Context: an optimization exercise on an open-source flow, tuned for small area and a short achievable clock period. The choices shown serve that exercise and are no tape-out recipe. Where RTL was checked, it was by simulation tests only, not by an equivalence proof against the original. Some runs may be left out. An edit can pass the tests and still lose a function that they never use. The RTL of runs 1 to 12 and 17 to 21 was laid out without a check of its function.

$ cat run.sh
#!/bin/bash
# synth_recipe.tcl (not shown) runs the flow's synth.tcl, then flattens the netlist and writes it again
# the make line also repeats each setting of config.mk as NAME=value (left out here)
make -C /OpenROAD-flow-scripts/flow DESIGN_CONFIG=/design/flow/config.mk WORK_HOME=/design/flow/orfs CLKGATE_MAP_FILE= SYNTH_SCRIPT=/design/flow/synth_recipe.tcl finish
$ cat config.mk
export PLATFORM = sky130hd
export DESIGN_NAME = circuit
export DESIGN_NICKNAME = circuit
export VERILOG_FILES = /design/flow/design.v
export SDC_FILE = /design/flow/constraint.sdc
export NUM_CORES = 4
export LEC_CHECK = 0
export CAP_MARGIN = 20
export CORE_MARGIN = 2
export CORE_UTILIZATION = 40
export SLEW_MARGIN = 20
$ cat constraint.sdc
create_clock -name core_clock -period 7.0 [get_ports {clk}]
set_input_delay 1.4000 -clock core_clock [delete_from_list [all_inputs] [get_ports {clk}]]
set_output_delay 1.4000 -clock core_clock [all_outputs]
set_load 0.01 [all_outputs]
$ cat design.v
module circuit (
  output [47:0] p,
  input  [17:0] a, b, d,
  input  [47:0] c,
  input  clk, rstn);
  reg [18:0] s_r;
  reg [17:0] a_r;
  reg [47:0] c_r;
  reg v0, v1, v2;
  reg [47:0] r_r;
  reg [47:0] p_r;
  reg t_r_0_0;
  reg t_r_0_1;
  reg t_r_1_0;
  reg t_r_1_1;
  reg t_r_1_2;
  reg t_r_2_0;
  reg t_r_2_1;
  reg t_r_2_2;
  reg t_r_2_3;
  reg t_r_3_0;
  reg t_r_3_1;
  reg t_r_3_2;
  reg t_r_3_3;
  reg t_r_4_0;
  reg t_r_4_1;
  reg t_r_4_2;
  reg t_r_4_3;
  reg t_r_5_0;
  reg t_r_5_1;
  reg t_r_5_2;
  reg t_r_5_3;
  reg t_r_6_0;
  reg t_r_6_1;
  reg t_r_6_2;
  reg t_r_6_3;
  reg t_r_7_0;
  reg t_r_7_1;
  reg t_r_7_2;
  reg t_r_7_3;
  reg t_r_8_0;
  reg t_r_8_1;
  reg t_r_8_2;
  reg t_r_8_3;
  reg t_r_9_0;
  reg t_r_9_1;
  reg t_r_9_2;
  reg t_r_9_3;
  reg t_r_10_0;
  reg t_r_10_1;
  reg t_r_10_2;
  reg t_r_10_3;
  reg t_r_11_0;
  reg t_r_11_1;
  reg t_r_11_2;
  reg t_r_11_3;
  reg t_r_12_0;
  reg t_r_12_1;
  reg t_r_12_2;
  reg t_r_12_3;
  reg t_r_13_0;
  reg t_r_13_1;
  reg t_r_13_2;
  reg t_r_13_3;
  reg t_r_14_0;
  reg t_r_14_1;
  reg t_r_14_2;
  reg t_r_14_3;
  reg t_r_15_0;
  reg t_r_15_1;
  reg t_r_15_2;
  reg t_r_15_3;
  reg t_r_16_0;
  reg t_r_16_1;
  reg t_r_16_2;
  reg t_r_16_3;
  reg t_r_17_0;
  reg t_r_17_1;
  reg t_r_17_2;
  reg t_r_17_3;
  reg t_r_18_0;
  reg t_r_18_1;
  reg t_r_18_2;
  reg t_r_18_3;
  reg t_r_19_0;
  reg t_r_19_1;
  reg t_r_19_2;
  reg t_r_19_3;
  reg t_r_20_0;
  reg t_r_20_1;
  reg t_r_20_2;
  reg t_r_20_3;
  reg t_r_21_0;
  reg t_r_21_1;
  reg t_r_21_2;
  reg t_r_21_3;
  reg t_r_22_0;
  reg t_r_22_1;
  reg t_r_22_2;
  reg t_r_22_3;
  reg t_r_23_0;
  reg t_r_23_1;
  reg t_r_23_2;
  reg t_r_23_3;
  reg t_r_24_0;
  reg t_r_24_1;
  reg t_r_24_2;
  reg t_r_24_3;
  reg t_r_25_0;
  reg t_r_25_1;
  reg t_r_25_2;
  reg t_r_25_3;
  reg t_r_26_0;
  reg t_r_26_1;
  reg t_r_26_2;
  reg t_r_26_3;
  reg t_r_27_0;
  reg t_r_27_1;
  reg t_r_27_2;
  reg t_r_27_3;
  reg t_r_28_0;
  reg t_r_28_1;
  reg t_r_28_2;
  reg t_r_28_3;
  reg t_r_29_0;
  reg t_r_29_1;
  reg t_r_29_2;
  reg t_r_29_3;
  reg t_r_30_0;
  reg t_r_30_1;
  reg t_r_30_2;
  reg t_r_30_3;
  reg t_r_31_0;
  reg t_r_31_1;
  reg t_r_31_2;
  reg t_r_31_3;
  reg t_r_32_0;
  reg t_r_32_1;
  reg t_r_32_2;
  reg t_r_32_3;
  reg t_r_33_0;
  reg t_r_33_1;
  reg t_r_33_2;
  reg t_r_33_3;
  reg t_r_34_0;
  reg t_r_34_1;
  reg t_r_34_2;
  reg t_r_34_3;
  reg t_r_35_0;
  reg t_r_35_1;
  reg t_r_36_0;
  reg t_r_37_0;
  reg t_r_38_0;
  reg t_r_39_0;
  reg t_r_40_0;
  reg t_r_41_0;
  reg t_r_42_0;
  reg t_r_43_0;
  reg t_r_44_0;
  reg t_r_45_0;
  reg t_r_46_0;
  reg t_r_47_0;
  wire hs1;
  wire hc2;
  wire fs3;
  wire fc4;
  wire hs5;
  wire hc6;
  wire fs7;
  wire fc8;
  wire fs9;
  wire fc10;
  wire hs11;
  wire hc12;
  wire fs13;
  wire fc14;
  wire fs15;
  wire fc16;
  wire fs17;
  wire fc18;
  wire hs19;
  wire hc20;
  wire fs21;
  wire fc22;
  wire fs23;
  wire fc24;
  wire fs25;
  wire fc26;
  wire fs27;
  wire fc28;
  wire hs29;
  wire hc30;
  wire fs31;
  wire fc32;
  wire fs33;
  wire fc34;
  wire fs35;
  wire fc36;
  wire fs37;
  wire fc38;
  wire fs39;
  wire fc40;
  wire hs41;
  wire hc42;
  wire fs43;
  wire fc44;
  wire fs45;
  wire fc46;
  wire fs47;
  wire fc48;
  wire fs49;
  wire fc50;
  wire fs51;
  wire fc52;
  wire fs53;
  wire fc54;
  wire hs55;
  wire hc56;
  wire fs57;
  wire fc58;
  wire fs59;
  wire fc60;
  wire fs61;
  wire fc62;
  wire fs63;
  wire fc64;
  wire fs65;
  wire fc66;
  wire fs67;
  wire fc68;
  wire fs69;
  wire fc70;
  wire hs71;
  wire hc72;
  wire fs73;
  wire fc74;
  wire fs75;
  wire fc76;
  wire fs77;
  wire fc78;
  wire fs79;
  wire fc80;
  wire fs81;
  wire fc82;
  wire fs83;
  wire fc84;
  wire fs85;
  wire fc86;
  wire fs87;
  wire fc88;
  wire hs89;
  wire hc90;
  wire fs91;
  wire fc92;
  wire fs93;
  wire fc94;
  wire fs95;
  wire fc96;
  wire fs97;
  wire fc98;
  wire fs99;
  wire fc100;
  wire fs101;
  wire fc102;
  wire fs103;
  wire fc104;
  wire fs105;
  wire fc106;
  wire fs107;
  wire fc108;
  wire hs109;
  wire hc110;
  wire fs111;
  wire fc112;
  wire fs113;
  wire fc114;
  wire fs115;
  wire fc116;
  wire fs117;
  wire fc118;
  wire fs119;
  wire fc120;
  wire fs121;
  wire fc122;
  wire fs123;
  wire fc124;
  wire fs125;
  wire fc126;
  wire fs127;
  wire fc128;
  wire fs129;
  wire fc130;
  wire hs131;
  wire hc132;
  wire fs133;
  wire fc134;
  wire fs135;
  wire fc136;
  wire fs137;
  wire fc138;
  wire fs139;
  wire fc140;
  wire fs141;
  wire fc142;
  wire fs143;
  wire fc144;
  wire fs145;
  wire fc146;
  wire fs147;
  wire fc148;
  wire fs149;
  wire fc150;
  wire fs151;
  wire fc152;
  wire fs153;
  wire fc154;
  wire hs155;
  wire hc156;
  wire fs157;
  wire fc158;
  wire fs159;
  wire fc160;
  wire fs161;
  wire fc162;
  wire fs163;
  wire fc164;
  wire fs165;
  wire fc166;
  wire fs167;
  wire fc168;
  wire fs169;
  wire fc170;
  wire fs171;
  wire fc172;
  wire fs173;
  wire fc174;
  wire fs175;
  wire fc176;
  wire fs177;
  wire fc178;
  wire fs179;
  wire fc180;
  wire hs181;
  wire hc182;
  wire fs183;
  wire fc184;
  wire fs185;
  wire fc186;
  wire fs187;
  wire fc188;
  wire fs189;
  wire fc190;
  wire fs191;
  wire fc192;
  wire fs193;
  wire fc194;
  wire fs195;
  wire fc196;
  wire fs197;
  wire fc198;
  wire fs199;
  wire fc200;
  wire fs201;
  wire fc202;
  wire fs203;
  wire fc204;
  wire fs205;
  wire fc206;
  wire fs207;
  wire fc208;
  wire hs209;
  wire hc210;
  wire fs211;
  wire fc212;
  wire fs213;
  wire fc214;
  wire fs215;
  wire fc216;
  wire fs217;
  wire fc218;
  wire fs219;
  wire fc220;
  wire fs221;
  wire fc222;
  wire fs223;
  wire fc224;
  wire fs225;
  wire fc226;
  wire fs227;
  wire fc228;
  wire fs229;
  wire fc230;
  wire fs231;
  wire fc232;
  wire fs233;
  wire fc234;
  wire fs235;
  wire fc236;
  wire fs237;
  wire fc238;
  wire hs239;
  wire hc240;
  wire fs241;
  wire fc242;
  wire fs243;
  wire fc244;
  wire fs245;
  wire fc246;
  wire fs247;
  wire fc248;
  wire fs249;
  wire fc250;
  wire fs251;
  wire fc252;
  wire fs253;
  wire fc254;
  wire fs255;
  wire fc256;
  wire fs257;
  wire fc258;
  wire fs259;
  wire fc260;
  wire fs261;
  wire fc262;
  wire fs263;
  wire fc264;
  wire fs265;
  wire fc266;
  wire fs267;
  wire fc268;
  wire fs269;
  wire fc270;
  wire fs271;
  wire fc272;
  wire fs273;
  wire fc274;
  wire fs275;
  wire fc276;
  wire fs277;
  wire fc278;
  wire fs279;
  wire fc280;
  wire fs281;
  wire fc282;
  wire fs283;
  wire fc284;
  wire fs285;
  wire fc286;
  wire fs287;
  wire fc288;
  wire fs289;
  wire fc290;
  wire fs291;
  wire fc292;
  wire fs293;
  wire fc294;
  wire fs295;
  wire fc296;
  wire fs297;
  wire fc298;
  wire hs299;
  wire hc300;
  wire fs301;
  wire fc302;
  wire fs303;
  wire fc304;
  wire fs305;
  wire fc306;
  wire fs307;
  wire fc308;
  wire fs309;
  wire fc310;
  wire fs311;
  wire fc312;
  wire fs313;
  wire fc314;
  wire fs315;
  wire fc316;
  wire fs317;
  wire fc318;
  wire fs319;
  wire fc320;
  wire fs321;
  wire fc322;
  wire fs323;
  wire fc324;
  wire fs325;
  wire fc326;
  wire fs327;
  wire fc328;
  wire fs329;
  wire fc330;
  wire fs331;
  wire fc332;
  wire fs333;
  wire fc334;
  wire fs335;
  wire fc336;
  wire fs337;
  wire fc338;
  wire fs339;
  wire fc340;
  wire fs341;
  wire fc342;
  wire fs343;
  wire fc344;
  wire fs345;
  wire fc346;
  wire fs347;
  wire fc348;
  wire fs349;
  wire fc350;
  wire fs351;
  wire fc352;
  wire fs353;
  wire fc354;
  wire fs355;
  wire fc356;
  wire fs357;
  wire fc358;
  wire fs359;
  wire fc360;
  wire fs361;
  wire fc362;
  wire fs363;
  wire fc364;
  wire fs365;
  wire fc366;
  wire fs367;
  wire fc368;
  wire fs369;
  wire fc370;
  wire fs371;
  wire fc372;
  wire fs373;
  wire fc374;
  wire fs375;
  wire fc376;
  wire fs377;
  wire fc378;
  wire fs379;
  wire fc380;
  wire fs381;
  wire fc382;
  wire fs383;
  wire fc384;
  wire fs385;
  wire fc386;
  wire fs387;
  wire fc388;
  wire fs389;
  wire fc390;
  wire fs391;
  wire fc392;
  wire fs393;
  wire fc394;
  wire fs395;
  wire fc396;
  wire fs397;
  wire fc398;
  wire fs399;
  wire fc400;
  wire fs401;
  wire fc402;
  wire fs403;
  wire fc404;
  wire fs405;
  wire fc406;
  wire fs407;
  wire fc408;
  wire fs409;
  wire fc410;
  wire fs411;
  wire fc412;
  wire fs413;
  wire fc414;
  wire fs415;
  wire fc416;
  wire fs417;
  wire fc418;
  wire fs419;
  wire fc420;
  wire fs421;
  wire fc422;
  wire fs423;
  wire fc424;
  wire fs425;
  wire fc426;
  wire fs427;
  wire fc428;
  wire fs429;
  wire fc430;
  wire fs431;
  wire fc432;
  wire fs433;
  wire fc434;
  wire fs435;
  wire fc436;
  wire fs437;
  wire fc438;
  wire fs439;
  wire fc440;
  wire fs441;
  wire fc442;
  wire fs443;
  wire fc444;
  wire fs445;
  wire fc446;
  wire fs447;
  wire fc448;
  wire fs449;
  wire fc450;
  wire fs451;
  wire fc452;
  wire fs453;
  wire fc454;
  wire fs455;
  wire fc456;
  wire fs457;
  wire fc458;
  wire fs459;
  wire fc460;
  wire fs461;
  wire fc462;
  wire fs463;
  wire fc464;
  wire fs465;
  wire fc466;
  wire fs467;
  wire fc468;
  wire fs469;
  wire fc470;
  wire fs471;
  wire fc472;
  wire fs473;
  wire fc474;
  wire fs475;
  wire fc476;
  wire fs477;
  wire fc478;
  wire fs479;
  wire fc480;
  wire fs481;
  wire fc482;
  wire fs483;
  wire fc484;
  wire fs485;
  wire fc486;
  wire fs487;
  wire fc488;
  wire fs489;
  wire fc490;
  wire fs491;
  wire fc492;
  wire fs493;
  wire fc494;
  wire fs495;
  wire fc496;
  wire fs497;
  wire fc498;
  wire fs499;
  wire fc500;
  wire fs501;
  wire fc502;
  wire fs503;
  wire fc504;
  wire fs505;
  wire fc506;
  wire fs507;
  wire fc508;
  wire fs509;
  wire fc510;
  wire hs511;
  wire hc512;
  wire fs513;
  wire fc514;
  wire hs515;
  wire hc516;
  wire fs517;
  wire fc518;
  wire fs519;
  wire fc520;
  wire fs521;
  wire fc522;
  wire fs523;
  wire fc524;
  wire fs525;
  wire fc526;
  wire fs527;
  wire fc528;
  wire fs529;
  wire fc530;
  wire fs531;
  wire fc532;
  wire fs533;
  wire fc534;
  wire fs535;
  wire fc536;
  wire fs537;
  wire fc538;
  wire fs539;
  wire fc540;
  wire fs541;
  wire fc542;
  wire fs543;
  wire fc544;
  wire fs545;
  wire fc546;
  wire fs547;
  wire fc548;
  wire fs549;
  wire fc550;
  wire fs551;
  wire fc552;
  wire fs553;
  wire fc554;
  wire fs555;
  wire fc556;
  wire fs557;
  wire fc558;
  wire fs559;
  wire fc560;
  wire fs561;
  wire fc562;
  wire fs563;
  wire fc564;
  wire fs565;
  wire fc566;
  wire fs567;
  wire fc568;
  wire fs569;
  wire fc570;
  wire fs571;
  wire fc572;
  wire fs573;
  wire fc574;
  wire fs575;
  wire fc576;
  wire fs577;
  wire fc578;
  wire fs579;
  wire fc580;
  wire fs581;
  wire fc582;
  wire fs583;
  wire fc584;
  wire fs585;
  wire fc586;
  wire fs587;
  wire fc588;
  wire fs589;
  wire fc590;
  wire fs591;
  wire fc592;
  wire fs593;
  wire fc594;
  wire fs595;
  wire fc596;
  wire fs597;
  wire fc598;
  wire fs599;
  wire fc600;
  wire fs601;
  wire fc602;
  wire fs603;
  wire fc604;
  wire fs605;
  wire fc606;
  wire fs607;
  wire fc608;
  wire fs609;
  wire fc610;
  wire fs611;
  wire fc612;
  wire fs613;
  wire fc614;
  wire fs615;
  wire fc616;
  wire fs617;
  wire fc618;
  wire fs619;
  wire fc620;
  wire fs621;
  wire fc622;
  wire fs623;
  wire fc624;
  wire fs625;
  wire fc626;
  wire fs627;
  wire fc628;
  wire fs629;
  wire fc630;
  wire fs631;
  wire fc632;
  wire fs633;
  wire fc634;
  wire fs635;
  wire fc636;
  wire fs637;
  wire fc638;
  wire fs639;
  wire fc640;
  wire fs641;
  wire fc642;
  wire fs643;
  wire fc644;
  wire fs645;
  wire fc646;
  wire [47:0] rowA, rowB;
  always @(posedge clk) begin
    s_r <= {1'b0, d} + {1'b0, b};
    a_r <= a;
    c_r <= c;
    v0 <= rstn;
    v1 <= v0 & rstn;
    v2 <= v1 & rstn;
  end
  assign hs1 = c_r[3] ^ (s_r[0] & a_r[3]);
  assign hc2 = c_r[3] & (s_r[0] & a_r[3]);
  assign fs3 = c_r[4] ^ (s_r[0] & a_r[4]) ^ (s_r[1] & a_r[3]);
  assign fc4 = (c_r[4] & (s_r[0] & a_r[4])) | ((s_r[1] & a_r[3]) & (c_r[4] ^ (s_r[0] & a_r[4])));
  assign hs5 = (s_r[2] & a_r[2]) ^ (s_r[3] & a_r[1]);
  assign hc6 = (s_r[2] & a_r[2]) & (s_r[3] & a_r[1]);
  assign fs7 = c_r[5] ^ (s_r[0] & a_r[5]) ^ (s_r[1] & a_r[4]);
  assign fc8 = (c_r[5] & (s_r[0] & a_r[5])) | ((s_r[1] & a_r[4]) & (c_r[5] ^ (s_r[0] & a_r[5])));
  assign fs9 = (s_r[2] & a_r[3]) ^ (s_r[3] & a_r[2]) ^ (s_r[4] & a_r[1]);
  assign fc10 = ((s_r[2] & a_r[3]) & (s_r[3] & a_r[2])) | ((s_r[4] & a_r[1]) & ((s_r[2] & a_r[3]) ^ (s_r[3] & a_r[2])));
  assign hs11 = (s_r[5] & a_r[0]) ^ hc6;
  assign hc12 = (s_r[5] & a_r[0]) & hc6;
  assign fs13 = c_r[6] ^ (s_r[0] & a_r[6]) ^ (s_r[1] & a_r[5]);
  assign fc14 = (c_r[6] & (s_r[0] & a_r[6])) | ((s_r[1] & a_r[5]) & (c_r[6] ^ (s_r[0] & a_r[6])));
  assign fs15 = (s_r[2] & a_r[4]) ^ (s_r[3] & a_r[3]) ^ (s_r[4] & a_r[2]);
  assign fc16 = ((s_r[2] & a_r[4]) & (s_r[3] & a_r[3])) | ((s_r[4] & a_r[2]) & ((s_r[2] & a_r[4]) ^ (s_r[3] & a_r[3])));
  assign fs17 = (s_r[5] & a_r[1]) ^ (s_r[6] & a_r[0]) ^ fc10;
  assign fc18 = ((s_r[5] & a_r[1]) & (s_r[6] & a_r[0])) | (fc10 & ((s_r[5] & a_r[1]) ^ (s_r[6] & a_r[0])));
  assign hs19 = fc8 ^ hc12;
  assign hc20 = fc8 & hc12;
  assign fs21 = c_r[7] ^ (s_r[0] & a_r[7]) ^ (s_r[1] & a_r[6]);
  assign fc22 = (c_r[7] & (s_r[0] & a_r[7])) | ((s_r[1] & a_r[6]) & (c_r[7] ^ (s_r[0] & a_r[7])));
  assign fs23 = (s_r[2] & a_r[5]) ^ (s_r[3] & a_r[4]) ^ (s_r[4] & a_r[3]);
  assign fc24 = ((s_r[2] & a_r[5]) & (s_r[3] & a_r[4])) | ((s_r[4] & a_r[3]) & ((s_r[2] & a_r[5]) ^ (s_r[3] & a_r[4])));
  assign fs25 = (s_r[5] & a_r[2]) ^ (s_r[6] & a_r[1]) ^ (s_r[7] & a_r[0]);
  assign fc26 = ((s_r[5] & a_r[2]) & (s_r[6] & a_r[1])) | ((s_r[7] & a_r[0]) & ((s_r[5] & a_r[2]) ^ (s_r[6] & a_r[1])));
  assign fs27 = fc14 ^ fc16 ^ fs21;
  assign fc28 = (fc14 & fc16) | (fs21 & (fc14 ^ fc16));
  assign hs29 = fs23 ^ fs25;
  assign hc30 = fs23 & fs25;
  assign fs31 = c_r[8] ^ (s_r[0] & a_r[8]) ^ (s_r[1] & a_r[7]);
  assign fc32 = (c_r[8] & (s_r[0] & a_r[8])) | ((s_r[1] & a_r[7]) & (c_r[8] ^ (s_r[0] & a_r[8])));
  assign fs33 = (s_r[2] & a_r[6]) ^ (s_r[3] & a_r[5]) ^ (s_r[4] & a_r[4]);
  assign fc34 = ((s_r[2] & a_r[6]) & (s_r[3] & a_r[5])) | ((s_r[4] & a_r[4]) & ((s_r[2] & a_r[6]) ^ (s_r[3] & a_r[5])));
  assign fs35 = (s_r[5] & a_r[3]) ^ (s_r[6] & a_r[2]) ^ (s_r[7] & a_r[1]);
  assign fc36 = ((s_r[5] & a_r[3]) & (s_r[6] & a_r[2])) | ((s_r[7] & a_r[1]) & ((s_r[5] & a_r[3]) ^ (s_r[6] & a_r[2])));
  assign fs37 = (s_r[8] & a_r[0]) ^ fc22 ^ fc24;
  assign fc38 = ((s_r[8] & a_r[0]) & fc22) | (fc24 & ((s_r[8] & a_r[0]) ^ fc22));
  assign fs39 = fc26 ^ fs31 ^ fs33;
  assign fc40 = (fc26 & fs31) | (fs33 & (fc26 ^ fs31));
  assign hs41 = fs35 ^ hc30;
  assign hc42 = fs35 & hc30;
  assign fs43 = c_r[9] ^ (s_r[0] & a_r[9]) ^ (s_r[1] & a_r[8]);
  assign fc44 = (c_r[9] & (s_r[0] & a_r[9])) | ((s_r[1] & a_r[8]) & (c_r[9] ^ (s_r[0] & a_r[9])));
  assign fs45 = (s_r[2] & a_r[7]) ^ (s_r[3] & a_r[6]) ^ (s_r[4] & a_r[5]);
  assign fc46 = ((s_r[2] & a_r[7]) & (s_r[3] & a_r[6])) | ((s_r[4] & a_r[5]) & ((s_r[2] & a_r[7]) ^ (s_r[3] & a_r[6])));
  assign fs47 = (s_r[5] & a_r[4]) ^ (s_r[6] & a_r[3]) ^ (s_r[7] & a_r[2]);
  assign fc48 = ((s_r[5] & a_r[4]) & (s_r[6] & a_r[3])) | ((s_r[7] & a_r[2]) & ((s_r[5] & a_r[4]) ^ (s_r[6] & a_r[3])));
  assign fs49 = (s_r[8] & a_r[1]) ^ (s_r[9] & a_r[0]) ^ fc32;
  assign fc50 = ((s_r[8] & a_r[1]) & (s_r[9] & a_r[0])) | (fc32 & ((s_r[8] & a_r[1]) ^ (s_r[9] & a_r[0])));
  assign fs51 = fc34 ^ fc36 ^ fs43;
  assign fc52 = (fc34 & fc36) | (fs43 & (fc34 ^ fc36));
  assign fs53 = fs45 ^ fs47 ^ fc38;
  assign fc54 = (fs45 & fs47) | (fc38 & (fs45 ^ fs47));
  assign hs55 = fc40 ^ fs49;
  assign hc56 = fc40 & fs49;
  assign fs57 = c_r[10] ^ (s_r[0] & a_r[10]) ^ (s_r[10] & a_r[0]);
  assign fc58 = (c_r[10] & (s_r[0] & a_r[10])) | ((s_r[10] & a_r[0]) & (c_r[10] ^ (s_r[0] & a_r[10])));
  assign fs59 = (s_r[1] & a_r[9]) ^ (s_r[2] & a_r[8]) ^ (s_r[3] & a_r[7]);
  assign fc60 = ((s_r[1] & a_r[9]) & (s_r[2] & a_r[8])) | ((s_r[3] & a_r[7]) & ((s_r[1] & a_r[9]) ^ (s_r[2] & a_r[8])));
  assign fs61 = (s_r[4] & a_r[6]) ^ (s_r[5] & a_r[5]) ^ (s_r[6] & a_r[4]);
  assign fc62 = ((s_r[4] & a_r[6]) & (s_r[5] & a_r[5])) | ((s_r[6] & a_r[4]) & ((s_r[4] & a_r[6]) ^ (s_r[5] & a_r[5])));
  assign fs63 = (s_r[7] & a_r[3]) ^ (s_r[8] & a_r[2]) ^ (s_r[9] & a_r[1]);
  assign fc64 = ((s_r[7] & a_r[3]) & (s_r[8] & a_r[2])) | ((s_r[9] & a_r[1]) & ((s_r[7] & a_r[3]) ^ (s_r[8] & a_r[2])));
  assign fs65 = fc44 ^ fc46 ^ fc48;
  assign fc66 = (fc44 & fc46) | (fc48 & (fc44 ^ fc46));
  assign fs67 = fs57 ^ fs59 ^ fs61;
  assign fc68 = (fs57 & fs59) | (fs61 & (fs57 ^ fs59));
  assign fs69 = fs63 ^ fc50 ^ fc52;
  assign fc70 = (fs63 & fc50) | (fc52 & (fs63 ^ fc50));
  assign hs71 = fs65 ^ fs67;
  assign hc72 = fs65 & fs67;
  assign fs73 = c_r[11] ^ (s_r[0] & a_r[11]) ^ (s_r[10] & a_r[1]);
  assign fc74 = (c_r[11] & (s_r[0] & a_r[11])) | ((s_r[10] & a_r[1]) & (c_r[11] ^ (s_r[0] & a_r[11])));
  assign fs75 = (s_r[11] & a_r[0]) ^ (s_r[1] & a_r[10]) ^ (s_r[2] & a_r[9]);
  assign fc76 = ((s_r[11] & a_r[0]) & (s_r[1] & a_r[10])) | ((s_r[2] & a_r[9]) & ((s_r[11] & a_r[0]) ^ (s_r[1] & a_r[10])));
  assign fs77 = (s_r[3] & a_r[8]) ^ (s_r[4] & a_r[7]) ^ (s_r[5] & a_r[6]);
  assign fc78 = ((s_r[3] & a_r[8]) & (s_r[4] & a_r[7])) | ((s_r[5] & a_r[6]) & ((s_r[3] & a_r[8]) ^ (s_r[4] & a_r[7])));
  assign fs79 = (s_r[6] & a_r[5]) ^ (s_r[7] & a_r[4]) ^ (s_r[8] & a_r[3]);
  assign fc80 = ((s_r[6] & a_r[5]) & (s_r[7] & a_r[4])) | ((s_r[8] & a_r[3]) & ((s_r[6] & a_r[5]) ^ (s_r[7] & a_r[4])));
  assign fs81 = (s_r[9] & a_r[2]) ^ fc58 ^ fc60;
  assign fc82 = ((s_r[9] & a_r[2]) & fc58) | (fc60 & ((s_r[9] & a_r[2]) ^ fc58));
  assign fs83 = fc62 ^ fc64 ^ fs73;
  assign fc84 = (fc62 & fc64) | (fs73 & (fc62 ^ fc64));
  assign fs85 = fs75 ^ fs77 ^ fs79;
  assign fc86 = (fs75 & fs77) | (fs79 & (fs75 ^ fs77));
  assign fs87 = fc66 ^ fc68 ^ fs81;
  assign fc88 = (fc66 & fc68) | (fs81 & (fc66 ^ fc68));
  assign hs89 = fs83 ^ fs85;
  assign hc90 = fs83 & fs85;
  assign fs91 = c_r[12] ^ (s_r[0] & a_r[12]) ^ (s_r[10] & a_r[2]);
  assign fc92 = (c_r[12] & (s_r[0] & a_r[12])) | ((s_r[10] & a_r[2]) & (c_r[12] ^ (s_r[0] & a_r[12])));
  assign fs93 = (s_r[11] & a_r[1]) ^ (s_r[12] & a_r[0]) ^ (s_r[1] & a_r[11]);
  assign fc94 = ((s_r[11] & a_r[1]) & (s_r[12] & a_r[0])) | ((s_r[1] & a_r[11]) & ((s_r[11] & a_r[1]) ^ (s_r[12] & a_r[0])));
  assign fs95 = (s_r[2] & a_r[10]) ^ (s_r[3] & a_r[9]) ^ (s_r[4] & a_r[8]);
  assign fc96 = ((s_r[2] & a_r[10]) & (s_r[3] & a_r[9])) | ((s_r[4] & a_r[8]) & ((s_r[2] & a_r[10]) ^ (s_r[3] & a_r[9])));
  assign fs97 = (s_r[5] & a_r[7]) ^ (s_r[6] & a_r[6]) ^ (s_r[7] & a_r[5]);
  assign fc98 = ((s_r[5] & a_r[7]) & (s_r[6] & a_r[6])) | ((s_r[7] & a_r[5]) & ((s_r[5] & a_r[7]) ^ (s_r[6] & a_r[6])));
  assign fs99 = (s_r[8] & a_r[4]) ^ (s_r[9] & a_r[3]) ^ fc74;
  assign fc100 = ((s_r[8] & a_r[4]) & (s_r[9] & a_r[3])) | (fc74 & ((s_r[8] & a_r[4]) ^ (s_r[9] & a_r[3])));
  assign fs101 = fc76 ^ fc78 ^ fc80;
  assign fc102 = (fc76 & fc78) | (fc80 & (fc76 ^ fc78));
  assign fs103 = fs91 ^ fs93 ^ fs95;
  assign fc104 = (fs91 & fs93) | (fs95 & (fs91 ^ fs93));
  assign fs105 = fs97 ^ fc82 ^ fc84;
  assign fc106 = (fs97 & fc82) | (fc84 & (fs97 ^ fc82));
  assign fs107 = fc86 ^ fs101 ^ fs99;
  assign fc108 = (fc86 & fs101) | (fs99 & (fc86 ^ fs101));
  assign hs109 = fs103 ^ hc90;
  assign hc110 = fs103 & hc90;
  assign fs111 = c_r[13] ^ (s_r[0] & a_r[13]) ^ (s_r[10] & a_r[3]);
  assign fc112 = (c_r[13] & (s_r[0] & a_r[13])) | ((s_r[10] & a_r[3]) & (c_r[13] ^ (s_r[0] & a_r[13])));
  assign fs113 = (s_r[11] & a_r[2]) ^ (s_r[12] & a_r[1]) ^ (s_r[13] & a_r[0]);
  assign fc114 = ((s_r[11] & a_r[2]) & (s_r[12] & a_r[1])) | ((s_r[13] & a_r[0]) & ((s_r[11] & a_r[2]) ^ (s_r[12] & a_r[1])));
  assign fs115 = (s_r[1] & a_r[12]) ^ (s_r[2] & a_r[11]) ^ (s_r[3] & a_r[10]);
  assign fc116 = ((s_r[1] & a_r[12]) & (s_r[2] & a_r[11])) | ((s_r[3] & a_r[10]) & ((s_r[1] & a_r[12]) ^ (s_r[2] & a_r[11])));
  assign fs117 = (s_r[4] & a_r[9]) ^ (s_r[5] & a_r[8]) ^ (s_r[6] & a_r[7]);
  assign fc118 = ((s_r[4] & a_r[9]) & (s_r[5] & a_r[8])) | ((s_r[6] & a_r[7]) & ((s_r[4] & a_r[9]) ^ (s_r[5] & a_r[8])));
  assign fs119 = (s_r[7] & a_r[6]) ^ (s_r[8] & a_r[5]) ^ (s_r[9] & a_r[4]);
  assign fc120 = ((s_r[7] & a_r[6]) & (s_r[8] & a_r[5])) | ((s_r[9] & a_r[4]) & ((s_r[7] & a_r[6]) ^ (s_r[8] & a_r[5])));
  assign fs121 = fc92 ^ fc94 ^ fc96;
  assign fc122 = (fc92 & fc94) | (fc96 & (fc92 ^ fc94));
  assign fs123 = fc98 ^ fs111 ^ fs113;
  assign fc124 = (fc98 & fs111) | (fs113 & (fc98 ^ fs111));
  assign fs125 = fs115 ^ fs117 ^ fs119;
  assign fc126 = (fs115 & fs117) | (fs119 & (fs115 ^ fs117));
  assign fs127 = fc100 ^ fc102 ^ fc104;
  assign fc128 = (fc100 & fc102) | (fc104 & (fc100 ^ fc102));
  assign fs129 = fs121 ^ fs123 ^ fs125;
  assign fc130 = (fs121 & fs123) | (fs125 & (fs121 ^ fs123));
  assign hs131 = fc106 ^ fc108;
  assign hc132 = fc106 & fc108;
  assign fs133 = c_r[14] ^ (s_r[0] & a_r[14]) ^ (s_r[10] & a_r[4]);
  assign fc134 = (c_r[14] & (s_r[0] & a_r[14])) | ((s_r[10] & a_r[4]) & (c_r[14] ^ (s_r[0] & a_r[14])));
  assign fs135 = (s_r[11] & a_r[3]) ^ (s_r[12] & a_r[2]) ^ (s_r[13] & a_r[1]);
  assign fc136 = ((s_r[11] & a_r[3]) & (s_r[12] & a_r[2])) | ((s_r[13] & a_r[1]) & ((s_r[11] & a_r[3]) ^ (s_r[12] & a_r[2])));
  assign fs137 = (s_r[14] & a_r[0]) ^ (s_r[1] & a_r[13]) ^ (s_r[2] & a_r[12]);
  assign fc138 = ((s_r[14] & a_r[0]) & (s_r[1] & a_r[13])) | ((s_r[2] & a_r[12]) & ((s_r[14] & a_r[0]) ^ (s_r[1] & a_r[13])));
  assign fs139 = (s_r[3] & a_r[11]) ^ (s_r[4] & a_r[10]) ^ (s_r[5] & a_r[9]);
  assign fc140 = ((s_r[3] & a_r[11]) & (s_r[4] & a_r[10])) | ((s_r[5] & a_r[9]) & ((s_r[3] & a_r[11]) ^ (s_r[4] & a_r[10])));
  assign fs141 = (s_r[6] & a_r[8]) ^ (s_r[7] & a_r[7]) ^ (s_r[8] & a_r[6]);
  assign fc142 = ((s_r[6] & a_r[8]) & (s_r[7] & a_r[7])) | ((s_r[8] & a_r[6]) & ((s_r[6] & a_r[8]) ^ (s_r[7] & a_r[7])));
  assign fs143 = (s_r[9] & a_r[5]) ^ fc112 ^ fc114;
  assign fc144 = ((s_r[9] & a_r[5]) & fc112) | (fc114 & ((s_r[9] & a_r[5]) ^ fc112));
  assign fs145 = fc116 ^ fc118 ^ fc120;
  assign fc146 = (fc116 & fc118) | (fc120 & (fc116 ^ fc118));
  assign fs147 = fs133 ^ fs135 ^ fs137;
  assign fc148 = (fs133 & fs135) | (fs137 & (fs133 ^ fs135));
  assign fs149 = fs139 ^ fs141 ^ fc122;
  assign fc150 = (fs139 & fs141) | (fc122 & (fs139 ^ fs141));
  assign fs151 = fc124 ^ fc126 ^ fs143;
  assign fc152 = (fc124 & fc126) | (fs143 & (fc124 ^ fc126));
  assign fs153 = fs145 ^ fs147 ^ fc128;
  assign fc154 = (fs145 & fs147) | (fc128 & (fs145 ^ fs147));
  assign hs155 = fs149 ^ fs151;
  assign hc156 = fs149 & fs151;
  assign fs157 = c_r[15] ^ (s_r[0] & a_r[15]) ^ (s_r[10] & a_r[5]);
  assign fc158 = (c_r[15] & (s_r[0] & a_r[15])) | ((s_r[10] & a_r[5]) & (c_r[15] ^ (s_r[0] & a_r[15])));
  assign fs159 = (s_r[11] & a_r[4]) ^ (s_r[12] & a_r[3]) ^ (s_r[13] & a_r[2]);
  assign fc160 = ((s_r[11] & a_r[4]) & (s_r[12] & a_r[3])) | ((s_r[13] & a_r[2]) & ((s_r[11] & a_r[4]) ^ (s_r[12] & a_r[3])));
  assign fs161 = (s_r[14] & a_r[1]) ^ (s_r[15] & a_r[0]) ^ (s_r[1] & a_r[14]);
  assign fc162 = ((s_r[14] & a_r[1]) & (s_r[15] & a_r[0])) | ((s_r[1] & a_r[14]) & ((s_r[14] & a_r[1]) ^ (s_r[15] & a_r[0])));
  assign fs163 = (s_r[2] & a_r[13]) ^ (s_r[3] & a_r[12]) ^ (s_r[4] & a_r[11]);
  assign fc164 = ((s_r[2] & a_r[13]) & (s_r[3] & a_r[12])) | ((s_r[4] & a_r[11]) & ((s_r[2] & a_r[13]) ^ (s_r[3] & a_r[12])));
  assign fs165 = (s_r[5] & a_r[10]) ^ (s_r[6] & a_r[9]) ^ (s_r[7] & a_r[8]);
  assign fc166 = ((s_r[5] & a_r[10]) & (s_r[6] & a_r[9])) | ((s_r[7] & a_r[8]) & ((s_r[5] & a_r[10]) ^ (s_r[6] & a_r[9])));
  assign fs167 = (s_r[8] & a_r[7]) ^ (s_r[9] & a_r[6]) ^ fc134;
  assign fc168 = ((s_r[8] & a_r[7]) & (s_r[9] & a_r[6])) | (fc134 & ((s_r[8] & a_r[7]) ^ (s_r[9] & a_r[6])));
  assign fs169 = fc136 ^ fc138 ^ fc140;
  assign fc170 = (fc136 & fc138) | (fc140 & (fc136 ^ fc138));
  assign fs171 = fc142 ^ fs157 ^ fs159;
  assign fc172 = (fc142 & fs157) | (fs159 & (fc142 ^ fs157));
  assign fs173 = fs161 ^ fs163 ^ fs165;
  assign fc174 = (fs161 & fs163) | (fs165 & (fs161 ^ fs163));
  assign fs175 = fc144 ^ fc146 ^ fc148;
  assign fc176 = (fc144 & fc146) | (fc148 & (fc144 ^ fc146));
  assign fs177 = fs167 ^ fs169 ^ fs171;
  assign fc178 = (fs167 & fs169) | (fs171 & (fs167 ^ fs169));
  assign fs179 = fs173 ^ fc150 ^ fc152;
  assign fc180 = (fs173 & fc150) | (fc152 & (fs173 ^ fc150));
  assign hs181 = fs175 ^ fs177;
  assign hc182 = fs175 & fs177;
  assign fs183 = c_r[16] ^ (s_r[0] & a_r[16]) ^ (s_r[10] & a_r[6]);
  assign fc184 = (c_r[16] & (s_r[0] & a_r[16])) | ((s_r[10] & a_r[6]) & (c_r[16] ^ (s_r[0] & a_r[16])));
  assign fs185 = (s_r[11] & a_r[5]) ^ (s_r[12] & a_r[4]) ^ (s_r[13] & a_r[3]);
  assign fc186 = ((s_r[11] & a_r[5]) & (s_r[12] & a_r[4])) | ((s_r[13] & a_r[3]) & ((s_r[11] & a_r[5]) ^ (s_r[12] & a_r[4])));
  assign fs187 = (s_r[14] & a_r[2]) ^ (s_r[15] & a_r[1]) ^ (s_r[16] & a_r[0]);
  assign fc188 = ((s_r[14] & a_r[2]) & (s_r[15] & a_r[1])) | ((s_r[16] & a_r[0]) & ((s_r[14] & a_r[2]) ^ (s_r[15] & a_r[1])));
  assign fs189 = (s_r[1] & a_r[15]) ^ (s_r[2] & a_r[14]) ^ (s_r[3] & a_r[13]);
  assign fc190 = ((s_r[1] & a_r[15]) & (s_r[2] & a_r[14])) | ((s_r[3] & a_r[13]) & ((s_r[1] & a_r[15]) ^ (s_r[2] & a_r[14])));
  assign fs191 = (s_r[4] & a_r[12]) ^ (s_r[5] & a_r[11]) ^ (s_r[6] & a_r[10]);
  assign fc192 = ((s_r[4] & a_r[12]) & (s_r[5] & a_r[11])) | ((s_r[6] & a_r[10]) & ((s_r[4] & a_r[12]) ^ (s_r[5] & a_r[11])));
  assign fs193 = (s_r[7] & a_r[9]) ^ (s_r[8] & a_r[8]) ^ (s_r[9] & a_r[7]);
  assign fc194 = ((s_r[7] & a_r[9]) & (s_r[8] & a_r[8])) | ((s_r[9] & a_r[7]) & ((s_r[7] & a_r[9]) ^ (s_r[8] & a_r[8])));
  assign fs195 = fc158 ^ fc160 ^ fc162;
  assign fc196 = (fc158 & fc160) | (fc162 & (fc158 ^ fc160));
  assign fs197 = fc164 ^ fc166 ^ fs183;
  assign fc198 = (fc164 & fc166) | (fs183 & (fc164 ^ fc166));
  assign fs199 = fs185 ^ fs187 ^ fs189;
  assign fc200 = (fs185 & fs187) | (fs189 & (fs185 ^ fs187));
  assign fs201 = fs191 ^ fs193 ^ fc168;
  assign fc202 = (fs191 & fs193) | (fc168 & (fs191 ^ fs193));
  assign fs203 = fc170 ^ fc172 ^ fc174;
  assign fc204 = (fc170 & fc172) | (fc174 & (fc170 ^ fc172));
  assign fs205 = fs195 ^ fs197 ^ fs199;
  assign fc206 = (fs195 & fs197) | (fs199 & (fs195 ^ fs197));
  assign fs207 = fc176 ^ fs201 ^ fs203;
  assign fc208 = (fc176 & fs201) | (fs203 & (fc176 ^ fs201));
  assign hs209 = fc178 ^ fs205;
  assign hc210 = fc178 & fs205;
  assign fs211 = c_r[17] ^ (s_r[0] & a_r[17]) ^ (s_r[10] & a_r[7]);
  assign fc212 = (c_r[17] & (s_r[0] & a_r[17])) | ((s_r[10] & a_r[7]) & (c_r[17] ^ (s_r[0] & a_r[17])));
  assign fs213 = (s_r[11] & a_r[6]) ^ (s_r[12] & a_r[5]) ^ (s_r[13] & a_r[4]);
  assign fc214 = ((s_r[11] & a_r[6]) & (s_r[12] & a_r[5])) | ((s_r[13] & a_r[4]) & ((s_r[11] & a_r[6]) ^ (s_r[12] & a_r[5])));
  assign fs215 = (s_r[14] & a_r[3]) ^ (s_r[15] & a_r[2]) ^ (s_r[16] & a_r[1]);
  assign fc216 = ((s_r[14] & a_r[3]) & (s_r[15] & a_r[2])) | ((s_r[16] & a_r[1]) & ((s_r[14] & a_r[3]) ^ (s_r[15] & a_r[2])));
  assign fs217 = (s_r[17] & a_r[0]) ^ (s_r[1] & a_r[16]) ^ (s_r[2] & a_r[15]);
  assign fc218 = ((s_r[17] & a_r[0]) & (s_r[1] & a_r[16])) | ((s_r[2] & a_r[15]) & ((s_r[17] & a_r[0]) ^ (s_r[1] & a_r[16])));
  assign fs219 = (s_r[3] & a_r[14]) ^ (s_r[4] & a_r[13]) ^ (s_r[5] & a_r[12]);
  assign fc220 = ((s_r[3] & a_r[14]) & (s_r[4] & a_r[13])) | ((s_r[5] & a_r[12]) & ((s_r[3] & a_r[14]) ^ (s_r[4] & a_r[13])));
  assign fs221 = (s_r[6] & a_r[11]) ^ (s_r[7] & a_r[10]) ^ (s_r[8] & a_r[9]);
  assign fc222 = ((s_r[6] & a_r[11]) & (s_r[7] & a_r[10])) | ((s_r[8] & a_r[9]) & ((s_r[6] & a_r[11]) ^ (s_r[7] & a_r[10])));
  assign fs223 = (s_r[9] & a_r[8]) ^ fc184 ^ fc186;
  assign fc224 = ((s_r[9] & a_r[8]) & fc184) | (fc186 & ((s_r[9] & a_r[8]) ^ fc184));
  assign fs225 = fc188 ^ fc190 ^ fc192;
  assign fc226 = (fc188 & fc190) | (fc192 & (fc188 ^ fc190));
  assign fs227 = fc194 ^ fs211 ^ fs213;
  assign fc228 = (fc194 & fs211) | (fs213 & (fc194 ^ fs211));
  assign fs229 = fs215 ^ fs217 ^ fs219;
  assign fc230 = (fs215 & fs217) | (fs219 & (fs215 ^ fs217));
  assign fs231 = fs221 ^ fc196 ^ fc198;
  assign fc232 = (fs221 & fc196) | (fc198 & (fs221 ^ fc196));
  assign fs233 = fc200 ^ fs223 ^ fs225;
  assign fc234 = (fc200 & fs223) | (fs225 & (fc200 ^ fs223));
  assign fs235 = fs227 ^ fs229 ^ fc202;
  assign fc236 = (fs227 & fs229) | (fc202 & (fs227 ^ fs229));
  assign fs237 = fc204 ^ fs231 ^ fs233;
  assign fc238 = (fc204 & fs231) | (fs233 & (fc204 ^ fs231));
  assign hs239 = fc206 ^ hc210;
  assign hc240 = fc206 & hc210;
  assign fs241 = c_r[18] ^ (s_r[10] & a_r[8]) ^ (s_r[11] & a_r[7]);
  assign fc242 = (c_r[18] & (s_r[10] & a_r[8])) | ((s_r[11] & a_r[7]) & (c_r[18] ^ (s_r[10] & a_r[8])));
  assign fs243 = (s_r[12] & a_r[6]) ^ (s_r[13] & a_r[5]) ^ (s_r[14] & a_r[4]);
  assign fc244 = ((s_r[12] & a_r[6]) & (s_r[13] & a_r[5])) | ((s_r[14] & a_r[4]) & ((s_r[12] & a_r[6]) ^ (s_r[13] & a_r[5])));
  assign fs245 = (s_r[15] & a_r[3]) ^ (s_r[16] & a_r[2]) ^ (s_r[17] & a_r[1]);
  assign fc246 = ((s_r[15] & a_r[3]) & (s_r[16] & a_r[2])) | ((s_r[17] & a_r[1]) & ((s_r[15] & a_r[3]) ^ (s_r[16] & a_r[2])));
  assign fs247 = (s_r[18] & a_r[0]) ^ (s_r[1] & a_r[17]) ^ (s_r[2] & a_r[16]);
  assign fc248 = ((s_r[18] & a_r[0]) & (s_r[1] & a_r[17])) | ((s_r[2] & a_r[16]) & ((s_r[18] & a_r[0]) ^ (s_r[1] & a_r[17])));
  assign fs249 = (s_r[3] & a_r[15]) ^ (s_r[4] & a_r[14]) ^ (s_r[5] & a_r[13]);
  assign fc250 = ((s_r[3] & a_r[15]) & (s_r[4] & a_r[14])) | ((s_r[5] & a_r[13]) & ((s_r[3] & a_r[15]) ^ (s_r[4] & a_r[14])));
  assign fs251 = (s_r[6] & a_r[12]) ^ (s_r[7] & a_r[11]) ^ (s_r[8] & a_r[10]);
  assign fc252 = ((s_r[6] & a_r[12]) & (s_r[7] & a_r[11])) | ((s_r[8] & a_r[10]) & ((s_r[6] & a_r[12]) ^ (s_r[7] & a_r[11])));
  assign fs253 = (s_r[9] & a_r[9]) ^ fc212 ^ fc214;
  assign fc254 = ((s_r[9] & a_r[9]) & fc212) | (fc214 & ((s_r[9] & a_r[9]) ^ fc212));
  assign fs255 = fc216 ^ fc218 ^ fc220;
  assign fc256 = (fc216 & fc218) | (fc220 & (fc216 ^ fc218));
  assign fs257 = fc222 ^ fs241 ^ fs243;
  assign fc258 = (fc222 & fs241) | (fs243 & (fc222 ^ fs241));
  assign fs259 = fs245 ^ fs247 ^ fs249;
  assign fc260 = (fs245 & fs247) | (fs249 & (fs245 ^ fs247));
  assign fs261 = fs251 ^ fc224 ^ fc226;
  assign fc262 = (fs251 & fc224) | (fc226 & (fs251 ^ fc224));
  assign fs263 = fc228 ^ fc230 ^ fs253;
  assign fc264 = (fc228 & fc230) | (fs253 & (fc228 ^ fc230));
  assign fs265 = fs255 ^ fs257 ^ fs259;
  assign fc266 = (fs255 & fs257) | (fs259 & (fs255 ^ fs257));
  assign fs267 = fc232 ^ fc234 ^ fs261;
  assign fc268 = (fc232 & fc234) | (fs261 & (fc232 ^ fc234));
  assign fs269 = fs263 ^ fs265 ^ fc236;
  assign fc270 = (fs263 & fs265) | (fc236 & (fs263 ^ fs265));
  assign fs271 = c_r[19] ^ (s_r[10] & a_r[9]) ^ (s_r[11] & a_r[8]);
  assign fc272 = (c_r[19] & (s_r[10] & a_r[9])) | ((s_r[11] & a_r[8]) & (c_r[19] ^ (s_r[10] & a_r[9])));
  assign fs273 = (s_r[12] & a_r[7]) ^ (s_r[13] & a_r[6]) ^ (s_r[14] & a_r[5]);
  assign fc274 = ((s_r[12] & a_r[7]) & (s_r[13] & a_r[6])) | ((s_r[14] & a_r[5]) & ((s_r[12] & a_r[7]) ^ (s_r[13] & a_r[6])));
  assign fs275 = (s_r[15] & a_r[4]) ^ (s_r[16] & a_r[3]) ^ (s_r[17] & a_r[2]);
  assign fc276 = ((s_r[15] & a_r[4]) & (s_r[16] & a_r[3])) | ((s_r[17] & a_r[2]) & ((s_r[15] & a_r[4]) ^ (s_r[16] & a_r[3])));
  assign fs277 = (s_r[18] & a_r[1]) ^ (s_r[2] & a_r[17]) ^ (s_r[3] & a_r[16]);
  assign fc278 = ((s_r[18] & a_r[1]) & (s_r[2] & a_r[17])) | ((s_r[3] & a_r[16]) & ((s_r[18] & a_r[1]) ^ (s_r[2] & a_r[17])));
  assign fs279 = (s_r[4] & a_r[15]) ^ (s_r[5] & a_r[14]) ^ (s_r[6] & a_r[13]);
  assign fc280 = ((s_r[4] & a_r[15]) & (s_r[5] & a_r[14])) | ((s_r[6] & a_r[13]) & ((s_r[4] & a_r[15]) ^ (s_r[5] & a_r[14])));
  assign fs281 = (s_r[7] & a_r[12]) ^ (s_r[8] & a_r[11]) ^ (s_r[9] & a_r[10]);
  assign fc282 = ((s_r[7] & a_r[12]) & (s_r[8] & a_r[11])) | ((s_r[9] & a_r[10]) & ((s_r[7] & a_r[12]) ^ (s_r[8] & a_r[11])));
  assign fs283 = fc242 ^ fc244 ^ fc246;
  assign fc284 = (fc242 & fc244) | (fc246 & (fc242 ^ fc244));
  assign fs285 = fc248 ^ fc250 ^ fc252;
  assign fc286 = (fc248 & fc250) | (fc252 & (fc248 ^ fc250));
  assign fs287 = fs271 ^ fs273 ^ fs275;
  assign fc288 = (fs271 & fs273) | (fs275 & (fs271 ^ fs273));
  assign fs289 = fs277 ^ fs279 ^ fs281;
  assign fc290 = (fs277 & fs279) | (fs281 & (fs277 ^ fs279));
  assign fs291 = fc254 ^ fc256 ^ fc258;
  assign fc292 = (fc254 & fc256) | (fc258 & (fc254 ^ fc256));
  assign fs293 = fc260 ^ fs283 ^ fs285;
  assign fc294 = (fc260 & fs283) | (fs285 & (fc260 ^ fs283));
  assign fs295 = fs287 ^ fs289 ^ fc262;
  assign fc296 = (fs287 & fs289) | (fc262 & (fs287 ^ fs289));
  assign fs297 = fc264 ^ fs291 ^ fs293;
  assign fc298 = (fc264 & fs291) | (fs293 & (fc264 ^ fs291));
  assign hs299 = fc266 ^ fc268;
  assign hc300 = fc266 & fc268;
  assign fs301 = c_r[20] ^ (s_r[10] & a_r[10]) ^ (s_r[11] & a_r[9]);
  assign fc302 = (c_r[20] & (s_r[10] & a_r[10])) | ((s_r[11] & a_r[9]) & (c_r[20] ^ (s_r[10] & a_r[10])));
  assign fs303 = (s_r[12] & a_r[8]) ^ (s_r[13] & a_r[7]) ^ (s_r[14] & a_r[6]);
  assign fc304 = ((s_r[12] & a_r[8]) & (s_r[13] & a_r[7])) | ((s_r[14] & a_r[6]) & ((s_r[12] & a_r[8]) ^ (s_r[13] & a_r[7])));
  assign fs305 = (s_r[15] & a_r[5]) ^ (s_r[16] & a_r[4]) ^ (s_r[17] & a_r[3]);
  assign fc306 = ((s_r[15] & a_r[5]) & (s_r[16] & a_r[4])) | ((s_r[17] & a_r[3]) & ((s_r[15] & a_r[5]) ^ (s_r[16] & a_r[4])));
  assign fs307 = (s_r[18] & a_r[2]) ^ (s_r[3] & a_r[17]) ^ (s_r[4] & a_r[16]);
  assign fc308 = ((s_r[18] & a_r[2]) & (s_r[3] & a_r[17])) | ((s_r[4] & a_r[16]) & ((s_r[18] & a_r[2]) ^ (s_r[3] & a_r[17])));
  assign fs309 = (s_r[5] & a_r[15]) ^ (s_r[6] & a_r[14]) ^ (s_r[7] & a_r[13]);
  assign fc310 = ((s_r[5] & a_r[15]) & (s_r[6] & a_r[14])) | ((s_r[7] & a_r[13]) & ((s_r[5] & a_r[15]) ^ (s_r[6] & a_r[14])));
  assign fs311 = (s_r[8] & a_r[12]) ^ (s_r[9] & a_r[11]) ^ fc272;
  assign fc312 = ((s_r[8] & a_r[12]) & (s_r[9] & a_r[11])) | (fc272 & ((s_r[8] & a_r[12]) ^ (s_r[9] & a_r[11])));
  assign fs313 = fc274 ^ fc276 ^ fc278;
  assign fc314 = (fc274 & fc276) | (fc278 & (fc274 ^ fc276));
  assign fs315 = fc280 ^ fc282 ^ fs301;
  assign fc316 = (fc280 & fc282) | (fs301 & (fc280 ^ fc282));
  assign fs317 = fs303 ^ fs305 ^ fs307;
  assign fc318 = (fs303 & fs305) | (fs307 & (fs303 ^ fs305));
  assign fs319 = fs309 ^ fc284 ^ fc286;
  assign fc320 = (fs309 & fc284) | (fc286 & (fs309 ^ fc284));
  assign fs321 = fc288 ^ fc290 ^ fs311;
  assign fc322 = (fc288 & fc290) | (fs311 & (fc288 ^ fc290));
  assign fs323 = fs313 ^ fs315 ^ fs317;
  assign fc324 = (fs313 & fs315) | (fs317 & (fs313 ^ fs315));
  assign fs325 = fc292 ^ fc294 ^ fs319;
  assign fc326 = (fc292 & fc294) | (fs319 & (fc292 ^ fc294));
  assign fs327 = fs321 ^ fs323 ^ fc296;
  assign fc328 = (fs321 & fs323) | (fc296 & (fs321 ^ fs323));
  assign fs329 = c_r[21] ^ (s_r[10] & a_r[11]) ^ (s_r[11] & a_r[10]);
  assign fc330 = (c_r[21] & (s_r[10] & a_r[11])) | ((s_r[11] & a_r[10]) & (c_r[21] ^ (s_r[10] & a_r[11])));
  assign fs331 = (s_r[12] & a_r[9]) ^ (s_r[13] & a_r[8]) ^ (s_r[14] & a_r[7]);
  assign fc332 = ((s_r[12] & a_r[9]) & (s_r[13] & a_r[8])) | ((s_r[14] & a_r[7]) & ((s_r[12] & a_r[9]) ^ (s_r[13] & a_r[8])));
  assign fs333 = (s_r[15] & a_r[6]) ^ (s_r[16] & a_r[5]) ^ (s_r[17] & a_r[4]);
  assign fc334 = ((s_r[15] & a_r[6]) & (s_r[16] & a_r[5])) | ((s_r[17] & a_r[4]) & ((s_r[15] & a_r[6]) ^ (s_r[16] & a_r[5])));
  assign fs335 = (s_r[18] & a_r[3]) ^ (s_r[4] & a_r[17]) ^ (s_r[5] & a_r[16]);
  assign fc336 = ((s_r[18] & a_r[3]) & (s_r[4] & a_r[17])) | ((s_r[5] & a_r[16]) & ((s_r[18] & a_r[3]) ^ (s_r[4] & a_r[17])));
  assign fs337 = (s_r[6] & a_r[15]) ^ (s_r[7] & a_r[14]) ^ (s_r[8] & a_r[13]);
  assign fc338 = ((s_r[6] & a_r[15]) & (s_r[7] & a_r[14])) | ((s_r[8] & a_r[13]) & ((s_r[6] & a_r[15]) ^ (s_r[7] & a_r[14])));
  assign fs339 = (s_r[9] & a_r[12]) ^ fc302 ^ fc304;
  assign fc340 = ((s_r[9] & a_r[12]) & fc302) | (fc304 & ((s_r[9] & a_r[12]) ^ fc302));
  assign fs341 = fc306 ^ fc308 ^ fc310;
  assign fc342 = (fc306 & fc308) | (fc310 & (fc306 ^ fc308));
  assign fs343 = fs329 ^ fs331 ^ fs333;
  assign fc344 = (fs329 & fs331) | (fs333 & (fs329 ^ fs331));
  assign fs345 = fs335 ^ fs337 ^ fc312;
  assign fc346 = (fs335 & fs337) | (fc312 & (fs335 ^ fs337));
  assign fs347 = fc314 ^ fc316 ^ fc318;
  assign fc348 = (fc314 & fc316) | (fc318 & (fc314 ^ fc316));
  assign fs349 = fs339 ^ fs341 ^ fs343;
  assign fc350 = (fs339 & fs341) | (fs343 & (fs339 ^ fs341));
  assign fs351 = fc320 ^ fc322 ^ fs345;
  assign fc352 = (fc320 & fc322) | (fs345 & (fc320 ^ fc322));
  assign fs353 = fs347 ^ fc324 ^ fs349;
  assign fc354 = (fs347 & fc324) | (fs349 & (fs347 ^ fc324));
  assign fs355 = c_r[22] ^ (s_r[10] & a_r[12]) ^ (s_r[11] & a_r[11]);
  assign fc356 = (c_r[22] & (s_r[10] & a_r[12])) | ((s_r[11] & a_r[11]) & (c_r[22] ^ (s_r[10] & a_r[12])));
  assign fs357 = (s_r[12] & a_r[10]) ^ (s_r[13] & a_r[9]) ^ (s_r[14] & a_r[8]);
  assign fc358 = ((s_r[12] & a_r[10]) & (s_r[13] & a_r[9])) | ((s_r[14] & a_r[8]) & ((s_r[12] & a_r[10]) ^ (s_r[13] & a_r[9])));
  assign fs359 = (s_r[15] & a_r[7]) ^ (s_r[16] & a_r[6]) ^ (s_r[17] & a_r[5]);
  assign fc360 = ((s_r[15] & a_r[7]) & (s_r[16] & a_r[6])) | ((s_r[17] & a_r[5]) & ((s_r[15] & a_r[7]) ^ (s_r[16] & a_r[6])));
  assign fs361 = (s_r[18] & a_r[4]) ^ (s_r[5] & a_r[17]) ^ (s_r[6] & a_r[16]);
  assign fc362 = ((s_r[18] & a_r[4]) & (s_r[5] & a_r[17])) | ((s_r[6] & a_r[16]) & ((s_r[18] & a_r[4]) ^ (s_r[5] & a_r[17])));
  assign fs363 = (s_r[7] & a_r[15]) ^ (s_r[8] & a_r[14]) ^ (s_r[9] & a_r[13]);
  assign fc364 = ((s_r[7] & a_r[15]) & (s_r[8] & a_r[14])) | ((s_r[9] & a_r[13]) & ((s_r[7] & a_r[15]) ^ (s_r[8] & a_r[14])));
  assign fs365 = fc330 ^ fc332 ^ fc334;
  assign fc366 = (fc330 & fc332) | (fc334 & (fc330 ^ fc332));
  assign fs367 = fc336 ^ fc338 ^ fs355;
  assign fc368 = (fc336 & fc338) | (fs355 & (fc336 ^ fc338));
  assign fs369 = fs357 ^ fs359 ^ fs361;
  assign fc370 = (fs357 & fs359) | (fs361 & (fs357 ^ fs359));
  assign fs371 = fs363 ^ fc340 ^ fc342;
  assign fc372 = (fs363 & fc340) | (fc342 & (fs363 ^ fc340));
  assign fs373 = fc344 ^ fs365 ^ fs367;
  assign fc374 = (fc344 & fs365) | (fs367 & (fc344 ^ fs365));
  assign fs375 = fs369 ^ fc346 ^ fc348;
  assign fc376 = (fs369 & fc346) | (fc348 & (fs369 ^ fc346));
  assign fs377 = fs371 ^ fc350 ^ fs373;
  assign fc378 = (fs371 & fc350) | (fs373 & (fs371 ^ fc350));
  assign fs379 = c_r[23] ^ (s_r[10] & a_r[13]) ^ (s_r[11] & a_r[12]);
  assign fc380 = (c_r[23] & (s_r[10] & a_r[13])) | ((s_r[11] & a_r[12]) & (c_r[23] ^ (s_r[10] & a_r[13])));
  assign fs381 = (s_r[12] & a_r[11]) ^ (s_r[13] & a_r[10]) ^ (s_r[14] & a_r[9]);
  assign fc382 = ((s_r[12] & a_r[11]) & (s_r[13] & a_r[10])) | ((s_r[14] & a_r[9]) & ((s_r[12] & a_r[11]) ^ (s_r[13] & a_r[10])));
  assign fs383 = (s_r[15] & a_r[8]) ^ (s_r[16] & a_r[7]) ^ (s_r[17] & a_r[6]);
  assign fc384 = ((s_r[15] & a_r[8]) & (s_r[16] & a_r[7])) | ((s_r[17] & a_r[6]) & ((s_r[15] & a_r[8]) ^ (s_r[16] & a_r[7])));
  assign fs385 = (s_r[18] & a_r[5]) ^ (s_r[6] & a_r[17]) ^ (s_r[7] & a_r[16]);
  assign fc386 = ((s_r[18] & a_r[5]) & (s_r[6] & a_r[17])) | ((s_r[7] & a_r[16]) & ((s_r[18] & a_r[5]) ^ (s_r[6] & a_r[17])));
  assign fs387 = (s_r[8] & a_r[15]) ^ (s_r[9] & a_r[14]) ^ fc356;
  assign fc388 = ((s_r[8] & a_r[15]) & (s_r[9] & a_r[14])) | (fc356 & ((s_r[8] & a_r[15]) ^ (s_r[9] & a_r[14])));
  assign fs389 = fc358 ^ fc360 ^ fc362;
  assign fc390 = (fc358 & fc360) | (fc362 & (fc358 ^ fc360));
  assign fs391 = fc364 ^ fs379 ^ fs381;
  assign fc392 = (fc364 & fs379) | (fs381 & (fc364 ^ fs379));
  assign fs393 = fs383 ^ fs385 ^ fc366;
  assign fc394 = (fs383 & fs385) | (fc366 & (fs383 ^ fs385));
  assign fs395 = fc368 ^ fc370 ^ fs387;
  assign fc396 = (fc368 & fc370) | (fs387 & (fc368 ^ fc370));
  assign fs397 = fs389 ^ fs391 ^ fc372;
  assign fc398 = (fs389 & fs391) | (fc372 & (fs389 ^ fs391));
  assign fs399 = fs393 ^ fs395 ^ fc374;
  assign fc400 = (fs393 & fs395) | (fc374 & (fs393 ^ fs395));
  assign fs401 = c_r[24] ^ (s_r[10] & a_r[14]) ^ (s_r[11] & a_r[13]);
  assign fc402 = (c_r[24] & (s_r[10] & a_r[14])) | ((s_r[11] & a_r[13]) & (c_r[24] ^ (s_r[10] & a_r[14])));
  assign fs403 = (s_r[12] & a_r[12]) ^ (s_r[13] & a_r[11]) ^ (s_r[14] & a_r[10]);
  assign fc404 = ((s_r[12] & a_r[12]) & (s_r[13] & a_r[11])) | ((s_r[14] & a_r[10]) & ((s_r[12] & a_r[12]) ^ (s_r[13] & a_r[11])));
  assign fs405 = (s_r[15] & a_r[9]) ^ (s_r[16] & a_r[8]) ^ (s_r[17] & a_r[7]);
  assign fc406 = ((s_r[15] & a_r[9]) & (s_r[16] & a_r[8])) | ((s_r[17] & a_r[7]) & ((s_r[15] & a_r[9]) ^ (s_r[16] & a_r[8])));
  assign fs407 = (s_r[18] & a_r[6]) ^ (s_r[7] & a_r[17]) ^ (s_r[8] & a_r[16]);
  assign fc408 = ((s_r[18] & a_r[6]) & (s_r[7] & a_r[17])) | ((s_r[8] & a_r[16]) & ((s_r[18] & a_r[6]) ^ (s_r[7] & a_r[17])));
  assign fs409 = (s_r[9] & a_r[15]) ^ fc380 ^ fc382;
  assign fc410 = ((s_r[9] & a_r[15]) & fc380) | (fc382 & ((s_r[9] & a_r[15]) ^ fc380));
  assign fs411 = fc384 ^ fc386 ^ fs401;
  assign fc412 = (fc384 & fc386) | (fs401 & (fc384 ^ fc386));
  assign fs413 = fs403 ^ fs405 ^ fs407;
  assign fc414 = (fs403 & fs405) | (fs407 & (fs403 ^ fs405));
  assign fs415 = fc388 ^ fc390 ^ fc392;
  assign fc416 = (fc388 & fc390) | (fc392 & (fc388 ^ fc390));
  assign fs417 = fs409 ^ fs411 ^ fs413;
  assign fc418 = (fs409 & fs411) | (fs413 & (fs409 ^ fs411));
  assign fs419 = fc394 ^ fc396 ^ fs415;
  assign fc420 = (fc394 & fc396) | (fs415 & (fc394 ^ fc396));
  assign fs421 = c_r[25] ^ (s_r[10] & a_r[15]) ^ (s_r[11] & a_r[14]);
  assign fc422 = (c_r[25] & (s_r[10] & a_r[15])) | ((s_r[11] & a_r[14]) & (c_r[25] ^ (s_r[10] & a_r[15])));
  assign fs423 = (s_r[12] & a_r[13]) ^ (s_r[13] & a_r[12]) ^ (s_r[14] & a_r[11]);
  assign fc424 = ((s_r[12] & a_r[13]) & (s_r[13] & a_r[12])) | ((s_r[14] & a_r[11]) & ((s_r[12] & a_r[13]) ^ (s_r[13] & a_r[12])));
  assign fs425 = (s_r[15] & a_r[10]) ^ (s_r[16] & a_r[9]) ^ (s_r[17] & a_r[8]);
  assign fc426 = ((s_r[15] & a_r[10]) & (s_r[16] & a_r[9])) | ((s_r[17] & a_r[8]) & ((s_r[15] & a_r[10]) ^ (s_r[16] & a_r[9])));
  assign fs427 = (s_r[18] & a_r[7]) ^ (s_r[8] & a_r[17]) ^ (s_r[9] & a_r[16]);
  assign fc428 = ((s_r[18] & a_r[7]) & (s_r[8] & a_r[17])) | ((s_r[9] & a_r[16]) & ((s_r[18] & a_r[7]) ^ (s_r[8] & a_r[17])));
  assign fs429 = fc402 ^ fc404 ^ fc406;
  assign fc430 = (fc402 & fc404) | (fc406 & (fc402 ^ fc404));
  assign fs431 = fc408 ^ fs421 ^ fs423;
  assign fc432 = (fc408 & fs421) | (fs423 & (fc408 ^ fs421));
  assign fs433 = fs425 ^ fs427 ^ fc410;
  assign fc434 = (fs425 & fs427) | (fc410 & (fs425 ^ fs427));
  assign fs435 = fc412 ^ fc414 ^ fs429;
  assign fc436 = (fc412 & fc414) | (fs429 & (fc412 ^ fc414));
  assign fs437 = fs431 ^ fc416 ^ fs433;
  assign fc438 = (fs431 & fc416) | (fs433 & (fs431 ^ fc416));
  assign fs439 = c_r[26] ^ (s_r[10] & a_r[16]) ^ (s_r[11] & a_r[15]);
  assign fc440 = (c_r[26] & (s_r[10] & a_r[16])) | ((s_r[11] & a_r[15]) & (c_r[26] ^ (s_r[10] & a_r[16])));
  assign fs441 = (s_r[12] & a_r[14]) ^ (s_r[13] & a_r[13]) ^ (s_r[14] & a_r[12]);
  assign fc442 = ((s_r[12] & a_r[14]) & (s_r[13] & a_r[13])) | ((s_r[14] & a_r[12]) & ((s_r[12] & a_r[14]) ^ (s_r[13] & a_r[13])));
  assign fs443 = (s_r[15] & a_r[11]) ^ (s_r[16] & a_r[10]) ^ (s_r[17] & a_r[9]);
  assign fc444 = ((s_r[15] & a_r[11]) & (s_r[16] & a_r[10])) | ((s_r[17] & a_r[9]) & ((s_r[15] & a_r[11]) ^ (s_r[16] & a_r[10])));
  assign fs445 = (s_r[18] & a_r[8]) ^ (s_r[9] & a_r[17]) ^ fc422;
  assign fc446 = ((s_r[18] & a_r[8]) & (s_r[9] & a_r[17])) | (fc422 & ((s_r[18] & a_r[8]) ^ (s_r[9] & a_r[17])));
  assign fs447 = fc424 ^ fc426 ^ fc428;
  assign fc448 = (fc424 & fc426) | (fc428 & (fc424 ^ fc426));
  assign fs449 = fs439 ^ fs441 ^ fs443;
  assign fc450 = (fs439 & fs441) | (fs443 & (fs439 ^ fs441));
  assign fs451 = fc430 ^ fc432 ^ fs445;
  assign fc452 = (fc430 & fc432) | (fs445 & (fc430 ^ fc432));
  assign fs453 = fs447 ^ fs449 ^ fc434;
  assign fc454 = (fs447 & fs449) | (fc434 & (fs447 ^ fs449));
  assign fs455 = c_r[27] ^ (s_r[10] & a_r[17]) ^ (s_r[11] & a_r[16]);
  assign fc456 = (c_r[27] & (s_r[10] & a_r[17])) | ((s_r[11] & a_r[16]) & (c_r[27] ^ (s_r[10] & a_r[17])));
  assign fs457 = (s_r[12] & a_r[15]) ^ (s_r[13] & a_r[14]) ^ (s_r[14] & a_r[13]);
  assign fc458 = ((s_r[12] & a_r[15]) & (s_r[13] & a_r[14])) | ((s_r[14] & a_r[13]) & ((s_r[12] & a_r[15]) ^ (s_r[13] & a_r[14])));
  assign fs459 = (s_r[15] & a_r[12]) ^ (s_r[16] & a_r[11]) ^ (s_r[17] & a_r[10]);
  assign fc460 = ((s_r[15] & a_r[12]) & (s_r[16] & a_r[11])) | ((s_r[17] & a_r[10]) & ((s_r[15] & a_r[12]) ^ (s_r[16] & a_r[11])));
  assign fs461 = (s_r[18] & a_r[9]) ^ fc440 ^ fc442;
  assign fc462 = ((s_r[18] & a_r[9]) & fc440) | (fc442 & ((s_r[18] & a_r[9]) ^ fc440));
  assign fs463 = fc444 ^ fs455 ^ fs457;
  assign fc464 = (fc444 & fs455) | (fs457 & (fc444 ^ fs455));
  assign fs465 = fs459 ^ fc446 ^ fc448;
  assign fc466 = (fs459 & fc446) | (fc448 & (fs459 ^ fc446));
  assign fs467 = fc450 ^ fs461 ^ fs463;
  assign fc468 = (fc450 & fs461) | (fs463 & (fc450 ^ fs461));
  assign fs469 = c_r[28] ^ (s_r[11] & a_r[17]) ^ (s_r[12] & a_r[16]);
  assign fc470 = (c_r[28] & (s_r[11] & a_r[17])) | ((s_r[12] & a_r[16]) & (c_r[28] ^ (s_r[11] & a_r[17])));
  assign fs471 = (s_r[13] & a_r[15]) ^ (s_r[14] & a_r[14]) ^ (s_r[15] & a_r[13]);
  assign fc472 = ((s_r[13] & a_r[15]) & (s_r[14] & a_r[14])) | ((s_r[15] & a_r[13]) & ((s_r[13] & a_r[15]) ^ (s_r[14] & a_r[14])));
  assign fs473 = (s_r[16] & a_r[12]) ^ (s_r[17] & a_r[11]) ^ (s_r[18] & a_r[10]);
  assign fc474 = ((s_r[16] & a_r[12]) & (s_r[17] & a_r[11])) | ((s_r[18] & a_r[10]) & ((s_r[16] & a_r[12]) ^ (s_r[17] & a_r[11])));
  assign fs475 = fc456 ^ fc458 ^ fc460;
  assign fc476 = (fc456 & fc458) | (fc460 & (fc456 ^ fc458));
  assign fs477 = fs469 ^ fs471 ^ fs473;
  assign fc478 = (fs469 & fs471) | (fs473 & (fs469 ^ fs471));
  assign fs479 = fc462 ^ fc464 ^ fs475;
  assign fc480 = (fc462 & fc464) | (fs475 & (fc462 ^ fc464));
  assign fs481 = c_r[29] ^ (s_r[12] & a_r[17]) ^ (s_r[13] & a_r[16]);
  assign fc482 = (c_r[29] & (s_r[12] & a_r[17])) | ((s_r[13] & a_r[16]) & (c_r[29] ^ (s_r[12] & a_r[17])));
  assign fs483 = (s_r[14] & a_r[15]) ^ (s_r[15] & a_r[14]) ^ (s_r[16] & a_r[13]);
  assign fc484 = ((s_r[14] & a_r[15]) & (s_r[15] & a_r[14])) | ((s_r[16] & a_r[13]) & ((s_r[14] & a_r[15]) ^ (s_r[15] & a_r[14])));
  assign fs485 = (s_r[17] & a_r[12]) ^ (s_r[18] & a_r[11]) ^ fc470;
  assign fc486 = ((s_r[17] & a_r[12]) & (s_r[18] & a_r[11])) | (fc470 & ((s_r[17] & a_r[12]) ^ (s_r[18] & a_r[11])));
  assign fs487 = fc472 ^ fc474 ^ fs481;
  assign fc488 = (fc472 & fc474) | (fs481 & (fc472 ^ fc474));
  assign fs489 = fs483 ^ fc476 ^ fc478;
  assign fc490 = (fs483 & fc476) | (fc478 & (fs483 ^ fc476));
  assign fs491 = c_r[30] ^ (s_r[13] & a_r[17]) ^ (s_r[14] & a_r[16]);
  assign fc492 = (c_r[30] & (s_r[13] & a_r[17])) | ((s_r[14] & a_r[16]) & (c_r[30] ^ (s_r[13] & a_r[17])));
  assign fs493 = (s_r[15] & a_r[15]) ^ (s_r[16] & a_r[14]) ^ (s_r[17] & a_r[13]);
  assign fc494 = ((s_r[15] & a_r[15]) & (s_r[16] & a_r[14])) | ((s_r[17] & a_r[13]) & ((s_r[15] & a_r[15]) ^ (s_r[16] & a_r[14])));
  assign fs495 = (s_r[18] & a_r[12]) ^ fc482 ^ fc484;
  assign fc496 = ((s_r[18] & a_r[12]) & fc482) | (fc484 & ((s_r[18] & a_r[12]) ^ fc482));
  assign fs497 = fs491 ^ fs493 ^ fc486;
  assign fc498 = (fs491 & fs493) | (fc486 & (fs491 ^ fs493));
  assign fs499 = c_r[31] ^ (s_r[14] & a_r[17]) ^ (s_r[15] & a_r[16]);
  assign fc500 = (c_r[31] & (s_r[14] & a_r[17])) | ((s_r[15] & a_r[16]) & (c_r[31] ^ (s_r[14] & a_r[17])));
  assign fs501 = (s_r[16] & a_r[15]) ^ (s_r[17] & a_r[14]) ^ (s_r[18] & a_r[13]);
  assign fc502 = ((s_r[16] & a_r[15]) & (s_r[17] & a_r[14])) | ((s_r[18] & a_r[13]) & ((s_r[16] & a_r[15]) ^ (s_r[17] & a_r[14])));
  assign fs503 = fc492 ^ fc494 ^ fs499;
  assign fc504 = (fc492 & fc494) | (fs499 & (fc492 ^ fc494));
  assign fs505 = c_r[32] ^ (s_r[15] & a_r[17]) ^ (s_r[16] & a_r[16]);
  assign fc506 = (c_r[32] & (s_r[15] & a_r[17])) | ((s_r[16] & a_r[16]) & (c_r[32] ^ (s_r[15] & a_r[17])));
  assign fs507 = (s_r[17] & a_r[15]) ^ (s_r[18] & a_r[14]) ^ fc500;
  assign fc508 = ((s_r[17] & a_r[15]) & (s_r[18] & a_r[14])) | (fc500 & ((s_r[17] & a_r[15]) ^ (s_r[18] & a_r[14])));
  assign fs509 = c_r[33] ^ (s_r[16] & a_r[17]) ^ (s_r[17] & a_r[16]);
  assign fc510 = (c_r[33] & (s_r[16] & a_r[17])) | ((s_r[17] & a_r[16]) & (c_r[33] ^ (s_r[16] & a_r[17])));
  assign hs511 = t_r_1_0 ^ t_r_1_1;
  assign hc512 = t_r_1_0 & t_r_1_1;
  assign fs513 = t_r_2_0 ^ t_r_2_1 ^ t_r_2_2;
  assign fc514 = (t_r_2_0 & t_r_2_1) | (t_r_2_2 & (t_r_2_0 ^ t_r_2_1));
  assign hs515 = t_r_2_3 ^ hc512;
  assign hc516 = t_r_2_3 & hc512;
  assign fs517 = t_r_3_0 ^ t_r_3_1 ^ t_r_3_2;
  assign fc518 = (t_r_3_0 & t_r_3_1) | (t_r_3_2 & (t_r_3_0 ^ t_r_3_1));
  assign fs519 = t_r_3_3 ^ fc514 ^ hc516;
  assign fc520 = (t_r_3_3 & fc514) | (hc516 & (t_r_3_3 ^ fc514));
  assign fs521 = t_r_4_0 ^ t_r_4_1 ^ t_r_4_2;
  assign fc522 = (t_r_4_0 & t_r_4_1) | (t_r_4_2 & (t_r_4_0 ^ t_r_4_1));
  assign fs523 = t_r_4_3 ^ fc518 ^ fs521;
  assign fc524 = (t_r_4_3 & fc518) | (fs521 & (t_r_4_3 ^ fc518));
  assign fs525 = t_r_5_0 ^ t_r_5_1 ^ t_r_5_2;
  assign fc526 = (t_r_5_0 & t_r_5_1) | (t_r_5_2 & (t_r_5_0 ^ t_r_5_1));
  assign fs527 = t_r_5_3 ^ fc522 ^ fs525;
  assign fc528 = (t_r_5_3 & fc522) | (fs525 & (t_r_5_3 ^ fc522));
  assign fs529 = t_r_6_0 ^ t_r_6_1 ^ t_r_6_2;
  assign fc530 = (t_r_6_0 & t_r_6_1) | (t_r_6_2 & (t_r_6_0 ^ t_r_6_1));
  assign fs531 = t_r_6_3 ^ fc526 ^ fs529;
  assign fc532 = (t_r_6_3 & fc526) | (fs529 & (t_r_6_3 ^ fc526));
  assign fs533 = t_r_7_0 ^ t_r_7_1 ^ t_r_7_2;
  assign fc534 = (t_r_7_0 & t_r_7_1) | (t_r_7_2 & (t_r_7_0 ^ t_r_7_1));
  assign fs535 = t_r_7_3 ^ fc530 ^ fs533;
  assign fc536 = (t_r_7_3 & fc530) | (fs533 & (t_r_7_3 ^ fc530));
  assign fs537 = t_r_8_0 ^ t_r_8_1 ^ t_r_8_2;
  assign fc538 = (t_r_8_0 & t_r_8_1) | (t_r_8_2 & (t_r_8_0 ^ t_r_8_1));
  assign fs539 = t_r_8_3 ^ fc534 ^ fs537;
  assign fc540 = (t_r_8_3 & fc534) | (fs537 & (t_r_8_3 ^ fc534));
  assign fs541 = t_r_9_0 ^ t_r_9_1 ^ t_r_9_2;
  assign fc542 = (t_r_9_0 & t_r_9_1) | (t_r_9_2 & (t_r_9_0 ^ t_r_9_1));
  assign fs543 = t_r_9_3 ^ fc538 ^ fs541;
  assign fc544 = (t_r_9_3 & fc538) | (fs541 & (t_r_9_3 ^ fc538));
  assign fs545 = t_r_10_0 ^ t_r_10_1 ^ t_r_10_2;
  assign fc546 = (t_r_10_0 & t_r_10_1) | (t_r_10_2 & (t_r_10_0 ^ t_r_10_1));
  assign fs547 = t_r_10_3 ^ fc542 ^ fs545;
  assign fc548 = (t_r_10_3 & fc542) | (fs545 & (t_r_10_3 ^ fc542));
  assign fs549 = t_r_11_0 ^ t_r_11_1 ^ t_r_11_2;
  assign fc550 = (t_r_11_0 & t_r_11_1) | (t_r_11_2 & (t_r_11_0 ^ t_r_11_1));
  assign fs551 = t_r_11_3 ^ fc546 ^ fs549;
  assign fc552 = (t_r_11_3 & fc546) | (fs549 & (t_r_11_3 ^ fc546));
  assign fs553 = t_r_12_0 ^ t_r_12_1 ^ t_r_12_2;
  assign fc554 = (t_r_12_0 & t_r_12_1) | (t_r_12_2 & (t_r_12_0 ^ t_r_12_1));
  assign fs555 = t_r_12_3 ^ fc550 ^ fs553;
  assign fc556 = (t_r_12_3 & fc550) | (fs553 & (t_r_12_3 ^ fc550));
  assign fs557 = t_r_13_0 ^ t_r_13_1 ^ t_r_13_2;
  assign fc558 = (t_r_13_0 & t_r_13_1) | (t_r_13_2 & (t_r_13_0 ^ t_r_13_1));
  assign fs559 = t_r_13_3 ^ fc554 ^ fs557;
  assign fc560 = (t_r_13_3 & fc554) | (fs557 & (t_r_13_3 ^ fc554));
  assign fs561 = t_r_14_0 ^ t_r_14_1 ^ t_r_14_2;
  assign fc562 = (t_r_14_0 & t_r_14_1) | (t_r_14_2 & (t_r_14_0 ^ t_r_14_1));
  assign fs563 = t_r_14_3 ^ fc558 ^ fs561;
  assign fc564 = (t_r_14_3 & fc558) | (fs561 & (t_r_14_3 ^ fc558));
  assign fs565 = t_r_15_0 ^ t_r_15_1 ^ t_r_15_2;
  assign fc566 = (t_r_15_0 & t_r_15_1) | (t_r_15_2 & (t_r_15_0 ^ t_r_15_1));
  assign fs567 = t_r_15_3 ^ fc562 ^ fs565;
  assign fc568 = (t_r_15_3 & fc562) | (fs565 & (t_r_15_3 ^ fc562));
  assign fs569 = t_r_16_0 ^ t_r_16_1 ^ t_r_16_2;
  assign fc570 = (t_r_16_0 & t_r_16_1) | (t_r_16_2 & (t_r_16_0 ^ t_r_16_1));
  assign fs571 = t_r_16_3 ^ fc566 ^ fs569;
  assign fc572 = (t_r_16_3 & fc566) | (fs569 & (t_r_16_3 ^ fc566));
  assign fs573 = t_r_17_0 ^ t_r_17_1 ^ t_r_17_2;
  assign fc574 = (t_r_17_0 & t_r_17_1) | (t_r_17_2 & (t_r_17_0 ^ t_r_17_1));
  assign fs575 = t_r_17_3 ^ fc570 ^ fs573;
  assign fc576 = (t_r_17_3 & fc570) | (fs573 & (t_r_17_3 ^ fc570));
  assign fs577 = t_r_18_0 ^ t_r_18_1 ^ t_r_18_2;
  assign fc578 = (t_r_18_0 & t_r_18_1) | (t_r_18_2 & (t_r_18_0 ^ t_r_18_1));
  assign fs579 = t_r_18_3 ^ fc574 ^ fs577;
  assign fc580 = (t_r_18_3 & fc574) | (fs577 & (t_r_18_3 ^ fc574));
  assign fs581 = t_r_19_0 ^ t_r_19_1 ^ t_r_19_2;
  assign fc582 = (t_r_19_0 & t_r_19_1) | (t_r_19_2 & (t_r_19_0 ^ t_r_19_1));
  assign fs583 = t_r_19_3 ^ fc578 ^ fs581;
  assign fc584 = (t_r_19_3 & fc578) | (fs581 & (t_r_19_3 ^ fc578));
  assign fs585 = t_r_20_0 ^ t_r_20_1 ^ t_r_20_2;
  assign fc586 = (t_r_20_0 & t_r_20_1) | (t_r_20_2 & (t_r_20_0 ^ t_r_20_1));
  assign fs587 = t_r_20_3 ^ fc582 ^ fs585;
  assign fc588 = (t_r_20_3 & fc582) | (fs585 & (t_r_20_3 ^ fc582));
  assign fs589 = t_r_21_0 ^ t_r_21_1 ^ t_r_21_2;
  assign fc590 = (t_r_21_0 & t_r_21_1) | (t_r_21_2 & (t_r_21_0 ^ t_r_21_1));
  assign fs591 = t_r_21_3 ^ fc586 ^ fs589;
  assign fc592 = (t_r_21_3 & fc586) | (fs589 & (t_r_21_3 ^ fc586));
  assign fs593 = t_r_22_0 ^ t_r_22_1 ^ t_r_22_2;
  assign fc594 = (t_r_22_0 & t_r_22_1) | (t_r_22_2 & (t_r_22_0 ^ t_r_22_1));
  assign fs595 = t_r_22_3 ^ fc590 ^ fs593;
  assign fc596 = (t_r_22_3 & fc590) | (fs593 & (t_r_22_3 ^ fc590));
  assign fs597 = t_r_23_0 ^ t_r_23_1 ^ t_r_23_2;
  assign fc598 = (t_r_23_0 & t_r_23_1) | (t_r_23_2 & (t_r_23_0 ^ t_r_23_1));
  assign fs599 = t_r_23_3 ^ fc594 ^ fs597;
  assign fc600 = (t_r_23_3 & fc594) | (fs597 & (t_r_23_3 ^ fc594));
  assign fs601 = t_r_24_0 ^ t_r_24_1 ^ t_r_24_2;
  assign fc602 = (t_r_24_0 & t_r_24_1) | (t_r_24_2 & (t_r_24_0 ^ t_r_24_1));
  assign fs603 = t_r_24_3 ^ fc598 ^ fs601;
  assign fc604 = (t_r_24_3 & fc598) | (fs601 & (t_r_24_3 ^ fc598));
  assign fs605 = t_r_25_0 ^ t_r_25_1 ^ t_r_25_2;
  assign fc606 = (t_r_25_0 & t_r_25_1) | (t_r_25_2 & (t_r_25_0 ^ t_r_25_1));
  assign fs607 = t_r_25_3 ^ fc602 ^ fs605;
  assign fc608 = (t_r_25_3 & fc602) | (fs605 & (t_r_25_3 ^ fc602));
  assign fs609 = t_r_26_0 ^ t_r_26_1 ^ t_r_26_2;
  assign fc610 = (t_r_26_0 & t_r_26_1) | (t_r_26_2 & (t_r_26_0 ^ t_r_26_1));
  assign fs611 = t_r_26_3 ^ fc606 ^ fs609;
  assign fc612 = (t_r_26_3 & fc606) | (fs609 & (t_r_26_3 ^ fc606));
  assign fs613 = t_r_27_0 ^ t_r_27_1 ^ t_r_27_2;
  assign fc614 = (t_r_27_0 & t_r_27_1) | (t_r_27_2 & (t_r_27_0 ^ t_r_27_1));
  assign fs615 = t_r_27_3 ^ fc610 ^ fs613;
  assign fc616 = (t_r_27_3 & fc610) | (fs613 & (t_r_27_3 ^ fc610));
  assign fs617 = t_r_28_0 ^ t_r_28_1 ^ t_r_28_2;
  assign fc618 = (t_r_28_0 & t_r_28_1) | (t_r_28_2 & (t_r_28_0 ^ t_r_28_1));
  assign fs619 = t_r_28_3 ^ fc614 ^ fs617;
  assign fc620 = (t_r_28_3 & fc614) | (fs617 & (t_r_28_3 ^ fc614));
  assign fs621 = t_r_29_0 ^ t_r_29_1 ^ t_r_29_2;
  assign fc622 = (t_r_29_0 & t_r_29_1) | (t_r_29_2 & (t_r_29_0 ^ t_r_29_1));
  assign fs623 = t_r_29_3 ^ fc618 ^ fs621;
  assign fc624 = (t_r_29_3 & fc618) | (fs621 & (t_r_29_3 ^ fc618));
  assign fs625 = t_r_30_0 ^ t_r_30_1 ^ t_r_30_2;
  assign fc626 = (t_r_30_0 & t_r_30_1) | (t_r_30_2 & (t_r_30_0 ^ t_r_30_1));
  assign fs627 = t_r_30_3 ^ fc622 ^ fs625;
  assign fc628 = (t_r_30_3 & fc622) | (fs625 & (t_r_30_3 ^ fc622));
  assign fs629 = t_r_31_0 ^ t_r_31_1 ^ t_r_31_2;
  assign fc630 = (t_r_31_0 & t_r_31_1) | (t_r_31_2 & (t_r_31_0 ^ t_r_31_1));
  assign fs631 = t_r_31_3 ^ fc626 ^ fs629;
  assign fc632 = (t_r_31_3 & fc626) | (fs629 & (t_r_31_3 ^ fc626));
  assign fs633 = t_r_32_0 ^ t_r_32_1 ^ t_r_32_2;
  assign fc634 = (t_r_32_0 & t_r_32_1) | (t_r_32_2 & (t_r_32_0 ^ t_r_32_1));
  assign fs635 = t_r_32_3 ^ fc630 ^ fs633;
  assign fc636 = (t_r_32_3 & fc630) | (fs633 & (t_r_32_3 ^ fc630));
  assign fs637 = t_r_33_0 ^ t_r_33_1 ^ t_r_33_2;
  assign fc638 = (t_r_33_0 & t_r_33_1) | (t_r_33_2 & (t_r_33_0 ^ t_r_33_1));
  assign fs639 = t_r_33_3 ^ fc634 ^ fs637;
  assign fc640 = (t_r_33_3 & fc634) | (fs637 & (t_r_33_3 ^ fc634));
  assign fs641 = t_r_34_0 ^ t_r_34_1 ^ t_r_34_2;
  assign fc642 = (t_r_34_0 & t_r_34_1) | (t_r_34_2 & (t_r_34_0 ^ t_r_34_1));
  assign fs643 = t_r_34_3 ^ fc638 ^ fs641;
  assign fc644 = (t_r_34_3 & fc638) | (fs641 & (t_r_34_3 ^ fc638));
  assign fs645 = t_r_35_0 ^ t_r_35_1 ^ fc642;
  assign fc646 = (t_r_35_0 & t_r_35_1) | (fc642 & (t_r_35_0 ^ t_r_35_1));
  always @(posedge clk) begin
    t_r_0_0 <= (s_r[0] & a_r[0]);
    t_r_0_1 <= c_r[0];
    t_r_1_0 <= (s_r[1] & a_r[0]);
    t_r_1_1 <= (s_r[0] & a_r[1]);
    t_r_1_2 <= c_r[1];
    t_r_2_0 <= (s_r[2] & a_r[0]);
    t_r_2_1 <= (s_r[1] & a_r[1]);
    t_r_2_2 <= (s_r[0] & a_r[2]);
    t_r_2_3 <= c_r[2];
    t_r_3_0 <= (s_r[1] & a_r[2]);
    t_r_3_1 <= (s_r[2] & a_r[1]);
    t_r_3_2 <= (s_r[3] & a_r[0]);
    t_r_3_3 <= hs1;
    t_r_4_0 <= (s_r[4] & a_r[0]);
    t_r_4_1 <= hc2;
    t_r_4_2 <= fs3;
    t_r_4_3 <= hs5;
    t_r_5_0 <= fc4;
    t_r_5_1 <= fs7;
    t_r_5_2 <= fs9;
    t_r_5_3 <= hs11;
    t_r_6_0 <= fs13;
    t_r_6_1 <= fs15;
    t_r_6_2 <= fs17;
    t_r_6_3 <= hs19;
    t_r_7_0 <= hc20;
    t_r_7_1 <= fc18;
    t_r_7_2 <= fs27;
    t_r_7_3 <= hs29;
    t_r_8_0 <= fc28;
    t_r_8_1 <= fs37;
    t_r_8_2 <= fs39;
    t_r_8_3 <= hs41;
    t_r_9_0 <= hc42;
    t_r_9_1 <= fs51;
    t_r_9_2 <= fs53;
    t_r_9_3 <= hs55;
    t_r_10_0 <= hc56;
    t_r_10_1 <= fc54;
    t_r_10_2 <= fs69;
    t_r_10_3 <= hs71;
    t_r_11_0 <= hc72;
    t_r_11_1 <= fc70;
    t_r_11_2 <= fs87;
    t_r_11_3 <= hs89;
    t_r_12_0 <= fc88;
    t_r_12_1 <= fs105;
    t_r_12_2 <= fs107;
    t_r_12_3 <= hs109;
    t_r_13_0 <= fs127;
    t_r_13_1 <= hc110;
    t_r_13_2 <= fs129;
    t_r_13_3 <= hs131;
    t_r_14_0 <= fc130;
    t_r_14_1 <= hc132;
    t_r_14_2 <= fs153;
    t_r_14_3 <= hs155;
    t_r_15_0 <= hc156;
    t_r_15_1 <= fc154;
    t_r_15_2 <= fs179;
    t_r_15_3 <= hs181;
    t_r_16_0 <= hc182;
    t_r_16_1 <= fc180;
    t_r_16_2 <= fs207;
    t_r_16_3 <= hs209;
    t_r_17_0 <= fs235;
    t_r_17_1 <= fc208;
    t_r_17_2 <= fs237;
    t_r_17_3 <= hs239;
    t_r_18_0 <= fc238;
    t_r_18_1 <= fs267;
    t_r_18_2 <= hc240;
    t_r_18_3 <= fs269;
    t_r_19_0 <= fs295;
    t_r_19_1 <= fs297;
    t_r_19_2 <= fc270;
    t_r_19_3 <= hs299;
    t_r_20_0 <= fc298;
    t_r_20_1 <= fs325;
    t_r_20_2 <= hc300;
    t_r_20_3 <= fs327;
    t_r_21_0 <= fc326;
    t_r_21_1 <= fs351;
    t_r_21_2 <= fc328;
    t_r_21_3 <= fs353;
    t_r_22_0 <= fc352;
    t_r_22_1 <= fs375;
    t_r_22_2 <= fc354;
    t_r_22_3 <= fs377;
    t_r_23_0 <= fc376;
    t_r_23_1 <= fs397;
    t_r_23_2 <= fc378;
    t_r_23_3 <= fs399;
    t_r_24_0 <= fs417;
    t_r_24_1 <= fc398;
    t_r_24_2 <= fc400;
    t_r_24_3 <= fs419;
    t_r_25_0 <= fs435;
    t_r_25_1 <= fc418;
    t_r_25_2 <= fc420;
    t_r_25_3 <= fs437;
    t_r_26_0 <= fc436;
    t_r_26_1 <= fs451;
    t_r_26_2 <= fc438;
    t_r_26_3 <= fs453;
    t_r_27_0 <= fc452;
    t_r_27_1 <= fs465;
    t_r_27_2 <= fc454;
    t_r_27_3 <= fs467;
    t_r_28_0 <= fs477;
    t_r_28_1 <= fc466;
    t_r_28_2 <= fc468;
    t_r_28_3 <= fs479;
    t_r_29_0 <= fs485;
    t_r_29_1 <= fs487;
    t_r_29_2 <= fc480;
    t_r_29_3 <= fs489;
    t_r_30_0 <= fc488;
    t_r_30_1 <= fs495;
    t_r_30_2 <= fc490;
    t_r_30_3 <= fs497;
    t_r_31_0 <= fs501;
    t_r_31_1 <= fc496;
    t_r_31_2 <= fc498;
    t_r_31_3 <= fs503;
    t_r_32_0 <= fc502;
    t_r_32_1 <= fs505;
    t_r_32_2 <= fc504;
    t_r_32_3 <= fs507;
    t_r_33_0 <= (s_r[18] & a_r[15]);
    t_r_33_1 <= fc506;
    t_r_33_2 <= fc508;
    t_r_33_3 <= fs509;
    t_r_34_0 <= (s_r[18] & a_r[16]);
    t_r_34_1 <= (s_r[17] & a_r[17]);
    t_r_34_2 <= c_r[34];
    t_r_34_3 <= fc510;
    t_r_35_0 <= (s_r[18] & a_r[17]);
    t_r_35_1 <= c_r[35];
    t_r_36_0 <= c_r[36];
    t_r_37_0 <= c_r[37];
    t_r_38_0 <= c_r[38];
    t_r_39_0 <= c_r[39];
    t_r_40_0 <= c_r[40];
    t_r_41_0 <= c_r[41];
    t_r_42_0 <= c_r[42];
    t_r_43_0 <= c_r[43];
    t_r_44_0 <= c_r[44];
    t_r_45_0 <= c_r[45];
    t_r_46_0 <= c_r[46];
    t_r_47_0 <= c_r[47];
  end
  assign rowA = {t_r_47_0, t_r_46_0, t_r_45_0, t_r_44_0, t_r_43_0, t_r_42_0, t_r_41_0, t_r_40_0, t_r_39_0, t_r_38_0, t_r_37_0, t_r_36_0, fc644, fc640, fc636, fc632, fc628, fc624, fc620, fc616, fc612, fc608, fc604, fc600, fc596, fc592, fc588, fc584, fc580, fc576, fc572, fc568, fc564, fc560, fc556, fc552, fc548, fc544, fc540, fc536, fc532, fc528, fc524, fc520, fs517, fs513, t_r_1_2, t_r_0_0};
  assign rowB = {1'b0, 1'b0, 1'b0, 1'b0, 1'b0, 1'b0, 1'b0, 1'b0, 1'b0, 1'b0, 1'b0, fc646, fs645, fs643, fs639, fs635, fs631, fs627, fs623, fs619, fs615, fs611, fs607, fs603, fs599, fs595, fs591, fs587, fs583, fs579, fs575, fs571, fs567, fs563, fs559, fs555, fs551, fs547, fs543, fs539, fs535, fs531, fs527, fs523, fs519, hs515, hs511, t_r_0_1};
  always @(posedge clk) begin
    r_r <= rowA + rowB;
    if (rstn && v2) p_r <= r_r;
    else p_r <= 48'd0;
  end
  assign p = p_r;
endmodule
==> results.cfg, run 1 <==
[timing]
skew_ns = 0.0295
rsz0062_at_grt = no
finalCriticalPeriod_ns = 3.88
finalHoldViolCount = 0
slew-limit-headroom_pct = 29.5
tightest_slew_ns = 1.06
fmax_mhz = 258
finalCritPeriodShare_pct = 55.5
slew_violations = 0
final.setup.tns_ns = 0
timing.final.ws_setup_ns = 3.12
finalSetupViolCount = 0

[clock_tree]
clk_latency_ns = 0.57
clock_path_buffers = 3
cts_setup_buffers = 0
cts_tree = yes
htreeDepth = 2
post_cts_resized = 0
clock-sinks = 335
clk_root_buffer_cell = clkbuf_16
numCtsBuffers = 40

[routing]
viasPerCell = 4.63
wl_met3_um = 3300
ant_nets = 0
avgRoutedWirePerCell_um = 16.9
wl_met1_um = 21200
wl_um = 46500
num_vias = 12700
drt_iter0_drc = 627
first_pass_iters = 5
routed.top_layer = met4
met2WireLength_um = 20700
drc = 0

[logic_synthesis]
synth_top_cell_by_area = dfxtp_1
ys.flop_type = dfxtp_1
yosysWarnings = 1
synthAdderAreaFrac_pct = 35.4
syn_area_sq_mm = 0.0199
synth.area.top_cells = dfxtp_1 34%, fa_1 31%, and2_1 7.8%
synth_mux_area_share_pct = 0.107
synth_compound_area_share_pct = 4.98
synth_xor_area_share_pct = 2.55
synth_top_area_share_pct = 33.7
synth_cells = 1924
synth_top_family_by_area = adder cells
ys_seq_area_share_pct = 33.7
synth.avg_cell_area_sq_um = 10.4
synthArstFlopShare_pct = 0
ys_ff_latch = 335
synth-edff-count = 0

[global_route]
antenna_found_initial = 0
grt-busiest-layer = met2
grt_pass1_wl_um = 74800
grt_pass1_vias = 14200
grt_use_total_pct = 18.9
grt.met1_usage_pct = 25.7
met2_usage_pct = 29.8
grt_overflow = 0
grt_util_met3_pct = 4.25
grt_max_degree = 52

[final_layout]
n_fill_cell = 4588
drive_gt1_share_pct = 3.97
fin_util_pct = 47.8
nonClkBufAreaFrac_pct = 6.64
largest_cell_class = multi-input combinational cells
multi_input_area_share_pct = 48.8
stdcell_area_sq_mm = 0.0234
area_growth_pct = 17.6
nClkBuffers = 51
clk_share_pct = 5.76
num_antenna_cells = 0
regArea_sq_mm = 0.00671
multi_input_cells = 1117
seq_share_pct = 28.6
final_nets = 2546
multi_input_area_sq_mm = 0.0114
n_all_buffers = 157

[floorplanning]
dieArea_sq_mm = 0.0516
num_io_pins = 152
rows = 81
coreArea_sq_mm = 0.0491
initial_core_util_pct = 40.6

[placement]
dpl_cell_area_sq_mm = 0.0221
hpwl_um = 33300
gp_congestion = 0.849
place_worst_setup_slack_ns = 2.83

[critical_path]
critPathKind = reg -> reg
arrival_ns = 4.32
start_kind = flip-flop
critPathMaxFanout = 5
worstSetupEndpointType = flip-flop

[flow_run]
maxCapViolCount = 0

[status]
outcome = complete, no violations
## run 1: registers in the layout (all words and copies together), names as in the netlist, 18 cells and up
register / cells
a_r: 18
c_r: 48
p_r: 48
r_r: 48
s_r: 19
## run 1: worst max-delay path: stages, from the launching register on
cell and delay, ns:
dfxtp_1 0.32, inv_1 0.06, fa_1 0.51, fa_1 0.51, inv_1 0.04, ha_1 0.34
a21oi_1 0.16, o22ai_1 0.11, a211oi_1 0.25, o31a_1 0.27, o211a_1 0.28, o21ai_1 0.16
a21oi_1 0.49, nor2_1 0.12, xor2_1 0.16
## run 1: stage by stage
| step | instances | hold slack (ns) |
|---|---|---|
| floorplan | 1924 | 0.310 |
| detailed placement | 2684 | 0.312 |
| CTS | 2753 | 0.326 |
| global route | 2753 | 0.330 |
| global placement | 2684 | 0.312 |
| finish | 2753 | 0.325 |
## run 1: final timing paths
kind | from | end | slack (ns) | cells past startpoint
setup reg to reg | t_r_6_0 | r_r[47] | 3.12 | 14
setup / recovery | t_r_6_0 | r_r[47] | 3.12 | 14
hold reg to reg | c_r[0] | t_r_0_1 | 0.33 | 0
hold / removal | c_r[0] | t_r_0_1 | 0.33 | 0
## run 1: synthesized netlist by cell type (11+ instances only)
library cell,instances
nand4_1,11
a21o_1,35
clkbuf_1,58
xor2_1,23
dfxtp_1,335
nand3_1,13
nor2_1,38
fa_1,307
and3_1,57
ha_1,73
nand2_1,133
and2_1,249
a21oi_1,48
xnor2_1,35
o21ai_0,23
inv_1,411
## run 1: cells in the final DEF, fill, tap and decap left out, types with 6 or more instances in the layout
cell / instances
a211oi_1: 6
a21o_1: 35
a21oi_1: 48
a31oi_1: 6
and2_1: 249
and3_1: 57
buf_4: 6
clkbuf_16: 40
clkbuf_8: 8
clkdlybuf4s50_1: 151
clkinv_2: 6
dfxtp_1: 335
fa_1: 307
ha_1: 73
inv_1: 411
nand2_1: 133
nand3_1: 13
nand4_1: 11
nor2_1: 38
nor2b_1: 6
o21ai_0: 23
xnor2_1: 35
xor2_1: 23
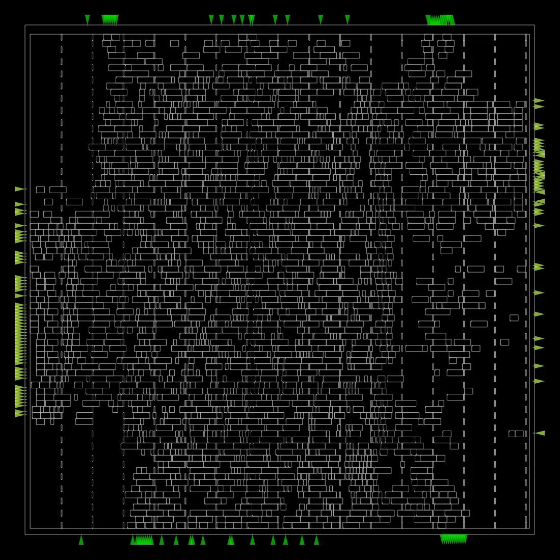
(run_1/placed.png)
Taps Inserted: 664
sequential cell count: 335

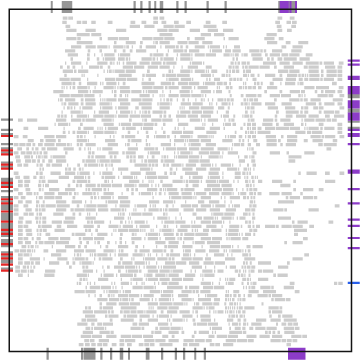
(run_1/pinout.png)
Drawn at 1.5 px/um. Pins as bars across the die edge, other pins in grey.
[purple] `p` | pins: 48 | direction: output | edge: 28 right, 12 bottom, 8 top
[blue] `rstn` | pins: 1 | direction: input | edge: right
[red] `b` | pins: 18 | direction: input | edge: left
Chip Width: 227 um
Die H: 227 um
buffers added on ports: 151

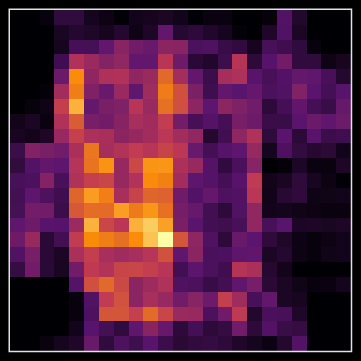
(run_1/route_heat.png)
Drawn at 1.5 px/um. The die is cut into 23 by 23 equal tiles; black is low, pale yellow is high, scaled to the fullest tile. Values are wire area over tile area, all layers added.
emptiest ninth of the die: lower right
densest ninth of the die: centre
nearly empty tiles: 13%
mean over tiles: 0.15

## Run 2: what changed since run 1
--- a/config.mk
+++ b/config.mk
@@ -9,3 +9,4 @@
 export CORE_MARGIN = 2
 export CORE_UTILIZATION = 40
+export SETUP_SLACK_MARGIN = 4.4
 export SLEW_MARGIN = 20
==> results.cfg, run 2 <==
[hold_path]
hold_end = t_r_36_0
hold_start = c_r[36]
hold_path_depth = 0
hp-class = reg -> reg

[timing]
slew-limit-headroom_pct = 73.6
finalCritPeriodShare_pct = 51.4
slew_violations = 0
skew_ns = 0.0361
rsz0062_at_grt = yes
final.setup.tns_ns = 0
tightest_slew_ns = 0.397
finalSetupViolCount = 0
fmax_mhz = 278
fin_hold_ws_ns = 0.326
finalHoldViolCount = 0
finalCriticalPeriod_ns = 3.60

[final_layout]
reg.largest.list = c_r: 48 flops, p_r: 48 flops, r_r: 48 flops
area_growth_pct = 33.2
final_common_cell = inv_1
fin_cells = 2961
layout_common_cells = 342 x inv_1, 296 x dfxtp_1, 223 x fa_1
n_fill_cell = 4269
drive_gt1_share_pct = 28.7
final_nets = 2755

[placement]
post-place-cells = 2681
gp_congestion = 0.849
portBuffers = 151
hpwl_um = 33300

[logic_synthesis]
synth_common_cells = 411 x inv_1, 335 x dfxtp_1, 307 x fa_1
yosysMostFrequentCell = inv_1
synth.area.top_cells = dfxtp_1 34%, fa_1 31%, and2_1 7.8%
synthArstFlopShare_pct = 0
syn_area_sq_mm = 0.0199
yosysWarnings = 1
synth-edff-count = 0
ys.flop_type = dfxtp_1
synth_top_cell_by_area = dfxtp_1
synth_top_area_share_pct = 33.7
synth_cells = 1924
synth.avg_cell_area_sq_um = 10.4
ys_seq_area_share_pct = 33.7

[global_route]
grt_use_total_pct = 21.3
grt_util_met3_pct = 4.93
grt_pass1_vias = 15300
grt_pass1_wl_um = 83300
antenna_found_initial = 0
grt.met1_usage_pct = 27.9
met2_usage_pct = 34.6
grt_overflow = 0
grt_max_degree = 52
grt-busiest-layer = met2

[routing]
drt_iter0_drc = 879
routed.top_layer = met4
viasPerCell = 4.75
met2WireLength_um = 24200
ant_nets = 0
wl_met3_um = 4420
avgRoutedWirePerCell_um = 17.9
first_pass_iters = 5
num_vias = 14100
wl_met1_um = 22700
wl_um = 53100
drc = 0

[clock_tree]
numCtsBuffers = 37
clock-sinks = 335
clkSlewWorstSetupHoldPaths_ns = 0.06
clock_path_buffers = 3
cts_tree = yes
clk_latency_ns = 0.57
clk_root_buffer_cell = clkbuf_16
htreeDepth = 2

[critical_path]
cp.required_ns = 7.45
r2r-start = t_r_6_1
worstSetupEndpointType = flip-flop
critPathKind = reg -> reg
arrival_ns = 4.05
cp_top_family = adder cells
cp_cell_sequence = inv_2 -> fa_2 -> fa_1 -> inv_2 -> ha_4 -> nand3_4 -> o22ai_4 -> a211oi_2 -> o31a_1 -> o211a_4 -> nor3_4 -> o211ai_1 -> mux2_1 -> and2_1
worstSetupPathDepth = 14
start_kind = flip-flop
crit_path_top_delay_cell = fa_1
rr_worst_depth = 14
r2r_setup_slack_ns = 3.40
cp_common_cell = inv_2
r2r_end = r_r[35]
crit_path_max_incr_delay_ns = 0.57
critPathMaxFanout = 5
crit_buf_inv = 2

[floorplanning]
dieArea_sq_mm = 0.0516
die_h_um = 227
die_w_um = 227
initial_core_util_pct = 40.6
num_io_pins = 152
coreArea_sq_mm = 0.0491

[flow_run]
maxCapViolCount = 0

[status]
outcome = complete, no violations
-- run 2: cell types whose count changed in the layout (fill, tap and decap cells not counted), moves of 45 or more --
cell	change
dlygate4sd2_1	+48
fa_1	-84
inv_1	-69
inv_2	+69
and2_1	-45
and2_4	+45
buf_4	+142
clkdlybuf4s50_1	-66
buf_6	+58
fa_2	+84
-- run 2: layout make-up --
type / count / area [sq um] / share of cell area [%]
multi-input cells: 1117 / 12700 / 47.8
inverters: 411 / 1540 / 5.82
diodes: 1 / 2.50 / 0.00943
clock buffers: 48 / 1020 / 3.84
clock inverters: 16 / 183 / 0.689
repair buffers: 369 / 3430 / 12.9
flip-flops and latches: 335 / 6850 / 25.8
well taps: 664 / 831 / 3.13
-- run 2: kinds of logic (layout without fill, tap and decap cells) --
| family | count (synthesis) | in the layout | synth area share [%] |
|---|---|---|---|
| other cells | 0 | 1 | 0 |
| simple gates | 526 | 526 | 14.3 |
| xor+xnor | 58 | 58 | 2.55 |
| compound gates | 151 | 151 | 4.98 |
| buf+inv | 472 | 844 | 8.91 |
| fa+ha+maj | 380 | 380 | 35.4 |
| mux | 2 | 2 | 0.107 |
| flops | 335 | 335 | 33.7 |
-- run 2: stage by stage --
step / cell area [sq um] / setup WS, ns
floorplan: 20600 / 3.74
global placement: 22400 / 3.05
detailed placement: 22400 / 3.03
CTS: 25900 / 3.48
global route: 26500 / 3.32
finish: 26500 / 3.40
-- run 2: timing repair --
action / in CTS / in global routing
hold endpoints to repair: 0 / 0
pin swaps: 134 / 100
buffers inserted: 184 / 31
endpoints found under the setup margin: 164 / 105
gates resized for setup: 385 / 152
-- run 2: worst max-delay path by stage --
stage | startpoint | to
after CTS | t_r_6_2 | r_r[35]
after global routing | t_r_7_2 | r_r[35]
final | t_r_6_1 | r_r[35]
after detailed placement | b[0] | s_r[18]
after global placement | b[0] | s_r[18]
after floorplan | t_r_6_2 | r_r[35]
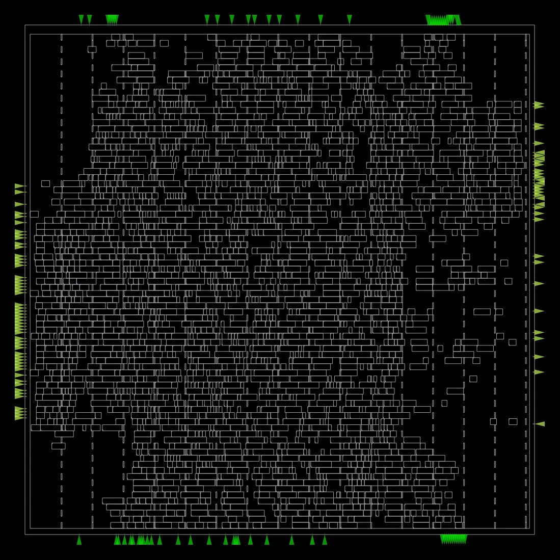
(run_2/placed.png)
final core occ: 54.1%
standard-cell rows: 81

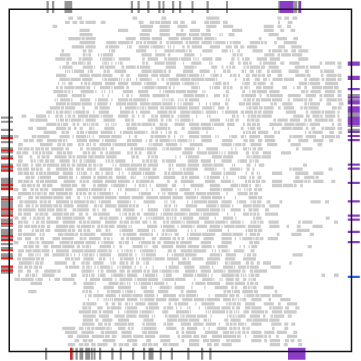
(run_2/pinout.png)
Drawn at 1.5 px/um. Pins as bars across the die edge, other pins in grey.
[blue] `rstn` | pins: 1 | direction: input | edge: right
[purple] `p` | pins: 48 | direction: output | edge: 26 right, 12 bottom, 10 top
[red] `b` | pins: 18 | direction: input | edge: 17 left, 1 bottom
all pins by edge: 51 left, 36 bottom, 33 right, 32 top

## Run 3: large edit since run 2, in outline
design.v: 1625 -> 2581 lines; modules unchanged: 0
  fa: new, 4 lines
  han: new, 4 lines
  ginv: new, 1 lines
  gnand2: new, 1 lines
  gnor2: new, 1 lines
  gand2: new, 1 lines
  gor2: new, 1 lines
  gxor2: new, 1 lines
  gxnor2: new, 1 lines
  gaoi21: new, 1 lines
  goai21: new, 1 lines
  circuit: edited, 1625 -> 2564 lines
==> module goai21 as of run 3 <==
module goai21 (input a, b, c, output y); assign y = ~((a | b) & c);  endmodule
==> module gxor2 as of run 3 <==
module gxor2  (input a, b, output y);    assign y = a ^ b;           endmodule
==> module ginv as of run 3 <==
module ginv   (input a, output y);       assign y = ~a;              endmodule
==> module gand2 as of run 3 <==
module gand2  (input a, b, output y);    assign y = a & b;           endmodule
==> module fa as of run 3 <==
module fa (input x, y, z, output s, co);
  assign s  = x ^ y ^ z;
  assign co = (x & y) | (x & z) | (y & z);
endmodule
==> module gxnor2 as of run 3 <==
module gxnor2 (input a, b, output y);    assign y = ~(a ^ b);        endmodule
==> module gnand2 as of run 3 <==
module gnand2 (input a, b, output y);    assign y = ~(a & b);        endmodule
==> module gnor2 as of run 3 <==
module gnor2  (input a, b, output y);    assign y = ~(a | b);        endmodule
==> module gaoi21 as of run 3 <==
module gaoi21 (input a, b, c, output y); assign y = ~((a & b) | c);  endmodule
==> module han as of run 3 <==
module han (input x, y, output s, co);
  assign s  = ~(x ^ y);
  assign co = x | y;
endmodule
==> module gor2 as of run 3 <==
module gor2   (input a, b, output y);    assign y = a | b;           endmodule
==> flow/run.sh (new file) <==
#!/bin/bash
# Standard layout, with the port buffers made of buf_2 cells instead of the default delay buffer.
set -euo pipefail
export BUFFER_PORTS_ARGS="-buffer_cell sky130_fd_sc_hd__buf_2"
bash standard.sh > standard.log 2>&1
==> standard.sh (new file) <==
#!/bin/bash
# synth_recipe.tcl (not shown) runs the flow's synth.tcl, then flattens the netlist and writes it again
# the make line also repeats each setting of config.mk as NAME=value (left out here)
make -C /OpenROAD-flow-scripts/flow DESIGN_CONFIG=/design/flow/config.mk WORK_HOME=/design/flow/orfs CLKGATE_MAP_FILE= SYNTH_SCRIPT=/design/flow/synth_recipe.tcl "${@:-finish}"
--- a/config.mk
+++ b/config.mk
@@ -8,5 +8,8 @@
 export CAP_MARGIN = 20
 export CORE_MARGIN = 2
-export CORE_UTILIZATION = 40
-export SETUP_SLACK_MARGIN = 4.4
+export CORE_UTILIZATION = 65
+export CTS_CLUSTER_DIAMETER = 80
+export CTS_CLUSTER_SIZE = 25
+export SETUP_SLACK_MARGIN = 4.6
 export SLEW_MARGIN = 20
+export SYNTH_HIERARCHICAL = 1
removed: run.sh
==> results.cfg, run 3 <==
[status]
outcome = complete, no violations

[routing]
met2WireLength_um = 21100
drt_iter0_drc = 853
wl_met1_um = 17600
num_vias = 12500
drc = 0
ant_nets = 0
wl_um = 44300
routed.top_layer = met4
viasPerCell = 5.50
first_pass_iters = 5
avgRoutedWirePerCell_um = 19.5
wl_met3_um = 4330

[logic_synthesis]
ys.flop_type = dfxtp_1
yosysMostFrequentCell = nand2_1
synth_common_cells = 424 x nand2_1, 405 x dfxtp_1, 306 x fa_1
synth_top_family_by_area = adder cells
synthAdderAreaFrac_pct = 30.9
synth_top_cell_by_area = dfxtp_1
synth.avg_cell_area_sq_um = 11.1
ys_seq_area_share_pct = 40.9
synth_cells = 1784
synth.area.top_cells = dfxtp_1 41%, fa_1 31%, nand2_1 8.0%
syn_area_sq_mm = 0.0198
synth_top_area_share_pct = 40.9
ys_ff_latch = 405
synth_xor_area_share_pct = 4.37
synth_simple_gate_area_share_pct = 15.1
synth_compound_area_share_pct = 5.51
yosysWarnings = 7
synthArstFlopShare_pct = 0
synth-edff-count = 0
synth_mux_area_share_pct = 0

[critical_path]
cp.required_ns = 5.60
crit_buf_inv = 1
setup.worst_path.start = p_r[17]
r2r-start = a_r[7]
critPathKind = reg -> out
arrival_ns = 0.98
r2r_setup_slack_ns = 4.64
crit_path_top_delay_cell = dfxtp_2
crit_end = p[17]
cp_top_family = flip-flops
crit_path_max_incr_delay_ns = 0.34
r2r_end = t_r_18_5
cp_cell_sequence = buf_6
rr_worst_depth = 4
start_kind = flip-flop
worstSetupEndpointType = output port
critPathMaxFanout = 1
worstSetupPathDepth = 1

[timing]
finalSetupViolCount = 0
finalCriticalPeriod_ns = 2.38
skew_ns = 0.0190
finalCritPeriodShare_pct = 34.1
final.setup.tns_ns = 0
fmax_mhz = 419
rsz0062_at_grt = yes
slew_violations = 0
timing.final.ws_setup_ns = 4.62
slew-limit-headroom_pct = 62.0
finalHoldViolCount = 0
tightest_slew_ns = 0.570

[final_layout]
n_fill_cell = 2144
final_nets = 2288
fin_cells = 2273
drive_gt1_share_pct = 18.1
regMostFlops = p_r
largest_reg_flops = 48
final_common_cell = nand2_1
layout_common_cells = 424 x nand2_1, 339 x dfxtp_1, 306 x fa_1
multi_input_area_sq_mm = 0.0111
area_growth_pct = 9.58
num_antenna_cells = 0
regArea_sq_mm = 0.00827
fin_util_pct = 72.7
reg.largest.list = p_r: 48 flops, cn_r: 37 flops, s_r: 19 flops

[placement]
portBuffers = 151
place_worst_setup_slack_ns = 4.16
hpwl_um = 33400
post-place-cells = 2246

[clock_tree]
clk_latency_ns = 0.53
clock_path_buffers = 3
clk_root_buffer_cell = clkbuf_16
clock-sinks = 405
clkSlewWorstSetupHoldPaths_ns = 0.09
cts_tree = yes
htreeDepth = 1
numCtsBuffers = 20

[floorplanning]
initial_core_util_pct = 66.4
rows = 63
num_io_pins = 152
coreArea_sq_mm = 0.0299
dieArea_sq_mm = 0.0319
die_w_um = 179
die_h_um = 179

[global_route]
antenna_found_initial = 0
grt_overflow = 0
grt_use_total_pct = 28.9
grt_max_degree = 41
grt_pass1_vias = 13600
grt_pass1_wl_um = 70100

[hold_path]
hp-class = reg -> reg
run 3: cell count changes in the layout (fill, tap and decap cells not counted), moves of 53 or more:
cell	before	now
and2_1	204	38
buf_4	148	4
or2_1	0	53
inv_2	69	0
fa_1	223	306
clkdlybuf4s50_1	85	0
nand2_1	119	424
fa_2	84	0
nor2_1	23	83
a21oi_2	17	86
buf_2	1	117
o21ai_1	2	63
inv_1	342	58
run 3: cell families after synthesis:
family,Yosys count
adders and majority gates,306
DFF,405
AOI/OAI and AO/OA,153
xor gates and xnor gates,99
and+or+nand+nor,679
buffers and inverters,142
run 3: worst min path at each step:
stage | start | endpoint | cells past startpoint
2_1_floorplan | ch_r[0] | ch_r1[0] | 0
6_report | ch_r[10] | ch_r1[10] | 0
3_5_place_dp | ch_r[0] | ch_r1[0] | 0
5_1_grt | ch_r[0] | ch_r1[0] | 0
3_3_place_gp | ch_r[10] | ch_r1[10] | 0
4_1_cts | ch_r1[5] | ch_r2[5] | 0
run 3: worst reg2reg max path, delay by kind of cell (launching register included):
family                     cells  cell delay, ns
adders and majority gates      3            1.57
DFF                            1            0.53
and+or+nand+nor                1            0.14
run 3: what timing repair did:
action                                  in CTS  in global routing
gates resized for setup                     68                 70
pin swaps                                    0                  0
endpoints found under the setup margin      82                 67
buffers inserted                             0                  0
run 3: per-layer routing:
metal  global-route usage, %  vias to the layer above
met5                       0                        -
met3                    7.40                      114
met4                    8.98                        0
met1                    37.0                     6109
li1                        -                     5639
met2                    48.7                      645
run 3: stage by stage:
stage               hold WS [ns]  area (sq um)
finish                     0.332         21700
global route               0.339         21700
CTS                        0.333         21500
detailed placement         0.312         20700
global placement           0.310         20700
floorplan                  0.310         19800
run 3: final cells by class:
class	instances	share of cell area, %
multi-input combinational	1237	51.0
sequential	405	38.1
timing repair buffer	156	4.65
clock buffer	22	2.44
tap	390	2.25
inverter	58	1.00
clock inverter	5	0.576
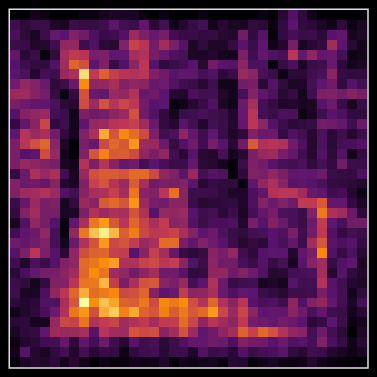
(run_3/route_heat.png)
Drawn at 2 px/um. The die is cut into 36 by 36 equal tiles; black is low, pale yellow is high, scaled to the fullest tile. Values are wire area over tile area, all layers added.
tiles over half the peak: 13%
mean over tiles: 0.23
emptiest ninth of the die: upper right
fullest tile: 0.84
nearly empty tiles: 2.5%

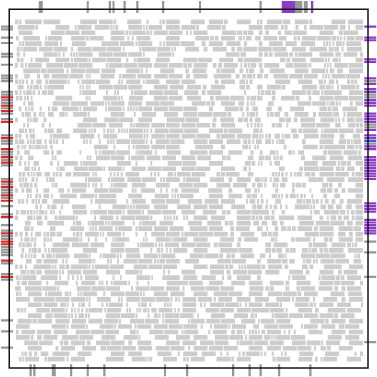
(run_3/pinout.png)
Drawn at 2 px/um. Pins as bars across the die edge, other pins in grey.
[red] `b` | pins: 18 | direction: input | edge: left
[blue] `rstn` | pins: 1 | direction: input | edge: right
[purple] `p` | pins: 48 | direction: output | edge: 40 right, 8 top
all pins by edge: 63 left, 51 right, 24 top, 14 bottom

## Run 4: what changed since run 3
--- a/config.mk
+++ b/config.mk
@@ -11,5 +11,5 @@
 export CTS_CLUSTER_DIAMETER = 80
 export CTS_CLUSTER_SIZE = 25
-export SETUP_SLACK_MARGIN = 4.6
+export SETUP_SLACK_MARGIN = 4.5
 export SLEW_MARGIN = 20
 export SYNTH_HIERARCHICAL = 1
==> results.cfg, run 4 <==
[status]
outcome = complete, no violations

[floorplanning]
initial_core_util_pct = 66.4
num_io_pins = 152
coreArea_sq_mm = 0.0299
rows = 63
die_h_um = 179
die_w_um = 179

[timing]
tightest_slew_ns = 0.565
fin_hold_ws_ns = 0.333
slew-limit-headroom_pct = 62.4
rsz0062_at_grt = no
fmax_mhz = 409
timing.final.ws_setup_ns = 4.55
finalCritPeriodShare_pct = 35.0
slew_violations = 0
final.setup.tns_ns = 0
finalSetupViolCount = 0
finalHoldViolCount = 0

[final_layout]
drive_gt1_share_pct = 16.1
num_antenna_cells = 0
layout_common_cells = 424 x nand2_1, 375 x dfxtp_1, 306 x fa_1
regArea_sq_mm = 0.00819
fin_cells = 2274
fin_util_pct = 71.6
largest_reg_flops = 48
n_fill_cell = 2186
reg.largest.list = p_r: 48 flops, cn_r: 37 flops, s_r: 19 flops
multi_input_area_sq_mm = 0.0111
regMostFlops = p_r
final_nets = 2291

[clock_tree]
clock-sinks = 405
cts_tree = yes
htreeDepth = 1
clk_root_buffer_cell = clkbuf_16
cts_setup_buffers = 0
clk_latency_ns = 0.55

[global_route]
grt_overflow = 0
grt_pass1_vias = 13500
grt_use_total_pct = 29.1

[critical_path]
cp_cell_sequence = nand2_1 -> fa_1 -> fa_1 -> fa_1
crit_path_top_delay_cell = dfxtp_2
arrival_ns = 2.86
worstSetupEndpointType = flip-flop
cp_common_cell = fa_1
critPathMaxFanout = 19
cp.required_ns = 7.42
critPathKind = reg -> reg

[logic_synthesis]
yosysWarnings = 7
synthArstFlopShare_pct = 0
ys_ff_latch = 405
synth.area.top_cells = dfxtp_1 41%, fa_1 31%, nand2_1 8.0%
synth.avg_cell_area_sq_um = 11.1
synth-edff-count = 0
synth_cells = 1784
syn_area_sq_mm = 0.0198
yosysMostFrequentCell = nand2_1

[hold_path]
hp-class = reg -> reg

[routing]
first_pass_iters = 5
viasPerCell = 5.43
wl_um = 43800
avgRoutedWirePerCell_um = 19.3
num_vias = 12300
ant_nets = 0

[placement]
post-place-cells = 2249
gp_congestion = 0.964
portBuffers = 151
## run 4: changes by cell type in the layout (fill, tap and decap cells not counted), sizes merged
cell	change
bufinv	-3
buf	+3
inv	+1
## run 4: per-module statistics from Yosys (local to each module, per instance)
module	area, sq um	flip-flops and latches
gnand2	3.75	0
ginv	3.75	0
gaoi21	8.76	0
gnor2	3.75	0
gxnor2	8.76	0
goai21	5.00	0
fa	20.0	0
gand2	6.26	0
gxor2	8.76	0
gor2	6.26	0
circuit	10600	405
## run 4: final timing paths
| check | from | slack [ns] | depth (start not counted) | endpoint |
|---|---|---|---|---|
| max reg2reg | a_r[10] | 4.55 | 4 | t_r_21_5 |
| min | ch_r1[3] | 0.33 | 0 | ch_r2[3] |
| min reg2reg | ch_r1[3] | 0.33 | 0 | ch_r2[3] |
| max | a_r[10] | 4.55 | 4 | t_r_21_5 |
## run 4: repair_timing
item / CTS / global route
setup endpoints to repair: 69 / 25
pin swaps: 0 / 0
gates resized for setup: 31 / 20
## run 4: cell type report
type / instances / area share, %
multi-input combinational: 1237 / 51.9
sequential: 405 / 38.3
timing repair buffer: 159 / 3.82
clock inverter: 3 / 0.234
inverter: 58 / 1.02
clock buffer: 22 / 2.48
tap: 390 / 2.28
## run 4: logic make-up after synthesis
family | Yosys count | synth area share, %
AOI/OAI and AO/OA | 153 | 5.51
xor gates and xnor gates | 99 | 4.37
adders and majority gates | 306 | 30.9
buffers and inverters | 142 | 3.29
DFF | 405 | 40.9
and+or+nand+nor | 679 | 15.1
## run 4: worst max-delay path: cells and delay by family (launching register included)
| family | cells | cell delay [ns] |
|---|---|---|
| flip-flops | 1 | 0.64 |
| AND/OR/NAND/NOR | 1 | 0.18 |
| adder cells (fa/ha/maj) | 3 | 1.49 |
## run 4: metal layers
| metal | vias to the layer above | track usage, % | part of all wire (%) |
|---|---|---|---|
| li1 | 5640 | - | - |
| met1 | 6000 | 38.6 | 41 |
| met2 | 586 | 48.0 | 47 |
| met3 | 117 | 7.36 | 9.9 |
| met4 | 0 | 8.23 | 2.8 |
| met5 | - | 0 | 0 |
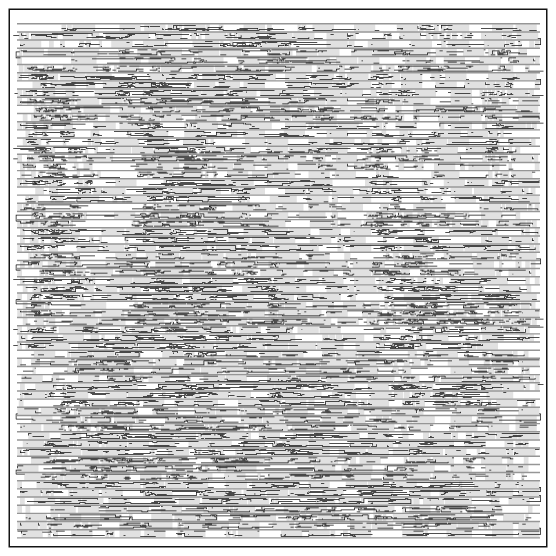
(run_4/m1.png)
Drawn at 3 px/um. Supply wires on this layer in grey. Cells faint in the background.
nets with wire on the layer: 2028
longest straight run: 71.8 um

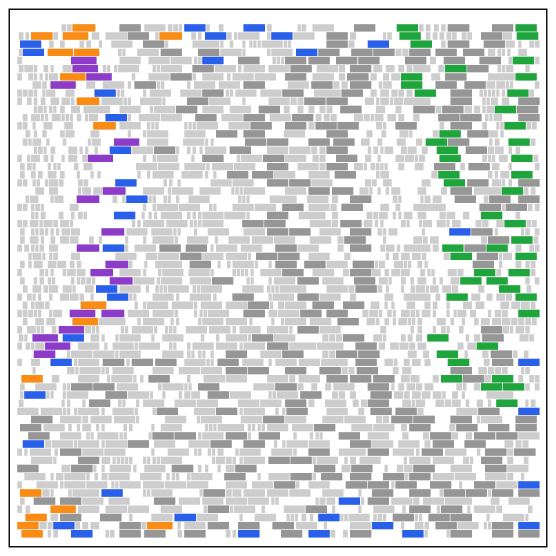
(run_4/ff_map.png)
Drawn at 3 px/um.
[blue] `cn_r` | placed flops: 37 | where: widely spread
[purple] `s_r` | placed flops: 19
[orange] `a_r` | placed flops: 18
[green] `p_r` | placed flops: 48

## Run 5: what changed since run 4
--- a/config.mk
+++ b/config.mk
@@ -11,5 +11,5 @@
 export CTS_CLUSTER_DIAMETER = 80
 export CTS_CLUSTER_SIZE = 25
-export SETUP_SLACK_MARGIN = 4.5
+export SETUP_SLACK_MARGIN = 4.7
 export SLEW_MARGIN = 20
 export SYNTH_HIERARCHICAL = 1
==> results.cfg, run 5 <==
[timing]
fin_hold_ws_ns = 0.325
finalHoldViolCount = 0
finalSetupViolCount = 0
skew_ns = 0.0304
rsz0062_at_grt = yes
final.setup.tns_ns = 0
tightest_slew_ns = 1.01
timing.final.ws_setup_ns = 4.62
finalCritPeriodShare_pct = 34.0
finalCriticalPeriod_ns = 2.38
fmax_mhz = 420

[global_route]
grt_pass1_vias = 13000
grt_pass1_wl_um = 68200
grt_use_total_pct = 28.2
grt_max_degree = 41
grt_overflow = 0

[logic_synthesis]
synth_top_cell_by_area = dfxtp_1
synth_common_cells = 424 x nand2_1, 405 x dfxtp_1, 306 x fa_1
synth.avg_cell_area_sq_um = 11.1
yosysWarnings = 7
ys_ff_latch = 405
yosysMostFrequentCell = nand2_1
synth-edff-count = 0
syn_area_sq_mm = 0.0198
synth_cells = 1784
synth.area.top_cells = dfxtp_1 41%, fa_1 31%, nand2_1 8.0%
synth_top_area_share_pct = 40.9
ys.flop_type = dfxtp_1

[critical_path]
cp_cell_sequence = buf_6
arrival_ns = 0.98
critPathKind = reg -> out
r2r-start = t_r_14_0
cp.required_ns = 5.60
r2r_setup_slack_ns = 4.73
crit_path_max_incr_delay_ns = 0.34
worstSetupPathDepth = 1
crit_buf_inv = 1
cp_top_family = flip-flops
critPathMaxFanout = 1
crit_path_top_delay_cell = dfxtp_2
setup.worst_path.start = p_r[15]

[placement]
portBuffers = 151
place_worst_setup_slack_ns = 4.12
hpwl_um = 32200

[clock_tree]
clk_root_buffer_cell = clkbuf_16
cts_tree = yes
clkSlewWorstSetupHoldPaths_ns = 0.09
clock-sinks = 405
htreeDepth = 1

[routing]
drc = 0
avgRoutedWirePerCell_um = 18.6
ant_nets = 0
drt_iter0_drc = 833
num_vias = 12500
first_pass_iters = 5

[final_layout]
layout_common_cells = 424 x nand2_1, 347 x dfxtp_1, 306 x fa_1
final_nets = 2328
drive_gt1_share_pct = 20.0
largest_reg_flops = 48
reg.largest.list = p_r: 48 flops, cn_r: 37 flops, s_r: 19 flops
area_growth_pct = 10.9
final_common_cell = nand2_1
regMostFlops = p_r

[floorplanning]
dieArea_sq_mm = 0.0319
initial_core_util_pct = 66.4
num_io_pins = 152

[status]
outcome = complete, no violations

[flow_run]
maxCapViolCount = 0
[run 5: logic make-up (layout without fill, tap and decap cells)]
family	count (synthesis)	count (layout)	synth area share, %
DFF	405	405	40.9
xor gates and xnor gates	99	99	4.37
and+or+nand+nor	679	679	15.1
buffers and inverters	142	281	3.29
adders and majority gates	306	306	30.9
AOI/OAI and AO/OA	153	153	5.51
[run 5: what timing repair did]
| item | in CTS | in global routing |
|---|---|---|
| gates resized for setup | 82 | 46 |
| setup endpoints to repair | 144 | 81 |
| buffers inserted | 15 | 23 |
[run 5: how the worst min path moves through the flow]
stage | from | to | slack, ns | cells past startpoint
2_1_floorplan | ch_r[0] | ch_r1[0] | 0.31 | 0
3_3_place_gp | ch_r1[10] | ch_r2[10] | 0.31 | 0
3_5_place_dp | ch_r1[8] | ch_r2[8] | 0.31 | 0
4_1_cts | t_r_1_0 | g_r_1 | 0.33 | 0
5_1_grt | t_r_1_0 | g_r_1 | 0.34 | 0
6_report | t_r_1_0 | g_r_1 | 0.33 | 0
[run 5: area by class of cell]
type	instances	area, sq um
inverter	58	218
sequential	405	8260
multi-input combinational	1237	11100
timing repair buffer	195	1300
clock buffer	23	533
tap	390	488
clock inverter	5	61.3
fill	2142	7870
[run 5: modules after synthesis (local to each module, per instance), excerpt]
module,cells inside,copies in the design
gxor2,1,52
gor2,1,53
fa,1,306
goai21,1,66
gand2,1,36
circuit,976,1
ginv,1,21
gnand2,1,79
gaoi21,1,87
[run 5: per-layer routing]
layer,vias up,track usage (%),share of wire (%),wire (um)
met5,-,0,0,0
met4,0,8.81,3.2,1390
met3,105,7.46,10,4450
met2,629,44.7,46,19700
met1,6061,38.5,41,17500
li1,5722,-,-,-
[run 5: stage by stage]
stage	instance area [sq um]	std cells	util [%]
2_1_floorplan	19900	1784	-
3_3_place_gp	20700	2247	69.4
3_5_place_dp	20700	2247	69.4
4_1_cts	21600	2290	72.5
5_1_grt	22000	2313	73.6
6_report	22000	2313	73.6
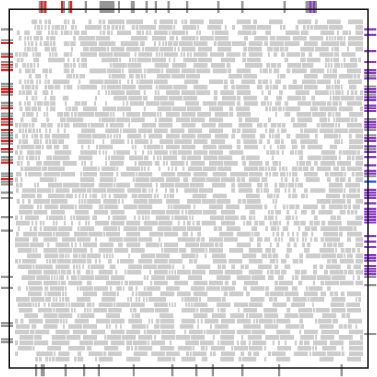
(run_5/pinout.png)
Drawn at 2 px/um. Pins as bars across the die edge, other pins in grey.
[red] `b` | pins: 18 | direction: input | edge: 14 left, 4 top
[blue] `rstn` | pins: 1 | direction: input | edge: right
[purple] `p` | pins: 48 | direction: output | edge: 46 right, 2 top
Chip Width: 179 um
Die H: 179 um

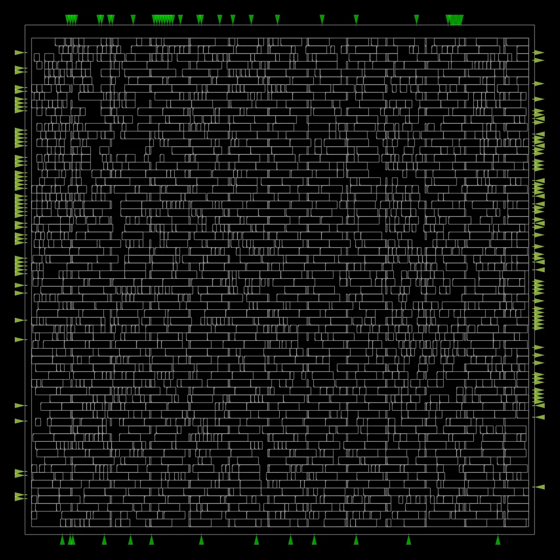
(run_5/placed.png)
sequential fraction of total cell area: 37.5%
Taps Inserted: 390
fill count: 2142
total core area: 0.0299 sq mm
standard-cell rows: 63

## Run 6: what changed since run 5
--- a/config.mk
+++ b/config.mk
@@ -9,7 +9,7 @@
 export CORE_MARGIN = 2
 export CORE_UTILIZATION = 65
-export CTS_CLUSTER_DIAMETER = 80
-export CTS_CLUSTER_SIZE = 25
-export SETUP_SLACK_MARGIN = 4.7
+export CTS_CLUSTER_DIAMETER = 60
+export CTS_CLUSTER_SIZE = 30
+export SETUP_SLACK_MARGIN = 4.6
 export SLEW_MARGIN = 20
 export SYNTH_HIERARCHICAL = 1
==> results.cfg, run 6 <==
[critical_path]
cp.required_ns = 5.60
critPathKind = reg -> out
critPathMaxFanout = 1
crit_buf_inv = 1
start_kind = flip-flop
worstSetupEndpointType = output port
arrival_ns = 1.02

[floorplanning]
initial_core_util_pct = 66.4
die_w_um = 179

[timing]
slew-limit-headroom_pct = 61.7
slew_violations = 0
tightest_slew_ns = 0.575
skew_ns = 0.0192
finalSetupViolCount = 0

[placement]
dpl_cell_area_sq_mm = 0.0207
gp_congestion = 0.874

[logic_synthesis]
yosysWarnings = 7
yosysMostFrequentCell = nand2_1
synthArstFlopShare_pct = 0
syn_area_sq_mm = 0.0198
synth.avg_cell_area_sq_um = 11.1
ys_seq_area_share_pct = 40.9
ys.flop_type = dfxtp_1

[routing]
drt_iter0_drc = 839
num_vias = 12600
drc = 0
first_pass_iters = 5
wl_um = 45000
avgRoutedWirePerCell_um = 19.6
viasPerCell = 5.50

[hold_path]
hp-class = reg -> reg

[clock_tree]
clk_latency_ns = 0.58
cts_tree = yes
clk_root_buffer_cell = clkbuf_16

[global_route]
grt_max_degree = 41

[flow_run]
maxCapViolCount = 0

[final_layout]
final_nets = 2297
area_growth_pct = 11.3
regMostFlops = p_r

[status]
outcome = complete, no violations
## run 6: modules after synthesis, one instance, submodules excluded
module	times used	flip-flops and latches	cell area, sq um
circuit	1	405	10600
fa	306	0	20.0
gand2	36	0	6.26
gaoi21	87	0	8.76
ginv	21	0	3.75
gnand2	79	0	3.75
gnor2	72	0	3.75
goai21	66	0	5.00
gor2	53	0	6.26
gxnor2	36	0	8.76
gxor2	52	0	8.76
## run 6: per-stage QoR
step | hold slack [ns] | cells | worst slack (ns) | util, %
after floorplan | 0.310 | 1784 | 4.61 | -
after detailed placement | 0.312 | 2246 | 4.16 | 69.2
after global placement | 0.310 | 2246 | 4.19 | 69.2
after global routing | 0.340 | 2298 | 4.52 | 73.9
after CTS | 0.334 | 2296 | 4.54 | 73.2
final | 0.334 | 2298 | 4.58 | 73.9
## run 6: kinds of logic (layout without fill, tap and decap cells)
kind of cell	after synthesis	count (layout)	synth area share (%)
compound gates	153	153	5.51
flops	405	405	40.9
fa+ha+maj	306	306	30.9
simple gates	679	679	15.1
buf+inv	142	266	3.29
xor+xnor	99	99	4.37
## run 6: area by class of cell
type / instances / area share (%)
multi-input cells: 1237 / 50.3
well taps: 390 / 2.21
clock buffers: 28 / 3.12
repair buffers: 158 / 4.66
flip-flops and latches: 405 / 37.5
clock inverters: 22 / 1.29
inverters: 58 / 0.986
## run 6: worst paths after layout
path	to	slack [ns]	cells past startpoint
worst max-delay path	p[27]	4.58	1
worst min-delay path	ch_r1[0]	0.33	0
worst max register to register	t_r_20_5	4.64	4
worst min register to register	ch_r1[0]	0.33	0
## run 6: what timing repair did
| item | 4_1_cts | 5_1_grt |
|---|---|---|
| endpoints found under the setup margin | 123 | 77 |
| gates resized for setup | 87 | 51 |
| hold buffers | 0 | 0 |
| setup buffers | 0 | 2 |
| pin swaps | 0 | 0 |
## run 6: metal layers
metal	share of wire, %	track usage, %	routed length (um)	up-vias
li1	-	-	-	5675
met5	0	0	0	-
met2	47	49.2	21300	678
met1	39	37.6	17600	6143
met4	3.6	10.1	1600	0
met3	9.9	7.55	4450	141
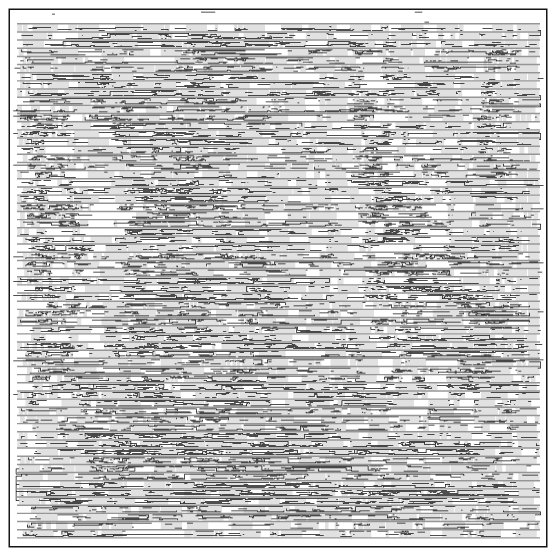
(run_6/m1.png)
Drawn at 3 px/um. Supply wires on this layer in grey. Cells faint in the background.
main direction: horizontal
nets with wire on the layer: 2050
wire length on this layer: 17600 um
longest straight run: 59.3 um

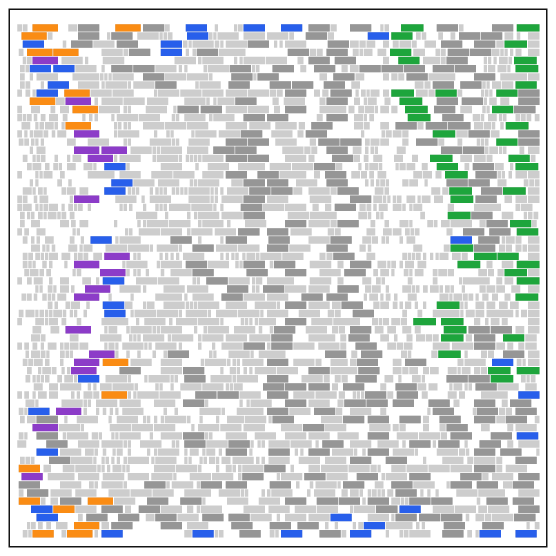
(run_6/ff_map.png)
Drawn at 3 px/um.
[orange] `a_r` | placed flops: 18
[green] `p_r` | placed flops: 48
[purple] `s_r` | placed flops: 19
[blue] `cn_r` | placed flops: 37 | where: widely spread
not coloured: 283
sequential fraction of total cell area: 37.5%

## Run 7: what changed since run 6
==> flow/run.sh (replaced) <==
#!/bin/bash
# Standard layout, with the port buffers made of buf_1 cells instead of the default delay buffer.
set -euo pipefail
export BUFFER_PORTS_ARGS="-buffer_cell sky130_fd_sc_hd__buf_1"
bash standard.sh > standard.log 2>&1
--- a/config.mk
+++ b/config.mk
@@ -9,6 +9,6 @@
 export CORE_MARGIN = 2
 export CORE_UTILIZATION = 65
-export CTS_CLUSTER_DIAMETER = 60
-export CTS_CLUSTER_SIZE = 30
+export CTS_CLUSTER_DIAMETER = 80
+export CTS_CLUSTER_SIZE = 25
 export SETUP_SLACK_MARGIN = 4.6
 export SLEW_MARGIN = 20
==> results.cfg, run 7 <==
[routing]
drt_iter0_drc = 852
first_pass_iters = 5
met2WireLength_um = 20800
avgRoutedWirePerCell_um = 19.1
num_vias = 12300

[logic_synthesis]
yosysMostFrequentCell = nand2_1
ys_seq_area_share_pct = 40.9
yosysWarnings = 7
synth_top_cell_by_area = dfxtp_1
synth-edff-count = 0
synthArstFlopShare_pct = 0
synth_top_family_by_area = adder cells
synth_common_cells = 424 x nand2_1, 405 x dfxtp_1, 306 x fa_1

[timing]
final.setup.tns_ns = 0
finalCriticalPeriod_ns = 2.39
skew_ns = 0.0208
tightest_slew_ns = 0.590
slew_violations = 0
finalSetupViolCount = 0

[clock_tree]
cts_tree = yes
clock-sinks = 405
clkSlewWorstSetupHoldPaths_ns = 0.09
numCtsBuffers = 21
htreeDepth = 1

[placement]
portBuffers = 151

[critical_path]
crit_path_top_delay_cell = dfxtp_2
crit_buf_inv = 1
worstSetupEndpointType = output port
critPathMaxFanout = 1

[global_route]
antenna_found_initial = 0
grt_pass1_vias = 13200
met2_usage_pct = 48.7
grt_overflow = 0

[floorplanning]
die_w_um = 179

[final_layout]
largest_reg_flops = 48
final_common_cell = nand2_1
drive_gt1_share_pct = 13.0

[status]
outcome = complete, no violations
-- run 7: cell count changes in the layout (fill, tap and decap cells not counted), moves of 4 or more --
| cell | previous run | this run |
|---|---|---|
| dfxtp_4 | 32 | 27 |
| buf_1 | 0 | 103 |
| inv_8 | 5 | 0 |
| clkbuf_16 | 27 | 21 |
| inv_16 | 4 | 0 |
| dfxtp_2 | 35 | 39 |
| buf_2 | 117 | 11 |
-- run 7: area by class of cell --
cell class | instances | area (sq um) | area share, %
clock buffer | 25 | 571 | 2.64
clock inverter | 5 | 58.8 | 0.272
inverter | 58 | 218 | 1.01
multi-input combinational | 1237 | 11100 | 51.3
timing repair buffer | 161 | 941 | 4.35
sequential | 405 | 8260 | 38.2
tap | 390 | 488 | 2.26
-- run 7: path summary, 6_finish.rpt --
| check | from | endpoint | slack [ns] | cells past startpoint |
|---|---|---|---|---|
| max reg2reg | s_r[4] | t_r_17_5 | 4.64 | 4 |
| min | ch_r1[3] | ch_r2[3] | 0.33 | 0 |
| min reg2reg | ch_r1[3] | ch_r2[3] | 0.33 | 0 |
| max | p_r[8] | p[8] | 4.61 | 1 |
-- run 7: repair_timing --
action | CTS | global route
hold buffers | 0 | 0
setup buffers | 0 | 0
resized for setup | 112 | 72
endpoints found under the setup margin | 120 | 91
hold endpoints to repair | 0 | 0
-- run 7: modules after synthesis, one instance, submodules excluded, excerpt --
module | flops+latches | cell area [sq um] | copies in the design | cells
gnor2 | 0 | 3.75 | 72 | 1
fa | 0 | 20.0 | 306 | 1
gand2 | 0 | 6.26 | 36 | 1
goai21 | 0 | 5.00 | 66 | 1
gor2 | 0 | 6.26 | 53 | 1
ginv | 0 | 3.75 | 21 | 1
gnand2 | 0 | 3.75 | 79 | 1
gxnor2 | 0 | 8.76 | 36 | 1
gxor2 | 0 | 8.76 | 52 | 1
circuit | 405 | 10600 | 1 | 976
-- run 7: metrics by stage --
stage	area (sq um)	util (%)
2_1_floorplan	19800	-
3_3_place_gp	20500	68.7
3_5_place_dp	20500	68.7
4_1_cts	21400	71.6
5_1_grt	21600	72.4
6_report	21600	72.4
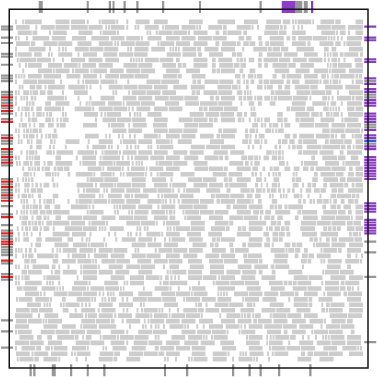
(run_7/pinout.png)
Drawn at 2 px/um. Pins as bars across the die edge, other pins in grey.
[blue] `rstn` | pins: 1 | direction: input | edge: right
[purple] `p` | pins: 48 | direction: output | edge: 40 right, 8 top
[red] `b` | pins: 18 | direction: input | edge: left
all pins by edge: 63 left, 51 right, 24 top, 14 bottom

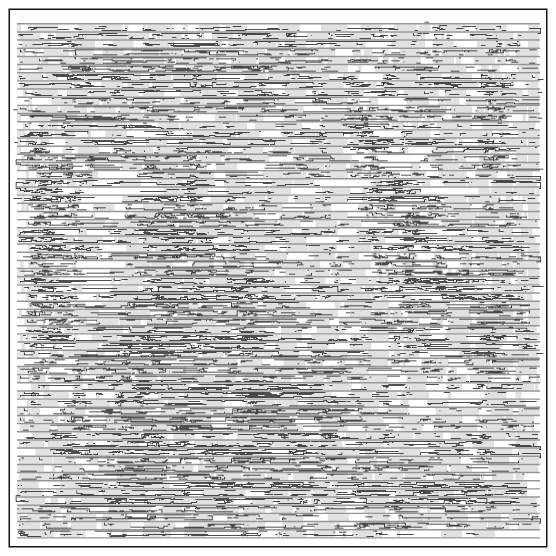
(run_7/m1.png)
Drawn at 3 px/um. Supply wires on this layer in grey. Cells faint in the background.
wire length on this layer: 17600 um
share of all routed wire: 40%
main direction: horizontal
met1 Usage GRT: 37.5%
WL final: 43600 um

--- run 8: outline of the changes from run 7 ---
design.v: 2581 -> 2513 lines; modules unchanged: 11
  circuit: edited, 2564 -> 2496 lines
==> flow/run.sh (replaced) <==
#!/bin/bash
# Standard layout, with the port buffers made of buf_2 cells instead of the default delay buffer.
set -euo pipefail
export BUFFER_PORTS_ARGS="-buffer_cell sky130_fd_sc_hd__buf_2"
bash standard.sh > standard.log 2>&1
==> results.cfg, run 8 <==
[timing]
finalCritPeriodShare_pct = 34.1
fin_hold_ws_ns = 0.332
slew_violations = 0
slew-limit-headroom_pct = 60.5
timing.final.ws_setup_ns = 4.62
final.setup.tns_ns = 0

[logic_synthesis]
synth-edff-count = 0
ys.flop_type = dfxtp_1
synth_top_family_by_area = adder cells
synth_top_cell_by_area = dfxtp_1
synth_common_cells = 424 x nand2_1, 405 x dfxtp_1, 306 x fa_1
synth_compound_area_share_pct = 5.54
synth_simple_gate_area_share_pct = 12.9
yosysWarnings = 7
synth_xor_area_share_pct = 6.00
synth.area.top_cells = dfxtp_1 41%, fa_1 31%, nand2_1 8.1%
synth.avg_cell_area_sq_um = 11.3
ys_seq_area_share_pct = 41.1

[routing]
wl_um = 43600
viasPerCell = 5.47
drt_iter0_drc = 832

[hold_path]
hp-class = reg -> reg

[global_route]
grt_pass1_wl_um = 68600
grt_pass1_vias = 13100

[critical_path]
cp.required_ns = 5.60
crit_path_top_delay_cell = dfxtp_2
arrival_ns = 0.98
critPathKind = reg -> out

[final_layout]
regMostFlops = p_r
num_antenna_cells = 0
reg.largest.list = p_r: 48 flops, cn_r: 37 flops, s_r: 19 flops
final_common_cell = nand2_1
final_nets = 2258
multi_input_area_sq_mm = 0.0110

[clock_tree]
clock-sinks = 405
htreeDepth = 1
cts_setup_buffers = 0
clock_path_buffers = 3
clk_root_buffer_cell = clkbuf_16
clk_latency_ns = 0.54
clkSlewWorstSetupHoldPaths_ns = 0.09
cts_tree = yes

[placement]
place_worst_setup_slack_ns = 4.10

[floorplanning]
rows = 63
die_w_um = 178
dieArea_sq_mm = 0.0317

[status]
outcome = complete, no violations

[flow_run]
maxCapViolCount = 0
==> run 8: final timing paths <==
check,endpoint,start,cells after the start
worst min-delay path,ch_r2[4],ch_r1[4],0
worst min register to register,ch_r2[4],ch_r1[4],0
worst max-delay path,p[17],p_r[17],1
worst max register to register,t_r_19_5,s_r[3],4
==> run 8: what timing repair did <==
| action | in CTS | in global routing |
|---|---|---|
| setup endpoints to repair | 100 | 76 |
| hold buffers | 0 | 0 |
| gates resized for setup | 73 | 42 |
==> run 8: logic make-up after synthesis <==
| kind of cell | count (synthesis) |
|---|---|
| DFF | 405 |
| xor gates and xnor gates | 135 |
| buffers and inverters | 143 |
| adders and majority gates | 306 |
| AOI/OAI and AO/OA | 153 |
| and+or+nand+nor | 609 |
==> run 8: routing by layer <==
layer  up-vias  wire, um  global-route usage [%]  part of all wire (%)
met1      6029     17300                    36.9                    40
met2       585     20900                    48.9                    48
met5         -        13                       0                 0.030
met3       104      4150                    6.48                   9.5
met4         2      1180                    7.58                   2.7
li1       5540         -                       -                     -
==> run 8: layout make-up <==
type | count | area share [%]
clock inverter | 7 | 0.395
multi-input combinational | 1203 | 51.0
clock buffer | 21 | 2.44
tap | 390 | 2.27
inverter | 59 | 1.03
timing repair buffer | 158 | 4.52
sequential | 405 | 38.3
==> run 8: through the flow <==
stage | utilization [%] | cell area [sq um] | cells
finish | 72.4 | 21500 | 2243
CTS | 71.9 | 21400 | 2243
global route | 72.4 | 21500 | 2243
floorplan | - | 19700 | 1751
global placement | 69.2 | 20600 | 2215
detailed placement | 69.2 | 20600 | 2215
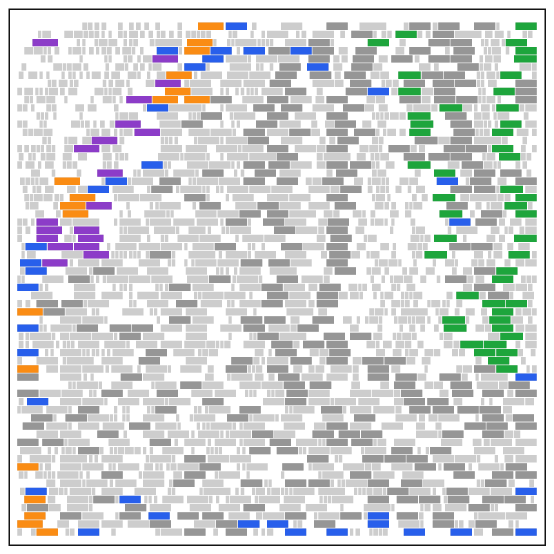
(run_8/ff_map.png)
Drawn at 3 px/um.
[blue] `cn_r` | placed flops: 37 | where: widely spread
[purple] `s_r` | placed flops: 19
[orange] `a_r` | placed flops: 18
[green] `p_r` | placed flops: 48

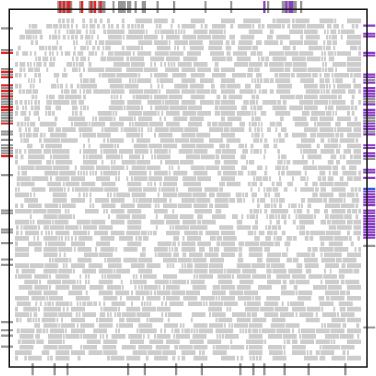
(run_8/pinout.png)
Drawn at 2 px/um. Pins as bars across the die edge, other pins in grey.
[red] `b` | pins: 18 | direction: input | edge: 10 left, 8 top
[blue] `rstn` | pins: 1 | direction: input | edge: right
[purple] `p` | pins: 48 | direction: output | edge: 44 right, 4 top

==> run 9: too many edits to list; what changed since run 8 <==
design.v: 2513 -> 2429 lines; modules unchanged: 11
  circuit: edited, 2496 -> 2412 lines
==> results.cfg, run 9 <==
[global_route]
antenna_found_initial = 0
grt_pass1_wl_um = 66800
grt_pass1_vias = 12700
grt_max_degree = 42

[status]
outcome = complete, no violations

[routing]
wl_met1_um = 17400
drc = 0
drt_iter0_drc = 731
wl_met3_um = 3710
first_pass_iters = 5
ant_nets = 0
viasPerCell = 5.41

[final_layout]
reg.largest.list = p_r: 48 flops, cn_r: 37 flops, s_r: 19 flops
final_nets = 2213
num_antenna_cells = 0
area_growth_pct = 9.24
largest_reg_flops = 48
fin_cells = 2198
regMostFlops = p_r

[logic_synthesis]
syn_area_sq_mm = 0.0195
yosysMostFrequentCell = nand2_1
synth_cells = 1709
synth.avg_cell_area_sq_um = 11.4
synth_mux_area_share_pct = 0
yosysWarnings = 7
synth_top_family_by_area = adder cells
synth_simple_gate_area_share_pct = 12.7
synth_compound_area_share_pct = 4.82
synth_common_cells = 416 x nand2_1, 405 x dfxtp_1, 306 x fa_1
ys_ff_latch = 405
synth-edff-count = 0
synth.area.top_cells = dfxtp_1 42%, fa_1 31%, nand2_1 8.0%

[timing]
fmax_mhz = 420
rsz0062_at_grt = yes
finalCriticalPeriod_ns = 2.38
slew_violations = 0
final.setup.tns_ns = 0
finalHoldViolCount = 0
slew-limit-headroom_pct = 29.6
finalSetupViolCount = 0
finalCritPeriodShare_pct = 34.0

[critical_path]
cp_cell_sequence = buf_6
critPathMaxFanout = 1
critPathKind = reg -> out
cp.required_ns = 5.60
cp_top_family = flip-flops
arrival_ns = 0.98
worstSetupEndpointType = output port

[clock_tree]
cts_hold_buf = 0
clk_latency_ns = 0.56
clkSlewWorstSetupHoldPaths_ns = 0.09
cts_tree = yes
numCtsBuffers = 21

[placement]
hpwl_um = 31300
post-place-cells = 2170

[floorplanning]
die_w_um = 177
rows = 63
initial_core_util_pct = 65.9
coreArea_sq_mm = 0.0296
==> run 9: cell types whose count changed in the layout (fill, tap and decap cells not counted), sizes merged <==
| cell | before | now |
|---|---|---|
| clkbuf | 21 | 22 |
| nor2 | 85 | 72 |
| inv | 61 | 62 |
| o21ai | 66 | 58 |
| a21oi | 87 | 74 |
| xor2 | 92 | 97 |
| clkinvlp | 0 | 1 |
| clkinv | 4 | 1 |
| xnor2 | 43 | 38 |
| nand2 | 425 | 417 |
| buf | 158 | 155 |
==> run 9: per-stage QoR <==
| step | area (sq um) | hold WS, ns | utilization [%] |
|---|---|---|---|
| after CTS | 21100 | 0.334 | 71.5 |
| after global placement | 20400 | 0.310 | 68.9 |
| after floorplan | 19500 | 0.310 | - |
| after global routing | 21300 | 0.338 | 72.0 |
| final | 21300 | 0.331 | 72.0 |
| after detailed placement | 20400 | 0.312 | 68.9 |
==> run 9: area by class of cell <==
class                      instances  area (sq um)
clock buffer                      22           529
clock inverter                     6          87.6
fill                            2218          8280
inverter                          59           221
multi-input combinational       1161         10800
sequential                       405          8260
tap                              390           488
timing repair buffer             155           917
==> run 9: logic make-up after synthesis <==
kind of cell               count (synthesis)
xor gates and xnor gates                 135
AOI/OAI and AO/OA                        132
and+or+nand+nor                          588
DFF                                      405
adders and majority gates                306
buffers and inverters                    143
==> run 9: final timing paths <==
kind | from | to | slack (ns) | cells past startpoint
hold / removal | ch_r1[2] | ch_r2[2] | 0.33 | 0
setup / recovery | p_r[20] | p[20] | 4.62 | 1
setup reg to reg | a_r[0] | t_r_18_5 | 4.68 | 4
hold reg to reg | ch_r1[2] | ch_r2[2] | 0.33 | 0
==> run 9: per-layer routing <==
layer	global-route usage (%)	up-vias
met2	45.9	515
li1	-	5384
met3	6.14	99
met1	37.9	5904
met4	8.33	0
met5	0	-
==> run 9: repair_timing <==
action,CTS,global route
gates resized for setup,69,44
setup endpoints to repair,104,80
setup buffers,0,0
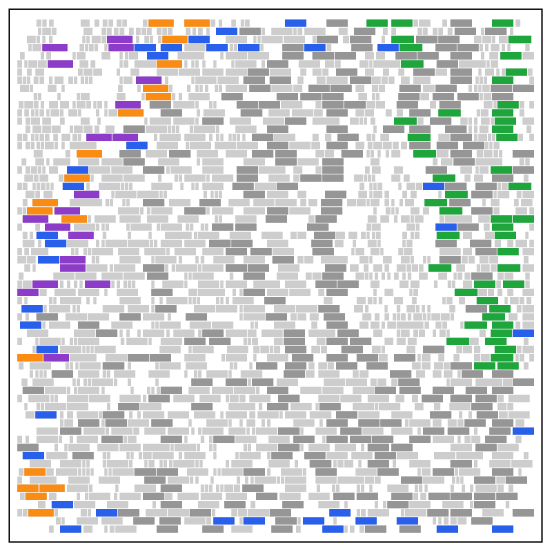
(run_9/ff_map.png)
Drawn at 3 px/um.
[green] `p_r` | placed flops: 48
[purple] `s_r` | placed flops: 19
[blue] `cn_r` | placed flops: 37 | where: widely spread
[orange] `a_r` | placed flops: 18
final core occ: 72.0%

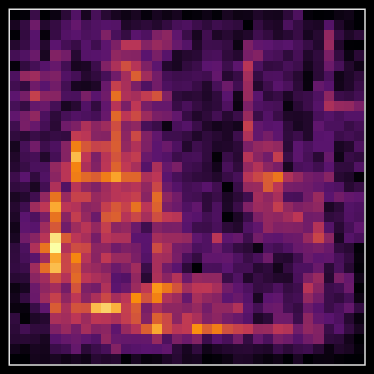
(run_9/route_heat.png)
Drawn at 2 px/um. The die is cut into 35 by 35 equal tiles; black is low, pale yellow is high, scaled to the fullest tile. Values are wire area over tile area, all layers added.
densest ninth of the die: middle left
nearly empty tiles: 3.2%
mean over tiles: 0.22
tiles over half the peak: 9.0%
fullest tile: 0.84
Tot GR Track Use: 28.1%
WL final: 42000 um
via count: 11900
Avg WL per Cell: 19.1 um

## Run 10: what changed since run 9
--- a/config.mk
+++ b/config.mk
@@ -8,5 +8,5 @@
 export CAP_MARGIN = 20
 export CORE_MARGIN = 2
-export CORE_UTILIZATION = 65
+export CORE_UTILIZATION = 70
 export CTS_CLUSTER_DIAMETER = 80
 export CTS_CLUSTER_SIZE = 25
==> results.cfg, run 10 <==
[logic_synthesis]
yosysMostFrequentCell = nand2_1
synth.area.top_cells = dfxtp_1 42%, fa_1 31%, nand2_1 8.0%
synthArstFlopShare_pct = 0
yosysUniqueCellTypes = 20
synth_common_cells = 416 x nand2_1, 405 x dfxtp_1, 306 x fa_1
synth_top_cell_by_area = dfxtp_1
ys_ff_latch = 405
yosysWarnings = 7
synth-edff-count = 0
ys_seq_area_share_pct = 41.6
ys.flop_type = dfxtp_1
synth.avg_cell_area_sq_um = 11.4
syn_area_sq_mm = 0.0195
synth_cells = 1709
synth_top_area_share_pct = 41.6

[global_route]
grt_use_total_pct = 30.7
grt_max_degree = 42
grt_pass1_vias = 12900
grt_pass1_wl_um = 67400
antenna_found_initial = 0
grt_overflow = 0

[timing]
fmax_mhz = 419
finalSetupViolCount = 0
finalHoldViolCount = 0
finalCriticalPeriod_ns = 2.39
timing.final.ws_setup_ns = 4.61
skew_ns = 0.0260
tightest_slew_ns = 1.02
finalCritPeriodShare_pct = 34.1
rsz0062_at_grt = yes
final.setup.tns_ns = 0
slew_violations = 0
fin_hold_ws_ns = 0.333
slew-limit-headroom_pct = 31.8

[status]
outcome = complete, no violations

[placement]
portBuffers = 151
hpwl_um = 31400
post-place-cells = 2158
dpl_cell_area_sq_mm = 0.0203
place_worst_setup_slack_ns = 4.20
gp_congestion = 0.905

[critical_path]
r2r_setup_slack_ns = 4.64
r2r-start = s_r[10]
crit_path_top_delay_cell = dfxtp_2
crit_path_max_incr_delay_ns = 0.34
crit_buf_inv = 1
critPathKind = reg -> out
start_kind = flip-flop
worstSetupEndpointType = output port
rr_worst_depth = 4
cp_top_family = flip-flops
cp_cell_sequence = buf_6
arrival_ns = 0.99
r2r_end = t_r_21_5
critPathMaxFanout = 1
cp.required_ns = 5.60

[final_layout]
drive_gt1_share_pct = 17.7
layout_common_cells = 415 x nand2_1, 353 x dfxtp_1, 306 x fa_1
final_common_cell = nand2_1
reg.largest.list = p_r: 48 flops, cn_r: 37 flops, s_r: 19 flops
n_fill_cell = 1812
num_antenna_cells = 0
largest_reg_flops = 48
final_nets = 2216
area_growth_pct = 8.95
stdcell_area_sq_mm = 0.0212
regMostFlops = p_r

[routing]
drc = 0
ant_nets = 0
avgRoutedWirePerCell_um = 19.5
drt_iter0_drc = 821
viasPerCell = 5.47
first_pass_iters = 5

[clock_tree]
clock_path_buffers = 3
cts_tree = yes
clk_root_buffer_cell = clkbuf_16
numCtsBuffers = 20
clock-sinks = 405
htreeDepth = 1
clk_latency_ns = 0.55
cts_hold_buf = 0
clkSlewWorstSetupHoldPaths_ns = 0.09

[hold_path]
hold_path_depth = 0
hold_end = ch_r2[9]
hp-class = reg -> reg
hold_start = ch_r1[9]

[floorplanning]
num_io_pins = 152
dieArea_sq_mm = 0.0292
die_w_um = 171
die_h_um = 171
initial_core_util_pct = 70.7
rows = 61

[flow_run]
maxCapViolCount = 0
-- run 10: worst max path at each step --
stage / from / to / slack, ns / cells past startpoint
2_1_floorplan: b[1] / s_r[17] / 4.61 / 7
3_3_place_gp: b[1] / s_r[7] / 4.20 / 8
3_5_place_dp: b[1] / s_r[7] / 4.20 / 8
4_1_cts: a_r[11] / t_r_21_5 / 4.56 / 4
5_1_grt: p_r[4] / p[4] / 4.57 / 1
6_report: p_r[20] / p[20] / 4.61 / 1
-- run 10: final cells by class --
| type | instances | area (sq um) | share of cell area [%] |
|---|---|---|---|
| Multi-Input combinational cell | 1161 | 10800 | 50.8 |
| Sequential cell | 405 | 8260 | 38.9 |
| Timing Repair Buffer | 159 | 938 | 4.42 |
| Clock buffer | 21 | 514 | 2.42 |
| Tap cell | 378 | 473 | 2.23 |
| Inverter | 59 | 221 | 1.04 |
| Clock inverter | 3 | 41.3 | 0.195 |
-- run 10: cell families (layout without fill, tap and decap cells) --
family / after synthesis / after routing / share of synthesized area, %
compound gates: 132 / 132 / 4.82
buf+inv: 143 / 242 / 3.38
fa+ha+maj: 306 / 306 / 31.5
xor+xnor: 135 / 135 / 6.07
flops: 405 / 405 / 41.6
simple gates: 588 / 588 / 12.7
-- run 10: per-layer routing --
metal	track usage, %	vias to the layer above	share of wire [%]
met3	7.17	117	8.8
met5	0	-	0
li1	-	5392	-
met1	39.6	5842	39
met4	11.2	0	3.8
met2	51.2	596	48
-- run 10: through the flow --
| stage | util (%) |
|---|---|
| floorplan | - |
| global placement | 73.8 |
| detailed placement | 73.8 |
| CTS | 76.5 |
| global route | 77.0 |
| finish | 77.0 |
-- run 10: repair_timing --
action	CTS	global route
resized for setup	77	33
setup buffers	0	4
setup endpoints to repair	102	85
hold endpoints to repair	0	0
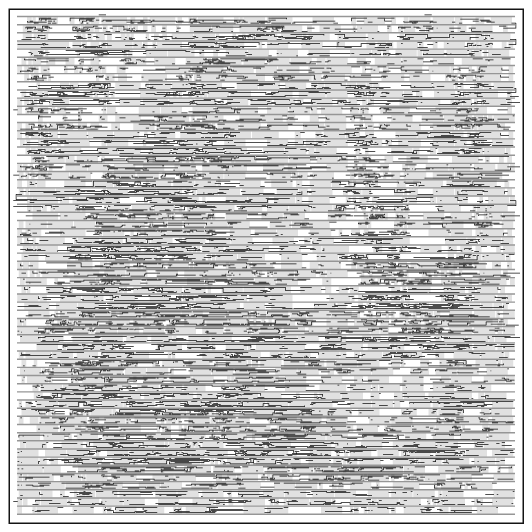
(run_10/m1.png)
Drawn at 3 px/um. Supply wires on this layer in grey. Cells faint in the background.
main direction: horizontal
nets with wire on the layer: 1977
longest straight run: 57.5 um
wire length on this layer: 16700 um
share of all routed wire: 39%
met1 Usage GRT: 39.6%
WL final: 42600 um
via count: 11900

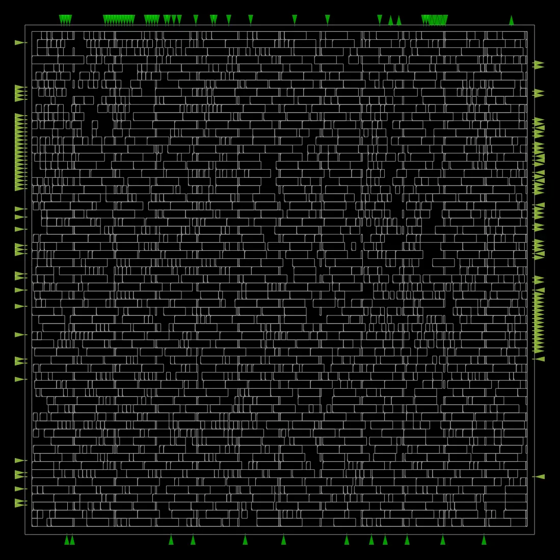
(run_10/placed.png)
total core area: 0.0276 sq mm
Finished Layout Cells: 2186

==> run 11: too many edits to list; what changed since run 10 <==
design.v: 2429 -> 2397 lines; modules unchanged: 11
  hap: new, 4 lines
  circuit: edited, 2412 -> 2376 lines
==> module hap as of run 11 <==
module hap (input a, b, output s, co);
  assign s  = a ^ b;
  assign co = a & b;
endmodule
--- a/config.mk
+++ b/config.mk
@@ -8,5 +8,5 @@
 export CAP_MARGIN = 20
 export CORE_MARGIN = 2
-export CORE_UTILIZATION = 70
+export CORE_UTILIZATION = 65
 export CTS_CLUSTER_DIAMETER = 80
 export CTS_CLUSTER_SIZE = 25
==> results.cfg, run 11 <==
[logic_synthesis]
synth_top_area_share_pct = 41.9
yosysUniqueCellTypes = 19
synthArstFlopShare_pct = 0
synth.area.top_cells = dfxtp_1 42%, fa_1 32%, nand2_1 8.0%
synth_top_family_by_area = adder cells
syn_area_sq_mm = 0.0194
yosysWarnings = 7
yosysMostFrequentCell = nand2_1
synth_common_cells = 415 x nand2_1, 405 x dfxtp_1, 306 x fa_1
synth_xor_area_share_pct = 4.43
synth_simple_gate_area_share_pct = 11.6
synth_compound_area_share_pct = 4.85
synth_mux_area_share_pct = 0
ys_ff_latch = 405
synth-edff-count = 0
ys.flop_type = dfxtp_1
synth.avg_cell_area_sq_um = 11.6
synth_cells = 1670
synth_top_cell_by_area = dfxtp_1
synthAdderAreaFrac_pct = 34.0
ys_seq_area_share_pct = 41.9

[clock_tree]
clock_path_buffers = 3
clock-sinks = 405
cts_hold_buf = 0
clk_latency_ns = 0.54
clk_root_buffer_cell = clkbuf_16
numCtsBuffers = 20
clkSlewWorstSetupHoldPaths_ns = 0.09
htreeDepth = 1
cts_setup_buffers = 0
cts_tree = yes

[timing]
fmax_mhz = 418
tightest_slew_ns = 0.610
final.setup.tns_ns = 0
slew-limit-headroom_pct = 59.4
slew_violations = 0
finalCriticalPeriod_ns = 2.39
rsz0062_at_grt = yes
skew_ns = 0.0232
finalSetupViolCount = 0
fin_hold_ws_ns = 0.332
finalCritPeriodShare_pct = 34.2
finalHoldViolCount = 0

[floorplanning]
initial_core_util_pct = 65.7
die_w_um = 177
num_io_pins = 152
die_h_um = 177
dieArea_sq_mm = 0.0312
rows = 63

[final_layout]
reg.largest.list = p_r: 48 flops, cn_r: 37 flops, s_r: 19 flops
final_nets = 2213
regMostFlops = p_r
final_common_cell = nand2_1
layout_common_cells = 414 x nand2_1, 353 x dfxtp_1, 306 x fa_1
drive_gt1_share_pct = 18.1
num_antenna_cells = 0
largest_reg_flops = 48
fin_util_pct = 71.8
area_growth_pct = 9.29

[placement]
hpwl_um = 31600
gp_congestion = 0.923
portBuffers = 151

[critical_path]
arrival_ns = 0.99
cp_cell_sequence = buf_6
cp.required_ns = 5.60
crit_buf_inv = 1
start_kind = flip-flop
crit_path_top_delay_cell = dfxtp_2
r2r-start = a_r[7]
r2r_setup_slack_ns = 4.66
r2r_end = t_r_17_5
critPathKind = reg -> out
rr_worst_depth = 4
worstSetupEndpointType = output port
cp_top_family = flip-flops
critPathMaxFanout = 1
crit_path_max_incr_delay_ns = 0.36

[routing]
first_pass_iters = 5
ant_nets = 0
wl_um = 42700
viasPerCell = 5.43
drt_iter0_drc = 897
drc = 0
avgRoutedWirePerCell_um = 19.8
num_vias = 11700

[status]
outcome = complete, no violations

[global_route]
grt_overflow = 0
grt_max_degree = 43
antenna_found_initial = 0
grt_pass1_wl_um = 66900
grt_pass1_vias = 12400
grt_use_total_pct = 28.6

[hold_path]
hp-class = reg -> reg
hold_end = ch_r2[3]
hold_path_depth = 0
hold_start = ch_r1[3]

[flow_run]
maxCapViolCount = 0
[run 11: final cells by class]
cell class / instances / area (sq um)
Multi-Input combinational cell: 1124 / 10700
Sequential cell: 405 / 8250
Clock buffer: 23 / 543
Clock inverter: 2 / 46.3
Inverter: 59 / 221
Timing Repair Buffer: 156 / 912
Tap cell: 390 / 488
Fill cell: 2186 / 8310
[run 11: Yosys stat by module, one instance, submodules excluded, excerpt]
module   copies in the design  cells inside
circuit                     1           938
fa                        306             1
gaoi21                     74             1
ginv                       22             1
gnand2                     71             1
goai21                     58             1
gxnor2                     30             1
hap                        36             1
[run 11: logic make-up after synthesis]
| group | count (synthesis) |
|---|---|
| AND/OR/NAND/NOR | 551 |
| flip-flops | 405 |
| adder cells (fa/ha/maj) | 343 |
| buffers and inverters | 141 |
| AO/OA/AOI/OAI | 132 |
| XOR/XNOR | 98 |
[run 11: layer usage]
layer  GRT usage [%]  share of wire, %  vias up
met5               0                 0        -
li1                -                 -     5305
met4            7.99               2.6        0
met3            5.50               8.9       63
met2            48.0                48      562
met1            38.3                40     5793
[run 11: metrics by stage]
stage	setup WS, ns	instance area [sq um]	cells
after floorplan	4.61	19400	1670
after global placement	4.20	20300	2134
after detailed placement	4.18	20300	2134
after CTS	4.57	21000	2159
after global routing	4.53	21200	2159
final	4.61	21200	2159
[run 11: how the worst max path moves through the flow]
stage                       start  endpoint  cells after the start
final                     p_r[37]     p[37]                      1
after global routing        u_r_0   p_r[25]                     11
after CTS                 p_r[37]     p[37]                      1
after detailed placement   a_r[7]  t_r_20_5                      4
after global placement    s_r[14]  t_r_21_5                      4
after floorplan              b[1]   s_r[17]                      7
[run 11: repair_timing]
| action | 4_1_cts | 5_1_grt |
|---|---|---|
| gates resized for setup | 64 | 46 |
| gates cloned | 0 | 0 |
| endpoints found under the hold margin | 0 | 0 |
| pin swaps | 0 | 1 |
| endpoints found under the setup margin | 101 | 87 |
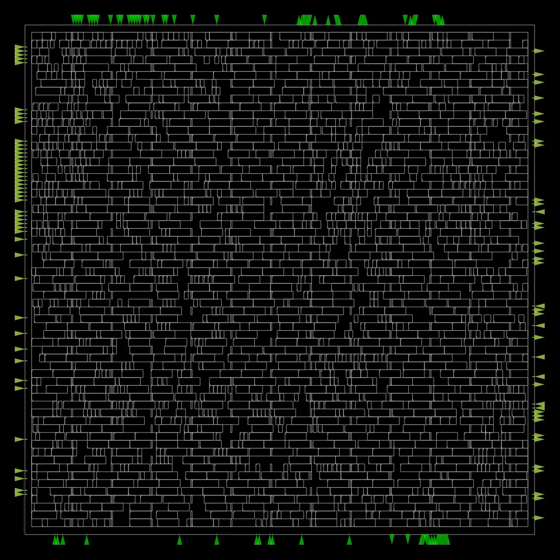
(run_11/placed.png)
sequential cell count: 405
fill count: 2186
Finished Layout Cells: 2159
sequential fraction of total cell area: 39.0%
total core area: 0.0295 sq mm

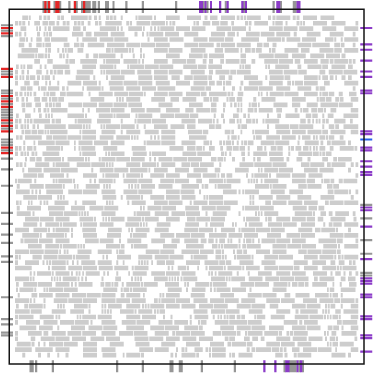
(run_11/pinout.png)
Drawn at 2 px/um. Pins as bars across the die edge, other pins in grey.
[red] `b` | pins: 18 | direction: input | edge: 12 left, 6 top
[blue] `rstn` | pins: 1 | direction: input | edge: right
[purple] `p` | pins: 48 | direction: output | edge: 30 right, 12 top, 6 bottom

## Run 12: what changed since run 11
--- a/config.mk
+++ b/config.mk
@@ -8,5 +8,5 @@
 export CAP_MARGIN = 20
 export CORE_MARGIN = 2
-export CORE_UTILIZATION = 65
+export CORE_UTILIZATION = 70
 export CTS_CLUSTER_DIAMETER = 80
 export CTS_CLUSTER_SIZE = 25
==> results.cfg, run 12 <==
[logic_synthesis]
ys_ff_latch = 405
synthArstFlopShare_pct = 0
ys.flop_type = dfxtp_1
synth_top_cell_by_area = dfxtp_1
synth_cells = 1670
yosysWarnings = 7
synthAdderAreaFrac_pct = 34.0
synth_simple_gate_area_share_pct = 11.6
synth-edff-count = 0
synth.avg_cell_area_sq_um = 11.6
yosysUniqueCellTypes = 19
syn_area_sq_mm = 0.0194
synth_mux_area_share_pct = 0

[timing]
finalCritPeriodShare_pct = 34.2
rsz0062_at_grt = yes
finalCriticalPeriod_ns = 2.39
fin_hold_ws_ns = 0.330
slew-limit-headroom_pct = 58.8

[routing]
ant_nets = 0
drc = 0
first_pass_iters = 6

[final_layout]
num_antenna_cells = 0
area_growth_pct = 8.75
layout_common_cells = 414 x nand2_1, 358 x dfxtp_1, 306 x fa_1
largest_reg_flops = 48
final_nets = 2218
final_common_cell = nand2_1
drive_gt1_share_pct = 17.7
reg.largest.list = p_r: 48 flops, cn_r: 37 flops, s_r: 19 flops
regMostFlops = p_r

[critical_path]
crit_path_top_delay_cell = dfxtp_2
crit_end = p[32]
critPathMaxFanout = 1
setup.worst_path.start = p_r[32]
r2r_end = t_r_20_5
crit_buf_inv = 1
arrival_ns = 0.99
cp_cell_sequence = buf_6
r2r_setup_slack_ns = 4.69
start_kind = flip-flop
worstSetupPathDepth = 1

[clock_tree]
clock-sinks = 405
numCtsBuffers = 20
clk_root_buffer_cell = clkbuf_16
htreeDepth = 1
clk_latency_ns = 0.55
cts_setup_buffers = 0
clock_path_buffers = 3
clkSlewWorstSetupHoldPaths_ns = 0.09

[floorplanning]
die_h_um = 170
die_w_um = 170
dieArea_sq_mm = 0.0290
coreArea_sq_mm = 0.0270

[global_route]
grt_pass1_vias = 12800
antenna_found_initial = 0
grt_pass1_wl_um = 66500
grt_max_degree = 43

[flow_run]
maxCapViolCount = 0

[hold_path]
hold_path_depth = 0
hold_start = ch_r1[9]

[status]
outcome = complete, no violations

[placement]
hpwl_um = 31100
portBuffers = 151
run 12: logic make-up (layout without fill, tap and decap cells):
kind of cell | after synthesis | count (layout)
buffers and inverters | 141 | 244
AO/OA/AOI/OAI | 132 | 132
AND/OR/NAND/NOR | 551 | 551
flip-flops | 405 | 405
XOR/XNOR | 98 | 98
adder cells (fa/ha/maj) | 343 | 343
run 12: per-stage QoR:
step / std cells / area [sq um] / util, % / setup slack (ns)
floorplan: 1670 / 19400 / - / 4.61
global placement: 2090 / 20300 / 74.9 / 4.28
detailed placement: 2090 / 20300 / 74.9 / 4.24
CTS: 2114 / 20900 / 77.4 / 4.57
global route: 2114 / 21100 / 77.9 / 4.57
finish: 2114 / 21100 / 77.9 / 4.61
run 12: routing by layer:
| metal | global-route usage, % | wire [um] |
|---|---|---|
| met1 | 40.1 | 16300 |
| met3 | 7.19 | 4590 |
| met4 | 9.48 | 1580 |
| met5 | 0 | 0 |
| met2 | 50.4 | 19700 |
run 12: final cells by class:
cell class                      instances  area [sq um]  share of cell area, %
Clock buffer                           22           508                   2.41
Timing Repair Buffer                  161           957                   4.54
Multi-Input combinational cell       1124         10700                   50.7
Inverter                               59           221                   1.05
Tap cell                              341           427                   2.03
Clock inverter                          2          36.3                  0.172
Sequential cell                       405          8230                   39.1
run 12: Yosys stat by module (local to each module, per instance):
| module | cells | copies in the design | area [sq um] | flip-flops and latches |
|---|---|---|---|---|
| circuit | 938 | 1 | 10400 | 405 |
| fa | 1 | 306 | 20.0 | 0 |
| hap | 1 | 36 | 12.5 | 0 |
| gaoi21 | 1 | 74 | 8.76 | 0 |
| gxnor2 | 1 | 30 | 8.76 | 0 |
| gxor2 | 1 | 58 | 8.76 | 0 |
| gor2 | 1 | 17 | 6.26 | 0 |
| goai21 | 1 | 58 | 5.00 | 0 |
| ginv | 1 | 22 | 3.75 | 0 |
| gnand2 | 1 | 71 | 3.75 | 0 |
| gnor2 | 1 | 60 | 3.75 | 0 |
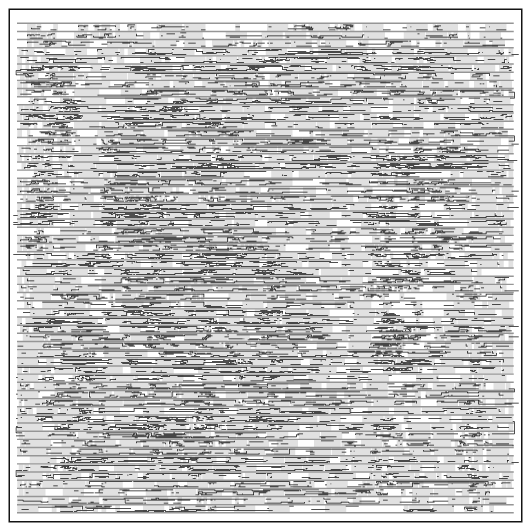
(run_12/m1.png)
Drawn at 3 px/um. Supply wires on this layer in grey. Cells faint in the background.
longest straight run: 62.1 um
main direction: horizontal
share of all routed wire: 39%
nets with wire on the layer: 1976
wire length on this layer: 16300 um

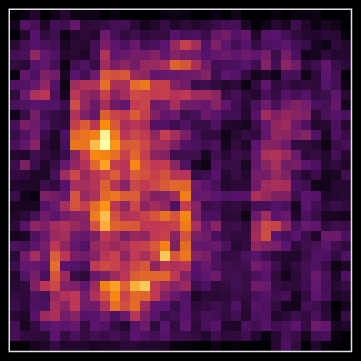
(run_12/route_heat.png)
Drawn at 2 px/um. The die is cut into 34 by 34 equal tiles; black is low, pale yellow is high, scaled to the fullest tile. Values are wire area over tile area, all layers added.
nearly empty tiles: 3.0%
fullest tile: 0.93
mean over tiles: 0.25
tiles over half the peak: 13%
via count: 12100
Tot GR Track Use: 30.3%
WL final: 42200 um
Avg WL per Cell: 19.9 um

==> run 13: too many edits to list; what changed since run 12 <==
design.v: 2397 -> 2328 lines; modules unchanged: 9
  circuit: edited, 2376 -> 2313 lines
  removed: hap, gand2, gor2
==> run.sh (new file) <==
#!/bin/bash
# synth_recipe.tcl (not shown) runs the flow's synth.tcl, then flattens the netlist and writes it again
# the make line also repeats each setting of config.mk as NAME=value (left out here)
make -C /OpenROAD-flow-scripts/flow DESIGN_CONFIG=/design/flow/config.mk WORK_HOME=/design/flow/orfs CLKGATE_MAP_FILE= SYNTH_SCRIPT=/design/flow/synth_recipe.tcl finish
--- a/config.mk
+++ b/config.mk
@@ -8,8 +8,5 @@
 export CAP_MARGIN = 20
 export CORE_MARGIN = 2
-export CORE_UTILIZATION = 70
-export CTS_CLUSTER_DIAMETER = 80
-export CTS_CLUSTER_SIZE = 25
-export SETUP_SLACK_MARGIN = 4.6
+export CORE_UTILIZATION = 40
 export SLEW_MARGIN = 20
 export SYNTH_HIERARCHICAL = 1
removed: flow/run.sh
removed: standard.sh
==> results.cfg, run 13 <==
[floorplanning]
die_h_um = 219
dieArea_sq_mm = 0.0482
initial_core_util_pct = 40.7
rows = 78
coreArea_sq_mm = 0.0456

[final_layout]
largest_reg_flops = 48
final_nets = 2364
area_growth_pct = 17.8
drive_gt1_share_pct = 6.01
n_fill_cell = 4162

[routing]
first_pass_iters = 5
ant_nets = 0
viasPerCell = 4.66
drc = 0
num_vias = 11900
routed.top_layer = met4
met2WireLength_um = 20600

[clock_tree]
post_cts_resized = 0
numCtsBuffers = 38
cts_tree = yes
htreeDepth = 2

[global_route]
grt-busiest-layer = met2
grt_pass1_wl_um = 67600
grt_util_met3_pct = 3.77
grt_max_degree = 25
met2_usage_pct = 31.6

[logic_synthesis]
syn_area_sq_mm = 0.0186
synth_common_cells = 460 x nand2_1, 337 x dfxtp_1, 305 x fa_1
synth.avg_cell_area_sq_um = 10.3
synthArstFlopShare_pct = 0
yosysMostFrequentCell = nand2_1
synth-edff-count = 0
synth_cells = 1811

[critical_path]
start_kind = flip-flop
worstSetupEndpointType = flip-flop
critPathKind = reg -> reg
cp_cell_sequence = nand2_1 -> fa_1 -> fa_1 -> fa_1 -> fa_1
crit_path_max_incr_delay_ns = 1.04

[hold_path]
hp-class = reg -> reg

[timing]
timing.final.ws_setup_ns = 3.53
slew-limit-headroom_pct = 27.2
fin_hold_ws_ns = 0.324
finalSetupViolCount = 0
finalCritPeriodShare_pct = 49.6
finalHoldViolCount = 0

[placement]
hpwl_um = 30300
place_worst_setup_slack_ns = 3.20

[status]
outcome = complete, no violations
==> run 13: cell types whose count changed after synthesis, moves of 9 or more <==
cell      previous run  this run
dfxtp_1            405       337
or2_1               17         0
buf_2               72        20
ha_1                37        19
a21oi_2             74        36
mux2i_1              0         9
o21ai_1             58        72
clkbuf_1             2        61
nor2_1              71       133
inv_1               59       173
nand2_1            415       460
xor2_1              60        92
and3_1              38        19
nand2b_1             0         9
==> run 13: critical path, delay by kind of cell (launching register included) <==
| family | cells | cell delay [ns] |
|---|---|---|
| flip-flops | 1 | 1.04 |
| adder cells (fa/ha/maj) | 4 | 2.12 |
| AND/OR/NAND/NOR | 1 | 0.19 |
==> run 13: modules after synthesis, one instance, submodules excluded <==
module / area (sq um) / times used / flops+latches
circuit: 9310 / 1 / 337
fa: 20.0 / 305 / 0
gaoi21: 8.76 / 36 / 0
ginv: 3.75 / 62 / 0
gnand2: 3.75 / 98 / 0
gnor2: 3.75 / 114 / 0
goai21: 5.00 / 71 / 0
gxnor2: 8.76 / 26 / 0
gxor2: 8.76 / 83 / 0
han: 27.5 / 18 / 0
==> run 13: path summary, 6_finish.rpt <==
path | end | slack, ns | cells after the start
worst min-delay path | t_r_36_0 | 0.32 | 0
worst min register to register | t_r_36_0 | 0.32 | 0
worst max-delay path | t_r_18_3 | 3.53 | 5
worst max register to register | t_r_18_3 | 3.53 | 5
==> run 13: cell type report <==
class | count | area, sq um | share of cell area, %
Clock inverter | 14 | 150 | 0.687
Tap cell | 600 | 751 | 3.43
Clock buffer | 52 | 1110 | 5.09
Inverter | 173 | 649 | 2.97
Timing Repair Buffer | 169 | 1650 | 7.53
Sequential cell | 337 | 6750 | 30.9
Multi-Input combinational cell | 1217 | 10800 | 49.4
Antenna cell | 1 | 2.50 | 0.0114
==> run 13: logic make-up after synthesis <==
| kind of cell | synth area share, % |
|---|---|
| xor+xnor | 5.94 |
| simple gates | 13.4 |
| compound gates | 4.16 |
| buf+inv | 5.47 |
| fa+ha+maj | 34.2 |
| other cells | 0.0202 |
| mux | 0.485 |
| flops | 36.3 |
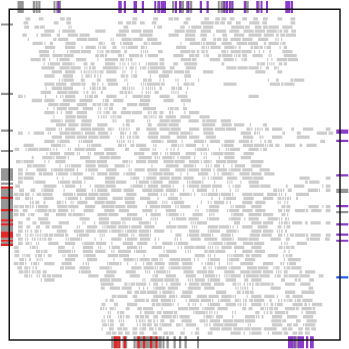
(run_13/pinout.png)
Drawn at 1.5 px/um. Pins as bars across the die edge, other pins in grey.
[blue] `rstn` | pins: 1 | direction: input | edge: right
[purple] `p` | pins: 48 | direction: output | edge: 29 top, 11 bottom, 8 right
[red] `b` | pins: 18 | direction: input | edge: 10 left, 8 bottom
all pins by edge: 53 top, 47 bottom, 40 left, 12 right

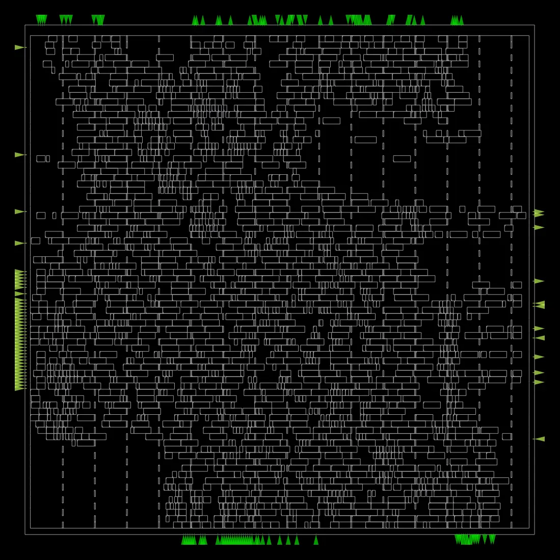
(run_13/placed.png)
final core occ: 48.0%
Taps Inserted: 600

## Run 14: what changed since run 13
--- a/config.mk
+++ b/config.mk
@@ -9,4 +9,5 @@
 export CORE_MARGIN = 2
 export CORE_UTILIZATION = 40
+export SETUP_SLACK_MARGIN = 4.4
 export SLEW_MARGIN = 20
 export SYNTH_HIERARCHICAL = 1
==> results.cfg, run 14 <==
[hold_path]
hp-class = reg -> reg

[critical_path]
start_kind = flip-flop
cp_cell_sequence = buf_6 -> buf_6 -> buf_12 -> nand2_4 -> fa_1 -> fa_2 -> fa_2 -> fa_2
cp.required_ns = 7.42
arrival_ns = 3.25
critPathMaxFanout = 4
worstSetupEndpointType = flip-flop
cp_common_cell = fa_2
cp_top_family = adder cells
critPathKind = reg -> reg
crit_buf_inv = 3
crit_path_max_incr_delay_ns = 0.54

[global_route]
grt_pass1_wl_um = 72400
grt_use_total_pct = 19.7
antenna_found_initial = 0
grt_pass1_vias = 14000
grt_max_degree = 25
grt_overflow = 0

[clock_tree]
cts_tree = yes
clock-sinks = 337
clk_root_buffer_cell = clkbuf_16
clock_path_buffers = 3
htreeDepth = 2
numCtsBuffers = 38

[placement]
portBuffers = 151
hpwl_um = 30600
gp_congestion = 0.825
post-place-cells = 2496
place_worst_setup_slack_ns = 3.61

[timing]
fmax_mhz = 353
finalCriticalPeriod_ns = 2.83
final.setup.tns_ns = 0
tightest_slew_ns = 0.717
slew-limit-headroom_pct = 52.2
finalCritPeriodShare_pct = 40.4
slew_violations = 0
timing.final.ws_setup_ns = 4.17
finalHoldViolCount = 0
finalSetupViolCount = 0
skew_ns = 0.0129

[logic_synthesis]
yosysWarnings = 7
synth.area.top_cells = dfxtp_1 36%, fa_1 33%, nand2_1 9.3%
ys.flop_type = dfxtp_1
synth_top_family_by_area = adder cells
yosysMostFrequentCell = nand2_1
synthAdderAreaFrac_pct = 34.2
ys_ff_latch = 337
synth_compound_area_share_pct = 4.16
synth_xor_area_share_pct = 5.94
synth_common_cells = 460 x nand2_1, 337 x dfxtp_1, 305 x fa_1
synth_top_area_share_pct = 36.3
ys_seq_area_share_pct = 36.3
synth-edff-count = 0
synth_simple_gate_area_share_pct = 13.4
synthArstFlopShare_pct = 0
synth.avg_cell_area_sq_um = 10.3
yosysUniqueCellTypes = 28
synth_cells = 1811
synth_top_cell_by_area = dfxtp_1
synth_mux_area_share_pct = 0.485

[floorplanning]
initial_core_util_pct = 40.7
die_h_um = 219
num_io_pins = 152
die_w_um = 219
dieArea_sq_mm = 0.0482

[status]
outcome = complete, no violations

[routing]
avgRoutedWirePerCell_um = 16.8
first_pass_iters = 6
viasPerCell = 4.76
drt_iter0_drc = 849
wl_um = 45800
drc = 0
num_vias = 12900

[final_layout]
reg.largest.list = p_r: 48 flops, cn_r: 37 flops, lr_r: 20 flops
regMostFlops = p_r
num_antenna_cells = 0
layout_common_cells = 425 x nand2_1, 306 x dfxtp_1, 233 x fa_1
final_common_cell = nand2_1
drive_gt1_share_pct = 22.7
area_growth_pct = 30.4
final_nets = 2521

[flow_run]
maxCapViolCount = 0
-- run 14: metrics by stage --
stage	area, sq um	hold WS, ns	utilization [%]
final	24200	0.325	53.1
after CTS	23600	0.324	51.8
after global routing	24200	0.327	53.1
after floorplan	19200	0.310	-
after global placement	20700	0.311	45.4
after detailed placement	20700	0.313	45.4
-- run 14: path summary, 6_finish.rpt --
kind	depth (start not counted)	slack [ns]	end	from
worst max-delay path	8	4.17	t_r_14_3	s_r[8]
worst min-delay path	0	0.32	ch_r2[0]	ch_r1[0]
worst max register to register	8	4.17	t_r_14_3	s_r[8]
worst min register to register	0	0.32	ch_r2[0]	ch_r1[0]
-- run 14: area by class of cell --
class | count | area, sq um | area share (%)
timing repair buffer | 326 | 3230 | 13.3
clock inverter | 14 | 180 | 0.744
inverter | 173 | 649 | 2.68
tap | 600 | 751 | 3.10
multi-input combinational | 1217 | 11500 | 47.3
clock buffer | 52 | 1100 | 4.56
sequential | 337 | 6840 | 28.3
-- run 14: timing repair --
action | CTS | global route
buffers inserted | 132 | 23
pin swaps | 79 | 90
setup endpoints to repair | 183 | 94
gates resized for setup | 227 | 126
gates cloned | 1 | 1
hold buffers | 0 | 0
-- run 14: per-layer routing --
| layer | share of wire (%) | vias to the layer above | global-route usage (%) |
|---|---|---|---|
| li1 | - | 5979 | - |
| met1 | 38 | 6335 | 23.3 |
| met3 | 7.7 | 137 | 4.07 |
| met5 | 0 | - | 0 |
| met2 | 50 | 489 | 34.4 |
| met4 | 4.5 | 0 | 8.90 |
-- run 14: logic make-up (layout without fill, tap and decap cells) --
kind of cell | count (synthesis) | count (layout)
other | 1 | 2
multiplexers | 9 | 9
buffers and inverters | 258 | 565
adder cells (fa/ha/maj) | 324 | 324
flip-flops | 337 | 337
XOR/XNOR | 126 | 126
AND/OR/NAND/NOR | 635 | 635
AO/OA/AOI/OAI | 121 | 121
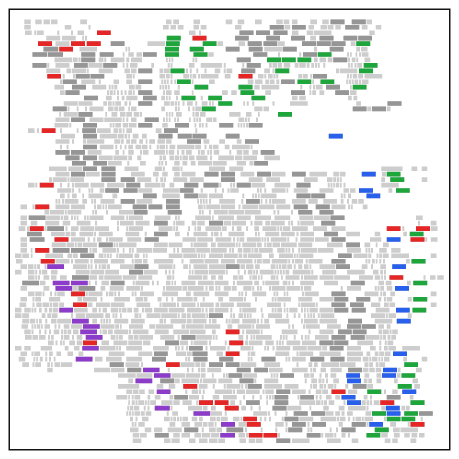
(run_14/ff_map.png)
Drawn at 2 px/um.
[green] `p_r` | placed flops: 48
[blue] `lr_r` | placed flops: 20
[red] `cn_r` | placed flops: 37 | where: widely spread
[purple] `s_r` | placed flops: 19 | where: lower left
register area: 0.00684 sq mm
sequential fraction of total cell area: 28.3%
final core occ: 53.1%

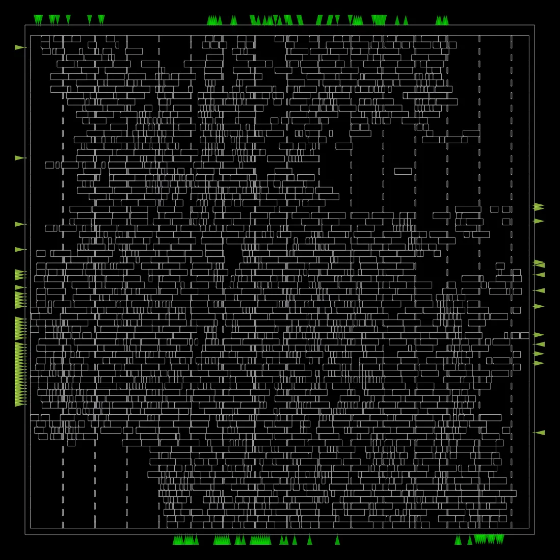
(run_14/placed.png)
sequential cell count: 337
total core area: 0.0456 sq mm
standard-cell rows: 78
fill count: 3909
Finished Layout Cells: 2719

## Run 15: what changed since run 14
--- a/config.mk
+++ b/config.mk
@@ -9,5 +9,5 @@
 export CORE_MARGIN = 2
 export CORE_UTILIZATION = 40
-export SETUP_SLACK_MARGIN = 4.4
+export SETUP_SLACK_MARGIN = 4.0
 export SLEW_MARGIN = 20
 export SYNTH_HIERARCHICAL = 1
==> results.cfg, run 15 <==
[status]
outcome = complete, no violations

[critical_path]
arrival_ns = 3.34
worstSetupEndpointType = flip-flop
cp_cell_sequence = nand2_1 -> fa_1 -> fa_1 -> fa_1 -> fa_1
critPathKind = reg -> reg
crit_path_top_delay_cell = dfxtp_2
setup.worst_path.start = s_r[18]
cp_common_cell = fa_1
cp.required_ns = 7.42
critPathMaxFanout = 18
start_kind = flip-flop
r2r-start = s_r[18]
r2r_setup_slack_ns = 4.08
crit_path_max_incr_delay_ns = 0.60
r2r_end = t_r_23_3
crit_end = t_r_23_3
rr_worst_depth = 5

[global_route]
grt_pass1_vias = 13400
grt_max_degree = 25
grt_pass1_wl_um = 67900
grt_use_total_pct = 18.2
grt_overflow = 0
antenna_found_initial = 1

[timing]
fmax_mhz = 342
tightest_slew_ns = 0.737
slew_violations = 0
finalCriticalPeriod_ns = 2.92
finalHoldViolCount = 0
final.setup.tns_ns = 0
skew_ns = 0.0136
slew-limit-headroom_pct = 50.8
finalCritPeriodShare_pct = 41.7
finalSetupViolCount = 0
rsz0062_at_grt = yes

[hold_path]
hold_start = ch_r1[9]
hold_end = ch_r2[9]
hold_path_depth = 0
hp-class = reg -> reg

[logic_synthesis]
syn_area_sq_mm = 0.0186
synth_top_cell_by_area = dfxtp_1
synth-edff-count = 0
ys.flop_type = dfxtp_1
yosysMostFrequentCell = nand2_1
synth_cells = 1811
synth.area.top_cells = dfxtp_1 36%, fa_1 33%, nand2_1 9.3%
ys_seq_area_share_pct = 36.3
yosysUniqueCellTypes = 28
synthArstFlopShare_pct = 0
synth.avg_cell_area_sq_um = 10.3
synth_common_cells = 460 x nand2_1, 337 x dfxtp_1, 305 x fa_1
yosysWarnings = 7
ys_ff_latch = 337
synth_top_area_share_pct = 36.3

[final_layout]
regMostFlops = p_r
area_growth_pct = 19.1
layout_common_cells = 459 x nand2_1, 320 x dfxtp_1, 305 x fa_1
regArea_sq_mm = 0.00681
multi_input_area_sq_mm = 0.0108
largest_reg_flops = 48
reg.largest.list = p_r: 48 flops, cn_r: 37 flops, lr_r: 20 flops
final_nets = 2369
drive_gt1_share_pct = 7.31

[clock_tree]
cts_hold_buf = 0
clk_root_buffer_cell = clkbuf_16
clock_path_buffers = 3
cts_tree = yes
clk_latency_ns = 0.55
clock-sinks = 337
numCtsBuffers = 40
clkSlewWorstSetupHoldPaths_ns = 0.06

[floorplanning]
coreArea_sq_mm = 0.0456
initial_core_util_pct = 40.7
die_w_um = 219
die_h_um = 219
dieArea_sq_mm = 0.0482
num_io_pins = 152
rows = 78

[routing]
avgRoutedWirePerCell_um = 16.1
drc = 0
drt_iter0_drc = 586
first_pass_iters = 7
ant_nets = 0
viasPerCell = 4.70

[placement]
portBuffers = 151
post-place-cells = 2499
hpwl_um = 30000
gp_congestion = 0.794

[flow_run]
maxCapViolCount = 0
==> run 15: cell counts after synthesis <==
No cell type changed its count.
==> run 15: timing repair <==
item / CTS / global route
gates resized for setup: 26 / 21
endpoints found under the hold margin: 0 / 0
buffers inserted: 0 / 0
setup endpoints to repair: 58 / 32
==> run 15: cell type report <==
class | count | area share, %
diodes | 1 | 0.0113
clock buffers | 62 | 5.63
clock inverters | 10 | 0.554
inverters | 173 | 2.94
multi-input cells | 1217 | 49.0
flip-flops and latches | 337 | 30.8
well taps | 600 | 3.39
repair buffers | 172 | 7.66
==> run 15: logic make-up (layout without fill, tap and decap cells) <==
kind of cell | Yosys count | count (layout) | synth area share [%]
AOI/OAI and AO/OA | 121 | 121 | 4.16
xor gates and xnor gates | 126 | 126 | 5.94
adders and majority gates | 324 | 324 | 34.2
buffers and inverters | 258 | 417 | 5.47
DFF | 337 | 337 | 36.3
muxes | 9 | 9 | 0.485
other | 1 | 3 | 0.0202
and+or+nand+nor | 635 | 635 | 13.4
==> run 15: layer usage <==
metal | vias to the layer above | wire length, um | global-route usage [%] | part of all wire, %
li1 | 5667 | - | - | -
met1 | 5918 | 16400 | 21.8 | 40
met2 | 386 | 20700 | 31.4 | 50
met3 | 114 | 2780 | 4.46 | 6.7
met4 | 0 | 1660 | 7.55 | 4.0
met5 | - | 0 | 0 | 0
==> run 15: worst max-delay path, delay by kind of cell, from the launching register on <==
| family | cells | cell delay [ns] |
|---|---|---|
| adder cells (fa/ha/maj) | 4 | 2.05 |
| AND/OR/NAND/NOR | 1 | 0.15 |
| flip-flops | 1 | 0.60 |
==> run 15: stage by stage <==
step	hold WS (ns)	cell area (sq um)	worst slack [ns]	util [%]
2_1_floorplan	0.310	18600	3.99	-
3_3_place_gp	0.311	20600	3.28	45.3
3_5_place_dp	0.312	20600	3.25	45.3
4_1_cts	0.323	22000	3.98	48.4
5_1_grt	0.325	22100	3.98	48.5
6_report	0.321	22100	4.08	48.5
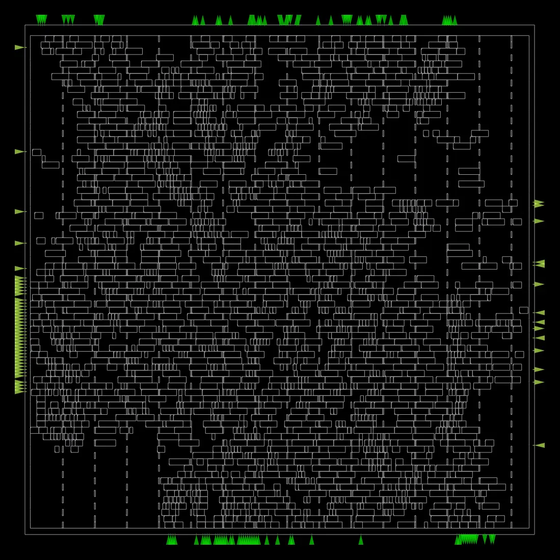
(run_15/placed.png)
final core occ: 48.5%
sequential fraction of total cell area: 30.8%
fill count: 4167
Finished Layout Cells: 2572

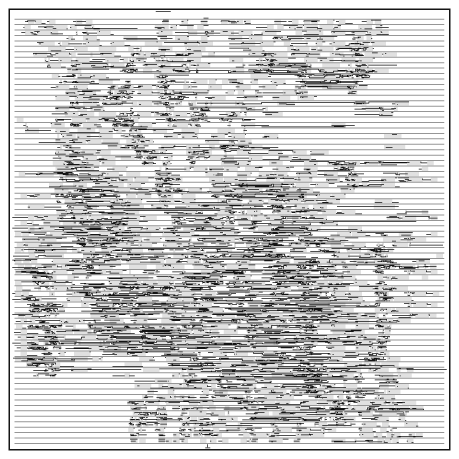
(run_15/m1.png)
Drawn at 2 px/um. Supply wires on this layer in grey. Cells faint in the background.
nets with wire on the layer: 2140
share of all routed wire: 40%
WL final: 41500 um
via count: 12100

## Run 16: what changed since run 15
==> flow/run.sh (new file) <==
#!/bin/bash
# Standard layout, with the port buffers made of buf_2 cells instead of the default delay buffer.
set -euo pipefail
export BUFFER_PORTS_ARGS="-buffer_cell sky130_fd_sc_hd__buf_2"
bash standard.sh > standard.log 2>&1
==> standard.sh (new file) <==
#!/bin/bash
# synth_recipe.tcl (not shown) runs the flow's synth.tcl, then flattens the netlist and writes it again
# the make line also repeats each setting of config.mk as NAME=value (left out here)
make -C /OpenROAD-flow-scripts/flow DESIGN_CONFIG=/design/flow/config.mk WORK_HOME=/design/flow/orfs CLKGATE_MAP_FILE= SYNTH_SCRIPT=/design/flow/synth_recipe.tcl "${@:-finish}"
removed: run.sh
==> results.cfg, run 16 <==
[routing]
first_pass_iters = 6
ant_nets = 0
wl_um = 41700
num_vias = 12000
avgRoutedWirePerCell_um = 16.3

[final_layout]
layout_common_cells = 460 x nand2_1, 315 x dfxtp_1, 305 x fa_1
regArea_sq_mm = 0.00681
final_common_cell = nand2_1
stdcell_area_sq_mm = 0.0213
multi_input_area_sq_mm = 0.0108
reg.largest.list = p_r: 48 flops, cn_r: 37 flops, lr_r: 20 flops
final_nets = 2363
drive_gt1_share_pct = 14.7
area_growth_pct = 14.5

[timing]
final.setup.tns_ns = 0
tightest_slew_ns = 0.866
fin_hold_ws_ns = 0.324
slew-limit-headroom_pct = 41.9
finalCritPeriodShare_pct = 42.1
rsz0062_at_grt = no
skew_ns = 0.0247
timing.final.ws_setup_ns = 4.05
fmax_mhz = 339

[hold_path]
hp-class = reg -> reg
hold_end = ch_r2[2]
hold_start = ch_r1[2]
hold_path_depth = 0

[critical_path]
cp_top_family = adder cells
r2r-start = s_r[11]
critPathKind = reg -> reg
cp.required_ns = 7.43
rr_worst_depth = 5
start_kind = flip-flop
crit_path_max_incr_delay_ns = 0.64
crit_path_top_delay_cell = dfxtp_2
cp_cell_sequence = nand2_1 -> fa_1 -> fa_1 -> fa_1 -> fa_1
critPathMaxFanout = 18
crit_buf_inv = 0
r2r_end = t_r_19_3

[clock_tree]
htreeDepth = 2
cts_tree = yes
clock-sinks = 337
numCtsBuffers = 40
clk_latency_ns = 0.56
clkSlewWorstSetupHoldPaths_ns = 0.06
clk_root_buffer_cell = clkbuf_16
cts_setup_buffers = 0

[status]
outcome = complete, no violations

[placement]
portBuffers = 151
dpl_cell_area_sq_mm = 0.0198
hpwl_um = 30400
gp_congestion = 0.860
place_worst_setup_slack_ns = 3.65

[floorplanning]
die_h_um = 219
dieArea_sq_mm = 0.0482
initial_core_util_pct = 40.7
die_w_um = 219

[logic_synthesis]
synth_top_area_share_pct = 36.3
synth_common_cells = 460 x nand2_1, 337 x dfxtp_1, 305 x fa_1
synth.area.top_cells = dfxtp_1 36%, fa_1 33%, nand2_1 9.3%
ys_seq_area_share_pct = 36.3
ys.flop_type = dfxtp_1
synth_top_cell_by_area = dfxtp_1
yosysUniqueCellTypes = 28
synth_cells = 1811
yosysWarnings = 7
synth-edff-count = 0
syn_area_sq_mm = 0.0186
yosysMostFrequentCell = nand2_1

[global_route]
grt_use_total_pct = 18.3
antenna_found_initial = 0
grt_max_degree = 25

[flow_run]
maxCapViolCount = 0
-- run 16: logic make-up after synthesis --
group	count (synthesis)	synth area share (%)
flip-flops	337	36.3
XOR/XNOR	126	5.94
multiplexers	9	0.485
AO/OA/AOI/OAI	121	4.16
buffers and inverters	258	5.47
adder cells (fa/ha/maj)	324	34.2
AND/OR/NAND/NOR	635	13.4
other	1	0.0202
-- run 16: Yosys stat by module (local to each module, per instance) --
module	cells inside	cell area (sq um)	flip-flops and latches	copies in the design
ginv	1	3.75	0	62
gnor2	1	3.75	0	114
gnand2	1	3.75	0	98
han	5	27.5	0	18
fa	1	20.0	0	305
circuit	926	9310	337	1
gxor2	1	8.76	0	83
gxnor2	1	8.76	0	26
goai21	1	5.00	0	71
gaoi21	1	8.76	0	36
-- run 16: final cells by class --
type	instances	share of cell area, %
timing repair buffer	166	4.10
tap	600	3.53
inverter	173	3.06
clock buffer	55	5.55
clock inverter	12	0.748
multi-input combinational	1217	51.0
sequential	337	32.0
-- run 16: routing by layer --
metal  up-vias  part of all wire (%)  global-route usage, %
met5         -                     0                      0
met1      5797                    40                   21.9
met4         0                   5.0                   9.21
met3       121                   6.9                   3.99
met2       414                    49                   31.1
li1       5649                     -                      -
-- run 16: what timing repair did --
action                                  CTS  global route
gates cloned                              0             0
endpoints found under the setup margin   53            21
hold buffers                              0             0
gates resized for setup                  24            18
pin swaps                                 0             1
-- run 16: how the worst max path moves through the flow --
stage                    end  cells past startpoint  slack [ns]  startpoint
floorplan           t_r_16_3                      7        3.99      s_r[8]
CTS                 t_r_15_3                      5        4.00      a_r[5]
finish              t_r_19_3                      5        4.05     s_r[11]
global placement      s_r[9]                      8        3.66        d[0]
detailed placement   s_r[17]                      8        3.65        d[0]
global route        t_r_22_3                      5        4.01     s_r[14]
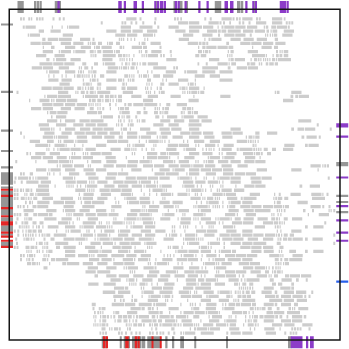
(run_16/pinout.png)
Drawn at 1.5 px/um. Pins as bars across the die edge, other pins in grey.
[blue] `rstn` | pins: 1 | direction: input | edge: right
[purple] `p` | pins: 48 | direction: output | edge: 29 top, 11 bottom, 8 right
[red] `b` | pins: 18 | direction: input | edge: 10 left, 8 bottom
all pins by edge: 52 top, 46 bottom, 40 left, 14 right

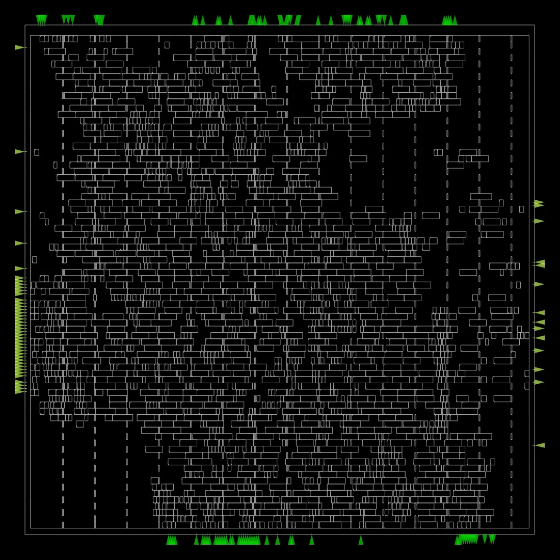
(run_16/placed.png)
final core occ: 46.6%
fill count: 4175
Finished Layout Cells: 2560
sequential fraction of total cell area: 32.0%

## Run 17: large edit since run 16, in outline
design.v: 2328 -> 2866 lines; modules unchanged: 9
  gand2: new, 1 lines
  gor2: new, 1 lines
  circuit: edited, 2313 -> 2849 lines
==> module gor2 as of run 17 <==
module gor2   (input a, b, output y);    assign y = a | b;           endmodule
==> module gand2 as of run 17 <==
module gand2  (input a, b, output y);    assign y = a & b;           endmodule
--- a/config.mk
+++ b/config.mk
@@ -9,5 +9,5 @@
 export CORE_MARGIN = 2
 export CORE_UTILIZATION = 40
-export SETUP_SLACK_MARGIN = 4.0
+export SETUP_SLACK_MARGIN = 4.4
 export SLEW_MARGIN = 20
 export SYNTH_HIERARCHICAL = 1
==> results.cfg, run 17 <==
[logic_synthesis]
synth_mux_area_share_pct = 0
synth_compound_area_share_pct = 7.19
synth_cells = 1992
synthArstFlopShare_pct = 0
ys_ff_latch = 430
synth.area.top_cells = dfxtp_1 41%, fa_1 29%, nand2_1 8.1%
syn_area_sq_mm = 0.0212
synth_top_area_share_pct = 40.5
yosysMostFrequentCell = nand2_1
yosysUniqueCellTypes = 23
synth_top_cell_by_area = dfxtp_1
yosysWarnings = 7
ys.flop_type = dfxtp_1
synth_top_family_by_area = adder cells
synth-edff-count = 0
synth_common_cells = 460 x nand2_1, 430 x dfxtp_1, 305 x fa_1
synth.avg_cell_area_sq_um = 10.7

[clock_tree]
cts_hold_buf = 0
cts_tree = yes
clock_path_buffers = 3
htreeDepth = 2
clock-sinks = 430
numCtsBuffers = 46
cts_setup_buffers = 0
clkSlewWorstSetupHoldPaths_ns = 0.07

[placement]
post-place-cells = 2757
dpl_cell_area_sq_mm = 0.0225
gp_congestion = 0.876
hpwl_um = 39800
portBuffers = 151

[final_layout]
area_growth_pct = 13.5
layout_common_cells = 460 x nand2_1, 403 x dfxtp_1, 305 x fa_1
regMostFlops = p_r
final_nets = 2544
reg.largest.list = p_r: 48 flops, cn_r: 37 flops, s_r: 19 flops
stdcell_area_sq_mm = 0.0241
largest_reg_flops = 48
final_common_cell = nand2_1
drive_gt1_share_pct = 17.6
fin_cells = 2843
n_fill_cell = 4891

[global_route]
antenna_found_initial = 1
grt_overflow = 0
grt_max_degree = 41
grt_pass1_vias = 15300
grt_pass1_wl_um = 83000

[routing]
drt_iter0_drc = 629
viasPerCell = 4.81
wl_met1_um = 22200
first_pass_iters = 5
wl_um = 52600
num_vias = 13700
wl_met3_um = 4180
drc = 0
ant_nets = 0
routed.top_layer = met4
met2WireLength_um = 24500

[timing]
rsz0062_at_grt = no
slew-limit-headroom_pct = 31.8
skew_ns = 0.0265
final.setup.tns_ns = 0
finalCritPeriodShare_pct = 36.2
fmax_mhz = 395
finalSetupViolCount = 0
finalCriticalPeriod_ns = 2.53
tightest_slew_ns = 1.02
finalHoldViolCount = 0

[critical_path]
start_kind = flip-flop
critPathKind = reg -> reg
cp.required_ns = 7.46
critPathMaxFanout = 6

[floorplanning]
die_h_um = 234
rows = 84
dieArea_sq_mm = 0.0549
die_w_um = 234
num_io_pins = 152
coreArea_sq_mm = 0.0526

[hold_path]
hp-class = reg -> reg

[flow_run]
maxCapViolCount = 0

[status]
outcome = complete, no violations
==> run 17: changes by cell type after synthesis, sizes merged, moves of 29 or more <==
cell,previous run,this run
dfxtp,337,430
a21oi,37,116
clkbuf,61,5
buf,24,79
inv,173,125
xor2,92,48
or2,0,37
and2,4,39
nor2b,7,37
o21ai,73,102
==> run 17: layout make-up <==
class	instances	area [sq um]	share of cell area [%]
flip-flops and latches	430	8640	35.9
repair buffers	161	831	3.45
clock buffers	65	1300	5.40
inverters	125	469	1.95
multi-input cells	1353	11700	48.7
diodes	1	2.50	0.0104
clock inverters	20	264	1.10
well taps	688	861	3.57
==> run 17: repair_timing <==
| action | in CTS | in global routing |
|---|---|---|
| resized for setup | 25 | 3 |
| cloned | 0 | 0 |
| endpoints found under the setup margin | 39 | 15 |
==> run 17: path summary, 6_finish.rpt <==
check                 from        to  slack, ns  cells after the start
setup / recovery     u_r_0   p_r[32]       4.47                      7
hold / removal    cn_r[34]  t_r_34_0       0.32                      0
setup reg to reg     u_r_0   p_r[32]       4.47                      7
hold reg to reg   cn_r[34]  t_r_34_0       0.32                      0
==> run 17: logic make-up after synthesis <==
logic type	count (synthesis)
other	1
adders and majority gates	323
and+or+nand+nor	728
buffers and inverters	209
xor gates and xnor gates	83
DFF	430
AOI/OAI and AO/OA	218
==> run 17: worst max-delay path: stages (launching register included) <==
cell	delay, ns
dfxtp_1	0.51
a21oi_2	0.17
o21ai_1	0.58
a21oi_2	0.21
o21ai_1	0.45
a21oi_2	0.12
xor2_1	0.18
and3_1	0.19
==> run 17: through the flow <==
step / util, % / setup slack (ns) / hold slack [ns]
after floorplan: - / 4.53 / 0.310
after global placement: 42.8 / 4.19 / 0.310
after detailed placement: 42.8 / 4.16 / 0.312
after CTS: 45.8 / 4.38 / 0.326
after global routing: 45.9 / 4.42 / 0.332
final: 45.9 / 4.47 / 0.325
==> run 17: routing by layer <==
layer | vias up | global-route usage, %
met3 | 104 | 4.46
met2 | 508 | 33.2
met4 | 0 | 7.25
met1 | 6704 | 25.4
li1 | 6371 | -
met5 | - | 0
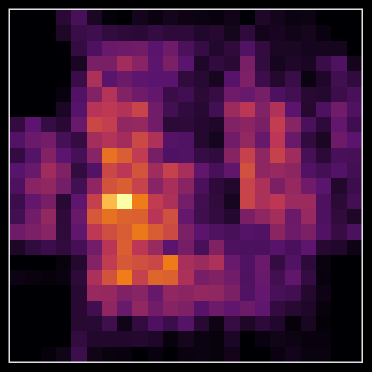
(run_17/route_heat.png)
Drawn at 1.5 px/um. The die is cut into 23 by 23 equal tiles; black is low, pale yellow is high, scaled to the fullest tile. Values are wire area over tile area, all layers added.
fullest tile: 0.72
mean over tiles: 0.16
tiles over half the peak: 8.7%
emptiest ninth of the die: lower right
nearly empty tiles: 15%
Tot GR Track Use: 19.9%
Avg WL per Cell: 18.5 um

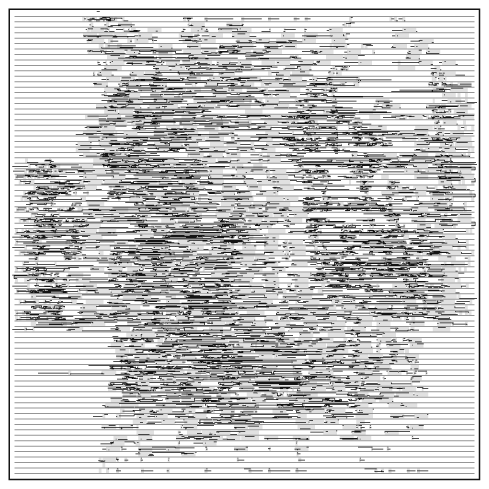
(run_17/m1.png)
Drawn at 2 px/um. Supply wires on this layer in grey. Cells faint in the background.
main direction: horizontal
wire length on this layer: 22.2 mm
nets with wire on the layer: 2305

## Run 18: what changed since run 17
--- a/config.mk
+++ b/config.mk
@@ -9,5 +9,5 @@
 export CORE_MARGIN = 2
 export CORE_UTILIZATION = 40
-export SETUP_SLACK_MARGIN = 4.4
+export SETUP_SLACK_MARGIN = 4.6
 export SLEW_MARGIN = 20
 export SYNTH_HIERARCHICAL = 1
==> results.cfg, run 18 <==
[logic_synthesis]
synthArstFlopShare_pct = 0
synth-edff-count = 0
yosysUniqueCellTypes = 23
syn_area_sq_mm = 0.0212
synth_cells = 1992
synth_top_area_share_pct = 40.5
ys.flop_type = dfxtp_1
ys_seq_area_share_pct = 40.5
synth_common_cells = 460 x nand2_1, 430 x dfxtp_1, 305 x fa_1
synth.avg_cell_area_sq_um = 10.7
yosysWarnings = 7
ys_ff_latch = 430
yosysMostFrequentCell = nand2_1

[critical_path]
critPathMaxFanout = 1
worstSetupPathDepth = 1
start_kind = flip-flop
worstSetupEndpointType = output port
crit_buf_inv = 1
cp_top_family = flip-flops
critPathKind = reg -> out
cp_cell_sequence = buf_6
crit_path_top_delay_cell = dfxtp_2
cp.required_ns = 5.60
arrival_ns = 1.01
crit_path_max_incr_delay_ns = 0.32
rr_worst_depth = 4

[floorplanning]
initial_core_util_pct = 40.4
dieArea_sq_mm = 0.0549
num_io_pins = 152
rows = 84
die_w_um = 234
die_h_um = 234
coreArea_sq_mm = 0.0526

[placement]
post-place-cells = 2758
portBuffers = 151
place_worst_setup_slack_ns = 4.18
hpwl_um = 39400
gp_congestion = 0.896

[clock_tree]
clock-sinks = 430
htreeDepth = 2
clock_path_buffers = 3
clk_root_buffer_cell = clkbuf_16
cts_tree = yes
numCtsBuffers = 45
cts_hold_buf = 0
post_cts_resized = 46
clk_latency_ns = 0.57
clkSlewWorstSetupHoldPaths_ns = 0.06

[timing]
finalSetupViolCount = 0
tightest_slew_ns = 1.01
slew-limit-headroom_pct = 32.3
timing.final.ws_setup_ns = 4.59
finalHoldViolCount = 0
rsz0062_at_grt = yes
final.setup.tns_ns = 0
finalCriticalPeriod_ns = 2.41
skew_ns = 0.0218
finalCritPeriodShare_pct = 34.4
fmax_mhz = 415

[hold_path]
hp-class = reg -> reg
hold_path_depth = 0

[routing]
first_pass_iters = 5
drt_iter0_drc = 811
num_vias = 13800
drc = 0
viasPerCell = 4.87
wl_um = 51900
avgRoutedWirePerCell_um = 18.3
ant_nets = 0

[final_layout]
n_fill_cell = 4875
regMostFlops = p_r
layout_common_cells = 460 x nand2_1, 383 x dfxtp_1, 305 x fa_1
final_common_cell = nand2_1
area_growth_pct = 14.9
final_nets = 2544
reg.largest.list = p_r: 48 flops, cn_r: 37 flops, s_r: 19 flops
num_antenna_cells = 0
fin_cells = 2838
drive_gt1_share_pct = 18.9

[global_route]
grt_pass1_wl_um = 81700
grt_pass1_vias = 15000
antenna_found_initial = 0
grt_use_total_pct = 19.5

[status]
outcome = complete, no violations

[flow_run]
maxCapViolCount = 0
## run 18: cell types whose count changed in the layout (fill, tap and decap cells not counted), sizes merged
cell,previous run,this run
clkbuf,65,60
bufinv,5,7
inv,128,126
buf,161,162
clkinv,11,10
clkinvlp,1,2
diode,1,0
## run 18: final timing paths
| path | end | slack, ns | startpoint |
|---|---|---|---|
| hold reg to reg | ch_r1[1] | 0.32 | ch_r[1] |
| setup / recovery | p[24] | 4.59 | p_r[24] |
| setup reg to reg | t_r_18_5 | 4.67 | a_r[7] |
| hold / removal | ch_r1[1] | 0.32 | ch_r[1] |
## run 18: metrics by stage
step,hold slack (ns),util (%),instance area [sq um]
2_1_floorplan,0.310,-,21200
3_3_place_gp,0.310,42.8,22500
3_5_place_dp,0.314,42.8,22500
4_1_cts,0.325,46.1,24200
5_1_grt,0.331,46.4,24400
6_report,0.322,46.4,24400
## run 18: per-module statistics from Yosys (local to each module, per instance), a selection
| module | cells inside | area (sq um) | times used | flip-flops and latches |
|---|---|---|---|---|
| gxnor2 | 1 | 8.76 | 27 | 0 |
| gaoi21 | 1 | 8.76 | 116 | 0 |
| gxor2 | 1 | 8.76 | 45 | 0 |
| goai21 | 1 | 5.00 | 102 | 0 |
| gnor2 | 1 | 3.75 | 100 | 0 |
| fa | 1 | 20.0 | 305 | 0 |
| gnand2 | 1 | 3.75 | 115 | 0 |
| gor2 | 1 | 6.26 | 37 | 0 |
| han | 5 | 27.5 | 18 | 0 |
| circuit | 1002 | 11100 | 1 | 430 |
## run 18: metal layers
layer  vias to the layer above  global-route usage [%]  share of wire [%]
met5                         -                       0                  0
met4                         0                    7.35                3.5
met3                       136                    4.66                8.3
met2                       541                    31.9                 46
met1                      6788                    25.1                 42
li1                       6354                       -                  -
## run 18: kinds of logic (layout without fill, tap and decap cells)
group	Yosys count	count (layout)	share of synthesized area, %
AND/OR/NAND/NOR	728	728	14.8
flip-flops	430	430	40.5
adder cells (fa/ha/maj)	323	323	29.8
AO/OA/AOI/OAI	218	218	7.19
buffers and inverters	209	367	4.26
XOR/XNOR	83	83	3.42
other	1	1	0.0177
## run 18: cell type report
cell class	instances	area, sq um	share of cell area, %
clock buffer	60	1320	5.39
clock inverter	20	284	1.16
inverter	125	469	1.92
multi-input combinational	1353	11700	48.1
sequential	430	8730	35.8
tap	688	861	3.53
timing repair buffer	162	996	4.08
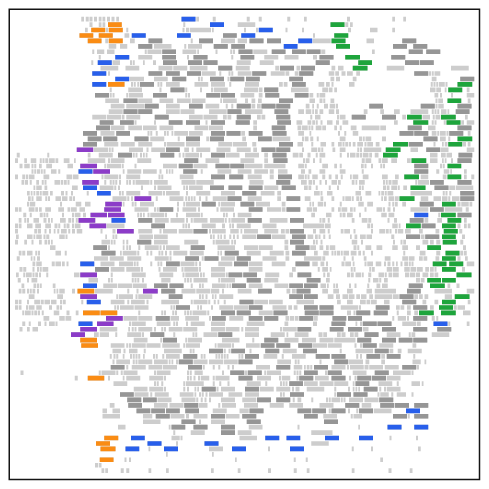
(run_18/ff_map.png)
Drawn at 2 px/um.
[purple] `s_r` | placed flops: 19 | where: middle left
[green] `p_r` | placed flops: 48
[orange] `a_r` | placed flops: 18
[blue] `cn_r` | placed flops: 37 | where: widely spread
not coloured: 308
final core occ: 46.4%
register area: 0.00873 sq mm
sequential fraction of total cell area: 35.8%

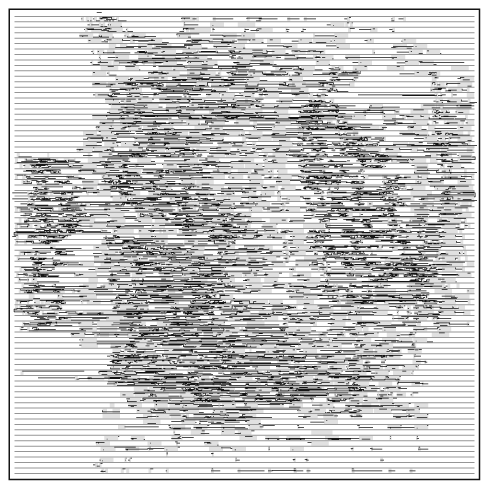
(run_18/m1.png)
Drawn at 2 px/um. Supply wires on this layer in grey. Cells faint in the background.
main direction: horizontal
wire length on this layer: 21.9 mm
nets with wire on the layer: 2294

## Run 19: what changed since run 18
--- a/config.mk
+++ b/config.mk
@@ -8,5 +8,5 @@
 export CAP_MARGIN = 20
 export CORE_MARGIN = 2
-export CORE_UTILIZATION = 40
+export CORE_UTILIZATION = 65
 export SETUP_SLACK_MARGIN = 4.6
 export SLEW_MARGIN = 20
==> results.cfg, run 19 <==
[logic_synthesis]
yosysUniqueCellTypes = 23
synth.area.top_cells = dfxtp_1 41%, fa_1 29%, nand2_1 8.1%
synth_top_cell_by_area = dfxtp_1
synth_cells = 1992
synth_common_cells = 460 x nand2_1, 430 x dfxtp_1, 305 x fa_1
synthArstFlopShare_pct = 0
ys.flop_type = dfxtp_1
syn_area_sq_mm = 0.0212

[global_route]
antenna_found_initial = 0
grt_max_degree = 41
grt_pass1_wl_um = 79700
grt_overflow = 0

[hold_path]
hold_path_depth = 0
hold_start = cn_r[1]
hold_end = t_r_1_0

[timing]
fmax_mhz = 414
finalSetupViolCount = 0
finalCritPeriodShare_pct = 34.5
slew-limit-headroom_pct = 63.8
final.setup.tns_ns = 0
slew_violations = 0

[placement]
post-place-cells = 2510

[routing]
wl_um = 51300
first_pass_iters = 5
drc = 0

[clock_tree]
clk_root_buffer_cell = clkbuf_16
clock_path_buffers = 3
clk_latency_ns = 0.59
cts_hold_buf = 0
numCtsBuffers = 45

[status]
outcome = complete, no violations

[critical_path]
worstSetupEndpointType = output port
arrival_ns = 1.02
r2r_setup_slack_ns = 4.66
critPathKind = reg -> out
crit_path_top_delay_cell = dfxtp_2
crit_path_max_incr_delay_ns = 0.35
crit_buf_inv = 1

[floorplanning]
initial_core_util_pct = 65.6
dieArea_sq_mm = 0.0341
rows = 66

[flow_run]
maxCapViolCount = 0

[final_layout]
final_common_cell = nand2_1
layout_common_cells = 460 x nand2_1, 378 x dfxtp_1, 305 x fa_1
==> run 19: cell counts after synthesis <==
Identical to the previous run, type by type.
==> run 19: through the flow <==
stage          instance area (sq um)  utilization [%]  setup WS (ns)
2_1_floorplan                  21200                -           4.61
3_3_place_gp                   22200             68.5           4.21
3_5_place_dp                   22200             68.5           4.10
4_1_cts                        23800             73.5           4.56
5_1_grt                        24000             74.2           4.54
6_report                       24000             74.2           4.58
==> run 19: repair_timing <==
action	4_1_cts	5_1_grt
resized for setup	50	59
pin swaps	0	1
endpoints found under the setup margin	107	77
setup buffers	0	3
==> run 19: cells by family (layout without fill, tap and decap cells) <==
family	after synthesis	count (layout)	share of synthesized area [%]
xor+xnor	83	83	3.42
fa+ha+maj	323	323	29.8
other cells	1	1	0.0177
flops	430	430	40.5
simple gates	728	728	14.8
compound gates	218	218	7.19
buf+inv	209	369	4.26
==> run 19: layout make-up <==
cell class / count / area [sq um]
repair buffers: 163 / 998
flip-flops and latches: 430 / 8740
well taps: 442 / 553
clock inverters: 24 / 272
multi-input cells: 1353 / 11700
inverters: 125 / 469
fillers: 2283 / 8360
clock buffers: 57 / 1230
==> run 19: worst max path at each step <==
stage	end	slack, ns	depth (start not counted)
floorplan	s_r[16]	4.61	6
global placement	s_r[8]	4.21	6
detailed placement	t_r_20_5	4.10	4
CTS	p[31]	4.56	1
global route	p[44]	4.54	1
finish	p[44]	4.58	1
==> run 19: Yosys stat by module (local to each module, per instance) <==
module / area [sq um] / times used / cells / flops+latches
han: 27.5 / 18 / 5 / 0
gor2: 6.26 / 37 / 1 / 0
gnor2: 3.75 / 100 / 1 / 0
gxor2: 8.76 / 45 / 1 / 0
gand2: 6.26 / 37 / 1 / 0
circuit: 11100 / 1 / 1002 / 430
ginv: 3.75 / 16 / 1 / 0
gaoi21: 8.76 / 116 / 1 / 0
fa: 20.0 / 305 / 1 / 0
goai21: 5.00 / 102 / 1 / 0
gxnor2: 8.76 / 27 / 1 / 0
gnand2: 3.75 / 115 / 1 / 0
==> run 19: per-layer routing <==
metal,global-route usage [%],wire length (um)
met4,13.7,2300
met5,1.19,49
met1,36.7,19200
met3,8.93,4890
met2,53.5,24800
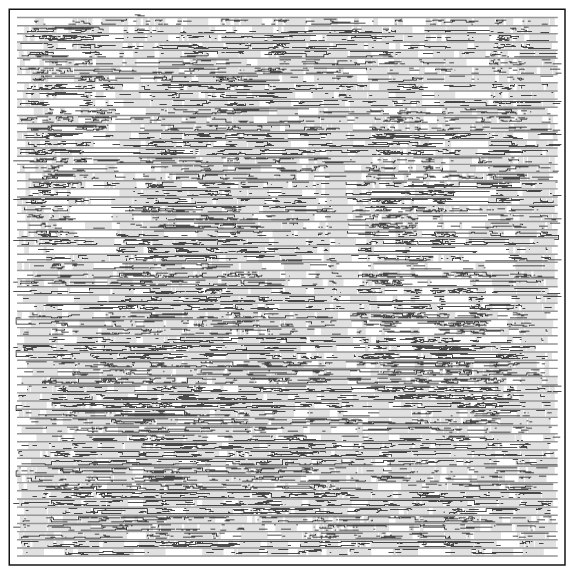
(run_19/m1.png)
Drawn at 3 px/um. Supply wires on this layer in grey. Cells faint in the background.
longest straight run: 55.7 um
nets with wire on the layer: 2309
wire length on this layer: 19200 um

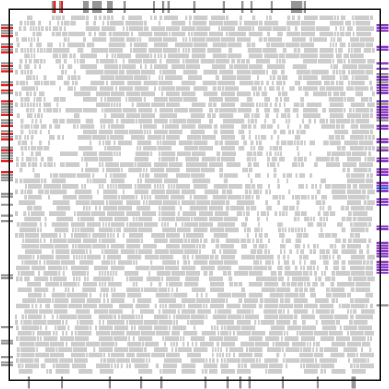
(run_19/pinout.png)
Drawn at 2 px/um. Pins as bars across the die edge, other pins in grey.
[blue] `rstn` | pins: 1 | direction: input | edge: right
[purple] `p` | pins: 48 | direction: output | edge: right
[red] `b` | pins: 18 | direction: input | edge: 16 left, 2 top
all pins by edge: 55 right, 53 left, 31 top, 13 bottom
Die H: 185 um
Chip Width: 185 um

## Run 20: what changed since run 19
--- a/config.mk
+++ b/config.mk
@@ -9,4 +9,5 @@
 export CORE_MARGIN = 2
 export CORE_UTILIZATION = 65
+export CTS_BUF_LIST = sky130_fd_sc_hd__clkbuf_8
 export SETUP_SLACK_MARGIN = 4.6
 export SLEW_MARGIN = 20
==> results.cfg, run 20 <==
[hold_path]
hp-class = reg -> reg
hold_path_depth = 0

[logic_synthesis]
synth_cells = 1992
synth.area.top_cells = dfxtp_1 41%, fa_1 29%, nand2_1 8.1%
synth_top_area_share_pct = 40.5
ys_seq_area_share_pct = 40.5
yosysMostFrequentCell = nand2_1
yosysUniqueCellTypes = 23
yosysWarnings = 7
synth.avg_cell_area_sq_um = 10.7
synth_common_cells = 460 x nand2_1, 430 x dfxtp_1, 305 x fa_1
synth_top_cell_by_area = dfxtp_1

[final_layout]
regMostFlops = p_r
drive_gt1_share_pct = 20.2
num_antenna_cells = 0
fin_util_pct = 73.9
final_common_cell = nand2_1
reg.largest.list = p_r: 48 flops, cn_r: 37 flops, s_r: 19 flops

[routing]
viasPerCell = 5.38
drc = 0
drt_iter0_drc = 1009
ant_nets = 0

[critical_path]
crit_path_top_delay_cell = dfxtp_2
worstSetupPathDepth = 1
rr_worst_depth = 4
cp.required_ns = 5.60
r2r_setup_slack_ns = 4.63
crit_path_max_incr_delay_ns = 0.33
r2r_end = t_r_20_5
crit_buf_inv = 1
setup.worst_path.start = p_r[33]
arrival_ns = 1.04
cp_top_family = flip-flops

[floorplanning]
die_h_um = 185
num_io_pins = 152
coreArea_sq_mm = 0.0324

[timing]
fin_hold_ws_ns = 0.322
finalSetupViolCount = 0
rsz0062_at_grt = yes
tightest_slew_ns = 0.557
skew_ns = 0.0380
timing.final.ws_setup_ns = 4.56
finalHoldViolCount = 0
fmax_mhz = 410
slew-limit-headroom_pct = 62.9
slew_violations = 0

[clock_tree]
clk_root_buffer_cell = clkbuf_8
clock_path_buffers = 3
htreeDepth = 3
clkSlewWorstSetupHoldPaths_ns = 0.06

[placement]
gp_congestion = 0.952
place_worst_setup_slack_ns = 4.10

[status]
outcome = complete, no violations

[flow_run]
maxCapViolCount = 0
-- run 20: area by class of cell --
| type | instances | area, sq um | area share [%] |
|---|---|---|---|
| multi-input combinational | 1353 | 11700 | 49.1 |
| clock inverter | 27 | 128 | 0.534 |
| timing repair buffer | 164 | 993 | 4.16 |
| clock buffer | 93 | 1280 | 5.35 |
| sequential | 430 | 8740 | 36.6 |
| inverter | 125 | 469 | 1.96 |
| tap | 442 | 553 | 2.31 |
-- run 20: per-layer routing --
metal	global-route usage [%]	up-vias	wire length, um
met5	0	-	0
met4	13.9	0	2230
met3	8.87	178	4570
met2	51.7	728	24100
met1	37.2	6835	19300
li1	-	6439	-
-- run 20: metrics by stage --
step / cells / instance area, sq um
2_1_floorplan: 1992 / 21200
3_3_place_gp: 2510 / 22200
3_5_place_dp: 2510 / 22200
4_1_cts: 2630 / 23700
5_1_grt: 2634 / 23900
6_report: 2634 / 23900
-- run 20: logic make-up (layout without fill, tap and decap cells) --
| kind of cell | after synthesis | count (layout) | synth area share [%] |
|---|---|---|---|
| flip-flops | 430 | 430 | 40.5 |
| adder cells (fa/ha/maj) | 323 | 323 | 29.8 |
| buffers and inverters | 209 | 409 | 4.26 |
| AO/OA/AOI/OAI | 218 | 218 | 7.19 |
| other | 1 | 1 | 0.0177 |
| XOR/XNOR | 83 | 83 | 3.42 |
| AND/OR/NAND/NOR | 728 | 728 | 14.8 |
-- run 20: worst max-delay path by stage --
stage	endpoint	slack, ns
2_1_floorplan	s_r[16]	4.61
3_3_place_gp	s_r[8]	4.21
3_5_place_dp	t_r_20_5	4.10
4_1_cts	p[30]	4.52
5_1_grt	p[3]	4.51
6_report	p[33]	4.56
-- run 20: timing repair --
item / CTS / global route
setup endpoints to repair: 104 / 74
cloned: 0 / 0
resized for setup: 49 / 57
buffers inserted: 0 / 4
pin swaps: 0 / 1
-- run 20: per-module statistics from Yosys (local to each module, per instance), excerpt --
module   flip-flops and latches  times used  cells
fa                            0         305      1
gnand2                        0         115      1
gand2                         0          37      1
gnor2                         0         100      1
gaoi21                        0         116      1
ginv                          0          16      1
circuit                     430           1   1002
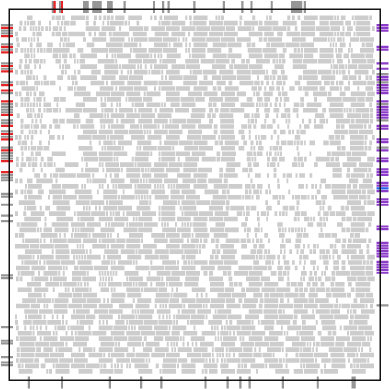
(run_20/pinout.png)
Drawn at 2 px/um. Pins as bars across the die edge, other pins in grey.
[purple] `p` | pins: 48 | direction: output | edge: right
[red] `b` | pins: 18 | direction: input | edge: 16 left, 2 top
[blue] `rstn` | pins: 1 | direction: input | edge: right
all pins by edge: 55 right, 53 left, 31 top, 13 bottom

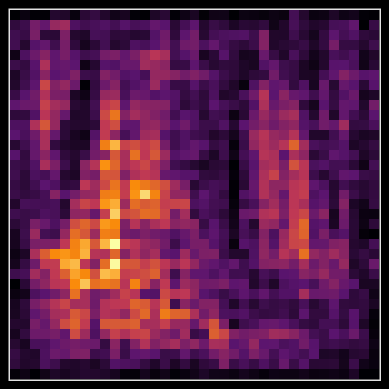
(run_20/route_heat.png)
Drawn at 2 px/um. The die is cut into 37 by 37 equal tiles; black is low, pale yellow is high, scaled to the fullest tile. Values are wire area over tile area, all layers added.
mean over tiles: 0.25
fullest tile: 0.92
nearly empty tiles: 2.4%
WL final: 50200 um
Tot GR Track Use: 30.9%
via count: 14200

--- run 21: outline of the changes from run 20 ---
design.v: 2866 -> 2618 lines; modules unchanged: 11
  circuit: edited, 2849 -> 2601 lines
--- a/config.mk
+++ b/config.mk
@@ -9,5 +9,6 @@
 export CORE_MARGIN = 2
 export CORE_UTILIZATION = 65
-export CTS_BUF_LIST = sky130_fd_sc_hd__clkbuf_8
+export CTS_CLUSTER_DIAMETER = 80
+export CTS_CLUSTER_SIZE = 25
 export SETUP_SLACK_MARGIN = 4.6
 export SLEW_MARGIN = 20
==> results.cfg, run 21 <==
[logic_synthesis]
syn_area_sq_mm = 0.0206
synth-edff-count = 0
synthArstFlopShare_pct = 0
synth.avg_cell_area_sq_um = 11.0
ys_ff_latch = 430
ys.flop_type = dfxtp_1
synth_top_area_share_pct = 41.8
ys_seq_area_share_pct = 41.8
synth.area.top_cells = dfxtp_1 42%, fa_1 30%, nand2_1 7.7%
yosysWarnings = 7
yosysMostFrequentCell = dfxtp_1
synth_common_cells = 430 x dfxtp_1, 424 x nand2_1, 305 x fa_1
synth_top_cell_by_area = dfxtp_1
yosysUniqueCellTypes = 23
synth_cells = 1868

[timing]
fin_hold_ws_ns = 0.329
skew_ns = 0.0228
fmax_mhz = 417
final.setup.tns_ns = 0
finalSetupViolCount = 0
finalCriticalPeriod_ns = 2.40
finalHoldViolCount = 0
finalCritPeriodShare_pct = 34.2
rsz0062_at_grt = yes
slew_violations = 0
slew-limit-headroom_pct = 59.4
tightest_slew_ns = 0.609

[placement]
gp_congestion = 0.908
dpl_cell_area_sq_mm = 0.0215
hpwl_um = 33000
portBuffers = 151

[critical_path]
cp.required_ns = 5.60
cp_top_family = flip-flops
start_kind = flip-flop
cp_cell_sequence = buf_6
crit_path_top_delay_cell = dfxtp_2
worstSetupEndpointType = output port
critPathMaxFanout = 1
crit_path_max_incr_delay_ns = 0.33
critPathKind = reg -> out
setup.worst_path.start = p_r[18]
r2r-start = s_r[11]
crit_buf_inv = 1
arrival_ns = 1.00

[routing]
viasPerCell = 5.35
first_pass_iters = 7
drt_iter0_drc = 880
avgRoutedWirePerCell_um = 18.9
ant_nets = 0
num_vias = 12900
wl_um = 45500
drc = 0

[floorplanning]
dieArea_sq_mm = 0.0331
rows = 65
initial_core_util_pct = 65.6
coreArea_sq_mm = 0.0314
num_io_pins = 152

[global_route]
grt_use_total_pct = 28.6
grt_pass1_wl_um = 72500
grt-busiest-layer = met2
grt_util_met3_pct = 7.00
grt.met1_usage_pct = 38.5
grt_overflow = 0
grt_pass1_vias = 13700
met2_usage_pct = 47.1
grt_max_degree = 41
antenna_found_initial = 1

[final_layout]
stdcell_area_sq_mm = 0.0229
n_fill_cell = 2247
final_common_cell = nand2_1
reg.largest.list = p_r: 48 flops, cn_r: 37 flops, s_r: 19 flops
drive_gt1_share_pct = 18.5
final_nets = 2416
layout_common_cells = 424 x nand2_1, 378 x dfxtp_1, 305 x fa_1
largest_reg_flops = 48
area_growth_pct = 11.0
regMostFlops = p_r

[clock_tree]
clkSlewWorstSetupHoldPaths_ns = 0.09
clock-sinks = 430
clock_path_buffers = 3
clk_latency_ns = 0.57
numCtsBuffers = 24
cts_hold_buf = 0
cts_tree = yes
clk_root_buffer_cell = clkbuf_16
htreeDepth = 1

[status]
outcome = complete, no violations

[flow_run]
maxCapViolCount = 0

[hold_path]
hold_start = ch_r[1]
hp-class = reg -> reg
run 21: cell count changes in the layout (fill, tap and decap cells not counted), sizes merged, moves of 3 or more:
cell,delta
clkinv,-5
clkinvlp,-3
nor2,-28
xor2,+9
a21oi,-28
buf,+14
o21ai,-36
xnor2,-8
inv,-7
clkbuf,-67
nand2,-36
run 21: final cells by class:
cell class | count | area [sq um] | share of cell area, %
inverter | 129 | 484 | 2.12
timing repair buffer | 178 | 1160 | 5.08
multi-input combinational | 1226 | 11200 | 48.8
sequential | 430 | 8740 | 38.2
clock buffer | 26 | 639 | 2.80
tap | 402 | 503 | 2.20
clock inverter | 10 | 168 | 0.734
antenna | 1 | 2.50 | 0.0109
run 21: what timing repair did:
action                                  CTS  global route
setup buffers                             1            15
endpoints found under the setup margin  100            83
resized for setup                        61            67
cloned                                    0             1
pin swaps                                 1             6
run 21: through the flow:
stage               instances  setup WS [ns]  utilization [%]
floorplan                1868           4.61                -
global placement         2348           4.22             68.5
detailed placement       2348           4.16             68.5
CTS                      2385           4.57             71.6
global route             2401           4.55             72.8
finish                   2402           4.60             72.8
run 21: path summary, 6_finish.rpt:
path | endpoint | slack (ns) | depth (start not counted)
worst min register to register | ch_r1[1] | 0.33 | 0
worst max-delay path | p[18] | 4.60 | 1
worst min-delay path | ch_r1[1] | 0.33 | 0
worst max register to register | t_r_16_5 | 4.67 | 4
run 21: logic make-up after synthesis:
kind of cell,after synthesis,share of synthesized area (%)
other,1,0.0182
AOI/OAI and AO/OA,154,5.35
and+or+nand+nor,664,14.1
adders and majority gates,323,30.8
buffers and inverters,213,4.47
DFF,430,41.8
xor gates and xnor gates,83,3.53
run 21: routing by layer:
metal	up-vias	part of all wire (%)	routed length (um)
met2	609	47	21400
li1	5896	-	-
met4	0	2.3	1050
met1	6269	40	18200
met3	86	11	4930
met5	-	0	0
run 21: per-module statistics from Yosys, one instance, submodules excluded, excerpt:
module / flops+latches / times used
han: 0 / 18
gxnor2: 0 / 19
gaoi21: 0 / 88
gand2: 0 / 37
gor2: 0 / 37
gnand2: 0 / 79
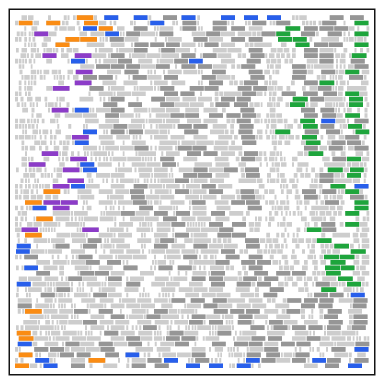
(run_21/ff_map.png)
Drawn at 2 px/um.
[purple] `s_r` | placed flops: 19
[orange] `a_r` | placed flops: 18
[blue] `cn_r` | placed flops: 37 | where: widely spread
[green] `p_r` | placed flops: 48 | where: a vertical strip on the right
final core occ: 72.8%
register area: 0.00874 sq mm
sequential fraction of total cell area: 38.2%

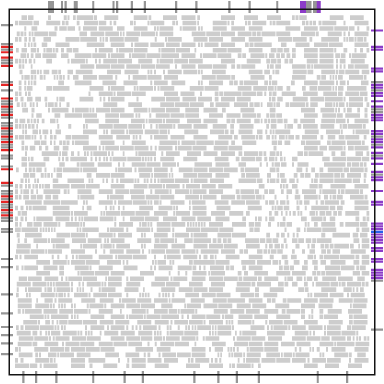
(run_21/pinout.png)
Drawn at 2 px/um. Pins as bars across the die edge, other pins in grey.
[purple] `p` | pins: 48 | direction: output | edge: 43 right, 5 top
[blue] `rstn` | pins: 1 | direction: input | edge: right
[red] `b` | pins: 18 | direction: input | edge: left
all pins by edge: 59 left, 54 right, 27 top, 12 bottom
Die H: 182 um
Chip Width: 182 um

--- run 22: outline of the changes from run 21 ---
design.v: 2618 -> 2564 lines; modules unchanged: 11
  circuit: edited, 2601 -> 2547 lines
--- a/config.mk
+++ b/config.mk
@@ -8,7 +8,8 @@
 export CAP_MARGIN = 20
 export CORE_MARGIN = 2
-export CORE_UTILIZATION = 65
+export CORE_UTILIZATION = 75
 export CTS_CLUSTER_DIAMETER = 80
 export CTS_CLUSTER_SIZE = 25
+export PLACE_DENSITY = 0.8
 export SETUP_SLACK_MARGIN = 4.6
 export SLEW_MARGIN = 20
==> results.cfg, run 22 <==
[logic_synthesis]
yosysUniqueCellTypes = 23
yosysMostFrequentCell = nand2_1
synth_top_area_share_pct = 40.4
synthArstFlopShare_pct = 0
synth-edff-count = 0
ys_ff_latch = 405

[floorplanning]
dieArea_sq_mm = 0.0281
rows = 59
num_io_pins = 152

[timing]
slew-limit-headroom_pct = 29.9
slew_violations = 0
tightest_slew_ns = 1.05
fmax_mhz = 409
finalCriticalPeriod_ns = 2.44
timing.final.ws_setup_ns = 4.56

[global_route]
grt_overflow = 0
antenna_found_initial = 1
grt-busiest-layer = met2
grt_pass1_vias = 14400

[final_layout]
layout_common_cells = 424 x nand2_1, 351 x dfxtp_1, 306 x fa_1
clk_share_pct = 2.52
nClkBuffers = 22
n_all_buffers = 175
stdcell_area_sq_mm = 0.0220
drive_gt1_share_pct = 18.4
regArea_sq_mm = 0.00826
regMostFlops = p_r
largest_reg_flops = 48

[routing]
met2WireLength_um = 23200
avgRoutedWirePerCell_um = 21.0
wl_met3_um = 5270
viasPerCell = 5.83
wl_um = 48100

[critical_path]
r2r_end = t_r_22_5
worstSetupEndpointType = flip-flop
arrival_ns = 2.87
r2r_setup_slack_ns = 4.56

[clock_tree]
cts_tree = yes
clock-sinks = 405
htreeDepth = 1
clkSlewWorstSetupHoldPaths_ns = 0.09
cts_hold_buf = 0
numCtsBuffers = 20

[hold_path]
hold_path_depth = 0

[placement]
dpl_cell_area_sq_mm = 0.0208

[status]
outcome = complete, no violations
-- run 22: cell types whose count changed in the layout (fill, tap and decap cells not counted), moves of 2 or more --
cell	delta
buf_12	+3
clkinv_8	-2
bufinv_16	-2
buf_6	-15
o21ai_1	-2
dfxtp_1	-27
o21ai_2	+2
buf_2	+7
clkbuf_16	-5
buf_4	+2
inv_1	-3
dfxtp_2	-5
dfxtp_4	+7
inv_8	-2
-- run 22: worst max path at each step --
stage | start | endpoint | slack, ns | depth (start not counted)
floorplan | d[0] | s_r[16] | 4.61 | 6
global placement | d[0] | s_r[8] | 4.05 | 6
detailed placement | d[0] | s_r[8] | 4.05 | 6
CTS | s_r[7] | t_r_22_5 | 4.60 | 4
global route | u_r_9 | p_r[46] | 4.54 | 12
finish | s_r[14] | t_r_22_5 | 4.56 | 4
-- run 22: repair_timing --
item,CTS,global route
gates cloned,0,1
endpoints found under the setup margin,94,63
pin swaps,0,9
buffers inserted,0,20
resized for setup,81,44
-- run 22: cells by family (layout without fill, tap and decap cells) --
kind of cell / after synthesis / count (layout) / synth area share (%)
AOI/OAI and AO/OA: 154 / 154 / 5.49
xor gates and xnor gates: 83 / 84 / 3.62
adders and majority gates: 323 / 323 / 31.6
buffers and inverters: 210 / 326 / 4.53
DFF: 405 / 405 / 40.4
other: 2 / 2 / 0.0374
and+or+nand+nor: 661 / 661 / 14.3
-- run 22: modules after synthesis, one instance, submodules excluded, excerpt --
module	cells inside	cell area, sq um	flip-flops and latches	times used
gnor2	1	3.75	0	72
gxnor2	1	8.76	0	19
circuit	977	10600	405	1
fa	1	20.0	0	306
gaoi21	1	8.76	0	88
gnand2	1	3.75	0	79
gxor2	1	8.76	0	53
ginv	1	3.75	0	21
gor2	1	6.26	0	36
-- run 22: through the flow --
stage                     instances
after detailed placement       2244
after global routing           2290
after floorplan                1838
final                          2290
after CTS                      2269
after global placement         2244
-- run 22: worst max-delay path: stages (launching register included) --
cell and delay [ns]:
dfxtp_4 0.55, nand2_1 0.18, fa_1 0.49, fa_1 0.64
fa_1 0.45
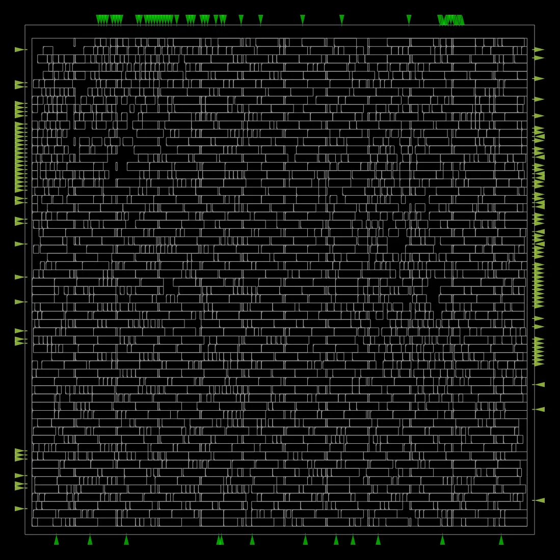
(run_22/placed.png)
Taps Inserted: 335
final core occ: 84.1%
sequential fraction of total cell area: 37.6%
fill count: 1424
sequential cell count: 405

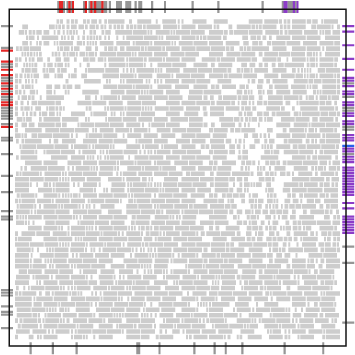
(run_22/pinout.png)
Drawn at 2 px/um. Pins as bars across the die edge, other pins in grey.
[blue] `rstn` | pins: 1 | direction: input | edge: right
[purple] `p` | pins: 48 | direction: output | edge: 44 right, 4 top
[red] `b` | pins: 18 | direction: input | edge: 10 left, 8 top
Die H: 168 um
Chip Width: 168 um

## Run 23: what changed since run 22
--- a/config.mk
+++ b/config.mk
@@ -8,8 +8,7 @@
 export CAP_MARGIN = 20
 export CORE_MARGIN = 2
-export CORE_UTILIZATION = 75
+export CORE_UTILIZATION = 65
 export CTS_CLUSTER_DIAMETER = 80
 export CTS_CLUSTER_SIZE = 25
-export PLACE_DENSITY = 0.8
 export SETUP_SLACK_MARGIN = 4.6
 export SLEW_MARGIN = 20
==> results.cfg, run 23 <==
[routing]
drc = 0
avgRoutedWirePerCell_um = 19.1
ant_nets = 0
met2WireLength_um = 21400

[critical_path]
critPathKind = reg -> out
arrival_ns = 0.98
critPathMaxFanout = 1
crit_path_max_incr_delay_ns = 0.33
r2r-start = s_r[10]
r2r_end = t_r_18_5

[logic_synthesis]
synth_top_area_share_pct = 40.4
yosysUniqueCellTypes = 23
synth_cells = 1838
synthArstFlopShare_pct = 0
ys_seq_area_share_pct = 40.4
synth-edff-count = 0
ys.flop_type = dfxtp_1
synth_top_cell_by_area = dfxtp_1

[floorplanning]
num_io_pins = 152
dieArea_sq_mm = 0.0323
initial_core_util_pct = 65.8
die_h_um = 180

[global_route]
grt_overflow = 0
grt_max_degree = 41
grt.met1_usage_pct = 38.8
grt-busiest-layer = met2
met2_usage_pct = 47.7
grt_use_total_pct = 28.4

[final_layout]
num_antenna_cells = 0
largest_reg_flops = 48
n_fill_cell = 2208
fin_util_pct = 71.9
layout_common_cells = 424 x nand2_1, 350 x dfxtp_1, 306 x fa_1

[clock_tree]
clock_path_buffers = 3
numCtsBuffers = 21
clk_root_buffer_cell = clkbuf_16

[timing]
timing.final.ws_setup_ns = 4.62
slew-limit-headroom_pct = 62.9
fmax_mhz = 419
finalSetupViolCount = 0
rsz0062_at_grt = yes
finalHoldViolCount = 0
tightest_slew_ns = 0.556
final.setup.tns_ns = 0

[status]
outcome = complete, no violations

[placement]
portBuffers = 151
hpwl_um = 33100
run 23: cell counts after synthesis:
Identical to the previous run, type by type.
run 23: layout make-up:
| cell class | count | area (sq um) | share of cell area, % |
|---|---|---|---|
| inverter | 126 | 473 | 2.16 |
| tap | 396 | 495 | 2.26 |
| timing repair buffer | 158 | 938 | 4.28 |
| clock inverter | 5 | 75.1 | 0.342 |
| sequential | 405 | 8260 | 37.6 |
| multi-input combinational | 1224 | 11200 | 50.9 |
| clock buffer | 23 | 543 | 2.47 |
run 23: logic make-up after synthesis:
kind of cell / after synthesis / synth area share [%]
compound gates: 154 / 5.49
simple gates: 661 / 14.3
flops: 405 / 40.4
other cells: 2 / 0.0374
xor+xnor: 83 / 3.62
fa+ha+maj: 323 / 31.6
buf+inv: 210 / 4.53
run 23: repair_timing:
item	in CTS	in global routing
pin swaps	1	5
gates resized for setup	63	63
buffers inserted	0	2
gates cloned	0	1
setup endpoints to repair	88	62
run 23: how the worst max path moves through the flow:
stage,endpoint,slack (ns),cells after the start
floorplan,s_r[16],4.61,6
global placement,t_r_20_5,4.20,4
global route,p_r[42],4.53,12
detailed placement,t_r_18_5,4.17,4
CTS,t_r_20_5,4.59,4
finish,p[11],4.62,1
run 23: modules after synthesis (local to each module, per instance), a selection:
module / copies in the design / flops+latches / cell area [sq um]
gaoi21: 88 / 0 / 8.76
gnor2: 72 / 0 / 3.75
gnand2: 79 / 0 / 3.75
circuit: 1 / 405 / 10600
gand2: 36 / 0 / 6.26
gxnor2: 19 / 0 / 8.76
gor2: 36 / 0 / 6.26
goai21: 66 / 0 / 5.00
ginv: 21 / 0 / 3.75
han: 17 / 0 / 27.5
gxor2: 53 / 0 / 8.76
run 23: metrics by stage:
stage | cell area (sq um)
after global placement | 20900
after CTS | 21700
final | 21900
after detailed placement | 20900
after floorplan | 20100
after global routing | 21900
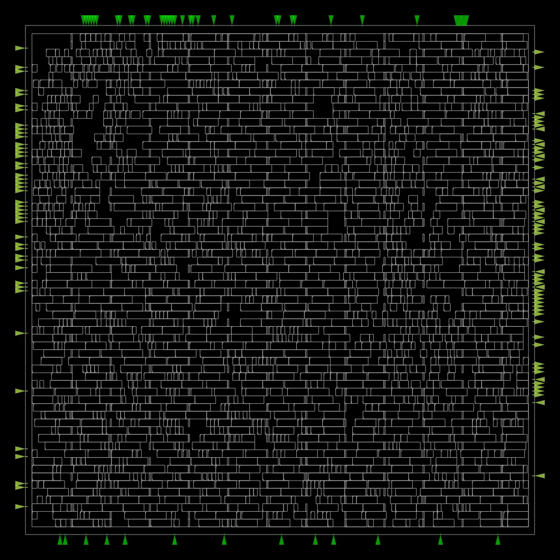
(run_23/placed.png)
total core area: 0.0305 sq mm
sequential fraction of total cell area: 37.6%
standard-cell rows: 64
Taps Inserted: 396
Finished Layout Cells: 2337

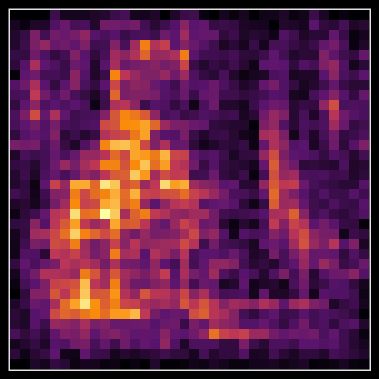
(run_23/route_heat.png)
Drawn at 2 px/um. The die is cut into 36 by 36 equal tiles; black is low, pale yellow is high, scaled to the fullest tile. Values are wire area over tile area, all layers added.
tiles over half the peak: 13%
nearly empty tiles: 1.9%
fullest tile: 0.80
mean over tiles: 0.23
densest ninth of the die: middle left

-- separate check: timing with driven ports --
How much do the figures lean on ideal ports? The routed layouts below were timed once more, with nothing changed but the port constraints. Step 1 sets driving cells, clkbuf_16 on the clock port and buf_2 on the other inputs (assumed; they add their load-dependent delay and slew). Step 2 moves the port delays by t, midway between the first and last clock arrival at a register: inputs arrive t later, outputs are due t later. That takes back most of the time a late clock gives input paths. a / b / c = ideal ports / drivers / drivers and shift; a / b = the first two.
run | t (ns) | setup slack, ns | worst slew at a driven data input, ns
run 1 | 0.609 | 3.117 / 3.117 / 2.801 | 0.05
run 2 | 0.607 | 3.401 / 3.401 / 3.401 | 0.06
run 3 | 0.577 | 4.616 / 4.563 / 4.186 | 0.06
run 4 | 0.587 | 4.553 / 4.543 / 4.170 | 0.05
run 5 | 0.591 | 4.618 / 4.565 / 4.283 | 0.05
run 6 | 0.623 | 4.577 / 4.524 / 4.188 | 0.06
run 7 | 0.595 | 4.607 / 4.553 / 4.211 | 0.05
run 8 | 0.583 | 4.616 / 4.564 / 4.259 | 0.05
run 9 | 0.593 | 4.617 / 4.567 / 4.168 | 0.05
run 10 | 0.584 | 4.612 / 4.561 / 4.236 | 0.04
run 11 | 0.580 | 4.607 / 4.557 / 4.183 | 0.04
run 12 | 0.585 | 4.608 / 4.559 / 4.273 | 0.04
run 13 | 0.595 | 3.528 / 3.528 / 3.171 | 0.05
run 14 | 0.594 | 4.170 / 4.170 / 3.907 | 0.05
run 15 | 0.602 | 4.079 / 4.079 / 3.662 | 0.07
run 16 | 0.607 | 4.053 / 4.053 / 3.618 | 0.05
run 17 | 0.646 | 4.466 / 4.466 / 4.187 | 0.05
run 18 | 0.625 | 4.589 / 4.528 / 4.190 | 0.05
run 19 | 0.625 | 4.582 / 4.526 / 4.194 | 0.05
run 20 | 0.656 | 4.562 / 4.515 / 4.204 | 0.05
run 21 | 0.603 | 4.603 / 4.553 / 4.215 | 0.05
run 22 | 0.591 | 4.557 / 4.543 / 4.083 | 0.05
run 23 | 0.578 | 4.616 / 4.563 / 4.284 | 0.05
After both steps setup and hold are still met in every run listed. For run 22, which loses most, drivers alone change the setup slack by -0.014 ns; drivers and shift together by -0.474 ns.
